From an optimization exercise on the open Yosys and OpenROAD flow, aimed at small area; shortcuts taken in it are not production practice. Where RTL was checked, it was by simulation tests only, not by an equivalence proof against the original. Not every run is shown, and edits may drop behaviour that the tests do not exercise. Function not checked in runs 5 to 8: the RTL went through the layout flow alone.

--- design/flow/design.v ---
module FIR_filter(data_in,data_out,reset,CLK,music);
input wire signed [15:0] data_in;
output wire signed [31:0] data_out;
input reset;
input music;
input CLK;
reg [15:0] r0;
reg [15:0] r1;
reg [15:0] r2;
reg [15:0] r3;
reg [15:0] r4;
reg [15:0] r5;
reg [15:0] r6;
reg [15:0] r7;
reg [15:0] r8;
reg [15:0] r9;
reg [15:0] r10;
reg [15:0] r11;
reg [15:0] r12;
reg [15:0] r13;
reg [15:0] r14;
reg [15:0] r15;
reg [15:0] r16;
reg [15:0] r17;
reg [15:0] r18;
always @(posedge CLK or negedge reset)
  if (!reset) begin
    r0 <= 16'd0;
    r1 <= 16'd0;
    r2 <= 16'd0;
    r3 <= 16'd0;
    r4 <= 16'd0;
    r5 <= 16'd0;
    r6 <= 16'd0;
    r7 <= 16'd0;
    r8 <= 16'd0;
    r9 <= 16'd0;
    r10 <= 16'd0;
    r11 <= 16'd0;
    r12 <= 16'd0;
    r13 <= 16'd0;
    r14 <= 16'd0;
    r15 <= 16'd0;
    r16 <= 16'd0;
    r17 <= 16'd0;
    r18 <= 16'd0;
  end else begin
    r0 <= data_in;
    r1 <= r0;
    r2 <= r1;
    r3 <= r2;
    r4 <= r3;
    r5 <= r4;
    r6 <= r5;
    r7 <= r6;
    r8 <= r7;
    r9 <= r8;
    r10 <= r9;
    r11 <= r10;
    r12 <= r11;
    r13 <= r12;
    r14 <= r13;
    r15 <= r14;
    r16 <= r15;
    r17 <= r16;
    r18 <= r17;
  end
wire s1 = r3[0] ^ r18[0];
wire c2 = r3[0] & r18[0];
wire s3 = r3[1] ^ r18[1] ^ c2;
wire c4 = (r3[1] & r18[1]) | (r3[1] & c2) | (r18[1] & c2);
wire s5 = r3[2] ^ r18[2] ^ c4;
wire c6 = (r3[2] & r18[2]) | (r3[2] & c4) | (r18[2] & c4);
wire s7 = r3[3] ^ r18[3] ^ c6;
wire c8 = (r3[3] & r18[3]) | (r3[3] & c6) | (r18[3] & c6);
wire s9 = r3[4] ^ r18[4] ^ c8;
wire c10 = (r3[4] & r18[4]) | (r3[4] & c8) | (r18[4] & c8);
wire s11 = r3[5] ^ r18[5] ^ c10;
wire c12 = (r3[5] & r18[5]) | (r3[5] & c10) | (r18[5] & c10);
wire s13 = r3[6] ^ r18[6] ^ c12;
wire c14 = (r3[6] & r18[6]) | (r3[6] & c12) | (r18[6] & c12);
wire s15 = r3[7] ^ r18[7] ^ c14;
wire c16 = (r3[7] & r18[7]) | (r3[7] & c14) | (r18[7] & c14);
wire s17 = r3[8] ^ r18[8];
wire c18 = r3[8] & r18[8];
wire s19 = r3[9] ^ r18[9] ^ c18;
wire c20 = (r3[9] & r18[9]) | (r3[9] & c18) | (r18[9] & c18);
wire s21 = r3[10] ^ r18[10] ^ c20;
wire c22 = (r3[10] & r18[10]) | (r3[10] & c20) | (r18[10] & c20);
wire s23 = r3[11] ^ r18[11] ^ c22;
wire c24 = (r3[11] & r18[11]) | (r3[11] & c22) | (r18[11] & c22);
wire s25 = r3[12] ^ r18[12] ^ c24;
wire c26 = (r3[12] & r18[12]) | (r3[12] & c24) | (r18[12] & c24);
wire s27 = r3[13] ^ r18[13] ^ c26;
wire c28 = (r3[13] & r18[13]) | (r3[13] & c26) | (r18[13] & c26);
wire s29 = r3[14] ^ r18[14] ^ c28;
wire c30 = (r3[14] & r18[14]) | (r3[14] & c28) | (r18[14] & c28);
wire s31 = ~r3[15] ^ ~r18[15] ^ c30;
wire c32 = (~r3[15] & ~r18[15]) | (~r3[15] & c30) | (~r18[15] & c30);
wire s33 = r4[0] ^ r17[0];
wire c34 = r4[0] & r17[0];
wire s35 = r4[1] ^ r17[1] ^ c34;
wire c36 = (r4[1] & r17[1]) | (r4[1] & c34) | (r17[1] & c34);
wire s37 = r4[2] ^ r17[2] ^ c36;
wire c38 = (r4[2] & r17[2]) | (r4[2] & c36) | (r17[2] & c36);
wire s39 = r4[3] ^ r17[3] ^ c38;
wire c40 = (r4[3] & r17[3]) | (r4[3] & c38) | (r17[3] & c38);
wire s41 = r4[4] ^ r17[4] ^ c40;
wire c42 = (r4[4] & r17[4]) | (r4[4] & c40) | (r17[4] & c40);
wire s43 = r4[5] ^ r17[5] ^ c42;
wire c44 = (r4[5] & r17[5]) | (r4[5] & c42) | (r17[5] & c42);
wire s45 = r4[6] ^ r17[6] ^ c44;
wire c46 = (r4[6] & r17[6]) | (r4[6] & c44) | (r17[6] & c44);
wire s47 = r4[7] ^ r17[7] ^ c46;
wire c48 = (r4[7] & r17[7]) | (r4[7] & c46) | (r17[7] & c46);
wire s49 = r4[8] ^ r17[8];
wire c50 = r4[8] & r17[8];
wire s51 = r4[9] ^ r17[9] ^ c50;
wire c52 = (r4[9] & r17[9]) | (r4[9] & c50) | (r17[9] & c50);
wire s53 = r4[10] ^ r17[10] ^ c52;
wire c54 = (r4[10] & r17[10]) | (r4[10] & c52) | (r17[10] & c52);
wire s55 = r4[11] ^ r17[11] ^ c54;
wire c56 = (r4[11] & r17[11]) | (r4[11] & c54) | (r17[11] & c54);
wire s57 = r4[12] ^ r17[12] ^ c56;
wire c58 = (r4[12] & r17[12]) | (r4[12] & c56) | (r17[12] & c56);
wire s59 = r4[13] ^ r17[13] ^ c58;
wire c60 = (r4[13] & r17[13]) | (r4[13] & c58) | (r17[13] & c58);
wire s61 = r4[14] ^ r17[14] ^ c60;
wire c62 = (r4[14] & r17[14]) | (r4[14] & c60) | (r17[14] & c60);
wire s63 = ~r4[15] ^ ~r17[15] ^ c62;
wire c64 = (~r4[15] & ~r17[15]) | (~r4[15] & c62) | (~r17[15] & c62);
wire s65 = r5[0] ^ r16[0];
wire c66 = r5[0] & r16[0];
wire s67 = r5[1] ^ r16[1] ^ c66;
wire c68 = (r5[1] & r16[1]) | (r5[1] & c66) | (r16[1] & c66);
wire s69 = r5[2] ^ r16[2] ^ c68;
wire c70 = (r5[2] & r16[2]) | (r5[2] & c68) | (r16[2] & c68);
wire s71 = r5[3] ^ r16[3] ^ c70;
wire c72 = (r5[3] & r16[3]) | (r5[3] & c70) | (r16[3] & c70);
wire s73 = r5[4] ^ r16[4] ^ c72;
wire c74 = (r5[4] & r16[4]) | (r5[4] & c72) | (r16[4] & c72);
wire s75 = r5[5] ^ r16[5] ^ c74;
wire c76 = (r5[5] & r16[5]) | (r5[5] & c74) | (r16[5] & c74);
wire s77 = r5[6] ^ r16[6] ^ c76;
wire c78 = (r5[6] & r16[6]) | (r5[6] & c76) | (r16[6] & c76);
wire s79 = r5[7] ^ r16[7] ^ c78;
wire c80 = (r5[7] & r16[7]) | (r5[7] & c78) | (r16[7] & c78);
wire s81 = r5[8] ^ r16[8];
wire c82 = r5[8] & r16[8];
wire s83 = r5[9] ^ r16[9] ^ c82;
wire c84 = (r5[9] & r16[9]) | (r5[9] & c82) | (r16[9] & c82);
wire s85 = r5[10] ^ r16[10] ^ c84;
wire c86 = (r5[10] & r16[10]) | (r5[10] & c84) | (r16[10] & c84);
wire s87 = r5[11] ^ r16[11] ^ c86;
wire c88 = (r5[11] & r16[11]) | (r5[11] & c86) | (r16[11] & c86);
wire s89 = r5[12] ^ r16[12] ^ c88;
wire c90 = (r5[12] & r16[12]) | (r5[12] & c88) | (r16[12] & c88);
wire s91 = r5[13] ^ r16[13] ^ c90;
wire c92 = (r5[13] & r16[13]) | (r5[13] & c90) | (r16[13] & c90);
wire s93 = r5[14] ^ r16[14] ^ c92;
wire c94 = (r5[14] & r16[14]) | (r5[14] & c92) | (r16[14] & c92);
wire s95 = ~r5[15] ^ ~r16[15] ^ c94;
wire c96 = (~r5[15] & ~r16[15]) | (~r5[15] & c94) | (~r16[15] & c94);
wire s97 = r6[0] ^ r15[0];
wire c98 = r6[0] & r15[0];
wire s99 = r6[1] ^ r15[1] ^ c98;
wire c100 = (r6[1] & r15[1]) | (r6[1] & c98) | (r15[1] & c98);
wire s101 = r6[2] ^ r15[2] ^ c100;
wire c102 = (r6[2] & r15[2]) | (r6[2] & c100) | (r15[2] & c100);
wire s103 = r6[3] ^ r15[3] ^ c102;
wire c104 = (r6[3] & r15[3]) | (r6[3] & c102) | (r15[3] & c102);
wire s105 = r6[4] ^ r15[4] ^ c104;
wire c106 = (r6[4] & r15[4]) | (r6[4] & c104) | (r15[4] & c104);
wire s107 = r6[5] ^ r15[5] ^ c106;
wire c108 = (r6[5] & r15[5]) | (r6[5] & c106) | (r15[5] & c106);
wire s109 = r6[6] ^ r15[6] ^ c108;
wire c110 = (r6[6] & r15[6]) | (r6[6] & c108) | (r15[6] & c108);
wire s111 = r6[7] ^ r15[7] ^ c110;
wire c112 = (r6[7] & r15[7]) | (r6[7] & c110) | (r15[7] & c110);
wire s113 = r6[8] ^ r15[8];
wire c114 = r6[8] & r15[8];
wire s115 = r6[9] ^ r15[9] ^ c114;
wire c116 = (r6[9] & r15[9]) | (r6[9] & c114) | (r15[9] & c114);
wire s117 = r6[10] ^ r15[10] ^ c116;
wire c118 = (r6[10] & r15[10]) | (r6[10] & c116) | (r15[10] & c116);
wire s119 = r6[11] ^ r15[11] ^ c118;
wire c120 = (r6[11] & r15[11]) | (r6[11] & c118) | (r15[11] & c118);
wire s121 = r6[12] ^ r15[12] ^ c120;
wire c122 = (r6[12] & r15[12]) | (r6[12] & c120) | (r15[12] & c120);
wire s123 = r6[13] ^ r15[13] ^ c122;
wire c124 = (r6[13] & r15[13]) | (r6[13] & c122) | (r15[13] & c122);
wire s125 = r6[14] ^ r15[14] ^ c124;
wire c126 = (r6[14] & r15[14]) | (r6[14] & c124) | (r15[14] & c124);
wire s127 = ~r6[15] ^ ~r15[15] ^ c126;
wire c128 = (~r6[15] & ~r15[15]) | (~r6[15] & c126) | (~r15[15] & c126);
wire s129 = r7[0] ^ r14[0];
wire c130 = r7[0] & r14[0];
wire s131 = r7[1] ^ r14[1] ^ c130;
wire c132 = (r7[1] & r14[1]) | (r7[1] & c130) | (r14[1] & c130);
wire s133 = r7[2] ^ r14[2] ^ c132;
wire c134 = (r7[2] & r14[2]) | (r7[2] & c132) | (r14[2] & c132);
wire s135 = r7[3] ^ r14[3] ^ c134;
wire c136 = (r7[3] & r14[3]) | (r7[3] & c134) | (r14[3] & c134);
wire s137 = r7[4] ^ r14[4] ^ c136;
wire c138 = (r7[4] & r14[4]) | (r7[4] & c136) | (r14[4] & c136);
wire s139 = r7[5] ^ r14[5] ^ c138;
wire c140 = (r7[5] & r14[5]) | (r7[5] & c138) | (r14[5] & c138);
wire s141 = r7[6] ^ r14[6] ^ c140;
wire c142 = (r7[6] & r14[6]) | (r7[6] & c140) | (r14[6] & c140);
wire s143 = r7[7] ^ r14[7] ^ c142;
wire c144 = (r7[7] & r14[7]) | (r7[7] & c142) | (r14[7] & c142);
wire s145 = r7[8] ^ r14[8];
wire c146 = r7[8] & r14[8];
wire s147 = r7[9] ^ r14[9] ^ c146;
wire c148 = (r7[9] & r14[9]) | (r7[9] & c146) | (r14[9] & c146);
wire s149 = r7[10] ^ r14[10] ^ c148;
wire c150 = (r7[10] & r14[10]) | (r7[10] & c148) | (r14[10] & c148);
wire s151 = r7[11] ^ r14[11] ^ c150;
wire c152 = (r7[11] & r14[11]) | (r7[11] & c150) | (r14[11] & c150);
wire s153 = r7[12] ^ r14[12] ^ c152;
wire c154 = (r7[12] & r14[12]) | (r7[12] & c152) | (r14[12] & c152);
wire s155 = r7[13] ^ r14[13] ^ c154;
wire c156 = (r7[13] & r14[13]) | (r7[13] & c154) | (r14[13] & c154);
wire s157 = r7[14] ^ r14[14] ^ c156;
wire c158 = (r7[14] & r14[14]) | (r7[14] & c156) | (r14[14] & c156);
wire s159 = ~r7[15] ^ ~r14[15] ^ c158;
wire c160 = (~r7[15] & ~r14[15]) | (~r7[15] & c158) | (~r14[15] & c158);
wire s161 = r8[0] ^ r13[0];
wire c162 = r8[0] & r13[0];
wire s163 = r8[1] ^ r13[1] ^ c162;
wire c164 = (r8[1] & r13[1]) | (r8[1] & c162) | (r13[1] & c162);
wire s165 = r8[2] ^ r13[2] ^ c164;
wire c166 = (r8[2] & r13[2]) | (r8[2] & c164) | (r13[2] & c164);
wire s167 = r8[3] ^ r13[3] ^ c166;
wire c168 = (r8[3] & r13[3]) | (r8[3] & c166) | (r13[3] & c166);
wire s169 = r8[4] ^ r13[4] ^ c168;
wire c170 = (r8[4] & r13[4]) | (r8[4] & c168) | (r13[4] & c168);
wire s171 = r8[5] ^ r13[5] ^ c170;
wire c172 = (r8[5] & r13[5]) | (r8[5] & c170) | (r13[5] & c170);
wire s173 = r8[6] ^ r13[6] ^ c172;
wire c174 = (r8[6] & r13[6]) | (r8[6] & c172) | (r13[6] & c172);
wire s175 = r8[7] ^ r13[7] ^ c174;
wire c176 = (r8[7] & r13[7]) | (r8[7] & c174) | (r13[7] & c174);
wire s177 = r8[8] ^ r13[8];
wire c178 = r8[8] & r13[8];
wire s179 = r8[9] ^ r13[9] ^ c178;
wire c180 = (r8[9] & r13[9]) | (r8[9] & c178) | (r13[9] & c178);
wire s181 = r8[10] ^ r13[10] ^ c180;
wire c182 = (r8[10] & r13[10]) | (r8[10] & c180) | (r13[10] & c180);
wire s183 = r8[11] ^ r13[11] ^ c182;
wire c184 = (r8[11] & r13[11]) | (r8[11] & c182) | (r13[11] & c182);
wire s185 = r8[12] ^ r13[12] ^ c184;
wire c186 = (r8[12] & r13[12]) | (r8[12] & c184) | (r13[12] & c184);
wire s187 = r8[13] ^ r13[13] ^ c186;
wire c188 = (r8[13] & r13[13]) | (r8[13] & c186) | (r13[13] & c186);
wire s189 = r8[14] ^ r13[14] ^ c188;
wire c190 = (r8[14] & r13[14]) | (r8[14] & c188) | (r13[14] & c188);
wire s191 = ~r8[15] ^ ~r13[15] ^ c190;
wire c192 = (~r8[15] & ~r13[15]) | (~r8[15] & c190) | (~r13[15] & c190);
wire s193 = r9[0] ^ r12[0];
wire c194 = r9[0] & r12[0];
wire s195 = r9[1] ^ r12[1] ^ c194;
wire c196 = (r9[1] & r12[1]) | (r9[1] & c194) | (r12[1] & c194);
wire s197 = r9[2] ^ r12[2] ^ c196;
wire c198 = (r9[2] & r12[2]) | (r9[2] & c196) | (r12[2] & c196);
wire s199 = r9[3] ^ r12[3] ^ c198;
wire c200 = (r9[3] & r12[3]) | (r9[3] & c198) | (r12[3] & c198);
wire s201 = r9[4] ^ r12[4] ^ c200;
wire c202 = (r9[4] & r12[4]) | (r9[4] & c200) | (r12[4] & c200);
wire s203 = r9[5] ^ r12[5] ^ c202;
wire c204 = (r9[5] & r12[5]) | (r9[5] & c202) | (r12[5] & c202);
wire s205 = r9[6] ^ r12[6] ^ c204;
wire c206 = (r9[6] & r12[6]) | (r9[6] & c204) | (r12[6] & c204);
wire s207 = r9[7] ^ r12[7] ^ c206;
wire c208 = (r9[7] & r12[7]) | (r9[7] & c206) | (r12[7] & c206);
wire s209 = r9[8] ^ r12[8];
wire c210 = r9[8] & r12[8];
wire s211 = r9[9] ^ r12[9] ^ c210;
wire c212 = (r9[9] & r12[9]) | (r9[9] & c210) | (r12[9] & c210);
wire s213 = r9[10] ^ r12[10] ^ c212;
wire c214 = (r9[10] & r12[10]) | (r9[10] & c212) | (r12[10] & c212);
wire s215 = r9[11] ^ r12[11] ^ c214;
wire c216 = (r9[11] & r12[11]) | (r9[11] & c214) | (r12[11] & c214);
wire s217 = r9[12] ^ r12[12] ^ c216;
wire c218 = (r9[12] & r12[12]) | (r9[12] & c216) | (r12[12] & c216);
wire s219 = r9[13] ^ r12[13] ^ c218;
wire c220 = (r9[13] & r12[13]) | (r9[13] & c218) | (r12[13] & c218);
wire s221 = r9[14] ^ r12[14] ^ c220;
wire c222 = (r9[14] & r12[14]) | (r9[14] & c220) | (r12[14] & c220);
wire s223 = ~r9[15] ^ ~r12[15] ^ c222;
wire c224 = (~r9[15] & ~r12[15]) | (~r9[15] & c222) | (~r12[15] & c222);
wire s225 = r10[0] ^ r11[0];
wire c226 = r10[0] & r11[0];
wire s227 = r10[1] ^ r11[1] ^ c226;
wire c228 = (r10[1] & r11[1]) | (r10[1] & c226) | (r11[1] & c226);
wire s229 = r10[2] ^ r11[2] ^ c228;
wire c230 = (r10[2] & r11[2]) | (r10[2] & c228) | (r11[2] & c228);
wire s231 = r10[3] ^ r11[3] ^ c230;
wire c232 = (r10[3] & r11[3]) | (r10[3] & c230) | (r11[3] & c230);
wire s233 = r10[4] ^ r11[4] ^ c232;
wire c234 = (r10[4] & r11[4]) | (r10[4] & c232) | (r11[4] & c232);
wire s235 = r10[5] ^ r11[5] ^ c234;
wire c236 = (r10[5] & r11[5]) | (r10[5] & c234) | (r11[5] & c234);
wire s237 = r10[6] ^ r11[6] ^ c236;
wire c238 = (r10[6] & r11[6]) | (r10[6] & c236) | (r11[6] & c236);
wire s239 = r10[7] ^ r11[7] ^ c238;
wire c240 = (r10[7] & r11[7]) | (r10[7] & c238) | (r11[7] & c238);
wire s241 = r10[8] ^ r11[8];
wire c242 = r10[8] & r11[8];
wire s243 = r10[9] ^ r11[9] ^ c242;
wire c244 = (r10[9] & r11[9]) | (r10[9] & c242) | (r11[9] & c242);
wire s245 = r10[10] ^ r11[10] ^ c244;
wire c246 = (r10[10] & r11[10]) | (r10[10] & c244) | (r11[10] & c244);
wire s247 = r10[11] ^ r11[11] ^ c246;
wire c248 = (r10[11] & r11[11]) | (r10[11] & c246) | (r11[11] & c246);
wire s249 = r10[12] ^ r11[12] ^ c248;
wire c250 = (r10[12] & r11[12]) | (r10[12] & c248) | (r11[12] & c248);
wire s251 = r10[13] ^ r11[13] ^ c250;
wire c252 = (r10[13] & r11[13]) | (r10[13] & c250) | (r11[13] & c250);
wire s253 = r10[14] ^ r11[14] ^ c252;
wire c254 = (r10[14] & r11[14]) | (r10[14] & c252) | (r11[14] & c252);
wire s255 = ~r10[15] ^ ~r11[15] ^ c254;
wire c256 = (~r10[15] & ~r11[15]) | (~r10[15] & c254) | (~r11[15] & c254);
wire n257 = ~s225;
wire n258 = ~s227;
wire n259 = ~s229;
wire n260 = ~s231;
wire n261 = ~s233;
wire n262 = ~s235;
wire n263 = ~s237;
wire n264 = ~s239;
wire n265 = ~c240;
wire s266 = s1 ^ n257 ^ 1'b1;
wire c267 = (s1 & n257) | (s1 & 1'b1) | (n257 & 1'b1);
wire s268 = s3 ^ n258 ^ c267;
wire c269 = (s3 & n258) | (s3 & c267) | (n258 & c267);
wire s270 = s5 ^ n259 ^ c269;
wire c271 = (s5 & n259) | (s5 & c269) | (n259 & c269);
wire s272 = s7 ^ n260 ^ c271;
wire c273 = (s7 & n260) | (s7 & c271) | (n260 & c271);
wire s274 = s9 ^ n261 ^ c273;
wire c275 = (s9 & n261) | (s9 & c273) | (n261 & c273);
wire s276 = s11 ^ n262 ^ c275;
wire c277 = (s11 & n262) | (s11 & c275) | (n262 & c275);
wire s278 = s13 ^ n263 ^ c277;
wire c279 = (s13 & n263) | (s13 & c277) | (n263 & c277);
wire s280 = s15 ^ n264 ^ c279;
wire c281 = (s15 & n264) | (s15 & c279) | (n264 & c279);
wire s282 = c16 ^ n265 ^ c281;
wire c283 = (c16 & n265) | (c16 & c281) | (n265 & c281);
wire n284 = ~s241;
wire n285 = ~s243;
wire n286 = ~s245;
wire n287 = ~s247;
wire n288 = ~s249;
wire n289 = ~s251;
wire n290 = ~s253;
wire n291 = ~s255;
wire n292 = ~c256;
wire s293 = s17 ^ n284 ^ 1'b1;
wire c294 = (s17 & n284) | (s17 & 1'b1) | (n284 & 1'b1);
wire s295 = s19 ^ n285 ^ c294;
wire c296 = (s19 & n285) | (s19 & c294) | (n285 & c294);
wire s297 = s21 ^ n286 ^ c296;
wire c298 = (s21 & n286) | (s21 & c296) | (n286 & c296);
wire s299 = s23 ^ n287 ^ c298;
wire c300 = (s23 & n287) | (s23 & c298) | (n287 & c298);
wire s301 = s25 ^ n288 ^ c300;
wire c302 = (s25 & n288) | (s25 & c300) | (n288 & c300);
wire s303 = s27 ^ n289 ^ c302;
wire c304 = (s27 & n289) | (s27 & c302) | (n289 & c302);
wire s305 = s29 ^ n290 ^ c304;
wire c306 = (s29 & n290) | (s29 & c304) | (n290 & c304);
wire s307 = s31 ^ n291 ^ c306;
wire c308 = (s31 & n291) | (s31 & c306) | (n291 & c306);
wire s309 = c32 ^ n292 ^ c308;
wire c310 = (c32 & n292) | (c32 & c308) | (n292 & c308);
wire s311 = s65 ^ s193;
wire c312 = s65 & s193;
wire s313 = s67 ^ s195 ^ c312;
wire c314 = (s67 & s195) | (s67 & c312) | (s195 & c312);
wire s315 = s69 ^ s197 ^ c314;
wire c316 = (s69 & s197) | (s69 & c314) | (s197 & c314);
wire s317 = s71 ^ s199 ^ c316;
wire c318 = (s71 & s199) | (s71 & c316) | (s199 & c316);
wire s319 = s73 ^ s201 ^ c318;
wire c320 = (s73 & s201) | (s73 & c318) | (s201 & c318);
wire s321 = s75 ^ s203 ^ c320;
wire c322 = (s75 & s203) | (s75 & c320) | (s203 & c320);
wire s323 = s77 ^ s205 ^ c322;
wire c324 = (s77 & s205) | (s77 & c322) | (s205 & c322);
wire s325 = s79 ^ s207 ^ c324;
wire c326 = (s79 & s207) | (s79 & c324) | (s207 & c324);
wire s327 = c80 ^ c208 ^ c326;
wire c328 = (c80 & c208) | (c80 & c326) | (c208 & c326);
wire s329 = s81 ^ s209;
wire c330 = s81 & s209;
wire s331 = s83 ^ s211 ^ c330;
wire c332 = (s83 & s211) | (s83 & c330) | (s211 & c330);
wire s333 = s85 ^ s213 ^ c332;
wire c334 = (s85 & s213) | (s85 & c332) | (s213 & c332);
wire s335 = s87 ^ s215 ^ c334;
wire c336 = (s87 & s215) | (s87 & c334) | (s215 & c334);
wire s337 = s89 ^ s217 ^ c336;
wire c338 = (s89 & s217) | (s89 & c336) | (s217 & c336);
wire s339 = s91 ^ s219 ^ c338;
wire c340 = (s91 & s219) | (s91 & c338) | (s219 & c338);
wire s341 = s93 ^ s221 ^ c340;
wire c342 = (s93 & s221) | (s93 & c340) | (s221 & c340);
wire s343 = s95 ^ s223 ^ c342;
wire c344 = (s95 & s223) | (s95 & c342) | (s223 & c342);
wire s345 = c96 ^ c224 ^ c344;
wire c346 = (c96 & c224) | (c96 & c344) | (c224 & c344);
wire s347 = s97 ^ s225;
wire c348 = s97 & s225;
wire s349 = s99 ^ s227 ^ c348;
wire c350 = (s99 & s227) | (s99 & c348) | (s227 & c348);
wire s351 = s101 ^ s229 ^ c350;
wire c352 = (s101 & s229) | (s101 & c350) | (s229 & c350);
wire s353 = s103 ^ s231 ^ c352;
wire c354 = (s103 & s231) | (s103 & c352) | (s231 & c352);
wire s355 = s105 ^ s233 ^ c354;
wire c356 = (s105 & s233) | (s105 & c354) | (s233 & c354);
wire s357 = s107 ^ s235 ^ c356;
wire c358 = (s107 & s235) | (s107 & c356) | (s235 & c356);
wire s359 = s109 ^ s237 ^ c358;
wire c360 = (s109 & s237) | (s109 & c358) | (s237 & c358);
wire s361 = s111 ^ s239 ^ c360;
wire c362 = (s111 & s239) | (s111 & c360) | (s239 & c360);
wire s363 = c112 ^ c240 ^ c362;
wire c364 = (c112 & c240) | (c112 & c362) | (c240 & c362);
wire s365 = s113 ^ s241;
wire c366 = s113 & s241;
wire s367 = s115 ^ s243 ^ c366;
wire c368 = (s115 & s243) | (s115 & c366) | (s243 & c366);
wire s369 = s117 ^ s245 ^ c368;
wire c370 = (s117 & s245) | (s117 & c368) | (s245 & c368);
wire s371 = s119 ^ s247 ^ c370;
wire c372 = (s119 & s247) | (s119 & c370) | (s247 & c370);
wire s373 = s121 ^ s249 ^ c372;
wire c374 = (s121 & s249) | (s121 & c372) | (s249 & c372);
wire s375 = s123 ^ s251 ^ c374;
wire c376 = (s123 & s251) | (s123 & c374) | (s251 & c374);
wire s377 = s125 ^ s253 ^ c376;
wire c378 = (s125 & s253) | (s125 & c376) | (s253 & c376);
wire s379 = s127 ^ s255 ^ c378;
wire c380 = (s127 & s255) | (s127 & c378) | (s255 & c378);
wire s381 = c128 ^ c256 ^ c380;
wire c382 = (c128 & c256) | (c128 & c380) | (c256 & c380);
wire s383 = s129 ^ s161;
wire c384 = s129 & s161;
wire s385 = s131 ^ s163 ^ c384;
wire c386 = (s131 & s163) | (s131 & c384) | (s163 & c384);
wire s387 = s133 ^ s165 ^ c386;
wire c388 = (s133 & s165) | (s133 & c386) | (s165 & c386);
wire s389 = s135 ^ s167 ^ c388;
wire c390 = (s135 & s167) | (s135 & c388) | (s167 & c388);
wire s391 = s137 ^ s169 ^ c390;
wire c392 = (s137 & s169) | (s137 & c390) | (s169 & c390);
wire s393 = s139 ^ s171 ^ c392;
wire c394 = (s139 & s171) | (s139 & c392) | (s171 & c392);
wire s395 = s141 ^ s173 ^ c394;
wire c396 = (s141 & s173) | (s141 & c394) | (s173 & c394);
wire s397 = s143 ^ s175 ^ c396;
wire c398 = (s143 & s175) | (s143 & c396) | (s175 & c396);
wire s399 = c144 ^ c176 ^ c398;
wire c400 = (c144 & c176) | (c144 & c398) | (c176 & c398);
wire s401 = s145 ^ s177;
wire c402 = s145 & s177;
wire s403 = s147 ^ s179 ^ c402;
wire c404 = (s147 & s179) | (s147 & c402) | (s179 & c402);
wire s405 = s149 ^ s181 ^ c404;
wire c406 = (s149 & s181) | (s149 & c404) | (s181 & c404);
wire s407 = s151 ^ s183 ^ c406;
wire c408 = (s151 & s183) | (s151 & c406) | (s183 & c406);
wire s409 = s153 ^ s185 ^ c408;
wire c410 = (s153 & s185) | (s153 & c408) | (s185 & c408);
wire s411 = s155 ^ s187 ^ c410;
wire c412 = (s155 & s187) | (s155 & c410) | (s187 & c410);
wire s413 = s157 ^ s189 ^ c412;
wire c414 = (s157 & s189) | (s157 & c412) | (s189 & c412);
wire s415 = s159 ^ s191 ^ c414;
wire c416 = (s159 & s191) | (s159 & c414) | (s191 & c414);
wire s417 = c160 ^ c192 ^ c416;
wire c418 = (c160 & c192) | (c160 & c416) | (c192 & c416);
wire s419 = s193 ^ s225;
wire c420 = s193 & s225;
wire s421 = s195 ^ s227 ^ c420;
wire c422 = (s195 & s227) | (s195 & c420) | (s227 & c420);
wire s423 = s197 ^ s229 ^ c422;
wire c424 = (s197 & s229) | (s197 & c422) | (s229 & c422);
wire s425 = s199 ^ s231 ^ c424;
wire c426 = (s199 & s231) | (s199 & c424) | (s231 & c424);
wire s427 = s201 ^ s233 ^ c426;
wire c428 = (s201 & s233) | (s201 & c426) | (s233 & c426);
wire s429 = s203 ^ s235 ^ c428;
wire c430 = (s203 & s235) | (s203 & c428) | (s235 & c428);
wire s431 = s205 ^ s237 ^ c430;
wire c432 = (s205 & s237) | (s205 & c430) | (s237 & c430);
wire s433 = s207 ^ s239 ^ c432;
wire c434 = (s207 & s239) | (s207 & c432) | (s239 & c432);
wire s435 = c208 ^ c240 ^ c434;
wire c436 = (c208 & c240) | (c208 & c434) | (c240 & c434);
wire s437 = s209 ^ s241;
wire c438 = s209 & s241;
wire s439 = s211 ^ s243 ^ c438;
wire c440 = (s211 & s243) | (s211 & c438) | (s243 & c438);
wire s441 = s213 ^ s245 ^ c440;
wire c442 = (s213 & s245) | (s213 & c440) | (s245 & c440);
wire s443 = s215 ^ s247 ^ c442;
wire c444 = (s215 & s247) | (s215 & c442) | (s247 & c442);
wire s445 = s217 ^ s249 ^ c444;
wire c446 = (s217 & s249) | (s217 & c444) | (s249 & c444);
wire s447 = s219 ^ s251 ^ c446;
wire c448 = (s219 & s251) | (s219 & c446) | (s251 & c446);
wire s449 = s221 ^ s253 ^ c448;
wire c450 = (s221 & s253) | (s221 & c448) | (s253 & c448);
wire s451 = s223 ^ s255 ^ c450;
wire c452 = (s223 & s255) | (s223 & c450) | (s255 & c450);
wire s453 = c224 ^ c256 ^ c452;
wire c454 = (c224 & c256) | (c224 & c452) | (c256 & c452);
wire n455 = ~s33;
wire n456 = ~s35;
wire n457 = ~s37;
wire n458 = ~s39;
wire n459 = ~s41;
wire n460 = ~s43;
wire n461 = ~s45;
wire n462 = ~s47;
wire n463 = ~c48;
wire n464 = ~s49;
wire n465 = ~s51;
wire n466 = ~s53;
wire n467 = ~s55;
wire n468 = ~s57;
wire n469 = ~s59;
wire n470 = ~s61;
wire n471 = ~s63;
wire n472 = ~c64;
wire n473 = ~s97;
wire n474 = ~s99;
wire n475 = ~s101;
wire n476 = ~s103;
wire n477 = ~s105;
wire n478 = ~s107;
wire n479 = ~s109;
wire n480 = ~s111;
wire n481 = ~c112;
wire n482 = ~s113;
wire n483 = ~s115;
wire n484 = ~s117;
wire n485 = ~s119;
wire n486 = ~s121;
wire n487 = ~s123;
wire n488 = ~s125;
wire n489 = ~s127;
wire n490 = ~c128;
wire n491 = ~s129;
wire n492 = ~s131;
wire n493 = ~s133;
wire n494 = ~s135;
wire n495 = ~s137;
wire n496 = ~s139;
wire n497 = ~s141;
wire n498 = ~s143;
wire n499 = ~c144;
wire n500 = ~s145;
wire n501 = ~s147;
wire n502 = ~s149;
wire n503 = ~s151;
wire n504 = ~s153;
wire n505 = ~s155;
wire n506 = ~s157;
wire n507 = ~s159;
wire n508 = ~c160;
wire n509 = ~s266;
wire n510 = ~s268;
wire n511 = ~s270;
wire n512 = ~s272;
wire n513 = ~s274;
wire n514 = ~s276;
wire n515 = ~s278;
wire n516 = ~s280;
wire n517 = ~s282;
wire n518 = ~c283;
wire n519 = ~s293;
wire n520 = ~s295;
wire n521 = ~s297;
wire n522 = ~s299;
wire n523 = ~s301;
wire n524 = ~s303;
wire n525 = ~s305;
wire n526 = ~s307;
wire n527 = ~s309;
wire n528 = ~c310;
wire n529 = ~s347;
wire n530 = ~s349;
wire n531 = ~s351;
wire n532 = ~s353;
wire n533 = ~s355;
wire n534 = ~s357;
wire n535 = ~s359;
wire n536 = ~s361;
wire n537 = ~s363;
wire n538 = ~c364;
wire n539 = ~s365;
wire n540 = ~s367;
wire n541 = ~s369;
wire n542 = ~s371;
wire n543 = ~s373;
wire n544 = ~s375;
wire n545 = ~s377;
wire n546 = ~s379;
wire n547 = ~s381;
wire n548 = ~c382;
wire n549 = ~s383;
wire n550 = ~s385;
wire n551 = ~s387;
wire n552 = ~s389;
wire n553 = ~s391;
wire n554 = ~s393;
wire n555 = ~s395;
wire n556 = ~s397;
wire n557 = ~s399;
wire n558 = ~c400;
wire n559 = ~s401;
wire n560 = ~s403;
wire n561 = ~s405;
wire n562 = ~s407;
wire n563 = ~s409;
wire n564 = ~s411;
wire n565 = ~s413;
wire n566 = ~s415;
wire n567 = ~s417;
wire n568 = ~c418;
wire s569 = n455 ^ s311 ^ s383;
wire c570 = (n455 & s311) | (n455 & s383) | (s311 & s383);
wire s571 = 1'b1 ^ n456 ^ s266;
wire c572 = (1'b1 & n456) | (1'b1 & s266) | (n456 & s266);
wire s573 = c570 ^ s313 ^ s385;
wire c574 = (c570 & s313) | (c570 & s385) | (s313 & s385);
wire s575 = n530 ^ s571 ^ s573;
wire c576 = (n530 & s571) | (n530 & s573) | (s571 & s573);
wire s577 = s1 ^ s193 ^ n457;
wire c578 = (s1 & s193) | (s1 & n457) | (s193 & n457);
wire s579 = c572 ^ s268 ^ c574;
wire c580 = (c572 & s268) | (c572 & c574) | (s268 & c574);
wire s581 = s315 ^ s387 ^ s577;
wire c582 = (s315 & s387) | (s315 & s577) | (s387 & s577);
wire s583 = n531 ^ c576 ^ s579;
wire c584 = (n531 & c576) | (n531 & s579) | (c576 & s579);
wire s585 = s65 ^ s3 ^ s195;
wire c586 = (s65 & s3) | (s65 & s195) | (s3 & s195);
wire s587 = s585 ^ n458 ^ c578;
wire c588 = (s585 & n458) | (s585 & c578) | (n458 & c578);
wire s589 = s270 ^ c580 ^ s317;
wire c590 = (s270 & c580) | (s270 & s317) | (c580 & s317);
wire s591 = s389 ^ c582 ^ n532;
wire c592 = (s389 & c582) | (s389 & n532) | (c582 & n532);
wire s593 = s587 ^ c584 ^ s589;
wire c594 = (s587 & c584) | (s587 & s589) | (c584 & s589);
wire s595 = 1'b1 ^ s33 ^ s311;
wire c596 = (1'b1 & s33) | (1'b1 & s311) | (s33 & s311);
wire s597 = n549 ^ s67 ^ s595;
wire c598 = (n549 & s67) | (n549 & s595) | (s67 & s595);
wire s599 = s5 ^ s197 ^ c586;
wire c600 = (s5 & s197) | (s5 & c586) | (s197 & c586);
wire s601 = s597 ^ s599 ^ n459;
wire c602 = (s597 & s599) | (s597 & n459) | (s599 & n459);
wire s603 = c588 ^ s272 ^ s319;
wire c604 = (c588 & s272) | (c588 & s319) | (s272 & s319);
wire s605 = s391 ^ c590 ^ n533;
wire c606 = (s391 & c590) | (s391 & n533) | (c590 & n533);
wire s607 = c592 ^ s601 ^ c594;
wire c608 = (c592 & s601) | (c592 & c594) | (s601 & c594);
wire s609 = s603 ^ s605 ^ s607;
wire c610 = (s603 & s605) | (s603 & s607) | (s605 & s607);
wire s611 = 1'b1 ^ n473 ^ s35;
wire c612 = (1'b1 & n473) | (1'b1 & s35) | (n473 & s35);
wire s613 = c596 ^ s69 ^ s313;
wire c614 = (c596 & s69) | (c596 & s313) | (s69 & s313);
wire s615 = s611 ^ n550 ^ c598;
wire c616 = (s611 & n550) | (s611 & c598) | (n550 & c598);
wire s617 = s7 ^ s199 ^ c600;
wire c618 = (s7 & s199) | (s7 & c600) | (s199 & c600);
wire s619 = s613 ^ s615 ^ s617;
wire c620 = (s613 & s615) | (s613 & s617) | (s615 & s617);
wire s621 = n460 ^ c602 ^ s619;
wire c622 = (n460 & c602) | (n460 & s619) | (c602 & s619);
wire s623 = s274 ^ s321 ^ s393;
wire c624 = (s274 & s321) | (s274 & s393) | (s321 & s393);
wire s625 = c604 ^ n534 ^ c606;
wire c626 = (c604 & n534) | (c604 & c606) | (n534 & c606);
wire s627 = s621 ^ c608 ^ s623;
wire c628 = (s621 & c608) | (s621 & s623) | (c608 & s623);
wire s629 = s625 ^ c610 ^ s627;
wire c630 = (s625 & c610) | (s625 & s627) | (c610 & s627);
wire s631 = 1'b1 ^ s311 ^ n474;
wire c632 = (1'b1 & s311) | (1'b1 & n474) | (s311 & n474);
wire s633 = n509 ^ s37 ^ c612;
wire c634 = (n509 & s37) | (n509 & c612) | (s37 & c612);
wire s635 = s631 ^ s71 ^ c614;
wire c636 = (s631 & s71) | (s631 & c614) | (s71 & c614);
wire s637 = s315 ^ s633 ^ n551;
wire c638 = (s315 & s633) | (s315 & n551) | (s633 & n551);
wire s639 = c616 ^ s9 ^ s201;
wire c640 = (c616 & s9) | (c616 & s201) | (s9 & s201);
wire s641 = c618 ^ s635 ^ s637;
wire c642 = (c618 & s635) | (c618 & s637) | (s635 & s637);
wire s643 = c620 ^ s639 ^ s641;
wire c644 = (c620 & s639) | (c620 & s641) | (s639 & s641);
wire s645 = n461 ^ c622 ^ s276;
wire c646 = (n461 & c622) | (n461 & s276) | (c622 & s276);
wire s647 = s643 ^ s323 ^ s395;
wire c648 = (s643 & s323) | (s643 & s395) | (s323 & s395);
wire s649 = c624 ^ n535 ^ c626;
wire c650 = (c624 & n535) | (c624 & c626) | (n535 & c626);
wire s651 = s645 ^ c628 ^ s647;
wire c652 = (s645 & c628) | (s645 & s647) | (c628 & s647);
wire s653 = s649 ^ s651 ^ c630;
wire c654 = (s649 & s651) | (s649 & c630) | (s651 & c630);
wire s655 = s161 ^ s313 ^ n475;
wire c656 = (s161 & s313) | (s161 & n475) | (s313 & n475);
wire s657 = c632 ^ n510 ^ s39;
wire c658 = (c632 & n510) | (c632 & s39) | (n510 & s39);
wire s659 = c634 ^ s655 ^ s73;
wire c660 = (c634 & s655) | (c634 & s73) | (s655 & s73);
wire s661 = c636 ^ s657 ^ s317;
wire c662 = (c636 & s657) | (c636 & s317) | (s657 & s317);
wire s663 = n552 ^ c638 ^ s11;
wire c664 = (n552 & c638) | (n552 & s11) | (c638 & s11);
wire s665 = s203 ^ c640 ^ s659;
wire c666 = (s203 & c640) | (s203 & s659) | (c640 & s659);
wire s667 = s661 ^ c642 ^ s663;
wire c668 = (s661 & c642) | (s661 & s663) | (c642 & s663);
wire s669 = s665 ^ c644 ^ n462;
wire c670 = (s665 & c644) | (s665 & n462) | (c644 & n462);
wire s671 = s667 ^ s278 ^ c646;
wire c672 = (s667 & s278) | (s667 & c646) | (s278 & c646);
wire s673 = s325 ^ s397 ^ c648;
wire c674 = (s325 & s397) | (s325 & c648) | (s397 & c648);
wire s675 = n536 ^ c650 ^ s669;
wire c676 = (n536 & c650) | (n536 & s669) | (c650 & s669);
wire s677 = s671 ^ c652 ^ s673;
wire c678 = (s671 & c652) | (s671 & s673) | (c652 & s673);
wire s679 = s675 ^ s677 ^ c654;
wire c680 = (s675 & s677) | (s675 & c654) | (s677 & c654);
wire s681 = 1'b1 ^ n464 ^ n491;
wire c682 = (1'b1 & n464) | (1'b1 & n491) | (n464 & n491);
wire s683 = s329 ^ s347 ^ s401;
wire c684 = (s329 & s347) | (s329 & s401) | (s347 & s401);
wire s685 = n539 ^ s163 ^ s681;
wire c686 = (n539 & s163) | (n539 & s681) | (s163 & s681);
wire s687 = s683 ^ s685 ^ s315;
wire c688 = (s683 & s685) | (s683 & s315) | (s685 & s315);
wire s689 = n476 ^ c656 ^ n511;
wire c690 = (n476 & c656) | (n476 & n511) | (c656 & n511);
wire s691 = s41 ^ c658 ^ s687;
wire c692 = (s41 & c658) | (s41 & s687) | (c658 & s687);
wire s693 = s689 ^ s75 ^ c660;
wire c694 = (s689 & s75) | (s689 & c660) | (s75 & c660);
wire s695 = s319 ^ c662 ^ n553;
wire c696 = (s319 & c662) | (s319 & n553) | (c662 & n553);
wire s697 = s691 ^ s13 ^ s205;
wire c698 = (s691 & s13) | (s691 & s205) | (s13 & s205);
wire s699 = c664 ^ c666 ^ s693;
wire c700 = (c664 & c666) | (c664 & s693) | (c666 & s693);
wire s701 = s695 ^ n463 ^ c668;
wire c702 = (s695 & n463) | (s695 & c668) | (n463 & c668);
wire s703 = s697 ^ s699 ^ c670;
wire c704 = (s697 & s699) | (s697 & c670) | (s699 & c670);
wire s705 = s701 ^ s280 ^ c672;
wire c706 = (s701 & s280) | (s701 & c672) | (s280 & c672);
wire s707 = s327 ^ s399 ^ c674;
wire c708 = (s327 & s399) | (s327 & c674) | (s399 & c674);
wire s709 = n537 ^ c676 ^ s703;
wire c710 = (n537 & c676) | (n537 & s703) | (c676 & s703);
wire s711 = s705 ^ c678 ^ s707;
wire c712 = (s705 & c678) | (s705 & s707) | (c678 & s707);
wire s713 = s709 ^ s711 ^ c680;
wire c714 = (s709 & s711) | (s709 & c680) | (s711 & c680);
wire s715 = 1'b1 ^ s65 ^ n549;
wire c716 = (1'b1 & s65) | (1'b1 & n549) | (s65 & n549);
wire s717 = n465 ^ n492 ^ c682;
wire c718 = (n465 & n492) | (n465 & c682) | (n492 & c682);
wire s719 = s293 ^ c684 ^ s165;
wire c720 = (s293 & c684) | (s293 & s165) | (c684 & s165);
wire s721 = s715 ^ s331 ^ s349;
wire c722 = (s715 & s331) | (s715 & s349) | (s331 & s349);
wire s723 = s403 ^ n540 ^ c686;
wire c724 = (s403 & n540) | (s403 & c686) | (n540 & c686);
wire s725 = s717 ^ s719 ^ s721;
wire c726 = (s717 & s719) | (s717 & s721) | (s719 & s721);
wire s727 = s723 ^ s317 ^ c688;
wire c728 = (s723 & s317) | (s723 & c688) | (s317 & c688);
wire s729 = n477 ^ s725 ^ c690;
wire c730 = (n477 & s725) | (n477 & c690) | (s725 & c690);
wire s731 = n512 ^ s43 ^ c692;
wire c732 = (n512 & s43) | (n512 & c692) | (s43 & c692);
wire s733 = s727 ^ s729 ^ s77;
wire c734 = (s727 & s729) | (s727 & s77) | (s729 & s77);
wire s735 = c694 ^ s321 ^ n554;
wire c736 = (c694 & s321) | (c694 & n554) | (s321 & n554);
wire s737 = c696 ^ s731 ^ s15;
wire c738 = (c696 & s731) | (c696 & s15) | (s731 & s15);
wire s739 = s207 ^ c698 ^ c700;
wire c740 = (s207 & c698) | (s207 & c700) | (c698 & c700);
wire s741 = s733 ^ s735 ^ c702;
wire c742 = (s733 & s735) | (s733 & c702) | (s735 & c702);
wire s743 = s737 ^ s739 ^ c328;
wire c744 = (s737 & s739) | (s737 & c328) | (s739 & c328);
wire s745 = c400 ^ n538 ^ c704;
wire c746 = (c400 & n538) | (c400 & c704) | (n538 & c704);
wire s747 = s741 ^ s282 ^ c706;
wire c748 = (s741 & s282) | (s741 & c706) | (s282 & c706);
wire s749 = s743 ^ c708 ^ c710;
wire c750 = (s743 & c708) | (s743 & c710) | (c708 & c710);
wire s751 = s745 ^ s747 ^ c712;
wire c752 = (s745 & s747) | (s745 & c712) | (s747 & c712);
wire s753 = s749 ^ s751 ^ c714;
wire c754 = (s749 & s751) | (s749 & c714) | (s751 & c714);
wire s755 = s17 ^ s209 ^ s67;
wire c756 = (s17 & s209) | (s17 & s67) | (s209 & s67);
wire s757 = c716 ^ s755 ^ n466;
wire c758 = (c716 & s755) | (c716 & n466) | (s755 & n466);
wire s759 = n493 ^ c718 ^ n550;
wire c760 = (n493 & c718) | (n493 & n550) | (c718 & n550);
wire s761 = s295 ^ s167 ^ c720;
wire c762 = (s295 & s167) | (s295 & c720) | (s167 & c720);
wire s763 = c722 ^ s333 ^ s351;
wire c764 = (c722 & s333) | (c722 & s351) | (s333 & s351);
wire s765 = s405 ^ s757 ^ n541;
wire c766 = (s405 & s757) | (s405 & n541) | (s757 & n541);
wire s767 = c724 ^ s759 ^ s761;
wire c768 = (c724 & s759) | (c724 & s761) | (s759 & s761);
wire s769 = c726 ^ s763 ^ s765;
wire c770 = (c726 & s763) | (c726 & s765) | (s763 & s765);
wire s771 = s319 ^ c728 ^ n478;
wire c772 = (s319 & c728) | (s319 & n478) | (c728 & n478);
wire s773 = s767 ^ c730 ^ n513;
wire c774 = (s767 & c730) | (s767 & n513) | (c730 & n513);
wire s775 = s769 ^ s45 ^ c732;
wire c776 = (s769 & s45) | (s769 & c732) | (s45 & c732);
wire s777 = s771 ^ s773 ^ c16;
wire c778 = (s771 & s773) | (s771 & c16) | (s773 & c16);
wire s779 = c208 ^ s79 ^ c734;
wire c780 = (c208 & s79) | (c208 & c734) | (s79 & c734);
wire s781 = s323 ^ n555 ^ c736;
wire c782 = (s323 & n555) | (s323 & c736) | (n555 & c736);
wire s783 = s775 ^ c738 ^ s777;
wire c784 = (s775 & c738) | (s775 & s777) | (c738 & s777);
wire s785 = c740 ^ s779 ^ s781;
wire c786 = (c740 & s779) | (c740 & s781) | (s779 & s781);
wire s787 = s783 ^ c742 ^ c283;
wire c788 = (s783 & c742) | (s783 & c283) | (c742 & c283);
wire s789 = s785 ^ c744 ^ c746;
wire c790 = (s785 & c744) | (s785 & c746) | (c744 & c746);
wire s791 = c748 ^ s787 ^ c750;
wire c792 = (c748 & s787) | (c748 & c750) | (s787 & c750);
wire s793 = s789 ^ c752 ^ s791;
wire c794 = (s789 & c752) | (s789 & s791) | (c752 & s791);
wire s795 = s81 ^ s419 ^ n549;
wire c796 = (s81 & s419) | (s81 & n549) | (s419 & n549);
wire s797 = s19 ^ s211 ^ s69;
wire c798 = (s19 & s211) | (s19 & s69) | (s211 & s69);
wire s799 = s795 ^ c756 ^ s797;
wire c800 = (s795 & c756) | (s795 & s797) | (c756 & s797);
wire s801 = n467 ^ n494 ^ c758;
wire c802 = (n467 & n494) | (n467 & c758) | (n494 & c758);
wire s803 = c760 ^ n551 ^ s297;
wire c804 = (c760 & n551) | (c760 & s297) | (n551 & s297);
wire s805 = s169 ^ c762 ^ s335;
wire c806 = (s169 & c762) | (s169 & s335) | (c762 & s335);
wire s807 = s353 ^ s407 ^ c764;
wire c808 = (s353 & s407) | (s353 & c764) | (s407 & c764);
wire s809 = s799 ^ n542 ^ c766;
wire c810 = (s799 & n542) | (s799 & c766) | (n542 & c766);
wire s811 = s801 ^ s803 ^ c768;
wire c812 = (s801 & s803) | (s801 & c768) | (s803 & c768);
wire s813 = s805 ^ s807 ^ c770;
wire c814 = (s805 & s807) | (s805 & c770) | (s807 & c770);
wire s815 = s809 ^ s321 ^ n479;
wire c816 = (s809 & s321) | (s809 & n479) | (s321 & n479);
wire s817 = c772 ^ s811 ^ n514;
wire c818 = (c772 & s811) | (c772 & n514) | (s811 & n514);
wire s819 = c774 ^ s813 ^ c80;
wire c820 = (c774 & s813) | (c774 & c80) | (s813 & c80);
wire s821 = s47 ^ c776 ^ s815;
wire c822 = (s47 & c776) | (s47 & s815) | (c776 & s815);
wire s823 = s817 ^ c778 ^ c780;
wire c824 = (s817 & c778) | (s817 & c780) | (c778 & c780);
wire s825 = s819 ^ s325 ^ n556;
wire c826 = (s819 & s325) | (s819 & n556) | (s325 & n556);
wire s827 = c782 ^ s821 ^ c784;
wire c828 = (c782 & s821) | (c782 & c784) | (s821 & c784);
wire s829 = s823 ^ s825 ^ c786;
wire c830 = (s823 & s825) | (s823 & c786) | (s825 & c786);
wire s831 = s827 ^ c788 ^ s829;
wire c832 = (s827 & c788) | (s827 & s829) | (c788 & s829);
wire s833 = c790 ^ s831 ^ c792;
wire c834 = (c790 & s831) | (c790 & c792) | (s831 & c792);
wire s835 = 1'b1 ^ s49 ^ s329;
wire c836 = (1'b1 & s49) | (1'b1 & s329) | (s49 & s329);
wire s837 = n559 ^ s83 ^ s835;
wire c838 = (n559 & s83) | (n559 & s835) | (s83 & s835);
wire s839 = c796 ^ s21 ^ s213;
wire c840 = (c796 & s21) | (c796 & s213) | (s21 & s213);
wire s841 = s421 ^ n550 ^ s837;
wire c842 = (s421 & n550) | (s421 & s837) | (n550 & s837);
wire s843 = s71 ^ c798 ^ s839;
wire c844 = (s71 & c798) | (s71 & s839) | (c798 & s839);
wire s845 = s841 ^ c800 ^ n468;
wire c846 = (s841 & c800) | (s841 & n468) | (c800 & n468);
wire s847 = n495 ^ c802 ^ s843;
wire c848 = (n495 & c802) | (n495 & s843) | (c802 & s843);
wire s849 = n552 ^ s299 ^ c804;
wire c850 = (n552 & s299) | (n552 & c804) | (s299 & c804);
wire s851 = s171 ^ s337 ^ s355;
wire c852 = (s171 & s337) | (s171 & s355) | (s337 & s355);
wire s853 = s409 ^ c806 ^ c808;
wire c854 = (s409 & c806) | (s409 & c808) | (c806 & c808);
wire s855 = n543 ^ c810 ^ s845;
wire c856 = (n543 & c810) | (n543 & s845) | (c810 & s845);
wire s857 = s847 ^ s849 ^ c812;
wire c858 = (s847 & s849) | (s847 & c812) | (s849 & c812);
wire s859 = s851 ^ s853 ^ c814;
wire c860 = (s851 & s853) | (s851 & c814) | (s853 & c814);
wire s861 = s855 ^ c48 ^ s323;
wire c862 = (s855 & c48) | (s855 & s323) | (c48 & s323);
wire s863 = n480 ^ c816 ^ s857;
wire c864 = (n480 & c816) | (n480 & s857) | (c816 & s857);
wire s865 = n515 ^ c818 ^ s859;
wire c866 = (n515 & c818) | (n515 & s859) | (c818 & s859);
wire s867 = c820 ^ s861 ^ c822;
wire c868 = (c820 & s861) | (c820 & c822) | (s861 & c822);
wire s869 = s863 ^ s865 ^ c824;
wire c870 = (s863 & s865) | (s863 & c824) | (s865 & c824);
wire s871 = s327 ^ n557 ^ c826;
wire c872 = (s327 & n557) | (s327 & c826) | (n557 & c826);
wire s873 = s867 ^ c828 ^ s869;
wire c874 = (s867 & c828) | (s867 & s869) | (c828 & s869);
wire s875 = s871 ^ c830 ^ s873;
wire c876 = (s871 & c830) | (s871 & s873) | (c830 & s873);
wire s877 = c832 ^ s875 ^ c834;
wire c878 = (c832 & s875) | (c832 & c834) | (s875 & c834);
wire s879 = 1'b1 ^ n482 ^ s419;
wire c880 = (1'b1 & n482) | (1'b1 & s419) | (n482 & s419);
wire s881 = s51 ^ c836 ^ s879;
wire c882 = (s51 & c836) | (s51 & s879) | (c836 & s879);
wire s883 = s85 ^ s331 ^ n560;
wire c884 = (s85 & s331) | (s85 & n560) | (s331 & n560);
wire s885 = c838 ^ s881 ^ s23;
wire c886 = (c838 & s881) | (c838 & s23) | (s881 & s23);
wire s887 = s215 ^ c840 ^ s423;
wire c888 = (s215 & c840) | (s215 & s423) | (c840 & s423);
wire s889 = n551 ^ s883 ^ c842;
wire c890 = (n551 & s883) | (n551 & c842) | (s883 & c842);
wire s891 = s73 ^ c844 ^ s885;
wire c892 = (s73 & c844) | (s73 & s885) | (c844 & s885);
wire s893 = s887 ^ s889 ^ n469;
wire c894 = (s887 & s889) | (s887 & n469) | (s889 & n469);
wire s895 = n496 ^ c846 ^ c848;
wire c896 = (n496 & c846) | (n496 & c848) | (c846 & c848);
wire s897 = s891 ^ n553 ^ s301;
wire c898 = (s891 & n553) | (s891 & s301) | (n553 & s301);
wire s899 = c850 ^ s173 ^ s339;
wire c900 = (c850 & s173) | (c850 & s339) | (s173 & s339);
wire s901 = s357 ^ s411 ^ c852;
wire c902 = (s357 & s411) | (s357 & c852) | (s411 & c852);
wire s903 = c854 ^ n544 ^ c856;
wire c904 = (c854 & n544) | (c854 & c856) | (n544 & c856);
wire s905 = s893 ^ s895 ^ s897;
wire c906 = (s893 & s895) | (s893 & s897) | (s895 & s897);
wire s907 = n481 ^ c858 ^ s899;
wire c908 = (n481 & c858) | (n481 & s899) | (c858 & s899);
wire s909 = s901 ^ c860 ^ s903;
wire c910 = (s901 & c860) | (s901 & s903) | (c860 & s903);
wire s911 = s905 ^ s325 ^ c862;
wire c912 = (s905 & s325) | (s905 & c862) | (s325 & c862);
wire s913 = c864 ^ s907 ^ n516;
wire c914 = (c864 & s907) | (c864 & n516) | (s907 & n516);
wire s915 = c866 ^ s909 ^ c328;
wire c916 = (c866 & s909) | (c866 & c328) | (s909 & c328);
wire s917 = n558 ^ s911 ^ c868;
wire c918 = (n558 & s911) | (n558 & c868) | (s911 & c868);
wire s919 = s913 ^ c870 ^ s915;
wire c920 = (s913 & c870) | (s913 & s915) | (c870 & s915);
wire s921 = c872 ^ s917 ^ c874;
wire c922 = (c872 & s917) | (c872 & c874) | (s917 & c874);
wire s923 = s919 ^ c876 ^ s921;
wire c924 = (s919 & c876) | (s919 & s921) | (c876 & s921);
wire s925 = 1'b1 ^ s225 ^ s329;
wire c926 = (1'b1 & s225) | (1'b1 & s329) | (s225 & s329);
wire s927 = n483 ^ n519 ^ c880;
wire c928 = (n483 & n519) | (n483 & c880) | (n519 & c880);
wire s929 = s925 ^ s53 ^ s421;
wire c930 = (s925 & s53) | (s925 & s421) | (s53 & s421);
wire s931 = c882 ^ s927 ^ s87;
wire c932 = (c882 & s927) | (c882 & s87) | (s927 & s87);
wire s933 = s333 ^ s929 ^ c884;
wire c934 = (s333 & s929) | (s333 & c884) | (s929 & c884);
wire s935 = n561 ^ s25 ^ s217;
wire c936 = (n561 & s25) | (n561 & s217) | (s25 & s217);
wire s937 = c886 ^ s931 ^ s425;
wire c938 = (c886 & s931) | (c886 & s425) | (s931 & s425);
wire s939 = c888 ^ n552 ^ s933;
wire c940 = (c888 & n552) | (c888 & s933) | (n552 & s933);
wire s941 = c890 ^ s75 ^ c892;
wire c942 = (c890 & s75) | (c890 & c892) | (s75 & c892);
wire s943 = s935 ^ s937 ^ s939;
wire c944 = (s935 & s937) | (s935 & s939) | (s937 & s939);
wire s945 = n470 ^ n497 ^ c894;
wire c946 = (n470 & n497) | (n470 & c894) | (n497 & c894);
wire s947 = c896 ^ s941 ^ n554;
wire c948 = (c896 & s941) | (c896 & n554) | (s941 & n554);
wire s949 = s303 ^ c898 ^ s943;
wire c950 = (s303 & c898) | (s303 & s943) | (c898 & s943);
wire s951 = s175 ^ s341 ^ s359;
wire c952 = (s175 & s341) | (s175 & s359) | (s341 & s359);
wire s953 = s413 ^ c900 ^ c902;
wire c954 = (s413 & c900) | (s413 & c902) | (c900 & c902);
wire s955 = n545 ^ c904 ^ s945;
wire c956 = (n545 & c904) | (n545 & s945) | (c904 & s945);
wire s957 = s947 ^ c906 ^ s949;
wire c958 = (s947 & c906) | (s947 & s949) | (c906 & s949);
wire s959 = c908 ^ s951 ^ s953;
wire c960 = (c908 & s951) | (c908 & s953) | (s951 & s953);
wire s961 = c910 ^ s955 ^ s957;
wire c962 = (c910 & s955) | (c910 & s957) | (s955 & s957);
wire s963 = s327 ^ c912 ^ s959;
wire c964 = (s327 & c912) | (s327 & s959) | (c912 & s959);
wire s965 = n517 ^ c914 ^ c916;
wire c966 = (n517 & c914) | (n517 & c916) | (c914 & c916);
wire s967 = s961 ^ c918 ^ s963;
wire c968 = (s961 & c918) | (s961 & s963) | (c918 & s963);
wire s969 = c920 ^ s965 ^ s967;
wire c970 = (c920 & s965) | (c920 & s967) | (s965 & s967);
wire s971 = c922 ^ s969 ^ c924;
wire c972 = (c922 & s969) | (c922 & c924) | (s969 & c924);
wire s973 = s177 ^ s227 ^ c926;
wire c974 = (s177 & s227) | (s177 & c926) | (s227 & c926);
wire s975 = s331 ^ n484 ^ n520;
wire c976 = (s331 & n484) | (s331 & n520) | (n484 & n520);
wire s977 = c928 ^ s973 ^ s55;
wire c978 = (c928 & s973) | (c928 & s55) | (s973 & s55);
wire s979 = c930 ^ s423 ^ s975;
wire c980 = (c930 & s423) | (c930 & s975) | (s423 & s975);
wire s981 = s89 ^ c932 ^ s977;
wire c982 = (s89 & c932) | (s89 & s977) | (c932 & s977);
wire s983 = s335 ^ c934 ^ n562;
wire c984 = (s335 & c934) | (s335 & n562) | (c934 & n562);
wire s985 = s979 ^ s27 ^ s219;
wire c986 = (s979 & s27) | (s979 & s219) | (s27 & s219);
wire s987 = c936 ^ s427 ^ c938;
wire c988 = (c936 & s427) | (c936 & c938) | (s427 & c938);
wire s989 = s981 ^ n553 ^ c940;
wire c990 = (s981 & n553) | (s981 & c940) | (n553 & c940);
wire s991 = s983 ^ s77 ^ c942;
wire c992 = (s983 & s77) | (s983 & c942) | (s77 & c942);
wire s993 = s985 ^ s987 ^ c944;
wire c994 = (s985 & s987) | (s985 & c944) | (s987 & c944);
wire s995 = s989 ^ c176 ^ n471;
wire c996 = (s989 & c176) | (s989 & n471) | (c176 & n471);
wire s997 = n498 ^ c946 ^ s991;
wire c998 = (n498 & c946) | (n498 & s991) | (c946 & s991);
wire s999 = n555 ^ c948 ^ s305;
wire c1000 = (n555 & c948) | (n555 & s305) | (c948 & s305);
wire s1001 = c950 ^ s993 ^ s343;
wire c1002 = (c950 & s993) | (c950 & s343) | (s993 & s343);
wire s1003 = s361 ^ s415 ^ c952;
wire c1004 = (s361 & s415) | (s361 & c952) | (s415 & c952);
wire s1005 = c954 ^ n546 ^ c956;
wire c1006 = (c954 & n546) | (c954 & c956) | (n546 & c956);
wire s1007 = s995 ^ s997 ^ s999;
wire c1008 = (s995 & s997) | (s995 & s999) | (s997 & s999);
wire s1009 = c958 ^ c328 ^ c960;
wire c1010 = (c958 & c328) | (c958 & c960) | (c328 & c960);
wire s1011 = s1001 ^ s1003 ^ n518;
wire c1012 = (s1001 & s1003) | (s1001 & n518) | (s1003 & n518);
wire s1013 = s1005 ^ s1007 ^ c962;
wire c1014 = (s1005 & s1007) | (s1005 & c962) | (s1007 & c962);
wire s1015 = c964 ^ s1009 ^ s1011;
wire c1016 = (c964 & s1009) | (c964 & s1011) | (s1009 & s1011);
wire s1017 = c966 ^ s1013 ^ c968;
wire c1018 = (c966 & s1013) | (c966 & c968) | (s1013 & c968);
wire s1019 = s1015 ^ c970 ^ s1017;
wire c1020 = (s1015 & c970) | (s1015 & s1017) | (c970 & s1017);
wire s1021 = 1'b1 ^ n500 ^ s365;
wire c1022 = (1'b1 & n500) | (1'b1 & s365) | (n500 & s365);
wire s1023 = s179 ^ s1021 ^ s229;
wire c1024 = (s179 & s1021) | (s179 & s229) | (s1021 & s229);
wire s1025 = c974 ^ s1023 ^ s333;
wire c1026 = (c974 & s1023) | (c974 & s333) | (s1023 & s333);
wire s1027 = n485 ^ n521 ^ c976;
wire c1028 = (n485 & n521) | (n485 & c976) | (n521 & c976);
wire s1029 = s57 ^ c978 ^ s425;
wire c1030 = (s57 & c978) | (s57 & s425) | (c978 & s425);
wire s1031 = s1025 ^ c980 ^ s1027;
wire c1032 = (s1025 & c980) | (s1025 & s1027) | (c980 & s1027);
wire s1033 = s91 ^ c982 ^ s337;
wire c1034 = (s91 & c982) | (s91 & s337) | (c982 & s337);
wire s1035 = s1029 ^ n563 ^ c984;
wire c1036 = (s1029 & n563) | (s1029 & c984) | (n563 & c984);
wire s1037 = s1031 ^ s29 ^ s221;
wire c1038 = (s1031 & s29) | (s1031 & s221) | (s29 & s221);
wire s1039 = c986 ^ s429 ^ c988;
wire c1040 = (c986 & s429) | (c986 & c988) | (s429 & c988);
wire s1041 = s1033 ^ n554 ^ c990;
wire c1042 = (s1033 & n554) | (s1033 & c990) | (n554 & c990);
wire s1043 = s1035 ^ s79 ^ n472;
wire c1044 = (s1035 & s79) | (s1035 & n472) | (s79 & n472);
wire s1045 = n499 ^ c992 ^ s1037;
wire c1046 = (n499 & c992) | (n499 & s1037) | (c992 & s1037);
wire s1047 = s1039 ^ c994 ^ s1041;
wire c1048 = (s1039 & c994) | (s1039 & s1041) | (c994 & s1041);
wire s1049 = c996 ^ s1043 ^ c998;
wire c1050 = (c996 & s1043) | (c996 & c998) | (s1043 & c998);
wire s1051 = s1045 ^ n556 ^ s307;
wire c1052 = (s1045 & n556) | (s1045 & s307) | (n556 & s307);
wire s1053 = c1000 ^ s1047 ^ s345;
wire c1054 = (c1000 & s1047) | (c1000 & s345) | (s1047 & s345);
wire s1055 = s363 ^ s417 ^ c1002;
wire c1056 = (s363 & s417) | (s363 & c1002) | (s417 & c1002);
wire s1057 = c1004 ^ n547 ^ c1006;
wire c1058 = (c1004 & n547) | (c1004 & c1006) | (n547 & c1006);
wire s1059 = s1049 ^ s1051 ^ c1008;
wire c1060 = (s1049 & s1051) | (s1049 & c1008) | (s1051 & c1008);
wire s1061 = s1053 ^ c1010 ^ s1055;
wire c1062 = (s1053 & c1010) | (s1053 & s1055) | (c1010 & s1055);
wire s1063 = c1012 ^ s1057 ^ s1059;
wire c1064 = (c1012 & s1057) | (c1012 & s1059) | (s1057 & s1059);
wire s1065 = c1014 ^ s1061 ^ c1016;
wire c1066 = (c1014 & s1061) | (c1014 & c1016) | (s1061 & c1016);
wire s1067 = s1063 ^ c1018 ^ s1065;
wire c1068 = (s1063 & c1018) | (s1063 & s1065) | (c1018 & s1065);
wire s1069 = s81 ^ n559 ^ n501;
wire c1070 = (s81 & n559) | (s81 & n501) | (n559 & n501);
wire s1071 = c1022 ^ s181 ^ s367;
wire c1072 = (c1022 & s181) | (c1022 & s367) | (s181 & s367);
wire s1073 = s1069 ^ s231 ^ c1024;
wire c1074 = (s1069 & s231) | (s1069 & c1024) | (s231 & c1024);
wire s1075 = s1071 ^ s335 ^ c1026;
wire c1076 = (s1071 & s335) | (s1071 & c1026) | (s335 & c1026);
wire s1077 = s1073 ^ n486 ^ n522;
wire c1078 = (s1073 & n486) | (s1073 & n522) | (n486 & n522);
wire s1079 = c1028 ^ s59 ^ s427;
wire c1080 = (c1028 & s59) | (c1028 & s427) | (s59 & s427);
wire s1081 = c1030 ^ s1075 ^ c1032;
wire c1082 = (c1030 & s1075) | (c1030 & c1032) | (s1075 & c1032);
wire s1083 = s1077 ^ s93 ^ s339;
wire c1084 = (s1077 & s93) | (s1077 & s339) | (s93 & s339);
wire s1085 = c1034 ^ s1079 ^ n564;
wire c1086 = (c1034 & s1079) | (c1034 & n564) | (s1079 & n564);
wire s1087 = c1036 ^ s1081 ^ c80;
wire c1088 = (c1036 & s1081) | (c1036 & c80) | (s1081 & c80);
wire s1089 = s31 ^ s223 ^ c1038;
wire c1090 = (s31 & s223) | (s31 & c1038) | (s223 & c1038);
wire s1091 = s431 ^ c1040 ^ s1083;
wire c1092 = (s431 & c1040) | (s431 & s1083) | (c1040 & s1083);
wire s1093 = n555 ^ c1042 ^ s1085;
wire c1094 = (n555 & c1042) | (n555 & s1085) | (c1042 & s1085);
wire s1095 = s1087 ^ c1044 ^ c1046;
wire c1096 = (s1087 & c1044) | (s1087 & c1046) | (c1044 & c1046);
wire s1097 = s1089 ^ s1091 ^ c1048;
wire c1098 = (s1089 & s1091) | (s1089 & c1048) | (s1091 & c1048);
wire s1099 = s1093 ^ c346 ^ c364;
wire c1100 = (s1093 & c346) | (s1093 & c364) | (c346 & c364);
wire s1101 = c418 ^ n548 ^ c1050;
wire c1102 = (c418 & n548) | (c418 & c1050) | (n548 & c1050);
wire s1103 = s1095 ^ n557 ^ s309;
wire c1104 = (s1095 & n557) | (s1095 & s309) | (n557 & s309);
wire s1105 = c1052 ^ s1097 ^ c1054;
wire c1106 = (c1052 & s1097) | (c1052 & c1054) | (s1097 & c1054);
wire s1107 = s1099 ^ c1056 ^ c1058;
wire c1108 = (s1099 & c1056) | (s1099 & c1058) | (c1056 & c1058);
wire s1109 = s1101 ^ s1103 ^ c1060;
wire c1110 = (s1101 & s1103) | (s1101 & c1060) | (s1103 & c1060);
wire s1111 = s1105 ^ c1062 ^ s1107;
wire c1112 = (s1105 & c1062) | (s1105 & s1107) | (c1062 & s1107);
wire s1113 = c1064 ^ s1109 ^ c1066;
wire c1114 = (c1064 & s1109) | (c1064 & c1066) | (s1109 & c1066);
wire s1115 = s1111 ^ c1068 ^ s1113;
wire c1116 = (s1111 & c1068) | (s1111 & s1113) | (c1068 & s1113);
wire s1117 = 1'b1 ^ s83 ^ n502;
wire c1118 = (1'b1 & s83) | (1'b1 & n502) | (s83 & n502);
wire s1119 = c1070 ^ n560 ^ s183;
wire c1120 = (c1070 & n560) | (c1070 & s183) | (n560 & s183);
wire s1121 = c1072 ^ s369 ^ s1117;
wire c1122 = (c1072 & s369) | (c1072 & s1117) | (s369 & s1117);
wire s1123 = s233 ^ c1074 ^ s1119;
wire c1124 = (s233 & c1074) | (s233 & s1119) | (c1074 & s1119);
wire s1125 = s1121 ^ s337 ^ c1076;
wire c1126 = (s1121 & s337) | (s1121 & c1076) | (s337 & c1076);
wire s1127 = n487 ^ s1123 ^ n523;
wire c1128 = (n487 & s1123) | (n487 & n523) | (s1123 & n523);
wire s1129 = c1078 ^ s61 ^ s429;
wire c1130 = (c1078 & s61) | (c1078 & s429) | (s61 & s429);
wire s1131 = c1080 ^ s1125 ^ c1082;
wire c1132 = (c1080 & s1125) | (c1080 & c1082) | (s1125 & c1082);
wire s1133 = s1127 ^ c32 ^ c224;
wire c1134 = (s1127 & c32) | (s1127 & c224) | (c32 & c224);
wire s1135 = s95 ^ s341 ^ c1084;
wire c1136 = (s95 & s341) | (s95 & c1084) | (s341 & c1084);
wire s1137 = s1129 ^ n565 ^ c1086;
wire c1138 = (s1129 & n565) | (s1129 & c1086) | (n565 & c1086);
wire s1139 = s1131 ^ c1088 ^ c1090;
wire c1140 = (s1131 & c1088) | (s1131 & c1090) | (c1088 & c1090);
wire s1141 = s1133 ^ s433 ^ c1092;
wire c1142 = (s1133 & s433) | (s1133 & c1092) | (s433 & c1092);
wire s1143 = s1135 ^ n556 ^ c1094;
wire c1144 = (s1135 & n556) | (s1135 & c1094) | (n556 & c1094);
wire s1145 = s1137 ^ s1139 ^ c1096;
wire c1146 = (s1137 & s1139) | (s1137 & c1096) | (s1139 & c1096);
wire s1147 = n558 ^ c310 ^ s1141;
wire c1148 = (n558 & c310) | (n558 & s1141) | (c310 & s1141);
wire s1149 = c1098 ^ s1143 ^ c1100;
wire c1150 = (c1098 & s1143) | (c1098 & c1100) | (s1143 & c1100);
wire s1151 = c1102 ^ s1145 ^ c1104;
wire c1152 = (c1102 & s1145) | (c1102 & c1104) | (s1145 & c1104);
wire s1153 = s1147 ^ c1106 ^ s1149;
wire c1154 = (s1147 & c1106) | (s1147 & s1149) | (c1106 & s1149);
wire s1155 = c1108 ^ s1151 ^ c1110;
wire c1156 = (c1108 & s1151) | (c1108 & c1110) | (s1151 & c1110);
wire s1157 = s1153 ^ c1112 ^ s1155;
wire c1158 = (s1153 & c1112) | (s1153 & s1155) | (c1112 & s1155);
wire s1159 = s437 ^ n559 ^ s85;
wire c1160 = (s437 & n559) | (s437 & s85) | (n559 & s85);
wire s1161 = s1159 ^ n503 ^ c1118;
wire c1162 = (s1159 & n503) | (s1159 & c1118) | (n503 & c1118);
wire s1163 = n561 ^ s185 ^ c1120;
wire c1164 = (n561 & s185) | (n561 & c1120) | (s185 & c1120);
wire s1165 = s371 ^ c1122 ^ s1161;
wire c1166 = (s371 & c1122) | (s371 & s1161) | (c1122 & s1161);
wire s1167 = s235 ^ c1124 ^ s1163;
wire c1168 = (s235 & c1124) | (s235 & s1163) | (c1124 & s1163);
wire s1169 = s1165 ^ s339 ^ c1126;
wire c1170 = (s1165 & s339) | (s1165 & c1126) | (s339 & c1126);
wire s1171 = n488 ^ s1167 ^ n524;
wire c1172 = (n488 & s1167) | (n488 & n524) | (s1167 & n524);
wire s1173 = c1128 ^ c96 ^ s63;
wire c1174 = (c1128 & c96) | (c1128 & s63) | (c96 & s63);
wire s1175 = s431 ^ c1130 ^ s1169;
wire c1176 = (s431 & c1130) | (s431 & s1169) | (c1130 & s1169);
wire s1177 = c1132 ^ s1171 ^ c1134;
wire c1178 = (c1132 & s1171) | (c1132 & c1134) | (s1171 & c1134);
wire s1179 = s343 ^ c1136 ^ s1173;
wire c1180 = (s343 & c1136) | (s343 & s1173) | (c1136 & s1173);
wire s1181 = n566 ^ c1138 ^ s1175;
wire c1182 = (n566 & c1138) | (n566 & s1175) | (c1138 & s1175);
wire s1183 = c1140 ^ s1177 ^ s435;
wire c1184 = (c1140 & s1177) | (c1140 & s435) | (s1177 & s435);
wire s1185 = c1142 ^ s1179 ^ n557;
wire c1186 = (c1142 & s1179) | (c1142 & n557) | (s1179 & n557);
wire s1187 = c1144 ^ s1181 ^ c1146;
wire c1188 = (c1144 & s1181) | (c1144 & c1146) | (s1181 & c1146);
wire s1189 = s1183 ^ c1148 ^ s1185;
wire c1190 = (s1183 & c1148) | (s1183 & s1185) | (c1148 & s1185);
wire s1191 = c1150 ^ s1187 ^ c1152;
wire c1192 = (c1150 & s1187) | (c1150 & c1152) | (s1187 & c1152);
wire s1193 = s1189 ^ c1154 ^ s1191;
wire c1194 = (s1189 & c1154) | (s1189 & s1191) | (c1154 & s1191);
wire s1195 = c1156 ^ s1193 ^ c1158;
wire c1196 = (c1156 & s1193) | (c1156 & c1158) | (s1193 & c1158);
wire s1197 = 1'b1 ^ s439 ^ n560;
wire c1198 = (1'b1 & s439) | (1'b1 & n560) | (s439 & n560);
wire s1199 = s87 ^ c1160 ^ s1197;
wire c1200 = (s87 & c1160) | (s87 & s1197) | (c1160 & s1197);
wire s1201 = n504 ^ c1162 ^ n562;
wire c1202 = (n504 & c1162) | (n504 & n562) | (c1162 & n562);
wire s1203 = s1199 ^ s187 ^ c1164;
wire c1204 = (s1199 & s187) | (s1199 & c1164) | (s187 & c1164);
wire s1205 = s373 ^ c1166 ^ s1201;
wire c1206 = (s373 & c1166) | (s373 & s1201) | (c1166 & s1201);
wire s1207 = s237 ^ c1168 ^ s1203;
wire c1208 = (s237 & c1168) | (s237 & s1203) | (c1168 & s1203);
wire s1209 = s1205 ^ c64 ^ s341;
wire c1210 = (s1205 & c64) | (s1205 & s341) | (c64 & s341);
wire s1211 = c1170 ^ n489 ^ s1207;
wire c1212 = (c1170 & n489) | (c1170 & s1207) | (n489 & s1207);
wire s1213 = n525 ^ c1172 ^ c1174;
wire c1214 = (n525 & c1172) | (n525 & c1174) | (c1172 & c1174);
wire s1215 = s433 ^ c1176 ^ s1209;
wire c1216 = (s433 & c1176) | (s433 & s1209) | (c1176 & s1209);
wire s1217 = s1211 ^ c1178 ^ c436;
wire c1218 = (s1211 & c1178) | (s1211 & c436) | (c1178 & c436);
wire s1219 = s345 ^ s1213 ^ c1180;
wire c1220 = (s345 & s1213) | (s345 & c1180) | (s1213 & c1180);
wire s1221 = n558 ^ n567 ^ s1215;
wire c1222 = (n558 & n567) | (n558 & s1215) | (n567 & s1215);
wire s1223 = c1182 ^ c1184 ^ s1217;
wire c1224 = (c1182 & c1184) | (c1182 & s1217) | (c1184 & s1217);
wire s1225 = s1219 ^ c1186 ^ s1221;
wire c1226 = (s1219 & c1186) | (s1219 & s1221) | (c1186 & s1221);
wire s1227 = c1188 ^ s1223 ^ c1190;
wire c1228 = (c1188 & s1223) | (c1188 & c1190) | (s1223 & c1190);
wire s1229 = s1225 ^ c1192 ^ s1227;
wire c1230 = (s1225 & c1192) | (s1225 & s1227) | (c1192 & s1227);
wire s1231 = s437 ^ s441 ^ c1198;
wire c1232 = (s437 & s441) | (s437 & c1198) | (s441 & c1198);
wire s1233 = n561 ^ s89 ^ c1200;
wire c1234 = (n561 & s89) | (n561 & c1200) | (s89 & c1200);
wire s1235 = s1231 ^ n505 ^ n563;
wire c1236 = (s1231 & n505) | (s1231 & n563) | (n505 & n563);
wire s1237 = c1202 ^ s1233 ^ s189;
wire c1238 = (c1202 & s1233) | (c1202 & s189) | (s1233 & s189);
wire s1239 = c1204 ^ s375 ^ c1206;
wire c1240 = (c1204 & s375) | (c1204 & c1206) | (s375 & c1206);
wire s1241 = s1235 ^ s239 ^ n490;
wire c1242 = (s1235 & s239) | (s1235 & n490) | (s239 & n490);
wire s1243 = c1208 ^ s1237 ^ s1239;
wire c1244 = (c1208 & s1237) | (c1208 & s1239) | (s1237 & s1239);
wire s1245 = s343 ^ c1210 ^ s1241;
wire c1246 = (s343 & c1210) | (s343 & s1241) | (c1210 & s1241);
wire s1247 = c1212 ^ n526 ^ s1243;
wire c1248 = (c1212 & n526) | (c1212 & s1243) | (n526 & s1243);
wire s1249 = c346 ^ c1214 ^ s435;
wire c1250 = (c346 & c1214) | (c346 & s435) | (c1214 & s435);
wire s1251 = n568 ^ c1216 ^ s1245;
wire c1252 = (n568 & c1216) | (n568 & s1245) | (c1216 & s1245);
wire s1253 = s1247 ^ c1218 ^ c1220;
wire c1254 = (s1247 & c1218) | (s1247 & c1220) | (c1218 & c1220);
wire s1255 = s1249 ^ c1222 ^ s1251;
wire c1256 = (s1249 & c1222) | (s1249 & s1251) | (c1222 & s1251);
wire s1257 = c1224 ^ s1253 ^ c1226;
wire c1258 = (c1224 & s1253) | (c1224 & c1226) | (s1253 & c1226);
wire s1259 = s1255 ^ c1228 ^ s1257;
wire c1260 = (s1255 & c1228) | (s1255 & s1257) | (c1228 & s1257);
wire s1261 = 1'b1 ^ s241 ^ s439;
wire c1262 = (1'b1 & s241) | (1'b1 & s439) | (s241 & s439);
wire s1263 = s1261 ^ s443 ^ c1232;
wire c1264 = (s1261 & s443) | (s1261 & c1232) | (s443 & c1232);
wire s1265 = n562 ^ s91 ^ c1234;
wire c1266 = (n562 & s91) | (n562 & c1234) | (s91 & c1234);
wire s1267 = s1263 ^ n506 ^ n564;
wire c1268 = (s1263 & n506) | (s1263 & n564) | (n506 & n564);
wire s1269 = c1236 ^ s1265 ^ c240;
wire c1270 = (c1236 & s1265) | (c1236 & c240) | (s1265 & c240);
wire s1271 = s191 ^ c1238 ^ s377;
wire c1272 = (s191 & c1238) | (s191 & s377) | (c1238 & s377);
wire s1273 = c1240 ^ s1267 ^ s1269;
wire c1274 = (c1240 & s1267) | (c1240 & s1269) | (s1267 & s1269);
wire s1275 = c1242 ^ s1271 ^ c1244;
wire c1276 = (c1242 & s1271) | (c1242 & c1244) | (s1271 & c1244);
wire s1277 = c436 ^ s345 ^ s1273;
wire c1278 = (c436 & s345) | (c436 & s1273) | (s345 & s1273);
wire s1279 = c1246 ^ n527 ^ c1248;
wire c1280 = (c1246 & n527) | (c1246 & c1248) | (n527 & c1248);
wire s1281 = s1275 ^ c1250 ^ s1277;
wire c1282 = (s1275 & c1250) | (s1275 & s1277) | (c1250 & s1277);
wire s1283 = c1252 ^ s1279 ^ c1254;
wire c1284 = (c1252 & s1279) | (c1252 & c1254) | (s1279 & c1254);
wire s1285 = s1281 ^ c1256 ^ s1283;
wire c1286 = (s1281 & c1256) | (s1281 & s1283) | (c1256 & s1283);
wire s1287 = c1258 ^ s1285 ^ c1260;
wire c1288 = (c1258 & s1285) | (c1258 & c1260) | (s1285 & c1260);
wire s1289 = 1'b1 ^ s243 ^ c1262;
wire c1290 = (1'b1 & s243) | (1'b1 & c1262) | (s243 & c1262);
wire s1291 = s441 ^ s1289 ^ s445;
wire c1292 = (s441 & s1289) | (s441 & s445) | (s1289 & s445);
wire s1293 = c1264 ^ n563 ^ s93;
wire c1294 = (c1264 & n563) | (c1264 & s93) | (n563 & s93);
wire s1295 = s1291 ^ c1266 ^ c192;
wire c1296 = (s1291 & c1266) | (s1291 & c192) | (c1266 & c192);
wire s1297 = s1293 ^ n507 ^ n565;
wire c1298 = (s1293 & n507) | (s1293 & n565) | (n507 & n565);
wire s1299 = c1268 ^ c1270 ^ s1295;
wire c1300 = (c1268 & c1270) | (c1268 & s1295) | (c1270 & s1295);
wire s1301 = s379 ^ c1272 ^ s1297;
wire c1302 = (s379 & c1272) | (s379 & s1297) | (c1272 & s1297);
wire s1303 = c346 ^ c1274 ^ s1299;
wire c1304 = (c346 & c1274) | (c346 & s1299) | (c1274 & s1299);
wire s1305 = n528 ^ s1301 ^ c1276;
wire c1306 = (n528 & s1301) | (n528 & c1276) | (s1301 & c1276);
wire s1307 = c1278 ^ s1303 ^ c1280;
wire c1308 = (c1278 & s1303) | (c1278 & c1280) | (s1303 & c1280);
wire s1309 = s1305 ^ c1282 ^ s1307;
wire c1310 = (s1305 & c1282) | (s1305 & s1307) | (c1282 & s1307);
wire s1311 = c1284 ^ s1309 ^ c1286;
wire c1312 = (c1284 & s1309) | (c1284 & c1286) | (s1309 & c1286);
wire s1313 = s245 ^ c1290 ^ s443;
wire c1314 = (s245 & c1290) | (s245 & s443) | (c1290 & s443);
wire s1315 = s1313 ^ s447 ^ c1292;
wire c1316 = (s1313 & s447) | (s1313 & c1292) | (s447 & c1292);
wire s1317 = n564 ^ s95 ^ c1294;
wire c1318 = (n564 & s95) | (n564 & c1294) | (s95 & c1294);
wire s1319 = n508 ^ s1315 ^ c1296;
wire c1320 = (n508 & s1315) | (n508 & c1296) | (s1315 & c1296);
wire s1321 = s1317 ^ n566 ^ c1298;
wire c1322 = (s1317 & n566) | (s1317 & c1298) | (n566 & c1298);
wire s1323 = c1300 ^ s1319 ^ s381;
wire c1324 = (c1300 & s1319) | (c1300 & s381) | (s1319 & s381);
wire s1325 = s1321 ^ c1302 ^ c1304;
wire c1326 = (s1321 & c1302) | (s1321 & c1304) | (c1302 & c1304);
wire s1327 = s1323 ^ c1306 ^ s1325;
wire c1328 = (s1323 & c1306) | (s1323 & s1325) | (c1306 & s1325);
wire s1329 = c1308 ^ s1327 ^ c1310;
wire c1330 = (c1308 & s1327) | (c1308 & c1310) | (s1327 & c1310);
wire s1331 = s247 ^ s445 ^ c1314;
wire c1332 = (s247 & s445) | (s247 & c1314) | (s445 & c1314);
wire s1333 = s1331 ^ c96 ^ s449;
wire c1334 = (s1331 & c96) | (s1331 & s449) | (c96 & s449);
wire s1335 = c1316 ^ n565 ^ c1318;
wire c1336 = (c1316 & n565) | (c1316 & c1318) | (n565 & c1318);
wire s1337 = s1333 ^ c1320 ^ c382;
wire c1338 = (s1333 & c1320) | (s1333 & c382) | (c1320 & c382);
wire s1339 = s1335 ^ n567 ^ c1322;
wire c1340 = (s1335 & n567) | (s1335 & c1322) | (n567 & c1322);
wire s1341 = c1324 ^ s1337 ^ s1339;
wire c1342 = (c1324 & s1337) | (c1324 & s1339) | (s1337 & s1339);
wire s1343 = c1326 ^ s1341 ^ c1328;
wire c1344 = (c1326 & s1341) | (c1326 & c1328) | (s1341 & c1328);
wire s1345 = 1'b1 ^ s249 ^ s447;
wire c1346 = (1'b1 & s249) | (1'b1 & s447) | (s249 & s447);
wire s1347 = c1332 ^ s1345 ^ s451;
wire c1348 = (c1332 & s1345) | (c1332 & s451) | (s1345 & s451);
wire s1349 = c1334 ^ n566 ^ c1336;
wire c1350 = (c1334 & n566) | (c1334 & c1336) | (n566 & c1336);
wire s1351 = n568 ^ s1347 ^ c1338;
wire c1352 = (n568 & s1347) | (n568 & c1338) | (s1347 & c1338);
wire s1353 = s1349 ^ c1340 ^ s1351;
wire c1354 = (s1349 & c1340) | (s1349 & s1351) | (c1340 & s1351);
wire s1355 = c1342 ^ s1353 ^ c1344;
wire c1356 = (c1342 & s1353) | (c1342 & c1344) | (s1353 & c1344);
wire s1357 = s251 ^ s449 ^ c1346;
wire c1358 = (s251 & s449) | (s251 & c1346) | (s449 & c1346);
wire s1359 = s1357 ^ s453 ^ c1348;
wire c1360 = (s1357 & s453) | (s1357 & c1348) | (s453 & c1348);
wire s1361 = n567 ^ c1350 ^ s1359;
wire c1362 = (n567 & c1350) | (n567 & s1359) | (c1350 & s1359);
wire s1363 = c1352 ^ s1361 ^ c1354;
wire c1364 = (c1352 & s1361) | (c1352 & c1354) | (s1361 & c1354);
wire s1365 = 1'b1 ^ s253 ^ s451;
wire c1366 = (1'b1 & s253) | (1'b1 & s451) | (s253 & s451);
wire s1367 = c1358 ^ c454 ^ n568;
wire c1368 = (c1358 & c454) | (c1358 & n568) | (c454 & n568);
wire s1369 = s1365 ^ c1360 ^ s1367;
wire c1370 = (s1365 & c1360) | (s1365 & s1367) | (c1360 & s1367);
wire s1371 = c1362 ^ s1369 ^ c1364;
wire c1372 = (c1362 & s1369) | (c1362 & c1364) | (s1369 & c1364);
wire s1373 = s255 ^ s453 ^ c1366;
wire c1374 = (s255 & s453) | (s255 & c1366) | (s453 & c1366);
wire s1375 = c1368 ^ s1373 ^ c1370;
wire c1376 = (c1368 & s1373) | (c1368 & c1370) | (s1373 & c1370);
wire s1377 = 1'b1 ^ c256 ^ c454;
wire c1378 = (1'b1 & c256) | (1'b1 & c454) | (c256 & c454);
wire s1379 = s1377 ^ c1374 ^ c1376;
wire c1380 = (s1377 & c1374) | (s1377 & c1376) | (c1374 & c1376);
wire s1381 = n529 ^ s569;
wire c1382 = n529 & s569;
wire s1383 = s575 ^ c1382;
wire c1384 = s575 & c1382;
wire s1385 = s581 ^ s583 ^ c1384;
wire c1386 = (s581 & s583) | (s581 & c1384) | (s583 & c1384);
wire s1387 = s591 ^ s593 ^ c1386;
wire c1388 = (s591 & s593) | (s591 & c1386) | (s593 & c1386);
wire s1389 = s609 ^ c1388;
wire c1390 = s609 & c1388;
wire s1391 = s629 ^ c1390;
wire c1392 = s629 & c1390;
wire s1393 = s653 ^ c1392;
wire c1394 = s653 & c1392;
wire s1395 = s679 ^ c1394;
wire c1396 = s679 & c1394;
wire s1397 = s713 ^ c1396;
wire c1398 = s713 & c1396;
wire s1399 = s753 ^ c1398;
wire c1400 = s753 & c1398;
wire s1401 = c754 ^ s793 ^ c1400;
wire c1402 = (c754 & s793) | (c754 & c1400) | (s793 & c1400);
reg [47:0] cs;
always @(posedge CLK or negedge reset)
  if (!reset) cs <= 48'd0;
  else cs <= {c1380,c1378,s1379,s1375,c1372,s1371,s1363,c1356,s1355,s1343,c1330,s1329,c1312,s1311,c1288,s1287,s1259,c1230,c1196,s1229,c1194,s1195,c1116,s1157,c1114,s1115,s1067,c1020,s1019,c972,s971,s923,c878,s877,c1402,s833,c794,s1401,s1399,s1397,s1395,s1393,s1391,s1389,s1387,s1385,s1383,s1381};
wire s1405 = cs[11] ^ cs[12] ^ cs[13];
wire c1406 = (cs[11] & cs[12]) | (cs[11] & cs[13]) | (cs[12] & cs[13]);
wire s1407 = cs[23] ^ cs[24] ^ cs[25];
wire c1408 = (cs[23] & cs[24]) | (cs[23] & cs[25]) | (cs[24] & cs[25]);
wire s1409 = cs[27] ^ cs[28] ^ cs[29];
wire c1410 = (cs[27] & cs[28]) | (cs[27] & cs[29]) | (cs[28] & cs[29]);
wire s1411 = cs[30] ^ cs[31] ^ c1410;
wire c1412 = (cs[30] & cs[31]) | (cs[30] & c1410) | (cs[31] & c1410);
wire s1413 = cs[14] ^ c1406;
wire c1414 = cs[14] & c1406;
wire s1415 = cs[15] ^ cs[16] ^ c1414;
wire c1416 = (cs[15] & cs[16]) | (cs[15] & c1414) | (cs[16] & c1414);
wire s1417 = cs[17] ^ c1416;
wire c1418 = cs[17] & c1416;
wire s1419 = cs[18] ^ cs[19] ^ c1418;
wire c1420 = (cs[18] & cs[19]) | (cs[18] & c1418) | (cs[19] & c1418);
wire s1421 = cs[20] ^ cs[21] ^ c1420;
wire c1422 = (cs[20] & cs[21]) | (cs[20] & c1420) | (cs[21] & c1420);
wire s1423 = cs[22] ^ c1422;
wire c1424 = cs[22] & c1422;
wire s1425 = s1407 ^ c1424;
wire c1426 = s1407 & c1424;
wire s1427 = cs[26] ^ c1408 ^ c1426;
wire c1428 = (cs[26] & c1408) | (cs[26] & c1426) | (c1408 & c1426);
wire s1429 = cs[32] ^ c1412;
wire c1430 = cs[32] & c1412;
wire s1431 = cs[33] ^ cs[34] ^ c1430;
wire c1432 = (cs[33] & cs[34]) | (cs[33] & c1430) | (cs[34] & c1430);
wire s1433 = cs[35] ^ cs[36] ^ c1432;
wire c1434 = (cs[35] & cs[36]) | (cs[35] & c1432) | (cs[36] & c1432);
wire s1435 = cs[37] ^ cs[38] ^ c1434;
wire c1436 = (cs[37] & cs[38]) | (cs[37] & c1434) | (cs[38] & c1434);
wire y1437 = s1409 ^ c1428;
wire t1438 = c1428 & s1409;
wire y1439 = s1411 ^ t1438;
wire p1440 = s1409 & s1411;
wire t1441 = c1428 & p1440;
wire y1442 = s1429 ^ t1441;
wire p1443 = p1440 & s1429;
wire t1444 = c1428 & p1443;
wire y1445 = s1431 ^ t1444;
wire p1446 = p1443 & s1431;
wire t1447 = c1428 & p1446;
wire y1448 = s1433 ^ t1447;
wire p1449 = p1446 & s1433;
wire t1450 = c1428 & p1449;
wire y1451 = s1435 ^ t1450;
wire p1452 = p1449 & s1435;
wire k1453 = c1436 | (c1428 & p1452);
wire s1454 = cs[40] ^ cs[41];
wire c1455 = cs[40] & cs[41];
wire s1456 = cs[42] ^ c1455;
wire c1457 = cs[42] & c1455;
wire s1458 = cs[43] ^ cs[44] ^ c1457;
wire c1459 = (cs[43] & cs[44]) | (cs[43] & c1457) | (cs[44] & c1457);
wire s1460 = cs[45] ^ c1459;
wire c1461 = cs[45] & c1459;
wire s1462 = cs[46] ^ cs[47] ^ c1461;
wire c1463 = (cs[46] & cs[47]) | (cs[46] & c1461) | (cs[47] & c1461);
wire y1464 = cs[39] ^ k1453;
wire t1465 = k1453 & cs[39];
wire y1466 = s1454 ^ t1465;
wire p1467 = cs[39] & s1454;
wire t1468 = k1453 & p1467;
wire y1469 = s1456 ^ t1468;
wire p1470 = p1467 & s1456;
wire t1471 = k1453 & p1470;
wire y1472 = s1458 ^ t1471;
wire p1473 = p1470 & s1458;
wire t1474 = k1453 & p1473;
wire y1475 = s1460 ^ t1474;
wire p1476 = p1473 & s1460;
wire t1477 = k1453 & p1476;
wire y1478 = s1462 ^ t1477;
wire p1479 = p1476 & s1462;
assign data_out = {y1478,y1475,y1472,y1469,y1466,y1464,y1451,y1448,y1445,y1442,y1439,y1437,s1427,s1425,s1423,s1421,s1419,s1417,s1415,s1413,s1405,cs[10],cs[9],cs[8],cs[7],cs[6],cs[5],cs[4],cs[3],cs[2],cs[1],cs[0]};
endmodule
--- design/flow/flow/run.sh ---
#!/bin/bash
# Standard ORFS synthesis, then a netlist pass that re-chooses the polarity
# of the full-adder cells (a full adder is self-dual) to drop the inverters
# Yosys' extract_fa leaves between adders, then the standard layout.
set -euo pipefail
W=$(pwd)
R=$W/orfs/results/$FLOW_PLATFORM/FIR_filter/base
bash standard.sh synth > $W/synth.log 2>&1
cp $R/1_2_yosys.v $W/1_2_yosys.std.v
python3 $W/flow/polar.py $W/1_2_yosys.std.v $W/1_2_yosys.pol.v > $W/polar.log 2>&1
cp $W/1_2_yosys.pol.v $R/1_2_yosys.v
rm -f $R/1_synth.odb $R/1_synth.sdc
export BUFFER_PORTS_ARGS="-buffer_cell sky130_fd_sc_hd__buf_1"
export CTS_ARGS="-sink_clustering_enable -repair_clock_nets -dont_use_dummy_load -buf_list sky130_fd_sc_hd__clkbuf_8 -sink_clustering_size 20 -sink_clustering_max_diameter 70"
bash standard.sh finish > $W/layout.log 2>&1
--- design/flow/flow/polar.py ---
#!/usr/bin/env python3
"""Re-choose the polarity of full-adder cells in a flat Yosys netlist.

A full adder is self-dual: FA(~a,~b,~c) = (~sum, ~cout).  Yosys' extract_fa
picks each adder's polarity locally, which leaves many inverters between
adders.  This script flips adders (inverting all three inputs and both
outputs) to minimise the number of inverters needed, then rewrites the
netlist with one shared inverter per signal that needs its complement.
The logic function of every net that is used by a non-adder cell, a
register or a port is unchanged.

usage: polar.py in.v out.v
"""
import re, sys, random, os

INV_TYPES = ('sky130_fd_sc_hd__inv_', 'sky130_fd_sc_hd__clkinv_')
FA_TYPE = 'sky130_fd_sc_hd__fa_'
OUT_PINS = {'X', 'Y', 'Q', 'Q_N', 'SUM', 'COUT', 'HI', 'LO'}

src = open(sys.argv[1]).read()
cell_re = re.compile(r'^(\s*)(sky130_fd_sc_hd__\w+)\s+(\\\S+\s|\S+)\s*\((.*?)\);\n', re.S | re.M)
pin_re = re.compile(r'\.(\w+)\(\s*(\\\S+\s|[^()\s]+)\s*\)')


def norm(n):
    return n.strip()


cells = []   # dict(type,name,pins{pin:net}, span)
for m in cell_re.finditer(src):
    pins = {p: norm(n) for p, n in pin_re.findall(m.group(4))}
    cells.append(dict(type=m.group(2), name=m.group(3).strip(), pins=pins, span=m.span(), indent=m.group(1)))

# ports
ports = set()
mod = re.search(r'module\s+\w+\s*\((.*?)\);', src, re.S)
decl = {}
for kind, rng, names in re.findall(r'^\s*(input|output)\s*(\[[^\]]*\])?\s*([^;]+);', src, re.M):
    for nm in names.split(','):
        nm = nm.strip()
        if rng:
            hi, lo = [int(x) for x in rng[1:-1].split(':')]
            for i in range(min(hi, lo), max(hi, lo) + 1):
                ports.add('%s[%d]' % (nm, i))
        ports.add(nm)

driver = {}
for c in cells:
    for p, n in c['pins'].items():
        if p in OUT_PINS:
            driver[n] = c

is_inv = lambda c: c['type'].startswith(INV_TYPES)
is_fa = lambda c: c['type'].startswith(FA_TYPE)


def root(n):
    par = 0
    seen = 0
    while n in driver and is_inv(driver[n]) and n not in ports:
        n = driver[n]['pins']['A']
        par ^= 1
        seen += 1
        if seen > 50: raise Exception('loop')
    return n, par


# inverters whose output is a port stay as they are (treated as ordinary cells)
removable = [c for c in cells if is_inv(c) and c['pins']['Y'] not in ports]
keep_cells = [c for c in cells if not (is_inv(c) and c['pins']['Y'] not in ports)]

fas = [c for c in keep_cells if is_fa(c)]
fa_idx = {id(c): i for i, c in enumerate(fas)}
# fixed FAs: drive a port directly
fixed = set()
for i, c in enumerate(fas):
    if c['pins']['SUM'] in ports or c['pins']['COUT'] in ports:
        fixed.add(i)

# consumers: (root, parity_needed_relative_to_root_value, fa_index or None, cell, pin)
uses = {}   # root -> list of (fa or -1, parity)
consumers = []
for c in keep_cells:
    for p, n in c['pins'].items():
        if p in OUT_PINS: continue
        if p == 'CLK' or p == 'RESET_B' or p == 'SET_B':
            r, par = root(n)
            consumers.append((c, p, r, par, -1))
            uses.setdefault(r, []).append((-1, par))
            continue
        r, par = root(n)
        f = fa_idx.get(id(c), -1)
        consumers.append((c, p, r, par, f))
        uses.setdefault(r, []).append((f, par))

drv_fa = {}
for i, c in enumerate(fas):
    drv_fa[c['pins']['SUM']] = i
    drv_fa[c['pins']['COUT']] = i

flip = [0] * len(fas)


def root_cost(r):
    d = drv_fa.get(r, -1)
    av = flip[d] if d >= 0 else 0
    for f, par in uses.get(r, []):
        need = par ^ (flip[f] if f >= 0 else 0)
        if need != av:
            return 1
    return 0


fa_roots = []
for i, c in enumerate(fas):
    rs = set()
    rs.add(c['pins']['SUM']); rs.add(c['pins']['COUT'])
    for p in ('A', 'B', 'CIN'):
        rs.add(root(c['pins'][p])[0])
    fa_roots.append(rs)


def total():
    return sum(root_cost(r) for r in uses)


before_inv = len(removable)
best = total()
import math
rng = random.Random(12345)
cur = best
best_flip = flip[:]
free = [i for i in range(len(fas)) if i not in fixed]
NIT = int(os.environ.get('POLAR_ITERS', '400000'))
T0 = 1.0
for it in range(NIT):
    T = T0 * (1 - it / NIT) + 0.01
    i = free[rng.randrange(len(free))]
    rs = fa_roots[i]
    c0 = sum(root_cost(r) for r in rs)
    flip[i] ^= 1
    c1 = sum(root_cost(r) for r in rs)
    d = c1 - c0
    if d <= 0 or rng.random() < math.exp(-d / T):
        cur += d
        if cur < best:
            best = cur
            best_flip = flip[:]
    else:
        flip[i] ^= 1
flip[:] = best_flip
# final greedy polish
improved = True
while improved:
    improved = False
    for i in free:
        rs = fa_roots[i]
        c0 = sum(root_cost(r) for r in rs)
        flip[i] ^= 1
        c1 = sum(root_cost(r) for r in rs)
        if c1 < c0: improved = True
        else: flip[i] ^= 1
after = total()

# rewrite
inv_net = {}
new_cells = []
ninv = 0


def inv_of(r):
    global ninv
    if r not in inv_net:
        ninv += 1
        nm = 'pol_n%d' % ninv
        inv_net[r] = nm
        new_cells.append('  sky130_fd_sc_hd__inv_1 pol_i%d (\n    .A(%s),\n    .Y(%s)\n  );\n' % (ninv, esc(r), nm))
    return inv_net[r]


def esc(n):
    return n + ' ' if n.startswith('\\') else n


newpins = {}
for (c, p, r, par, f) in consumers:
    d = drv_fa.get(r, -1)
    av = flip[d] if d >= 0 else 0
    need = par ^ (flip[f] if f >= 0 else 0)
    newpins[(id(c), p)] = r if need == av else inv_of(r)

out = []
pos = 0
for c in cells:
    s, e = c['span']
    out.append(src[pos:s])
    pos = e
    if is_inv(c) and c['pins']['Y'] not in ports:
        continue
    pins = []
    for p, n in c['pins'].items():
        if (id(c), p) in newpins:
            n = newpins[(id(c), p)]
        pins.append('    .%s(%s)' % (p, esc(n)))
    out.append('%s%s %s (\n%s\n  );\n' % (c['indent'], c['type'], esc(c['name']), ',\n'.join(pins)))
tail = src[pos:]
i = tail.rfind('endmodule')
decls = ''.join('  wire %s;\n' % nm for nm in inv_net.values())
out.append(tail[:i] + decls + ''.join(new_cells) + tail[i:])
open(sys.argv[2], 'w').write(''.join(out))
print('fa %d fixed %d; inverters %d -> %d (model %d -> %d)' % (len(fas), len(fixed), before_inv, ninv, best, after))
--- design/flow/standard.sh ---
#!/bin/bash
# synth_recipe.tcl (not shown) runs the flow's synth.tcl, then flattens the netlist and writes it again
# the make line also repeats each setting of config.mk as NAME=value (left out here)
make -C /OpenROAD-flow-scripts/flow DESIGN_CONFIG=/design/flow/config.mk WORK_HOME=/design/flow/orfs CLKGATE_MAP_FILE= SYNTH_SCRIPT=/design/flow/synth_recipe.tcl "${@:-finish}"
--- design/flow/config.mk ---
export PLATFORM = sky130hd
export DESIGN_NAME = FIR_filter
export DESIGN_NICKNAME = FIR_filter
export VERILOG_FILES = /design/flow/design.v
export SDC_FILE = /design/flow/constraint.sdc
export NUM_CORES = 4
export LEC_CHECK = 0
export ABC_AREA = 1
export CAP_MARGIN = 20
export CORE_MARGIN = 2
export CORE_UTILIZATION = 65
export SLEW_MARGIN = 20
--- design/flow/constraint.sdc ---
create_clock -name core_clock -period 8.0 [get_ports {CLK}]
set_input_delay 1.6000 -clock core_clock [delete_from_list [all_inputs] [get_ports {CLK}]]
set_output_delay 1.6000 -clock core_clock [all_outputs]
set_load 0.01 [all_outputs]
Fig. 1: run 1, the metal 2 layer
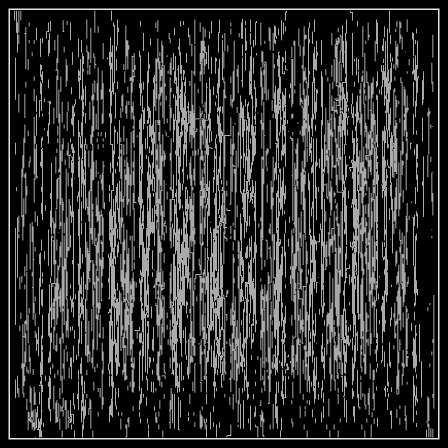
nets with wire on the layer	1875
wire length on this layer	23.2 mm
longest straight run	80.6 um

Fig. 2: run 1, cell classes on the final placement
Scale bar: 50 um. Fill, decap, tap and diode cells in gray.
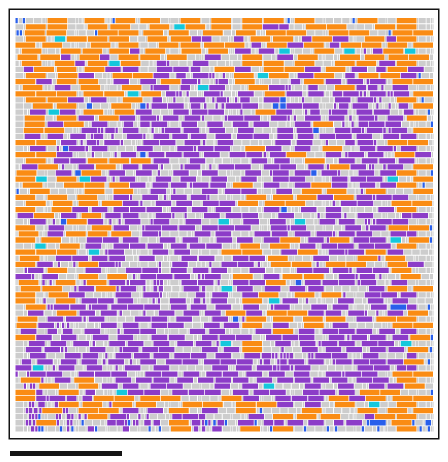
class	color	cells
remaining logic cells	purple	909
remaining buffers and delay cells	blue	65
clock-net drivers	cyan	26
registers	orange	352

==> impl_metrics.csv, run 1 <==
group,metric,value,unit
status,status,"complete, no violations",
global_route,grt_pass1_vias,11900,
detailed_routing,postRouteAntennaNets,0,
setup_path,cp.required,8.50,ns
synthesis,syn_nets,1969,
timing,setup_viol,0,
setup_path,path_max_fanout,3,
synthesis,syn_area,22800,um2
timing,hold_viol_final,0,
timing,slew_headroom,0.360,
worst_hold_path,worstHoldStart,"r17[11]",
detailed_routing,drt-total-wl,44300,um
clocking,root_buffer,"clkbuf_8",
floorplanning,die-area,36500,um2
detailed_routing,drc,0,
setup_path,arrival,8.26,ns
worst_hold_path,min_path_cells,0,
floorplanning,die_w,191,um
cells_and_area,final_cell_area,23800,um2
timing,worst_slack,0.241,ns
global_route,overflow,0,
setup_path,worst-setup-path-type,"register to register",
global_route,grt_usage,0.273,
cells_and_area,most-common-layout-cells,"fa_1, dfrtp_1, inv_1, ha_1, buf_1",
cells_and_area,nets,2030,
clocking,cts_setup_buffers,0,
timing,rsz0062_at_grt,"no",
timing,tns,0,ns
placed_design,port_buffers,49,
clocking,path_clk_slew,0.11,ns
detailed_routing,vias_per_cell,5.36,
timing,post-route-period-util,0.970,
clocking,numCtsBuffers,26,
setup_path,cpMostUsedCell,"fa_1",
clocking,hold_buffers,0,
floorplanning,start_util,0.659,
global_route,antenna_found_initial,1,
global_route,grt_pass1_wl,69600,um
detailed_routing,vias,9692,
run,drv_cap,0,
clocking,htreeDepth,1,
setup_path,cp-start-kind,"register",
synthesis,synthCells,1293,
synthesis,syn-mean-instance-area,17.6,um2
detailed_routing,wire_per_inst,24.5,um
setup_path,endpoint_kind,"register",
placed_design,hpwl,38800,um
synthesis,yosys_warnings,1,
floorplanning,rows,68,
Fig. 3: run 1, sizing map
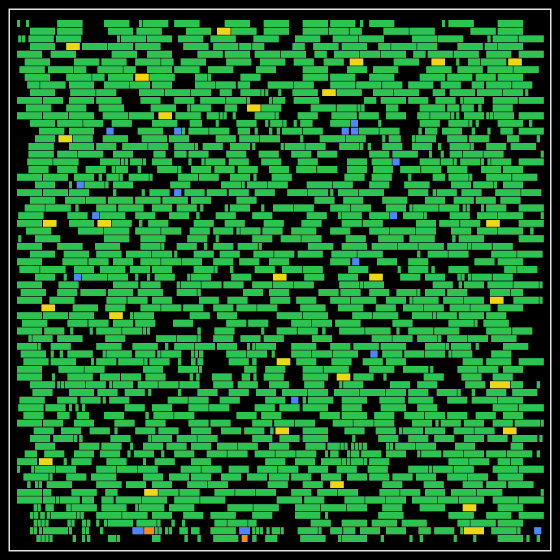
size	color	cells
x6 and larger	yellow	28
x2	orange	2
x3 and x4	blue	17
x1 and smaller	green	1305

==> run 1: worst max-delay path, delay by kind of cell, from the launching register on <==
kind / cells / cell delay, ns
adder cells (fa/ha/maj): 16 / 7.22
flip-flops: 1 / 0.41
==> run 1: cell type report <==
cell class              instances  area (um2)  share of cell area
flip-flops and latches        352        8810               0.371
clock buffers                  26         358              0.0151
well taps                     455         569              0.0239
inverters                     197         739              0.0311
multi-input cells             712       13000               0.545
repair buffers                 65         333              0.0140
==> run 1: state kept, by name, indices dropped and copies added, names as in the netlist <==
| register | flops |
|---|---|
| cs | 48 |
| r0 | 16 |
| r10 | 16 |
| r11 | 16 |
| r12 | 16 |
| r13 | 16 |
| r14 | 16 |
| r15 | 16 |
| r16 | 16 |
| r17 | 16 |
| r18 | 16 |
| r1 | 16 |
| r2 | 16 |
| r3 | 16 |
| r4 | 16 |
| r5 | 16 |
| r6 | 16 |
| r7 | 16 |
| r8 | 16 |
| r9 | 16 |
==> run 1: worst paths after layout <==
| path | to |
|---|---|
| max | cs[10] |
| min | r18[11] |
| max reg2reg | cs[10] |
| min reg2reg | r18[11] |
| max in group asynchronous | r17[11] |
| min in group asynchronous | r2[6] |
==> run 1: routing by layer <==
layer  track usage  wire (um)
met5             0         27
met4        0.0654        999
met3        0.0398       1890
met2         0.452      23200
met1         0.397      18200
==> run 1: stage by stage <==
| step | util | cells | hold WS, ns |
|---|---|---|---|
| detailed placement | 0.678 | 1781 | 0.335 |
| global placement | 0.678 | 1781 | 0.331 |
| CTS | 0.688 | 1807 | 0.325 |
| floorplan | - | 1293 | 0.331 |
| global route | 0.688 | 1807 | 0.324 |
| finish | 0.688 | 1807 | 0.324 |
## Run 2: what changed since run 1
--- a/design/flow/config.mk
+++ b/design/flow/config.mk
@@ -5,8 +5,7 @@
 export SDC_FILE = /design/flow/constraint.sdc
 export NUM_CORES = 4
 export LEC_CHECK = 0
-export ABC_AREA = 1
 export CAP_MARGIN = 20
 export CORE_MARGIN = 2
-export CORE_UTILIZATION = 65
+export CORE_UTILIZATION = 70
 export SLEW_MARGIN = 20
Fig. 4: run 2, I/O nets highlighted
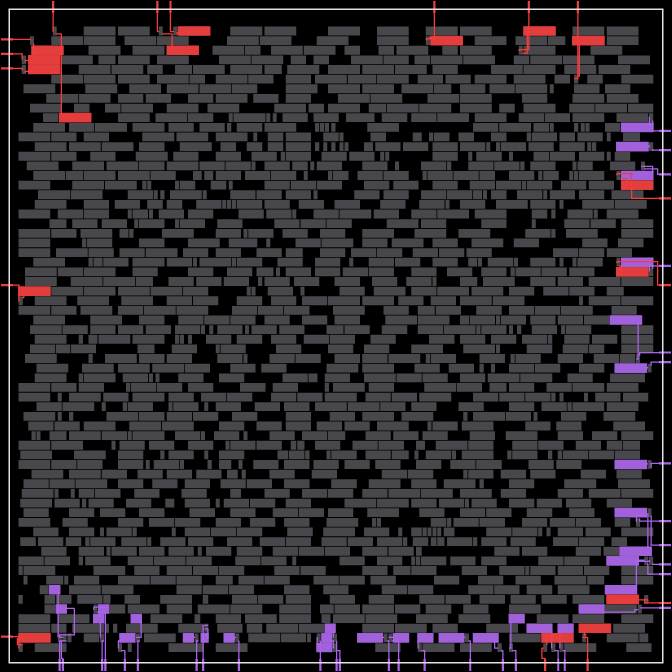
port	color	direction	edge	end cells	buffers	wire
`data_in`	red	input	6 north, 5 west, 3 east, 2 south	16	16	237 um
`data_out`	purple	output	20 south, 12 east	32	32	333 um

Fig. 5: run 2, sizing map
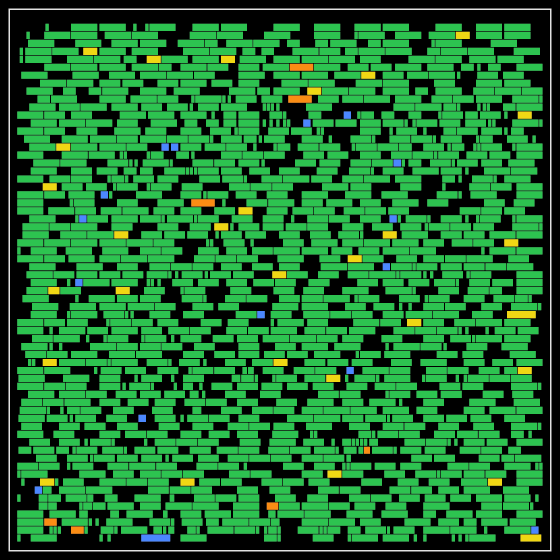
size	color	cells	most used
x2	orange	7	fa_2
x3 and x4	blue	16	buf_4
x6 and larger	yellow	29	clkbuf_8
x1 and smaller	green	1271	fa_1

Fig. 6: run 2, cell classes on the final placement
Scale bar: 50 um. Fill, decap, tap and diode cells in gray.
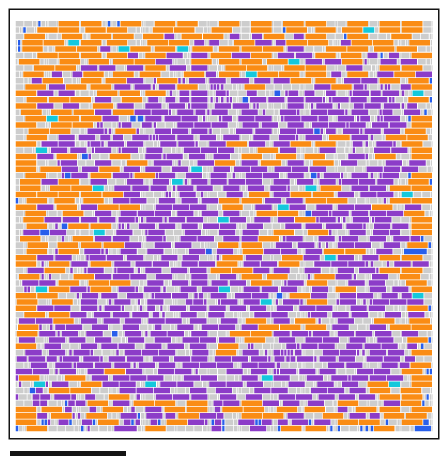
final core utilization: 0.747
fin area: 23700 um2

==> impl_metrics.csv, run 2 <==
group,metric,value,unit
status,status,"complete, no violations",
setup_path,cp.required,8.48,ns
detailed_routing,drt-total-wl,43000,um
setup_path,endpoint_kind,"register",
timing,rsz0062_at_grt,"no",
clocking,clock_path_buffers,3,
synthesis,syn_area,22700,um2
clocking,clock_sinks,352,
worst_hold_path,hold_path.class,"register to register",
detailed_routing,postRouteAntennaNets,0,
global_route,grt_usage,0.290,
clocking,numCtsBuffers,26,
synthesis,synthCells,1263,
cells_and_area,drive_gt1_frac,0.0393,
synthesis,syn-mean-instance-area,18.0,um2
placed_design,gp_congestion,0.919,
setup_path,crit_path_cell_trace,"ha_1, fa_1, fa_1, fa_1, fa_1, fa_1, fa_1, fa_1, fa_1, fa_1, fa_1, fa_1, fa_1, fa_1, ha_1, fa_1",
timing,post-route-period-util,0.972,
global_route,overflow,0,
timing,tightestPinTransition,0.827,ns
detailed_routing,vias_per_cell,5.57,
floorplanning,core_area,31700,um2
clocking,clk_latency,0.61,ns
timing,min_period,7.77,ns
timing,fmax,0.129,GHz
cells_and_area,fill_cells,1961,
timing,drv_slew,0,
floorplanning,io-pin-count,51,
synthesis,syn_nets,1939,
timing,setup_viol,0,
detailed_routing,wire_per_inst,24.9,um
cells_and_area,final_common_cell,"fa_1",
floorplanning,rows,65,
placed_design,pre_cts_slack,0.173,ns
setup_path,arrival,8.25,ns
cells_and_area,nets,2001,
detailed_routing,vias,9605,
timing,skew,0.0491,ns
timing,slew_headroom,0.449,
clocking,hold_buffers,0,
clocking,cts_setup_buffers,0,
global_route,grt_start_max_net_pins,190,
cells_and_area,num_antenna_cells,0,
clocking,cts_resized,0,
floorplanning,fp.dieH,184,um
setup_path,cpMostUsedCell,"fa_1",
timing,tns,0,ns
timing,hold_viol_final,0,
clocking,root_buffer,"clkbuf_8",
floorplanning,die-area,33900,um2
clocking,cts_tree,"yes",
setup_path,path_max_fanout,3,
cells_and_area,most-common-layout-cells,"fa_1, dfrtp_1, inv_1, ha_1, buf_1",
cells_and_area,area_growth,4.32,%
setup_path,cpPeakStageDelay,0.70,ns
floorplanning,die_w,184,um
run,drv_cap,0,
detailed_routing,initialDrtViolationCount,505,
setup_path,ff2ff_path_depth,16,
detailed_routing,firstDrtPassIters,5,
placed_design,port_buffers,49,
global_route,antenna_found_initial,0,
synthesis,yosys_warnings,1,
clocking,htreeDepth,1,
detailed_routing,drc,0,
setup_path,cp_slowest_cell,"fa_1",
floorplanning,start_util,0.716,
global_route,grt_pass1_vias,12100,
worst_hold_path,min_path_cells,0,
setup_path,worst-setup-path-type,"register to register",
global_route,grt_pass1_wl,68700,um
cells_and_area,largest_reg_flops,48,
placed_design,hpwl,37800,um
setup_path,cp-start-kind,"register",
clocking,path_clk_slew,0.11,ns
timing,worst_slack,0.226,ns
cells_and_area,top_register,"cs",
-- run 2: worst max-delay path, delay by kind of cell, from the launching register on --
kind / cells / cell delay [ns]
adders and majority gates: 16 / 7.26
DFF: 1 / 0.40
-- run 2: final timing paths --
path	start	to	slack (ns)
setup / recovery	r5[0]	cs[10]	0.23
hold / removal	r11[6]	r12[6]	0.35
setup reg to reg	r5[0]	cs[10]	0.23
hold reg to reg	r11[6]	r12[6]	0.35
max in group asynchronous	reset	r2[8]	5.48
min in group asynchronous	reset	r1[7]	1.09
-- run 2: area by class of cell --
cell class | instances | area, um2 | share of cell area
Timing Repair Buffer | 66 | 352 | 0.0148
Sequential cell | 352 | 8810 | 0.372
Tap cell | 402 | 503 | 0.0212
Multi-Input combinational cell | 692 | 13000 | 0.547
Inverter | 187 | 702 | 0.0296
Clock buffer | 26 | 358 | 0.0151
-- run 2: stage by stage --
step	std cells	hold WS, ns	area [um2]
2_1_floorplan	1263	0.331	22700
3_3_place_gp	1698	0.331	23300
3_5_place_dp	1698	0.335	23300
4_1_cts	1724	0.360	23600
5_1_grt	1725	0.365	23700
6_report	1725	0.353	23700
-- run 2: per-layer routing --
metal / vias up / routed length (um) / global-route usage
met5: - / 0 / 0
met4: 0 / 1300 / 0.0752
met3: 65 / 2080 / 0.0440
met2: 237 / 22500 / 0.480
met1: 5496 / 17100 / 0.422
li1: 3807 / - / -
## Run 3: what changed since run 2
--- a/design/flow/config.mk
+++ b/design/flow/config.mk
@@ -7,5 +7,8 @@
 export LEC_CHECK = 0
 export CAP_MARGIN = 20
 export CORE_MARGIN = 2
-export CORE_UTILIZATION = 70
+export CORE_UTILIZATION = 65
+export CTS_BUF_LIST = sky130_fd_sc_hd__clkbuf_8
+export CTS_CLUSTER_DIAMETER = 50
+export CTS_CLUSTER_SIZE = 18
 export SLEW_MARGIN = 20
Fig. 7: run 3, sizing map
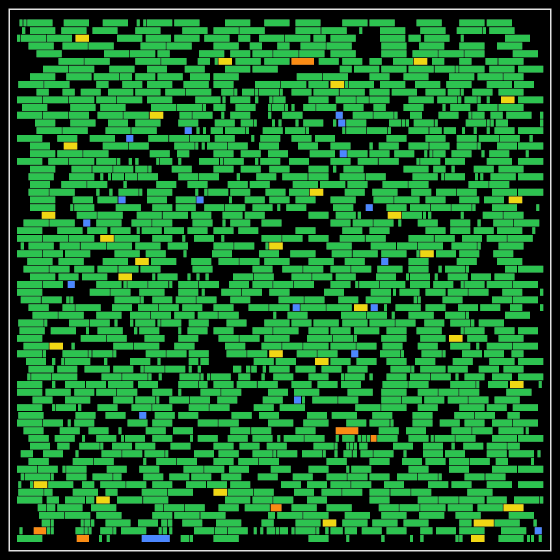
size	color	cells
x2	orange	6
x3 and x4	blue	18
x1 and smaller	green	1272
x6 and larger	yellow	29
Area Overhead vs Synth: 4.64%
Worst Slack Setup Final: 0.212 ns

Fig. 8: run 3, routing congestion map
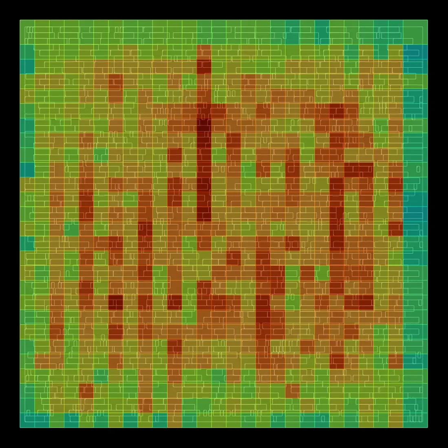
grt met2 use: 0.446
GR Util met1: 0.398

Fig. 9: run 3, cell classes on the final placement
Scale bar: 50 um. Fill, decap, tap and diode cells in gray.
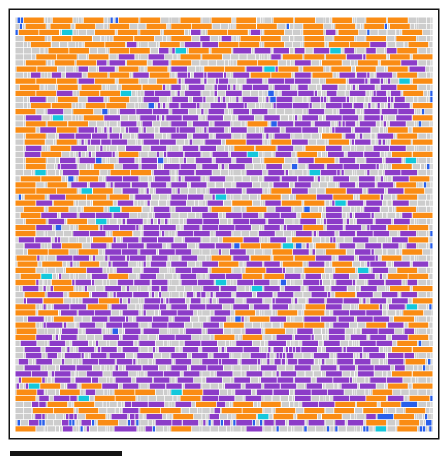
class	color	cells
remaining logic cells	purple	879
registers	orange	352
remaining buffers and delay cells	blue	67
clock-net drivers	cyan	27

==> impl_metrics.csv, run 3 <==
group,metric,value,unit
status,status,"complete, no violations",
detailed_routing,wire_per_inst,24.7,um
placed_design,gp_congestion,0.900,
clocking,clock_sinks,352,
detailed_routing,postRouteAntennaNets,0,
global_route,antenna_found_initial,0,
global_route,overflow,0,
floorplanning,die_w,191,um
clocking,clock_path_buffers,3,
floorplanning,io-pin-count,51,
cells_and_area,largest_reg_flops,48,
placed_design,dpl_cell_area,23400,um2
timing,tightestPinTransition,0.985,ns
setup_path,cp-start-kind,"register",
timing,setup_viol,0,
run,drv_cap,0,
setup_path,path_max_fanout,3,
clocking,path_clk_slew,0.11,ns
detailed_routing,drt-total-wl,43900,um
synthesis,syn-mean-instance-area,18.0,um2
cells_and_area,multi_input_area,13000,um2
cells_and_area,drive_gt1_frac,0.0400,
global_route,grt_pass1_vias,12000,
synthesis,syn_area,22700,um2
timing,rsz0062_at_grt,"no",
setup_path,r2r-start,"r8[0]",
cells_and_area,num_antenna_cells,0,
clocking,cts_tree,"yes",
timing,skew,0.0853,ns
setup_path,ff2ff_path_depth,16,
cells_and_area,final_util,0.689,
cells_and_area,nets,2003,
cells_and_area,final_cell_area,23800,um2
timing,drv_slew,0,
clocking,cts_setup_buffers,0,
detailed_routing,drc,0,
placed_design,hpwl,38500,um
cells_and_area,fill_cells,2379,
timing,post-route-period-util,0.974,
synthesis,synthCells,1263,
placed_design,port_buffers,49,
floorplanning,core_area,34500,um2
timing,min_period,7.79,ns
clocking,clk_latency,0.65,ns
clocking,numCtsBuffers,27,
## run 3: cell type report
cell class	instances	area share
Sequential cell	352	0.371
Inverter	187	0.0295
Multi-Input combinational cell	692	0.545
Timing Repair Buffer	67	0.0146
Clock buffer	27	0.0156
Tap cell	455	0.0240
## run 3: worst max-delay path by stage
stage                     start     end  slack (ns)  cells after the start
final                     r8[0]  cs[26]        0.21                     16
after global routing      r8[0]  cs[26]        0.03                     16
after CTS                 r5[0]  cs[10]        0.17                     16
after detailed placement  r5[0]  cs[10]        0.20                     16
after global placement    r5[0]  cs[10]        0.25                     16
after floorplan           r9[8]  cs[22]        0.61                     15
## run 3: worst max-delay path, stage by stage (launching register included)
cell and delay (ns):
dfrtp_1 0.42, ha_1 0.38, ha_1 0.41, inv_1 0.15, fa_1 0.45, fa_1 0.51, fa_1 0.48, fa_1 0.44
fa_1 0.47, fa_1 0.53, fa_1 0.46, fa_1 0.47, fa_1 0.47, fa_1 0.46, fa_1 0.51, fa_1 0.58
fa_1 0.42
## run 3: repair_timing
item / 4_1_cts / 5_1_grt
gates resized for setup: 0 / 2
hold endpoints to repair: 0 / 0
endpoints found under the setup margin: 0 / 3
## run 3: layer usage
layer / up-vias / global-route usage / part of all wire
met2: 175 / 0.446 / 0.52
met5: - / 0 / 0
met1: 5489 / 0.398 / 0.41
li1: 3806 / - / -
met4: 0 / 0.0710 / 0.030
met3: 76 / 0.0359 / 0.038
## run 3: metrics by stage
stage | hold slack [ns] | setup slack [ns] | std cells
2_1_floorplan | 0.331 | 0.613 | 1263
3_3_place_gp | 0.332 | 0.255 | 1753
3_5_place_dp | 0.335 | 0.198 | 1753
4_1_cts | 0.354 | 0.165 | 1780
5_1_grt | 0.360 | 0.0254 | 1780
6_report | 0.338 | 0.212 | 1780
## Run 4: what changed since run 3
--- a/design/flow/design.v
+++ b/design/flow/design.v
@@ -1465,44 +1465,44 @@
 wire c1398 = s713 & c1396;
 wire s1399 = s753 ^ c1398;
 wire c1400 = s753 & c1398;
-wire s1401 = c754 ^ s793 ^ c1400;
-wire c1402 = (c754 & s793) | (c754 & c1400) | (s793 & c1400);
-reg [47:0] cs;
+reg [48:0] cs;
 always @(posedge CLK or negedge reset)
-  if (!reset) cs <= 48'd0;
-  else cs <= {c1380,c1378,s1379,s1375,c1372,s1371,s1363,c1356,s1355,s1343,c1330,s1329,c1312,s1311,c1288,s1287,s1259,c1230,c1196,s1229,c1194,s1195,c1116,s1157,c1114,s1115,s1067,c1020,s1019,c972,s971,s923,c878,s877,c1402,s833,c794,s1401,s1399,s1397,s1395,s1393,s1391,s1389,s1387,s1385,s1383,s1381};
-wire s1405 = cs[11] ^ cs[12] ^ cs[13];
-wire c1406 = (cs[11] & cs[12]) | (cs[11] & cs[13]) | (cs[12] & cs[13]);
-wire s1407 = cs[23] ^ cs[24] ^ cs[25];
-wire c1408 = (cs[23] & cs[24]) | (cs[23] & cs[25]) | (cs[24] & cs[25]);
-wire s1409 = cs[27] ^ cs[28] ^ cs[29];
-wire c1410 = (cs[27] & cs[28]) | (cs[27] & cs[29]) | (cs[28] & cs[29]);
-wire s1411 = cs[30] ^ cs[31] ^ c1410;
-wire c1412 = (cs[30] & cs[31]) | (cs[30] & c1410) | (cs[31] & c1410);
-wire s1413 = cs[14] ^ c1406;
-wire c1414 = cs[14] & c1406;
-wire s1415 = cs[15] ^ cs[16] ^ c1414;
-wire c1416 = (cs[15] & cs[16]) | (cs[15] & c1414) | (cs[16] & c1414);
-wire s1417 = cs[17] ^ c1416;
-wire c1418 = cs[17] & c1416;
-wire s1419 = cs[18] ^ cs[19] ^ c1418;
-wire c1420 = (cs[18] & cs[19]) | (cs[18] & c1418) | (cs[19] & c1418);
-wire s1421 = cs[20] ^ cs[21] ^ c1420;
-wire c1422 = (cs[20] & cs[21]) | (cs[20] & c1420) | (cs[21] & c1420);
-wire s1423 = cs[22] ^ c1422;
-wire c1424 = cs[22] & c1422;
+  if (!reset) cs <= 49'd0;
+  else cs <= {c1380,c1378,s1379,s1375,c1372,s1371,s1363,c1356,s1355,s1343,c1330,s1329,c1312,s1311,c1288,s1287,s1259,c1230,c1196,s1229,c1194,s1195,c1116,s1157,c1114,s1115,s1067,c1020,s1019,c972,s971,s923,c878,s877,s833,c794,c1400,s793,c754,s1399,s1397,s1395,s1393,s1391,s1389,s1387,s1385,s1383,s1381};
+wire s1403 = cs[10] ^ cs[11] ^ cs[12];
+wire c1404 = (cs[10] & cs[11]) | (cs[10] & cs[12]) | (cs[11] & cs[12]);
+wire s1405 = cs[13] ^ cs[14] ^ c1404;
+wire c1406 = (cs[13] & cs[14]) | (cs[13] & c1404) | (cs[14] & c1404);
+wire s1407 = cs[24] ^ cs[25] ^ cs[26];
+wire c1408 = (cs[24] & cs[25]) | (cs[24] & cs[26]) | (cs[25] & cs[26]);
+wire s1409 = cs[28] ^ cs[29] ^ cs[30];
+wire c1410 = (cs[28] & cs[29]) | (cs[28] & cs[30]) | (cs[29] & cs[30]);
+wire s1411 = cs[31] ^ cs[32] ^ c1410;
+wire c1412 = (cs[31] & cs[32]) | (cs[31] & c1410) | (cs[32] & c1410);
+wire s1413 = cs[15] ^ c1406;
+wire c1414 = cs[15] & c1406;
+wire s1415 = cs[16] ^ cs[17] ^ c1414;
+wire c1416 = (cs[16] & cs[17]) | (cs[16] & c1414) | (cs[17] & c1414);
+wire s1417 = cs[18] ^ c1416;
+wire c1418 = cs[18] & c1416;
+wire s1419 = cs[19] ^ cs[20] ^ c1418;
+wire c1420 = (cs[19] & cs[20]) | (cs[19] & c1418) | (cs[20] & c1418);
+wire s1421 = cs[21] ^ cs[22] ^ c1420;
+wire c1422 = (cs[21] & cs[22]) | (cs[21] & c1420) | (cs[22] & c1420);
+wire s1423 = cs[23] ^ c1422;
+wire c1424 = cs[23] & c1422;
 wire s1425 = s1407 ^ c1424;
 wire c1426 = s1407 & c1424;
-wire s1427 = cs[26] ^ c1408 ^ c1426;
-wire c1428 = (cs[26] & c1408) | (cs[26] & c1426) | (c1408 & c1426);
-wire s1429 = cs[32] ^ c1412;
-wire c1430 = cs[32] & c1412;
-wire s1431 = cs[33] ^ cs[34] ^ c1430;
-wire c1432 = (cs[33] & cs[34]) | (cs[33] & c1430) | (cs[34] & c1430);
-wire s1433 = cs[35] ^ cs[36] ^ c1432;
-wire c1434 = (cs[35] & cs[36]) | (cs[35] & c1432) | (cs[36] & c1432);
-wire s1435 = cs[37] ^ cs[38] ^ c1434;
-wire c1436 = (cs[37] & cs[38]) | (cs[37] & c1434) | (cs[38] & c1434);
+wire s1427 = cs[27] ^ c1408 ^ c1426;
+wire c1428 = (cs[27] & c1408) | (cs[27] & c1426) | (c1408 & c1426);
+wire s1429 = cs[33] ^ c1412;
+wire c1430 = cs[33] & c1412;
+wire s1431 = cs[34] ^ cs[35] ^ c1430;
+wire c1432 = (cs[34] & cs[35]) | (cs[34] & c1430) | (cs[35] & c1430);
+wire s1433 = cs[36] ^ cs[37] ^ c1432;
+wire c1434 = (cs[36] & cs[37]) | (cs[36] & c1432) | (cs[37] & c1432);
+wire s1435 = cs[38] ^ cs[39] ^ c1434;
+wire c1436 = (cs[38] & cs[39]) | (cs[38] & c1434) | (cs[39] & c1434);
 wire y1437 = s1409 ^ c1428;
 wire t1438 = c1428 & s1409;
 wire y1439 = s1411 ^ t1438;
@@ -1520,20 +1520,20 @@
 wire y1451 = s1435 ^ t1450;
 wire p1452 = p1449 & s1435;
 wire k1453 = c1436 | (c1428 & p1452);
-wire s1454 = cs[40] ^ cs[41];
-wire c1455 = cs[40] & cs[41];
-wire s1456 = cs[42] ^ c1455;
-wire c1457 = cs[42] & c1455;
-wire s1458 = cs[43] ^ cs[44] ^ c1457;
-wire c1459 = (cs[43] & cs[44]) | (cs[43] & c1457) | (cs[44] & c1457);
-wire s1460 = cs[45] ^ c1459;
-wire c1461 = cs[45] & c1459;
-wire s1462 = cs[46] ^ cs[47] ^ c1461;
-wire c1463 = (cs[46] & cs[47]) | (cs[46] & c1461) | (cs[47] & c1461);
-wire y1464 = cs[39] ^ k1453;
-wire t1465 = k1453 & cs[39];
+wire s1454 = cs[41] ^ cs[42];
+wire c1455 = cs[41] & cs[42];
+wire s1456 = cs[43] ^ c1455;
+wire c1457 = cs[43] & c1455;
+wire s1458 = cs[44] ^ cs[45] ^ c1457;
+wire c1459 = (cs[44] & cs[45]) | (cs[44] & c1457) | (cs[45] & c1457);
+wire s1460 = cs[46] ^ c1459;
+wire c1461 = cs[46] & c1459;
+wire s1462 = cs[47] ^ cs[48] ^ c1461;
+wire c1463 = (cs[47] & cs[48]) | (cs[47] & c1461) | (cs[48] & c1461);
+wire y1464 = cs[40] ^ k1453;
+wire t1465 = k1453 & cs[40];
 wire y1466 = s1454 ^ t1465;
-wire p1467 = cs[39] & s1454;
+wire p1467 = cs[40] & s1454;
 wire t1468 = k1453 & p1467;
 wire y1469 = s1456 ^ t1468;
 wire p1470 = p1467 & s1456;
@@ -1546,5 +1546,5 @@
 wire t1477 = k1453 & p1476;
 wire y1478 = s1462 ^ t1477;
 wire p1479 = p1476 & s1462;
-assign data_out = {y1478,y1475,y1472,y1469,y1466,y1464,y1451,y1448,y1445,y1442,y1439,y1437,s1427,s1425,s1423,s1421,s1419,s1417,s1415,s1413,s1405,cs[10],cs[9],cs[8],cs[7],cs[6],cs[5],cs[4],cs[3],cs[2],cs[1],cs[0]};
+assign data_out = {y1478,y1475,y1472,y1469,y1466,y1464,y1451,y1448,y1445,y1442,y1439,y1437,s1427,s1425,s1423,s1421,s1419,s1417,s1415,s1413,s1405,s1403,cs[9],cs[8],cs[7],cs[6],cs[5],cs[4],cs[3],cs[2],cs[1],cs[0]};
 endmodule
Fig. 10: run 4, sizing map
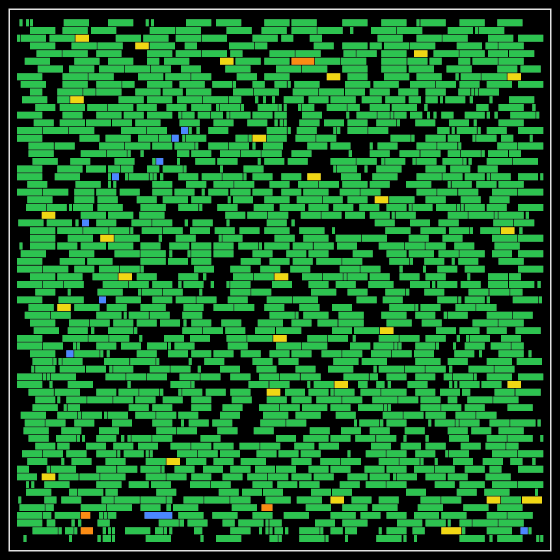
size	color	cells
x2	orange	4
x3 and x4	blue	9
x1 and smaller	green	1268
x6 and larger	yellow	27
fin area: 23600 um2
Signal buffers: 58

Fig. 11: run 4, cell classes on the final placement
Scale bar: 50 um. Fill, decap, tap and diode cells in gray.
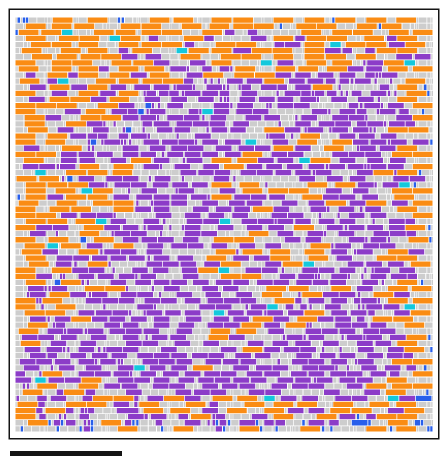
final core utilization: 0.686
FP Rows: 68
core area: 34500 um2

Fig. 12: run 4, I/O nets highlighted
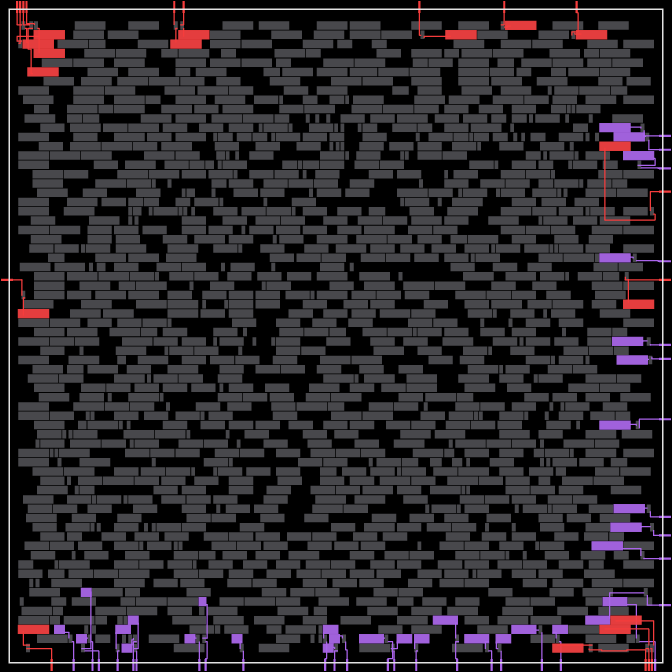
port	color	direction	edge	end cells	buffers	wire
`data_out`	purple	output	21 south, 11 east	32	32	316 um
`data_in`	red	input	9 north, 4 south, 2 east, 1 west	16	16	286 um

==> impl_metrics.csv, run 4 <==
group,metric,value,unit
setup_path,cp_slowest_cell,"fa_1",
global_route,antenna_found_initial,0,
clocking,hold_buffers,0,
synthesis,syn-mean-instance-area,18.1,um2
synthesis,yosys_warnings,1,
detailed_routing,drc,0,
placed_design,gp_congestion,0.882,
detailed_routing,postRouteAntennaNets,0,
placed_design,hpwl,38200,um
detailed_routing,vias_per_cell,5.36,
floorplanning,die-area,36400,um2
timing,drv_slew,0,
setup_path,arrival,8.17,ns
cells_and_area,most-common-layout-cells,"fa_1, dfrtp_1, inv_1, ha_1, buf_1",
setup_path,cpMostUsedCell,"fa_1",
setup_path,cp-start-kind,"register",
timing,post-route-period-util,0.965,
setup_path,endpoint_kind,"register",
setup_path,cpPeakStageDelay,0.63,ns
synthesis,syn_area,22700,um2
floorplanning,fp.dieH,191,um
detailed_routing,initialDrtViolationCount,534,
cells_and_area,largest_reg_flops,49,
detailed_routing,firstDrtPassIters,5,
timing,tns,0,ns
cells_and_area,num_antenna_cells,0,
global_route,grt_pass1_wl,68000,um
clocking,root_buffer,"clkbuf_8",
detailed_routing,vias,9455,
synthesis,syn_nets,1932,
timing,fmax,0.129,GHz
setup_path,crit_path_cell_trace,"ha_1, fa_1, fa_1, fa_1, fa_1, fa_1, fa_1, fa_1, fa_1, fa_1, fa_1, fa_1, fa_1, fa_1, fa_1",
clocking,clock_path_buffers,3,
setup_path,cp.required,8.44,ns
timing,tightestPinTransition,1.00,ns
synthesis,synthCells,1257,
cells_and_area,final_common_cell,"fa_1",
cells_and_area,nets,1985,
clocking,cts_tree,"yes",
detailed_routing,drt-total-wl,43700,um
clocking,htreeDepth,1,
cells_and_area,area_growth,4.21,%
cells_and_area,top_register,"cs",
detailed_routing,wire_per_inst,24.8,um
floorplanning,io-pin-count,51,
status,status,"complete, no violations",
cells_and_area,drive_gt1_frac,0.0306,
timing,skew,0.0486,ns
timing,hold_viol_final,0,
floorplanning,die_w,191,um
run,drv_cap,0,
clocking,numCtsBuffers,25,
placed_design,port_buffers,49,
timing,rsz0062_at_grt,"no",
timing,slew_headroom,0.333,
setup_path,ff2ff_path_depth,15,
global_route,grt_start_max_net_pins,179,
worst_hold_path,hold_path.class,"register to register",
global_route,grt_usage,0.268,
clocking,path_clk_slew,0.11,ns
global_route,overflow,0,
floorplanning,start_util,0.659,
worst_hold_path,min_path_cells,0,
global_route,grt_pass1_vias,11700,
setup_path,path_max_fanout,3,
timing,setup_viol,0,
setup_path,worst-setup-path-type,"register to register",
clocking,clk_latency,0.61,ns
clocking,clock_sinks,353,
timing,min_period,7.72,ns
==> run 4: timing repair <==
item                                    4_1_cts  5_1_grt
resized for setup                             0        1
buffers inserted                              0        0
endpoints found under the setup margin        0        1
==> run 4: cell type report <==
type | instances | area, um2
fillers | 2329 | 10800
multi-input cells | 687 | 12900
inverters | 185 | 694
clock buffers | 25 | 344
repair buffers | 58 | 280
well taps | 455 | 569
flip-flops and latches | 353 | 8830
==> run 4: worst max-delay path: cells and delay by family (launching register included) <==
| family | cells | cell delay (ns) |
|---|---|---|
| flip-flops | 1 | 0.41 |
| adder cells (fa/ha/maj) | 15 | 7.15 |
==> run 4: metrics by stage <==
stage,hold slack [ns],instance area (um2),cells,setup WS (ns)
after global routing,0.363,23600,1763,0.00430
final,0.352,23600,1763,0.277
after CTS,0.359,23600,1763,0.180
after floorplan,0.331,22700,1257,0.638
after detailed placement,0.335,23300,1738,0.246
after global placement,0.332,23300,1738,0.302
==> run 4: final timing paths <==
path | from | end | slack [ns]
max in group asynchronous | reset | r0[9] | 5.91
max | r9[8] | cs[23] | 0.28
min reg2reg | r0[14] | r1[14] | 0.35
max reg2reg | r9[8] | cs[23] | 0.28
min in group asynchronous | reset | r3[7] | 0.88
min | r0[14] | r1[14] | 0.35
==> run 4: layer usage <==
layer  share of wire  track usage  wire (um)
met3           0.038       0.0335       1650
met5               0            0          0
met2            0.53        0.451      23200
met4           0.018       0.0531        767
met1            0.41        0.390      18000
## Run 5: large edit since run 4, in outline
design/flow/design.v: 1550 -> 1550 lines; modules unchanged: 0
  FIR_filter: edited, 1550 -> 1550 lines
Fig. 13: run 5, the metal 2 layer
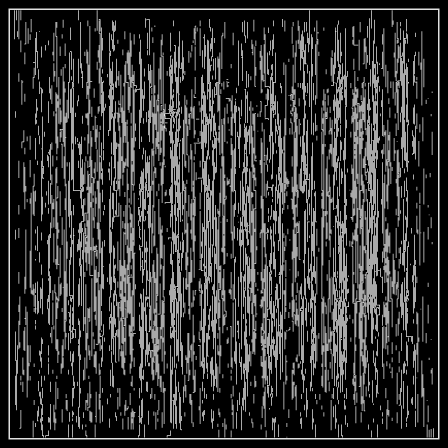
share of all routed wire	52%
main direction	vertical
grt met2 use: 0.466
vias after detailed routing: 9966
WL final: 45900 um

Fig. 14: run 5, routing congestion map
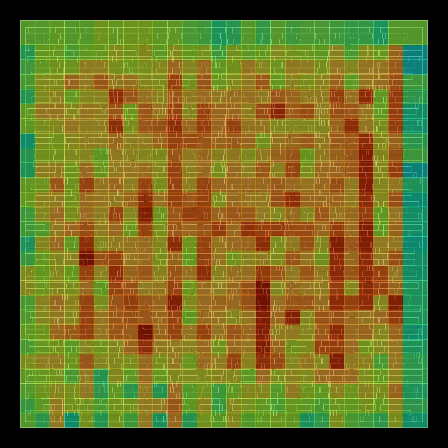
GR Util met1: 0.407
grt peak-use layer: met2
final core utilization: 0.715

Fig. 15: run 5, sizing map
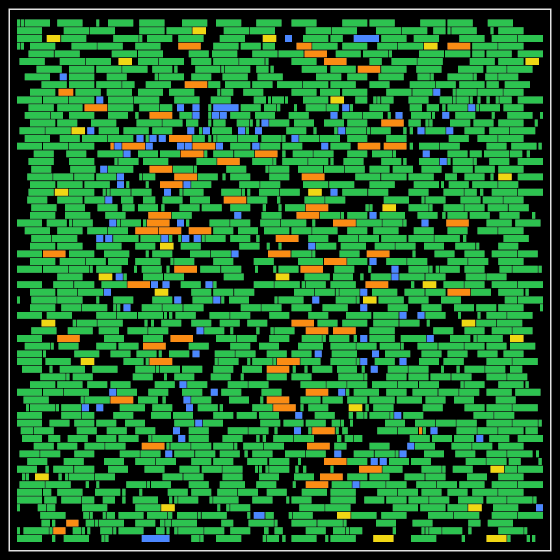
size	color	cells	most used
x3 and x4	blue	109	buf_4
x6 and larger	yellow	30	clkbuf_8
x2	orange	67	fa_2
x1 and smaller	green	1224	fa_1

==> impl_metrics.csv, run 5 <==
group,metric,value,unit
worst_hold_path,hold_path.class,"register to register",
synthesis,syn_nets,1955,
timing,fmax,0.128,GHz
timing,post-route-period-util,0.975,
detailed_routing,drc,0,
cells_and_area,most-common-layout-cells,"fa_1, dfrtp_1, inv_1, buf_4, fa_2",
cells_and_area,nets,2108,
clocking,clk_latency,0.66,ns
setup_path,cp.required,8.54,ns
timing,tns,0,ns
placed_design,port_buffers,49,
timing,setup_viol,0,
setup_path,endpoint_kind,"register",
global_route,overflow,0,
run,drv_cap,0,
setup_path,crit_path_cell_trace,"ha_2, fa_2, inv_1, fa_1, fa_1, fa_2, fa_1, fa_2, fa_1, fa_1, fa_1, inv_2, fa_1, fa_2, fa_2, fa_1, fa_2, fa_1",
floorplanning,die_w,191,um
clocking,cts_tree,"yes",
floorplanning,fp.dieH,191,um
global_route,grt_start_max_net_pins,180,
setup_path,cp_slowest_cell,"fa_2",
clocking,path_clk_slew,0.11,ns
detailed_routing,initialDrtViolationCount,432,
cells_and_area,num_antenna_cells,0,
global_route,grt_usage,0.281,
timing,min_period,7.80,ns
cells_and_area,drive_gt1_frac,0.144,
setup_path,arrival,8.34,ns
timing,skew,0.0665,ns
floorplanning,core_area,34500,um2
detailed_routing,postRouteAntennaNets,0,
setup_path,path_max_fanout,3,
floorplanning,io-pin-count,51,
synthesis,yosys_warnings,1,
timing,drv_slew,0,
setup_path,cpPeakStageDelay,0.59,ns
clocking,htreeDepth,1,
status,status,"complete, no violations",
setup_path,rrSetupSlack,0.20,ns
timing,hold_viol_final,0,
setup_path,crit_buf_inv,2,
detailed_routing,vias_per_cell,5.29,
synthesis,synthCells,1279,
cells_and_area,area_growth,8.39,%
placed_design,hpwl,40000,um
global_route,antenna_found_initial,0,
setup_path,cp-start-kind,"register",
setup_path,cpMostUsedCell,"fa_1",
clocking,root_buffer,"clkbuf_8",
clocking,numCtsBuffers,28,
setup_path,worst-setup-path-type,"register to register",
detailed_routing,firstDrtPassIters,5,
global_route,grt_pass1_wl,71100,um
setup_path,cp_top_family,"adder cells",
detailed_routing,wire_per_inst,24.4,um
placed_design,gp_congestion,0.919,
timing,tightestPinTransition,1.04,ns
synthesis,syn-mean-instance-area,17.8,um2
clocking,clock_path_buffers,3,
floorplanning,die-area,36500,um2
synthesis,syn_area,22700,um2
timing,slew_headroom,0.308,
clocking,clock_sinks,350,
cells_and_area,largest_reg_flops,46,
global_route,grt_pass1_vias,12300,
cells_and_area,final_common_cell,"fa_1",
cells_and_area,top_register,"cs",
floorplanning,start_util,0.659,
floorplanning,rows,68,
run 5: repair_timing:
item,in CTS,in global routing
pin swaps,4,18
resized for setup,23,44
buffers inserted,0,2
hold buffers,0,0
setup endpoints to repair,3,6
hold endpoints to repair,0,0
run 5: path summary, 6_finish.rpt:
| kind | start | to | depth (start not counted) |
|---|---|---|---|
| min | r1[4] | r2[4] | 0 |
| max in group asynchronous | reset | r18[8] | 2 |
| min in group asynchronous | reset | cs[10] | 1 |
| max reg2reg | r11[0] | cs[23] | 18 |
| min reg2reg | r1[4] | r2[4] | 0 |
| max | r11[0] | cs[23] | 18 |
run 5: layer usage:
layer | vias up | global-route usage | wire [um]
met5 | - | 0 | 0
met4 | 0 | 0.0680 | 1280
li1 | 4005 | - | -
met3 | 71 | 0.0397 | 1900
met2 | 211 | 0.466 | 23900
met1 | 5679 | 0.407 | 18900
run 5: worst reg2reg max path: cells and delay by family, from the launching register on:
kind / cells / cell delay, ns
DFF: 1 / 0.40
buffers and inverters: 2 / 0.21
adders and majority gates: 16 / 7.10
run 5: layout make-up:
class	instances	area [um2]
Fill cell	2231	9840
Timing Repair Buffer	155	1010
Clock buffer	28	385
Tap cell	455	569
Sequential cell	350	8760
Inverter	210	788
Multi-Input combinational cell	687	13100
run 5: metrics by stage:
step           area (um2)  std cells  hold WS (ns)  setup slack (ns)
5_1_grt             24600       1885         0.352          -0.00528
6_report            24600       1885         0.334             0.204
2_1_floorplan       22700       1279         0.331            0.0307
3_5_place_dp        24000       1855         0.335            -0.287
3_3_place_gp        24000       1855         0.331            -0.245
4_1_cts             24500       1883         0.341           0.00101
==> run 6: too many edits to list; what changed since run 5 <==
design/flow/design.v: 1550 -> 1550 lines; modules unchanged: 0
  FIR_filter: edited, 1550 -> 1550 lines
Fig. 16: run 6, I/O nets highlighted
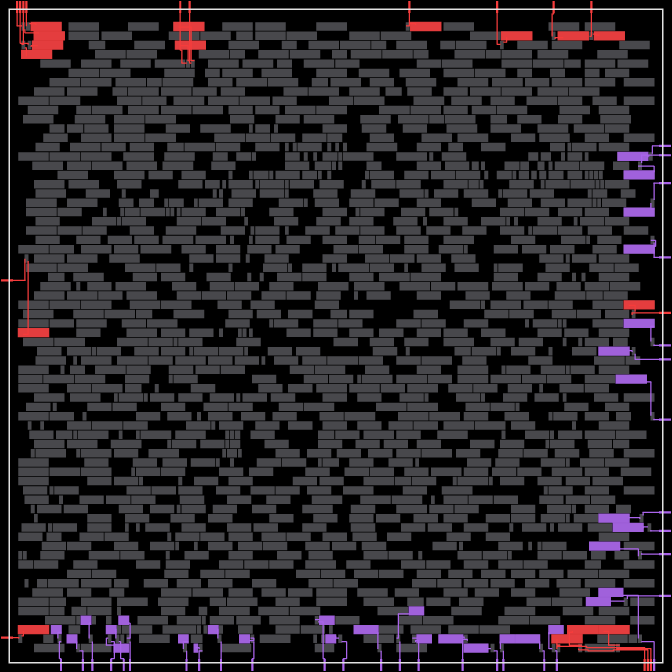
port	color	direction	edge	end cells	buffers	wire
`data_in`	red	input	10 north, 3 south, 2 west, 1 east	16	16	278 um
`data_out`	purple	output	21 south, 11 east	32	32	317 um
IO buf count: 49
Ports: 51

Fig. 17: run 6, cell classes on the final placement
Scale bar: 50 um. Fill, decap, tap and diode cells in gray.
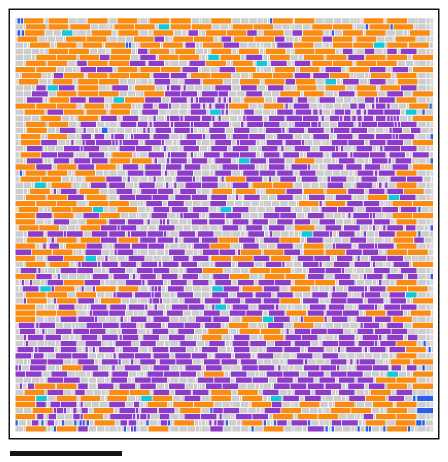
class	color	cells
remaining logic cells	purple	874
clock-net drivers	cyan	26
registers	orange	356
remaining buffers and delay cells	blue	52
final core utilization: 0.686
Seq/total area: 0.376
fin area: 23700 um2
core area: 34500 um2

Fig. 18: run 6, routing congestion map
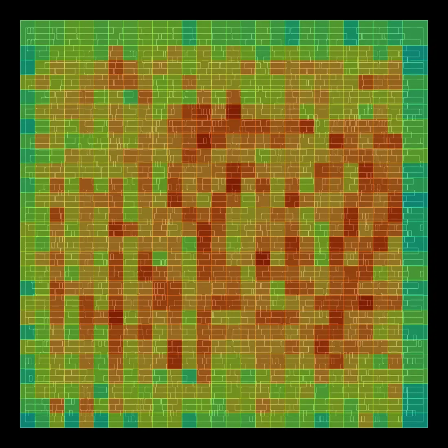
grt met2 use: 0.452
GR Util met1: 0.385
GR Util met3: 0.0347

==> impl_metrics.csv, run 6 <==
group,metric,value,unit
status,status,"complete, no violations",
clocking,numCtsBuffers,26,
cells_and_area,final_common_cell,"fa_1",
setup_path,cp_slowest_cell,"fa_1",
timing,hold_viol_final,0,
detailed_routing,vias,9446,
synthesis,syn_area,22800,um2
clocking,cts_tree,"yes",
timing,skew,0.0746,ns
setup_path,endpoint_kind,"register",
floorplanning,rows,68,
timing,min_period,7.65,ns
timing,drv_slew,0,
timing,fmax,0.131,GHz
setup_path,cpPeakStageDelay,0.70,ns
floorplanning,fp.dieH,191,um
clocking,clock_path_buffers,3,
synthesis,syn_nets,1934,
global_route,overflow,0,
clocking,root_buffer,"clkbuf_8",
cells_and_area,most-common-layout-cells,"fa_1, dfrtp_1, inv_1, ha_1, buf_1",
floorplanning,start_util,0.659,
clocking,path_clk_slew,0.11,ns
detailed_routing,firstDrtPassIters,4,
clocking,cts_resized,0,
setup_path,cpMostUsedCell,"fa_1",
detailed_routing,wire_per_inst,24.6,um
detailed_routing,initialDrtViolationCount,479,
global_route,grt_pass1_vias,11900,
detailed_routing,drc,0,
cells_and_area,area_growth,4.05,%
floorplanning,die-area,36500,um2
clocking,hold_buffers,0,
setup_path,cp-start-kind,"register",
clocking,clk_latency,0.63,ns
cells_and_area,top_register,"cs",
clocking,clock_sinks,356,
setup_path,crit_path_cell_trace,"ha_1, fa_1, fa_1, fa_1, fa_1, fa_1, fa_1, fa_1, fa_1, fa_1, fa_1, fa_1, fa_1, fa_1, ha_1",
global_route,grt_start_max_net_pins,180,
synthesis,synthCells,1262,
detailed_routing,vias_per_cell,5.36,
global_route,antenna_found_initial,0,
setup_path,path_max_fanout,3,
timing,setup_viol,0,
timing,rsz0062_at_grt,"no",
clocking,cts_setup_buffers,0,
synthesis,yosys_warnings,1,
setup_path,arrival,8.14,ns
timing,tightestPinTransition,1.03,ns
cells_and_area,num_antenna_cells,0,
cells_and_area,fill_cells,2350,
cells_and_area,nets,1982,
timing,post-route-period-util,0.957,
detailed_routing,postRouteAntennaNets,0,
detailed_routing,drt-total-wl,43400,um
global_route,grt_usage,0.268,
cells_and_area,drive_gt1_frac,0.0268,
setup_path,worst-setup-path-type,"register to register",
worst_hold_path,hold_path.class,"register to register",
placed_design,hpwl,38100,um
timing,slew_headroom,0.314,
placed_design,gp_congestion,0.908,
cells_and_area,largest_reg_flops,52,
floorplanning,die_w,191,um
timing,tns,0,ns
run,drv_cap,0,
clocking,htreeDepth,1,
synthesis,syn-mean-instance-area,18.0,um2
global_route,grt_pass1_wl,68300,um
setup_path,rrSetupSlack,0.35,ns
setup_path,cp.required,8.49,ns
[run 6: final timing paths]
check / start / endpoint / depth (start not counted)
max in group asynchronous: reset / r5[9] / 3
worst min-delay path: r2[15] / r3[15] / 0
worst min register to register: r2[15] / r3[15] / 0
worst max-delay path: r9[0] / cs[9] / 15
worst max register to register: r9[0] / cs[9] / 15
min in group asynchronous: reset / r1[5] / 2
[run 6: worst max-delay path: cells and delay by family, from the launching register on]
kind                     cells  cell delay, ns
adder cells (fa/ha/maj)     15            7.11
flip-flops                   1            0.41
[run 6: final cells by class]
cell class              count  area (um2)  area share
multi-input cells         692       12900       0.546
repair buffers             52         235     0.00993
inverters                 182         683      0.0288
clock buffers              26         358      0.0151
flip-flops and latches    356        8910       0.376
well taps                 455         569      0.0240
[run 6: per-stage QoR]
step | area [um2] | worst slack, ns | std cells | hold WS (ns)
final | 23700 | 0.348 | 1763 | 0.339
after floorplan | 22800 | 0.824 | 1262 | 0.331
after global routing | 23700 | 0.155 | 1763 | 0.336
after CTS | 23700 | 0.309 | 1763 | 0.344
after detailed placement | 23300 | 0.377 | 1737 | 0.335
after global placement | 23300 | 0.423 | 1737 | 0.331
[run 6: routing by layer]
| metal | GRT usage | vias to the layer above | wire length, um |
|---|---|---|---|
| met1 | 0.385 | 5440 | 17300 |
| met3 | 0.0347 | 58 | 2030 |
| li1 | - | 3774 | - |
| met5 | 0 | - | 0 |
| met2 | 0.452 | 174 | 23100 |
| met4 | 0.0592 | 0 | 933 |
--- run 7: outline of the changes from run 6 ---
design/flow/design.v: 1550 -> 1550 lines; modules unchanged: 0
  FIR_filter: edited, 1550 -> 1550 lines
Fig. 19: run 7, sizing map
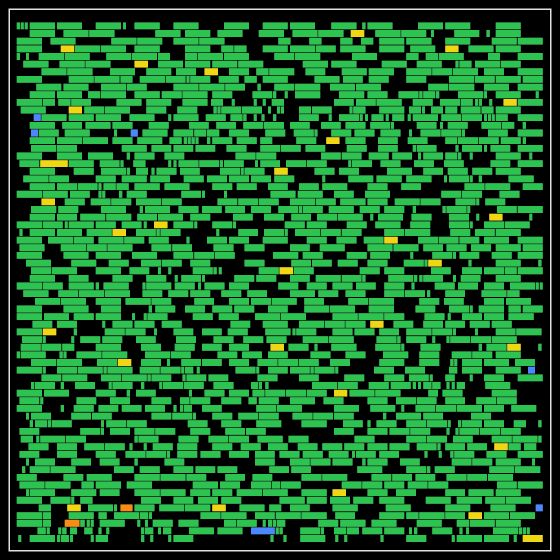
size	color	cells
x6 and larger	yellow	29
x2	orange	2
x3 and x4	blue	6
x1 and smaller	green	1293
Signal buffers: 55
Worst Slack Setup Final: 0.633 ns

Fig. 20: run 7, routing congestion map
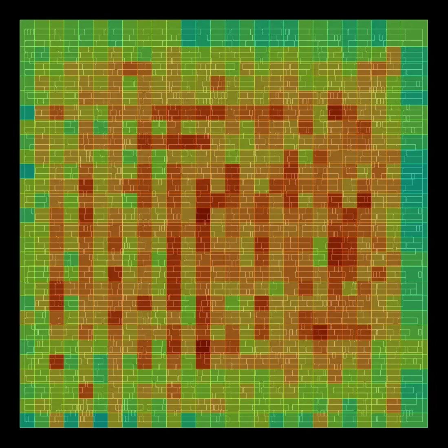
grt met2 use: 0.455
routed len/inst: 24.8 um

Fig. 21: run 7, cell classes on the final placement
Scale bar: 50 um. Fill, decap, tap and diode cells in gray.
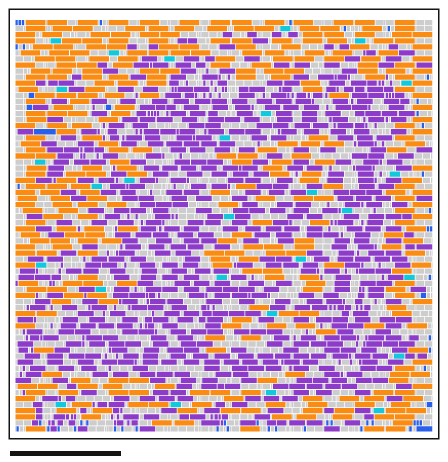
fin area: 23900 um2
core area: 34600 um2
final core utilization: 0.691

==> impl_metrics.csv, run 7 <==
group,metric,value,unit
status,status,"complete, no violations",
global_route,use_met3,0.0364,
cells_and_area,top_register,"cs",
clocking,hold_buffers,0,
floorplanning,start_util,0.663,
global_route,grt_pass1_wl,69200,um
clocking,clock_sinks,362,
worst_hold_path,min_path_cells,0,
detailed_routing,vias,9522,
setup_path,cp_top_family,"adder cells",
global_route,grt_start_max_net_pins,136,
setup_path,endpoint_kind,"register",
floorplanning,die_w,192,um
detailed_routing,drc,0,
timing,tightestPinTransition,0.940,ns
setup_path,worst-setup-path-type,"register to register",
global_route,overflow,0,
timing,tns,0,ns
setup_path,cpPeakStageDelay,0.63,ns
placed_design,gp_congestion,0.885,
setup_path,cp-start-kind,"register",
run,drv_cap,0,
worst_hold_path,hold_path.class,"register to register",
setup_path,cp.required,8.56,ns
cells_and_area,drive_gt1_frac,0.0278,
timing,drv_slew,0,
setup_path,path_max_fanout,3,
clocking,numCtsBuffers,27,
timing,post-route-period-util,0.921,
global_route,grt_pass1_vias,11900,
cells_and_area,largest_reg_flops,58,
global_route,antenna_found_initial,0,
cells_and_area,nets,2006,
timing,min_period,7.37,ns
setup_path,crit_path_cell_trace,"ha_1, fa_1, fa_1, fa_1, fa_1, fa_1, fa_1, fa_1, fa_1, fa_1, fa_1, fa_1, fa_1, fa_1",
placed_design,pre_cts_slack,0.617,ns
clocking,path_clk_slew,0.12,ns
floorplanning,die-area,36900,um2
placed_design,dp.cells,1757,
timing,skew,0.0439,ns
clocking,clock_path_buffers,3,
setup_path,arrival,7.93,ns
timing,slew_headroom,0.373,
[run 7: path summary, 6_finish.rpt]
kind | to | slack [ns] | from
min in group asynchronous | r1[7] | 1.13 | reset
max in group asynchronous | r11[2] | 5.36 | reset
min | r2[13] | 0.35 | r1[13]
max | cs[22] | 0.63 | r9[8]
min reg2reg | r2[13] | 0.35 | r1[13]
max reg2reg | cs[22] | 0.63 | r9[8]
[run 7: through the flow]
| step | util | hold slack [ns] | instance area (um2) |
|---|---|---|---|
| 2_1_floorplan | - | 0.331 | 23000 |
| 3_3_place_gp | 0.680 | 0.332 | 23500 |
| 3_5_place_dp | 0.680 | 0.335 | 23500 |
| 4_1_cts | 0.690 | 0.354 | 23900 |
| 5_1_grt | 0.691 | 0.363 | 23900 |
| 6_report | 0.691 | 0.350 | 23900 |
[run 7: routing by layer]
layer,share of wire,wire length (um)
met2,0.53,23600
met4,0.019,824
met3,0.040,1790
met5,0,0
met1,0.41,18000
[run 7: cell type report]
cell class                      count  area [um2]
Sequential cell                   362        9060
Timing Repair Buffer               55         265
Clock buffer                       27         372
Tap cell                          455         569
Fill cell                        2314       10700
Multi-Input combinational cell    691       12900
Inverter                          195         732
## Run 8: what changed since run 7
--- a/design/flow/design.v
+++ b/design/flow/design.v
@@ -1381,132 +1381,132 @@
 wire c1314 = (s1309 & c1292) | (s1309 & c1294) | (c1292 & c1294);
 wire s1315 = s1311 ^ c1296 ^ s1313;
 wire c1316 = (s1311 & c1296) | (s1311 & s1313) | (c1296 & s1313);
-wire s1317 = s247 ^ s445 ^ c1302;
-wire c1318 = (s247 & s445) | (s247 & c1302) | (s445 & c1302);
-wire s1319 = s1317 ^ c96 ^ s449;
-wire c1320 = (s1317 & c96) | (s1317 & s449) | (c96 & s449);
-wire s1321 = c1304 ^ n565 ^ c1306;
-wire c1322 = (c1304 & n565) | (c1304 & c1306) | (n565 & c1306);
-wire s1323 = s1319 ^ c1308 ^ c382;
-wire c1324 = (s1319 & c1308) | (s1319 & c382) | (c1308 & c382);
-wire s1325 = s1321 ^ n567 ^ c1310;
-wire c1326 = (s1321 & n567) | (s1321 & c1310) | (n567 & c1310);
-wire s1327 = c1312 ^ s1323 ^ s1325;
-wire c1328 = (c1312 & s1323) | (c1312 & s1325) | (s1323 & s1325);
-wire s1329 = c1314 ^ s1327 ^ c1316;
-wire c1330 = (c1314 & s1327) | (c1314 & c1316) | (s1327 & c1316);
-wire s1331 = 1'b1 ^ s249 ^ s447;
-wire c1332 = (1'b1 & s249) | (1'b1 & s447) | (s249 & s447);
-wire s1333 = c1318 ^ s1331 ^ s451;
-wire c1334 = (c1318 & s1331) | (c1318 & s451) | (s1331 & s451);
-wire s1335 = c1320 ^ n566 ^ c1322;
-wire c1336 = (c1320 & n566) | (c1320 & c1322) | (n566 & c1322);
-wire s1337 = n568 ^ s1333 ^ c1324;
-wire c1338 = (n568 & s1333) | (n568 & c1324) | (s1333 & c1324);
-wire s1339 = s1335 ^ c1326 ^ s1337;
-wire c1340 = (s1335 & c1326) | (s1335 & s1337) | (c1326 & s1337);
-wire s1341 = s251 ^ s449 ^ c1332;
-wire c1342 = (s251 & s449) | (s251 & c1332) | (s449 & c1332);
-wire s1343 = s1341 ^ s453 ^ c1334;
-wire c1344 = (s1341 & s453) | (s1341 & c1334) | (s453 & c1334);
-wire s1345 = n567 ^ c1336 ^ s1343;
-wire c1346 = (n567 & c1336) | (n567 & s1343) | (c1336 & s1343);
-wire s1347 = c1338 ^ s1345 ^ c1340;
-wire c1348 = (c1338 & s1345) | (c1338 & c1340) | (s1345 & c1340);
-wire s1349 = 1'b1 ^ s253 ^ s451;
-wire c1350 = (1'b1 & s253) | (1'b1 & s451) | (s253 & s451);
-wire s1351 = c1342 ^ c454 ^ n568;
-wire c1352 = (c1342 & c454) | (c1342 & n568) | (c454 & n568);
-wire s1353 = s1349 ^ c1344 ^ s1351;
-wire c1354 = (s1349 & c1344) | (s1349 & s1351) | (c1344 & s1351);
-wire s1355 = s255 ^ s453 ^ c1350;
-wire c1356 = (s255 & s453) | (s255 & c1350) | (s453 & c1350);
-wire s1357 = c1352 ^ s1355 ^ c1354;
-wire c1358 = (c1352 & s1355) | (c1352 & c1354) | (s1355 & c1354);
-wire s1359 = 1'b1 ^ c256 ^ c454;
-wire c1360 = (1'b1 & c256) | (1'b1 & c454) | (c256 & c454);
-wire s1361 = s1359 ^ c1356 ^ c1358;
-wire c1362 = (s1359 & c1356) | (s1359 & c1358) | (c1356 & c1358);
-wire s1363 = n529 ^ s569;
-wire c1364 = n529 & s569;
-wire s1365 = s575 ^ c1364;
-wire c1366 = s575 & c1364;
-wire s1367 = s581 ^ s583 ^ c1366;
-wire c1368 = (s581 & s583) | (s581 & c1366) | (s583 & c1366);
-wire s1369 = s591 ^ s593 ^ c1368;
-wire c1370 = (s591 & s593) | (s591 & c1368) | (s593 & c1368);
-wire s1371 = s609 ^ c1370;
-wire c1372 = s609 & c1370;
-wire s1373 = s629 ^ c1372;
-wire c1374 = s629 & c1372;
-wire s1375 = s653 ^ c1374;
-wire c1376 = s653 & c1374;
-wire s1377 = s679 ^ c1376;
-wire c1378 = s679 & c1376;
-wire s1379 = s713 ^ c1378;
-wire c1380 = s713 & c1378;
-reg [57:0] cs;
+wire s1317 = c1298 ^ s1315 ^ c1300;
+wire c1318 = (c1298 & s1315) | (c1298 & c1300) | (s1315 & c1300);
+wire s1319 = s247 ^ s445 ^ c1302;
+wire c1320 = (s247 & s445) | (s247 & c1302) | (s445 & c1302);
+wire s1321 = s1319 ^ c96 ^ s449;
+wire c1322 = (s1319 & c96) | (s1319 & s449) | (c96 & s449);
+wire s1323 = c1304 ^ n565 ^ c1306;
+wire c1324 = (c1304 & n565) | (c1304 & c1306) | (n565 & c1306);
+wire s1325 = s1321 ^ c1308 ^ c382;
+wire c1326 = (s1321 & c1308) | (s1321 & c382) | (c1308 & c382);
+wire s1327 = s1323 ^ n567 ^ c1310;
+wire c1328 = (s1323 & n567) | (s1323 & c1310) | (n567 & c1310);
+wire s1329 = c1312 ^ s1325 ^ s1327;
+wire c1330 = (c1312 & s1325) | (c1312 & s1327) | (s1325 & s1327);
+wire s1331 = c1314 ^ s1329 ^ c1316;
+wire c1332 = (c1314 & s1329) | (c1314 & c1316) | (s1329 & c1316);
+wire s1333 = 1'b1 ^ s249 ^ s447;
+wire c1334 = (1'b1 & s249) | (1'b1 & s447) | (s249 & s447);
+wire s1335 = c1320 ^ s1333 ^ s451;
+wire c1336 = (c1320 & s1333) | (c1320 & s451) | (s1333 & s451);
+wire s1337 = c1322 ^ n566 ^ c1324;
+wire c1338 = (c1322 & n566) | (c1322 & c1324) | (n566 & c1324);
+wire s1339 = n568 ^ s1335 ^ c1326;
+wire c1340 = (n568 & s1335) | (n568 & c1326) | (s1335 & c1326);
+wire s1341 = s1337 ^ c1328 ^ s1339;
+wire c1342 = (s1337 & c1328) | (s1337 & s1339) | (c1328 & s1339);
+wire s1343 = s251 ^ s449 ^ c1334;
+wire c1344 = (s251 & s449) | (s251 & c1334) | (s449 & c1334);
+wire s1345 = s1343 ^ s453 ^ c1336;
+wire c1346 = (s1343 & s453) | (s1343 & c1336) | (s453 & c1336);
+wire s1347 = n567 ^ c1338 ^ s1345;
+wire c1348 = (n567 & c1338) | (n567 & s1345) | (c1338 & s1345);
+wire s1349 = c1340 ^ s1347 ^ c1342;
+wire c1350 = (c1340 & s1347) | (c1340 & c1342) | (s1347 & c1342);
+wire s1351 = 1'b1 ^ s253 ^ s451;
+wire c1352 = (1'b1 & s253) | (1'b1 & s451) | (s253 & s451);
+wire s1353 = c1344 ^ c454 ^ n568;
+wire c1354 = (c1344 & c454) | (c1344 & n568) | (c454 & n568);
+wire s1355 = s1351 ^ c1346 ^ s1353;
+wire c1356 = (s1351 & c1346) | (s1351 & s1353) | (c1346 & s1353);
+wire s1357 = c1348 ^ s1355 ^ c1350;
+wire c1358 = (c1348 & s1355) | (c1348 & c1350) | (s1355 & c1350);
+wire s1359 = s255 ^ s453 ^ c1352;
+wire c1360 = (s255 & s453) | (s255 & c1352) | (s453 & c1352);
+wire s1361 = c1354 ^ s1359 ^ c1356;
+wire c1362 = (c1354 & s1359) | (c1354 & c1356) | (s1359 & c1356);
+wire s1363 = 1'b1 ^ c256 ^ c454;
+wire c1364 = (1'b1 & c256) | (1'b1 & c454) | (c256 & c454);
+wire s1365 = s1363 ^ c1360 ^ c1362;
+wire c1366 = (s1363 & c1360) | (s1363 & c1362) | (c1360 & c1362);
+wire s1367 = n529 ^ s569;
+wire c1368 = n529 & s569;
+wire s1369 = s575 ^ c1368;
+wire c1370 = s575 & c1368;
+wire s1371 = s581 ^ s583 ^ c1370;
+wire c1372 = (s581 & s583) | (s581 & c1370) | (s583 & c1370);
+wire s1373 = s591 ^ s593 ^ c1372;
+wire c1374 = (s591 & s593) | (s591 & c1372) | (s593 & c1372);
+wire s1375 = s609 ^ c1374;
+wire c1376 = s609 & c1374;
+wire s1377 = s629 ^ c1376;
+wire c1378 = s629 & c1376;
+wire s1379 = s653 ^ c1378;
+wire c1380 = s653 & c1378;
+wire s1381 = s679 ^ c1380;
+wire c1382 = s679 & c1380;
+wire s1383 = s713 ^ c1382;
+wire c1384 = s713 & c1382;
+wire s1385 = s753 ^ c1384;
+wire c1386 = s753 & c1384;
+reg [55:0] cs;
 always @(posedge CLK or negedge reset)
-  if (!reset) cs <= 58'd0;
-  else cs <= {c1362,c1360,s1361,s1357,c1348,s1353,c1346,s1347,c1330,s1339,c1328,s1329,c1300,s1315,c1298,c1278,s1299,c1276,c1252,s1277,c1250,s1251,c1222,s1221,c1188,c1152,s1187,c1150,s1151,c1110,s1109,c1064,s1107,s1063,c1016,s1015,c922,s967,c920,s921,c834,s875,c832,s833,c794,s793,c754,c1380,s753,s1379,s1377,s1375,s1373,s1371,s1369,s1367,s1365,s1363};
-wire s1383 = cs[15] ^ cs[16] ^ cs[17];
-wire c1384 = (cs[15] & cs[16]) | (cs[15] & cs[17]) | (cs[16] & cs[17]);
-wire s1385 = cs[19] ^ cs[20] ^ cs[21];
-wire c1386 = (cs[19] & cs[20]) | (cs[19] & cs[21]) | (cs[20] & cs[21]);
-wire s1387 = cs[25] ^ cs[26] ^ cs[27];
-wire c1388 = (cs[25] & cs[26]) | (cs[25] & cs[27]) | (cs[26] & cs[27]);
-wire s1389 = cs[28] ^ cs[29] ^ c1388;
-wire c1390 = (cs[28] & cs[29]) | (cs[28] & c1388) | (cs[29] & c1388);
-wire s1391 = cs[30] ^ cs[31] ^ cs[32];
-wire c1392 = (cs[30] & cs[31]) | (cs[30] & cs[32]) | (cs[31] & cs[32]);
-wire s1393 = cs[33] ^ cs[34] ^ c1392;
-wire c1394 = (cs[33] & cs[34]) | (cs[33] & c1392) | (cs[34] & c1392);
-wire s1395 = cs[35] ^ cs[36] ^ c1394;
-wire c1396 = (cs[35] & cs[36]) | (cs[35] & c1394) | (cs[36] & c1394);
-wire s1397 = cs[37] ^ cs[38] ^ cs[39];
-wire c1398 = (cs[37] & cs[38]) | (cs[37] & cs[39]) | (cs[38] & cs[39]);
-wire s1399 = cs[40] ^ cs[41] ^ cs[42];
-wire c1400 = (cs[40] & cs[41]) | (cs[40] & cs[42]) | (cs[41] & cs[42]);
-wire s1401 = cs[43] ^ cs[44] ^ cs[45];
-wire c1402 = (cs[43] & cs[44]) | (cs[43] & cs[45]) | (cs[44] & cs[45]);
-wire s1403 = cs[47] ^ cs[48] ^ cs[49];
-wire c1404 = (cs[47] & cs[48]) | (cs[47] & cs[49]) | (cs[48] & cs[49]);
-wire s1405 = cs[51] ^ cs[52] ^ cs[53];
-wire c1406 = (cs[51] & cs[52]) | (cs[51] & cs[53]) | (cs[52] & cs[53]);
-wire s1407 = cs[9] ^ cs[10];
-wire c1408 = cs[9] & cs[10];
-wire s1409 = cs[11] ^ cs[12] ^ c1408;
-wire c1410 = (cs[11] & cs[12]) | (cs[11] & c1408) | (cs[12] & c1408);
-wire s1411 = cs[13] ^ cs[14] ^ c1410;
-wire c1412 = (cs[13] & cs[14]) | (cs[13] & c1410) | (cs[14] & c1410);
-wire s1413 = s1383 ^ c1412;
-wire c1414 = s1383 & c1412;
-wire s1415 = cs[18] ^ c1384 ^ c1414;
-wire c1416 = (cs[18] & c1384) | (cs[18] & c1414) | (c1384 & c1414);
-wire s1417 = s1385 ^ c1416;
-wire c1418 = s1385 & c1416;
-wire s1419 = cs[22] ^ c1386 ^ c1418;
-wire c1420 = (cs[22] & c1386) | (cs[22] & c1418) | (c1386 & c1418);
+  if (!reset) cs <= 56'd0;
+  else cs <= {c1366,c1364,s1365,s1361,c1358,s1357,s1349,c1332,s1341,c1330,s1331,c1318,s1317,c1278,s1299,c1276,c1252,s1277,c1250,s1251,c1222,s1221,c1188,c1152,s1187,c1150,s1151,c1110,s1109,c1064,s1107,s1063,c1016,s1015,c922,s967,c920,s921,c834,s875,c832,s833,c794,c1386,s793,c754,s1385,s1383,s1381,s1379,s1377,s1375,s1373,s1371,s1369,s1367};
+wire s1389 = cs[10] ^ cs[11] ^ cs[12];
+wire c1390 = (cs[10] & cs[11]) | (cs[10] & cs[12]) | (cs[11] & cs[12]);
+wire s1391 = cs[13] ^ cs[14] ^ c1390;
+wire c1392 = (cs[13] & cs[14]) | (cs[13] & c1390) | (cs[14] & c1390);
+wire s1393 = cs[15] ^ cs[16] ^ cs[17];
+wire c1394 = (cs[15] & cs[16]) | (cs[15] & cs[17]) | (cs[16] & cs[17]);
+wire s1395 = cs[19] ^ cs[20] ^ cs[21];
+wire c1396 = (cs[19] & cs[20]) | (cs[19] & cs[21]) | (cs[20] & cs[21]);
+wire s1397 = cs[25] ^ cs[26] ^ cs[27];
+wire c1398 = (cs[25] & cs[26]) | (cs[25] & cs[27]) | (cs[26] & cs[27]);
+wire s1399 = cs[28] ^ cs[29] ^ c1398;
+wire c1400 = (cs[28] & cs[29]) | (cs[28] & c1398) | (cs[29] & c1398);
+wire s1401 = cs[30] ^ cs[31] ^ cs[32];
+wire c1402 = (cs[30] & cs[31]) | (cs[30] & cs[32]) | (cs[31] & cs[32]);
+wire s1403 = cs[33] ^ cs[34] ^ c1402;
+wire c1404 = (cs[33] & cs[34]) | (cs[33] & c1402) | (cs[34] & c1402);
+wire s1405 = cs[35] ^ cs[36] ^ c1404;
+wire c1406 = (cs[35] & cs[36]) | (cs[35] & c1404) | (cs[36] & c1404);
+wire s1407 = cs[37] ^ cs[38] ^ cs[39];
+wire c1408 = (cs[37] & cs[38]) | (cs[37] & cs[39]) | (cs[38] & cs[39]);
+wire s1409 = cs[40] ^ cs[41] ^ cs[42];
+wire c1410 = (cs[40] & cs[41]) | (cs[40] & cs[42]) | (cs[41] & cs[42]);
+wire s1411 = cs[46] ^ cs[47] ^ cs[48];
+wire c1412 = (cs[46] & cs[47]) | (cs[46] & cs[48]) | (cs[47] & cs[48]);
+wire s1413 = c1392 ^ s1393;
+wire c1414 = c1392 & s1393;
+wire s1415 = cs[18] ^ c1394 ^ c1414;
+wire c1416 = (cs[18] & c1394) | (cs[18] & c1414) | (c1394 & c1414);
+wire s1417 = s1395 ^ c1416;
+wire c1418 = s1395 & c1416;
+wire s1419 = cs[22] ^ c1396 ^ c1418;
+wire c1420 = (cs[22] & c1396) | (cs[22] & c1418) | (c1396 & c1418);
 wire s1421 = cs[23] ^ cs[24] ^ c1420;
 wire c1422 = (cs[23] & cs[24]) | (cs[23] & c1420) | (cs[24] & c1420);
-wire s1423 = s1387 ^ c1422;
-wire c1424 = s1387 & c1422;
-wire s1425 = s1389 ^ c1424;
-wire c1426 = s1389 & c1424;
-wire s1427 = c1390 ^ s1391 ^ c1426;
-wire c1428 = (c1390 & s1391) | (c1390 & c1426) | (s1391 & c1426);
-wire s1429 = c1396 ^ s1397;
-wire c1430 = c1396 & s1397;
-wire s1431 = c1398 ^ s1399 ^ c1430;
-wire c1432 = (c1398 & s1399) | (c1398 & c1430) | (s1399 & c1430);
-wire s1433 = c1400 ^ s1401 ^ c1432;
-wire c1434 = (c1400 & s1401) | (c1400 & c1432) | (s1401 & c1432);
-wire s1435 = cs[46] ^ c1402 ^ c1434;
-wire c1436 = (cs[46] & c1402) | (cs[46] & c1434) | (c1402 & c1434);
-wire y1437 = s1393 ^ c1428;
-wire t1438 = c1428 & s1393;
-wire y1439 = s1395 ^ t1438;
-wire p1440 = s1393 & s1395;
+wire s1423 = s1397 ^ c1422;
+wire c1424 = s1397 & c1422;
+wire s1425 = s1399 ^ c1424;
+wire c1426 = s1399 & c1424;
+wire s1427 = c1400 ^ s1401 ^ c1426;
+wire c1428 = (c1400 & s1401) | (c1400 & c1426) | (s1401 & c1426);
+wire s1429 = c1406 ^ s1407;
+wire c1430 = c1406 & s1407;
+wire s1431 = c1408 ^ s1409 ^ c1430;
+wire c1432 = (c1408 & s1409) | (c1408 & c1430) | (s1409 & c1430);
+wire s1433 = cs[43] ^ c1410 ^ c1432;
+wire c1434 = (cs[43] & c1410) | (cs[43] & c1432) | (c1410 & c1432);
+wire s1435 = cs[44] ^ cs[45] ^ c1434;
+wire c1436 = (cs[44] & cs[45]) | (cs[44] & c1434) | (cs[45] & c1434);
+wire y1437 = s1403 ^ c1428;
+wire t1438 = c1428 & s1403;
+wire y1439 = s1405 ^ t1438;
+wire p1440 = s1403 & s1405;
 wire t1441 = c1428 & p1440;
 wire y1442 = s1429 ^ t1441;
 wire p1443 = p1440 & s1429;
@@ -1520,20 +1520,20 @@
 wire y1451 = s1435 ^ t1450;
 wire p1452 = p1449 & s1435;
 wire k1453 = c1436 | (c1428 & p1452);
-wire s1454 = cs[50] ^ c1404;
-wire c1455 = cs[50] & c1404;
-wire s1456 = s1405 ^ c1455;
-wire c1457 = s1405 & c1455;
-wire s1458 = cs[54] ^ c1406 ^ c1457;
-wire c1459 = (cs[54] & c1406) | (cs[54] & c1457) | (c1406 & c1457);
-wire s1460 = cs[55] ^ c1459;
-wire c1461 = cs[55] & c1459;
-wire s1462 = cs[56] ^ cs[57] ^ c1461;
-wire c1463 = (cs[56] & cs[57]) | (cs[56] & c1461) | (cs[57] & c1461);
-wire y1464 = s1403 ^ k1453;
-wire t1465 = k1453 & s1403;
+wire s1454 = cs[49] ^ c1412;
+wire c1455 = cs[49] & c1412;
+wire s1456 = cs[50] ^ c1455;
+wire c1457 = cs[50] & c1455;
+wire s1458 = cs[51] ^ cs[52] ^ c1457;
+wire c1459 = (cs[51] & cs[52]) | (cs[51] & c1457) | (cs[52] & c1457);
+wire s1460 = cs[53] ^ c1459;
+wire c1461 = cs[53] & c1459;
+wire s1462 = cs[54] ^ cs[55] ^ c1461;
+wire c1463 = (cs[54] & cs[55]) | (cs[54] & c1461) | (cs[55] & c1461);
+wire y1464 = s1411 ^ k1453;
+wire t1465 = k1453 & s1411;
 wire y1466 = s1454 ^ t1465;
-wire p1467 = s1403 & s1454;
+wire p1467 = s1411 & s1454;
 wire t1468 = k1453 & p1467;
 wire y1469 = s1456 ^ t1468;
 wire p1470 = p1467 & s1456;
@@ -1546,5 +1546,5 @@
 wire t1477 = k1453 & p1476;
 wire y1478 = s1462 ^ t1477;
 wire p1479 = p1476 & s1462;
-assign data_out = {y1478,y1475,y1472,y1469,y1466,y1464,y1451,y1448,y1445,y1442,y1439,y1437,s1427,s1425,s1423,s1421,s1419,s1417,s1415,s1413,s1411,s1409,s1407,cs[8],cs[7],cs[6],cs[5],cs[4],cs[3],cs[2],cs[1],cs[0]};
+assign data_out = {y1478,y1475,y1472,y1469,y1466,y1464,y1451,y1448,y1445,y1442,y1439,y1437,s1427,s1425,s1423,s1421,s1419,s1417,s1415,s1413,s1391,s1389,cs[9],cs[8],cs[7],cs[6],cs[5],cs[4],cs[3],cs[2],cs[1],cs[0]};
 endmodule
Fig. 22: run 8, cell classes on the final placement
Scale bar: 50 um. Fill, decap, tap and diode cells in gray.
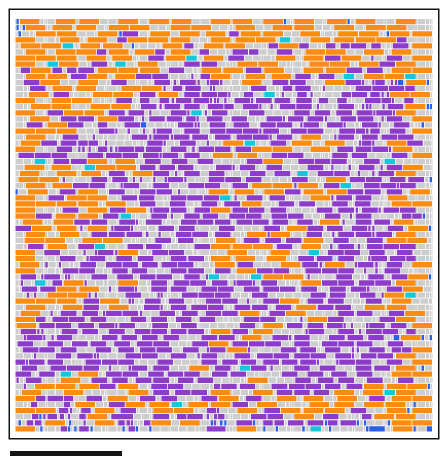
core area: 34500 um2
final core utilization: 0.689
fin area: 23800 um2
Seq/total area: 0.379

Fig. 23: run 8, I/O nets highlighted
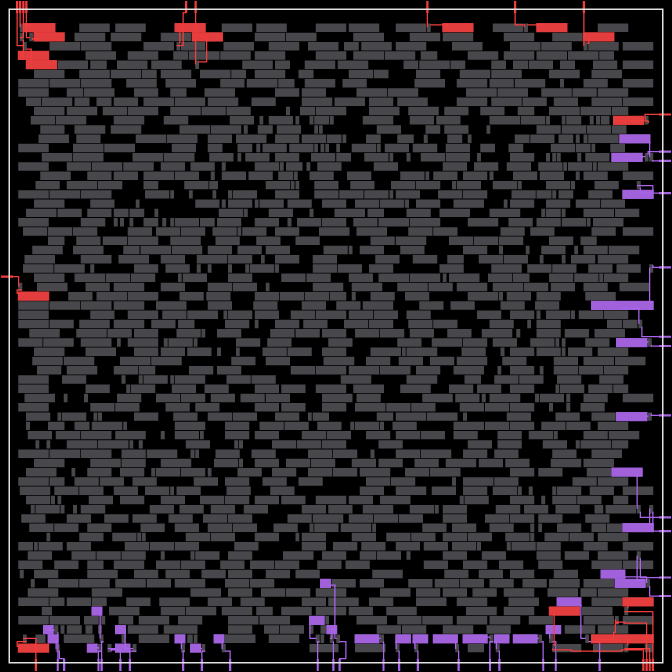
port	color	direction	edge	end cells	buffers	wire
`data_out`	purple	output	21 south, 11 east	32	32	328 um
`data_in`	red	input	9 north, 5 south, 1 west, 1 east	16	16	280 um

Fig. 24: run 8, sizing map
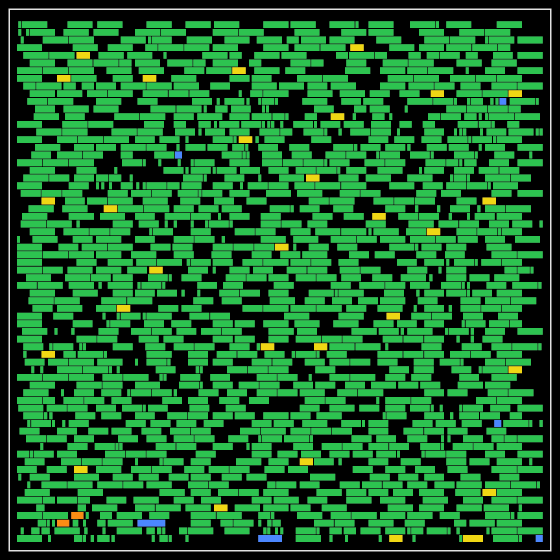
Signal buffers: 53
Area Overhead vs Synth: 4.13%
Worst Slack Setup Final: 0.405 ns

==> impl_metrics.csv, run 8 <==
group,metric,value,unit
cells_and_area,most-common-layout-cells,"fa_1, dfrtp_1, inv_1, ha_1, buf_1",
timing,slew_headroom,0.291,
placed_design,port_buffers,49,
setup_path,path_max_fanout,3,
timing,rsz0062_at_grt,"no",
global_route,grt_usage,0.269,
floorplanning,start_util,0.662,
floorplanning,io-pin-count,51,
placed_design,pre_cts_slack,0.364,ns
detailed_routing,drc,0,
setup_path,crit_path_cell_trace,"ha_1, fa_1, fa_1, fa_1, fa_1, fa_1, fa_1, fa_1, fa_1, fa_1, fa_1, fa_1, fa_1, fa_1, ha_1",
detailed_routing,initialDrtViolationCount,490,
clocking,cts_tree,"yes",
timing,tightestPinTransition,1.06,ns
placed_design,gp_congestion,0.900,
detailed_routing,postRouteAntennaNets,0,
setup_path,cp_slowest_cell,"fa_1",
run,drv_cap,0,
synthesis,synthCells,1256,
synthesis,yosys_warnings,1,
setup_path,worst-setup-path-type,"register to register",
placed_design,dp.cells,1732,
timing,min_period,7.59,ns
clocking,numCtsBuffers,28,
cells_and_area,stdcell_count,1760,
cells_and_area,fill_cells,2343,
clocking,path_clk_slew,0.11,ns
floorplanning,die_w,192,um
timing,drv_slew,0,
global_route,grt_start_max_net_pins,176,
floorplanning,rows,68,
cells_and_area,drive_gt1_frac,0.0284,
cells_and_area,largest_reg_flops,56,
cells_and_area,top_register,"cs",
setup_path,cp-startpoint,"r9[0]",
detailed_routing,wire_per_inst,24.8,um
setup_path,crit_path_end,"cs[9]",
global_route,antenna_found_initial,0,
synthesis,syn-mean-instance-area,18.2,um2
setup_path,cpMostUsedCell,"fa_1",
detailed_routing,drt-total-wl,43600,um
synthesis,syn_area,22900,um2
global_route,grt_pass1_wl,68800,um
setup_path,arrival,8.12,ns
timing,tns,0,ns
setup_path,r2r-end,"cs[9]",
clocking,clock_sinks,360,
cells_and_area,num_antenna_cells,0,
worst_hold_path,worstHoldStart,"r2[4]",
synthesis,syn_nets,1933,
clocking,cts_setup_buffers,0,
clocking,root_buffer,"clkbuf_8",
detailed_routing,vias_per_cell,5.36,
cells_and_area,final_common_cell,"fa_1",
detailed_routing,vias,9428,
placed_design,hpwl,38400,um
status,status,"complete, no violations",
detailed_routing,firstDrtPassIters,5,
setup_path,cp-start-kind,"register",
cells_and_area,regArea,9010,um2
timing,skew,0.0760,ns
setup_path,cpPeakStageDelay,0.68,ns
floorplanning,die-area,36700,um2
timing,fmax,0.132,GHz
setup_path,rrSetupSlack,0.41,ns
setup_path,cp.required,8.53,ns
worst_hold_path,hold_path.class,"register to register",
global_route,overflow,0,
setup_path,endpoint_kind,"register",
clocking,hold_buffers,0,
timing,setup_viol,0,
setup_path,r2r-start,"r9[0]",
-- run 8: worst min-delay path by stage --
stage | to | slack, ns | cells past startpoint
finish | r3[4] | 0.35 | 0
global route | r3[4] | 0.36 | 0
CTS | r3[4] | 0.35 | 0
global placement | r1[2] | 0.33 | 0
floorplan | r1[0] | 0.33 | 0
detailed placement | r2[11] | 0.33 | 0
-- run 8: area by class of cell --
class / instances / share of cell area
Multi-Input combinational cell: 681 / 0.543
Clock buffer: 28 / 0.0162
Timing Repair Buffer: 53 / 0.00967
Sequential cell: 360 / 0.379
Inverter: 183 / 0.0289
Tap cell: 455 / 0.0239
-- run 8: per-stage QoR --
step / hold WS [ns]
CTS: 0.349
global route: 0.355
finish: 0.350
global placement: 0.332
floorplan: 0.331
detailed placement: 0.335
-- run 8: per-layer routing --
metal,up-vias,routed length (um),global-route usage
li1,3758,-,-
met1,5456,17700,0.392
met2,151,23000,0.446
met3,63,1660,0.0345
met4,0,1190,0.0648
met5,-,0,0

==> layout pictures side by side <==
I/O nets highlighted.
panel A
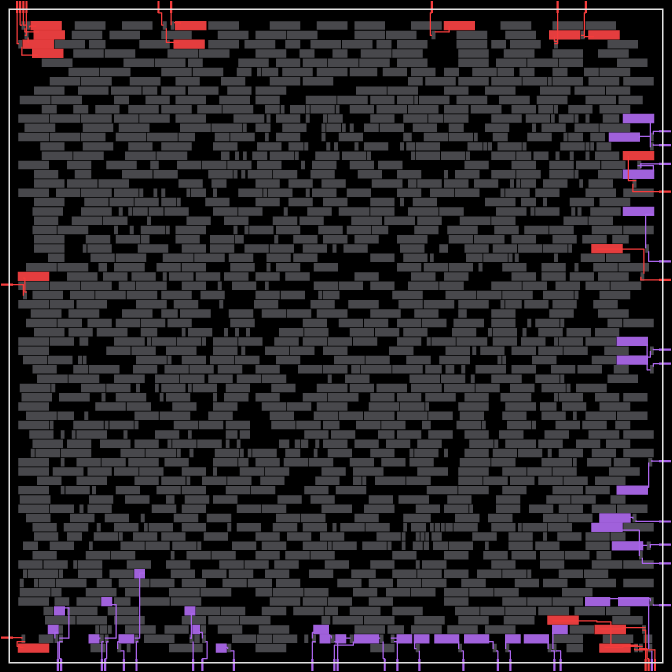
panel B
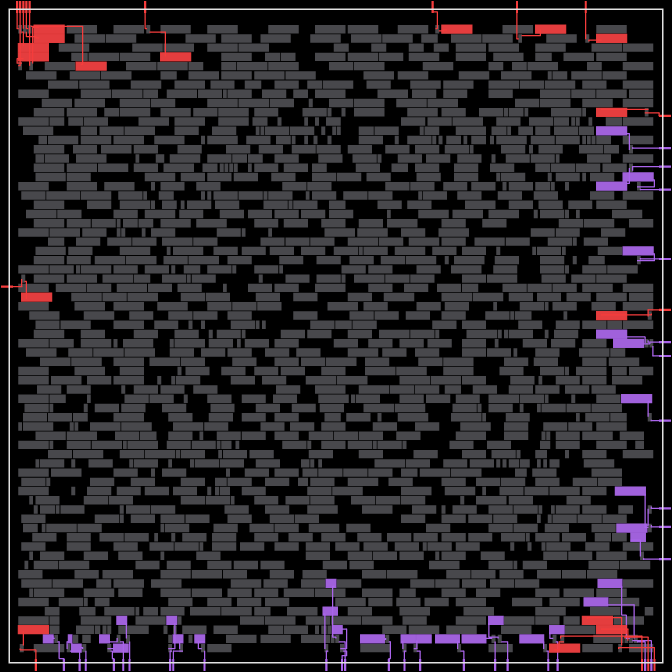
Panel A is run 3.
Panel B is run 7.

Key to panel B:
port	color	direction	edge	end cells	buffers	wire
`data_in`	red	input	9 north, 4 south, 2 east, 1 west	16	16	317 um
`data_out`	purple	output	22 south, 10 east	32	32	363 um

-- separate check: timing with driven ports --
In the flow no input, the clock included, has a driving cell. The finished layouts below were timed again as built, in two steps.
Step 1 sets driving cells, clkbuf_16 on the clock port and buf_2 on the other inputs (assumed; they add their load-dependent delay and slew).
Step 2 moves the port delays by t, midway between the first and last clock arrival at a register: inputs arrive t later, outputs are due t later. That takes back most of the time a late clock gives input paths.
Three values: ideal, step 1, step 2; two values: the first two.
run | shift t [ns] | slack for setup (ns) | worst hold slack (ns)
run 1 | 0.638 | 0.241 / 0.241 / 0.241 | 0.324 / 0.324 / 0.324
run 2 | 0.625 | 0.226 / 0.226 / 0.226 | 0.353 / 0.353 / 0.353
run 3 | 0.653 | 0.212 / 0.212 / 0.212 | 0.338 / 0.338 / 0.338
run 4 | 0.635 | 0.277 / 0.277 / 0.277 | 0.352 / 0.352 / 0.352
run 5 | 0.668 | 0.204 / 0.204 / 0.204 | 0.334 / 0.334 / 0.334
run 6 | 0.645 | 0.348 / 0.348 / 0.348 | 0.339 / 0.339 / 0.339
run 7 | 0.657 | 0.633 / 0.633 / 0.633 | 0.350 / 0.350 / 0.350
run 8 | 0.655 | 0.405 / 0.405 / 0.405 | 0.350 / 0.350 / 0.350
After both steps setup and hold are still met in every run listed.
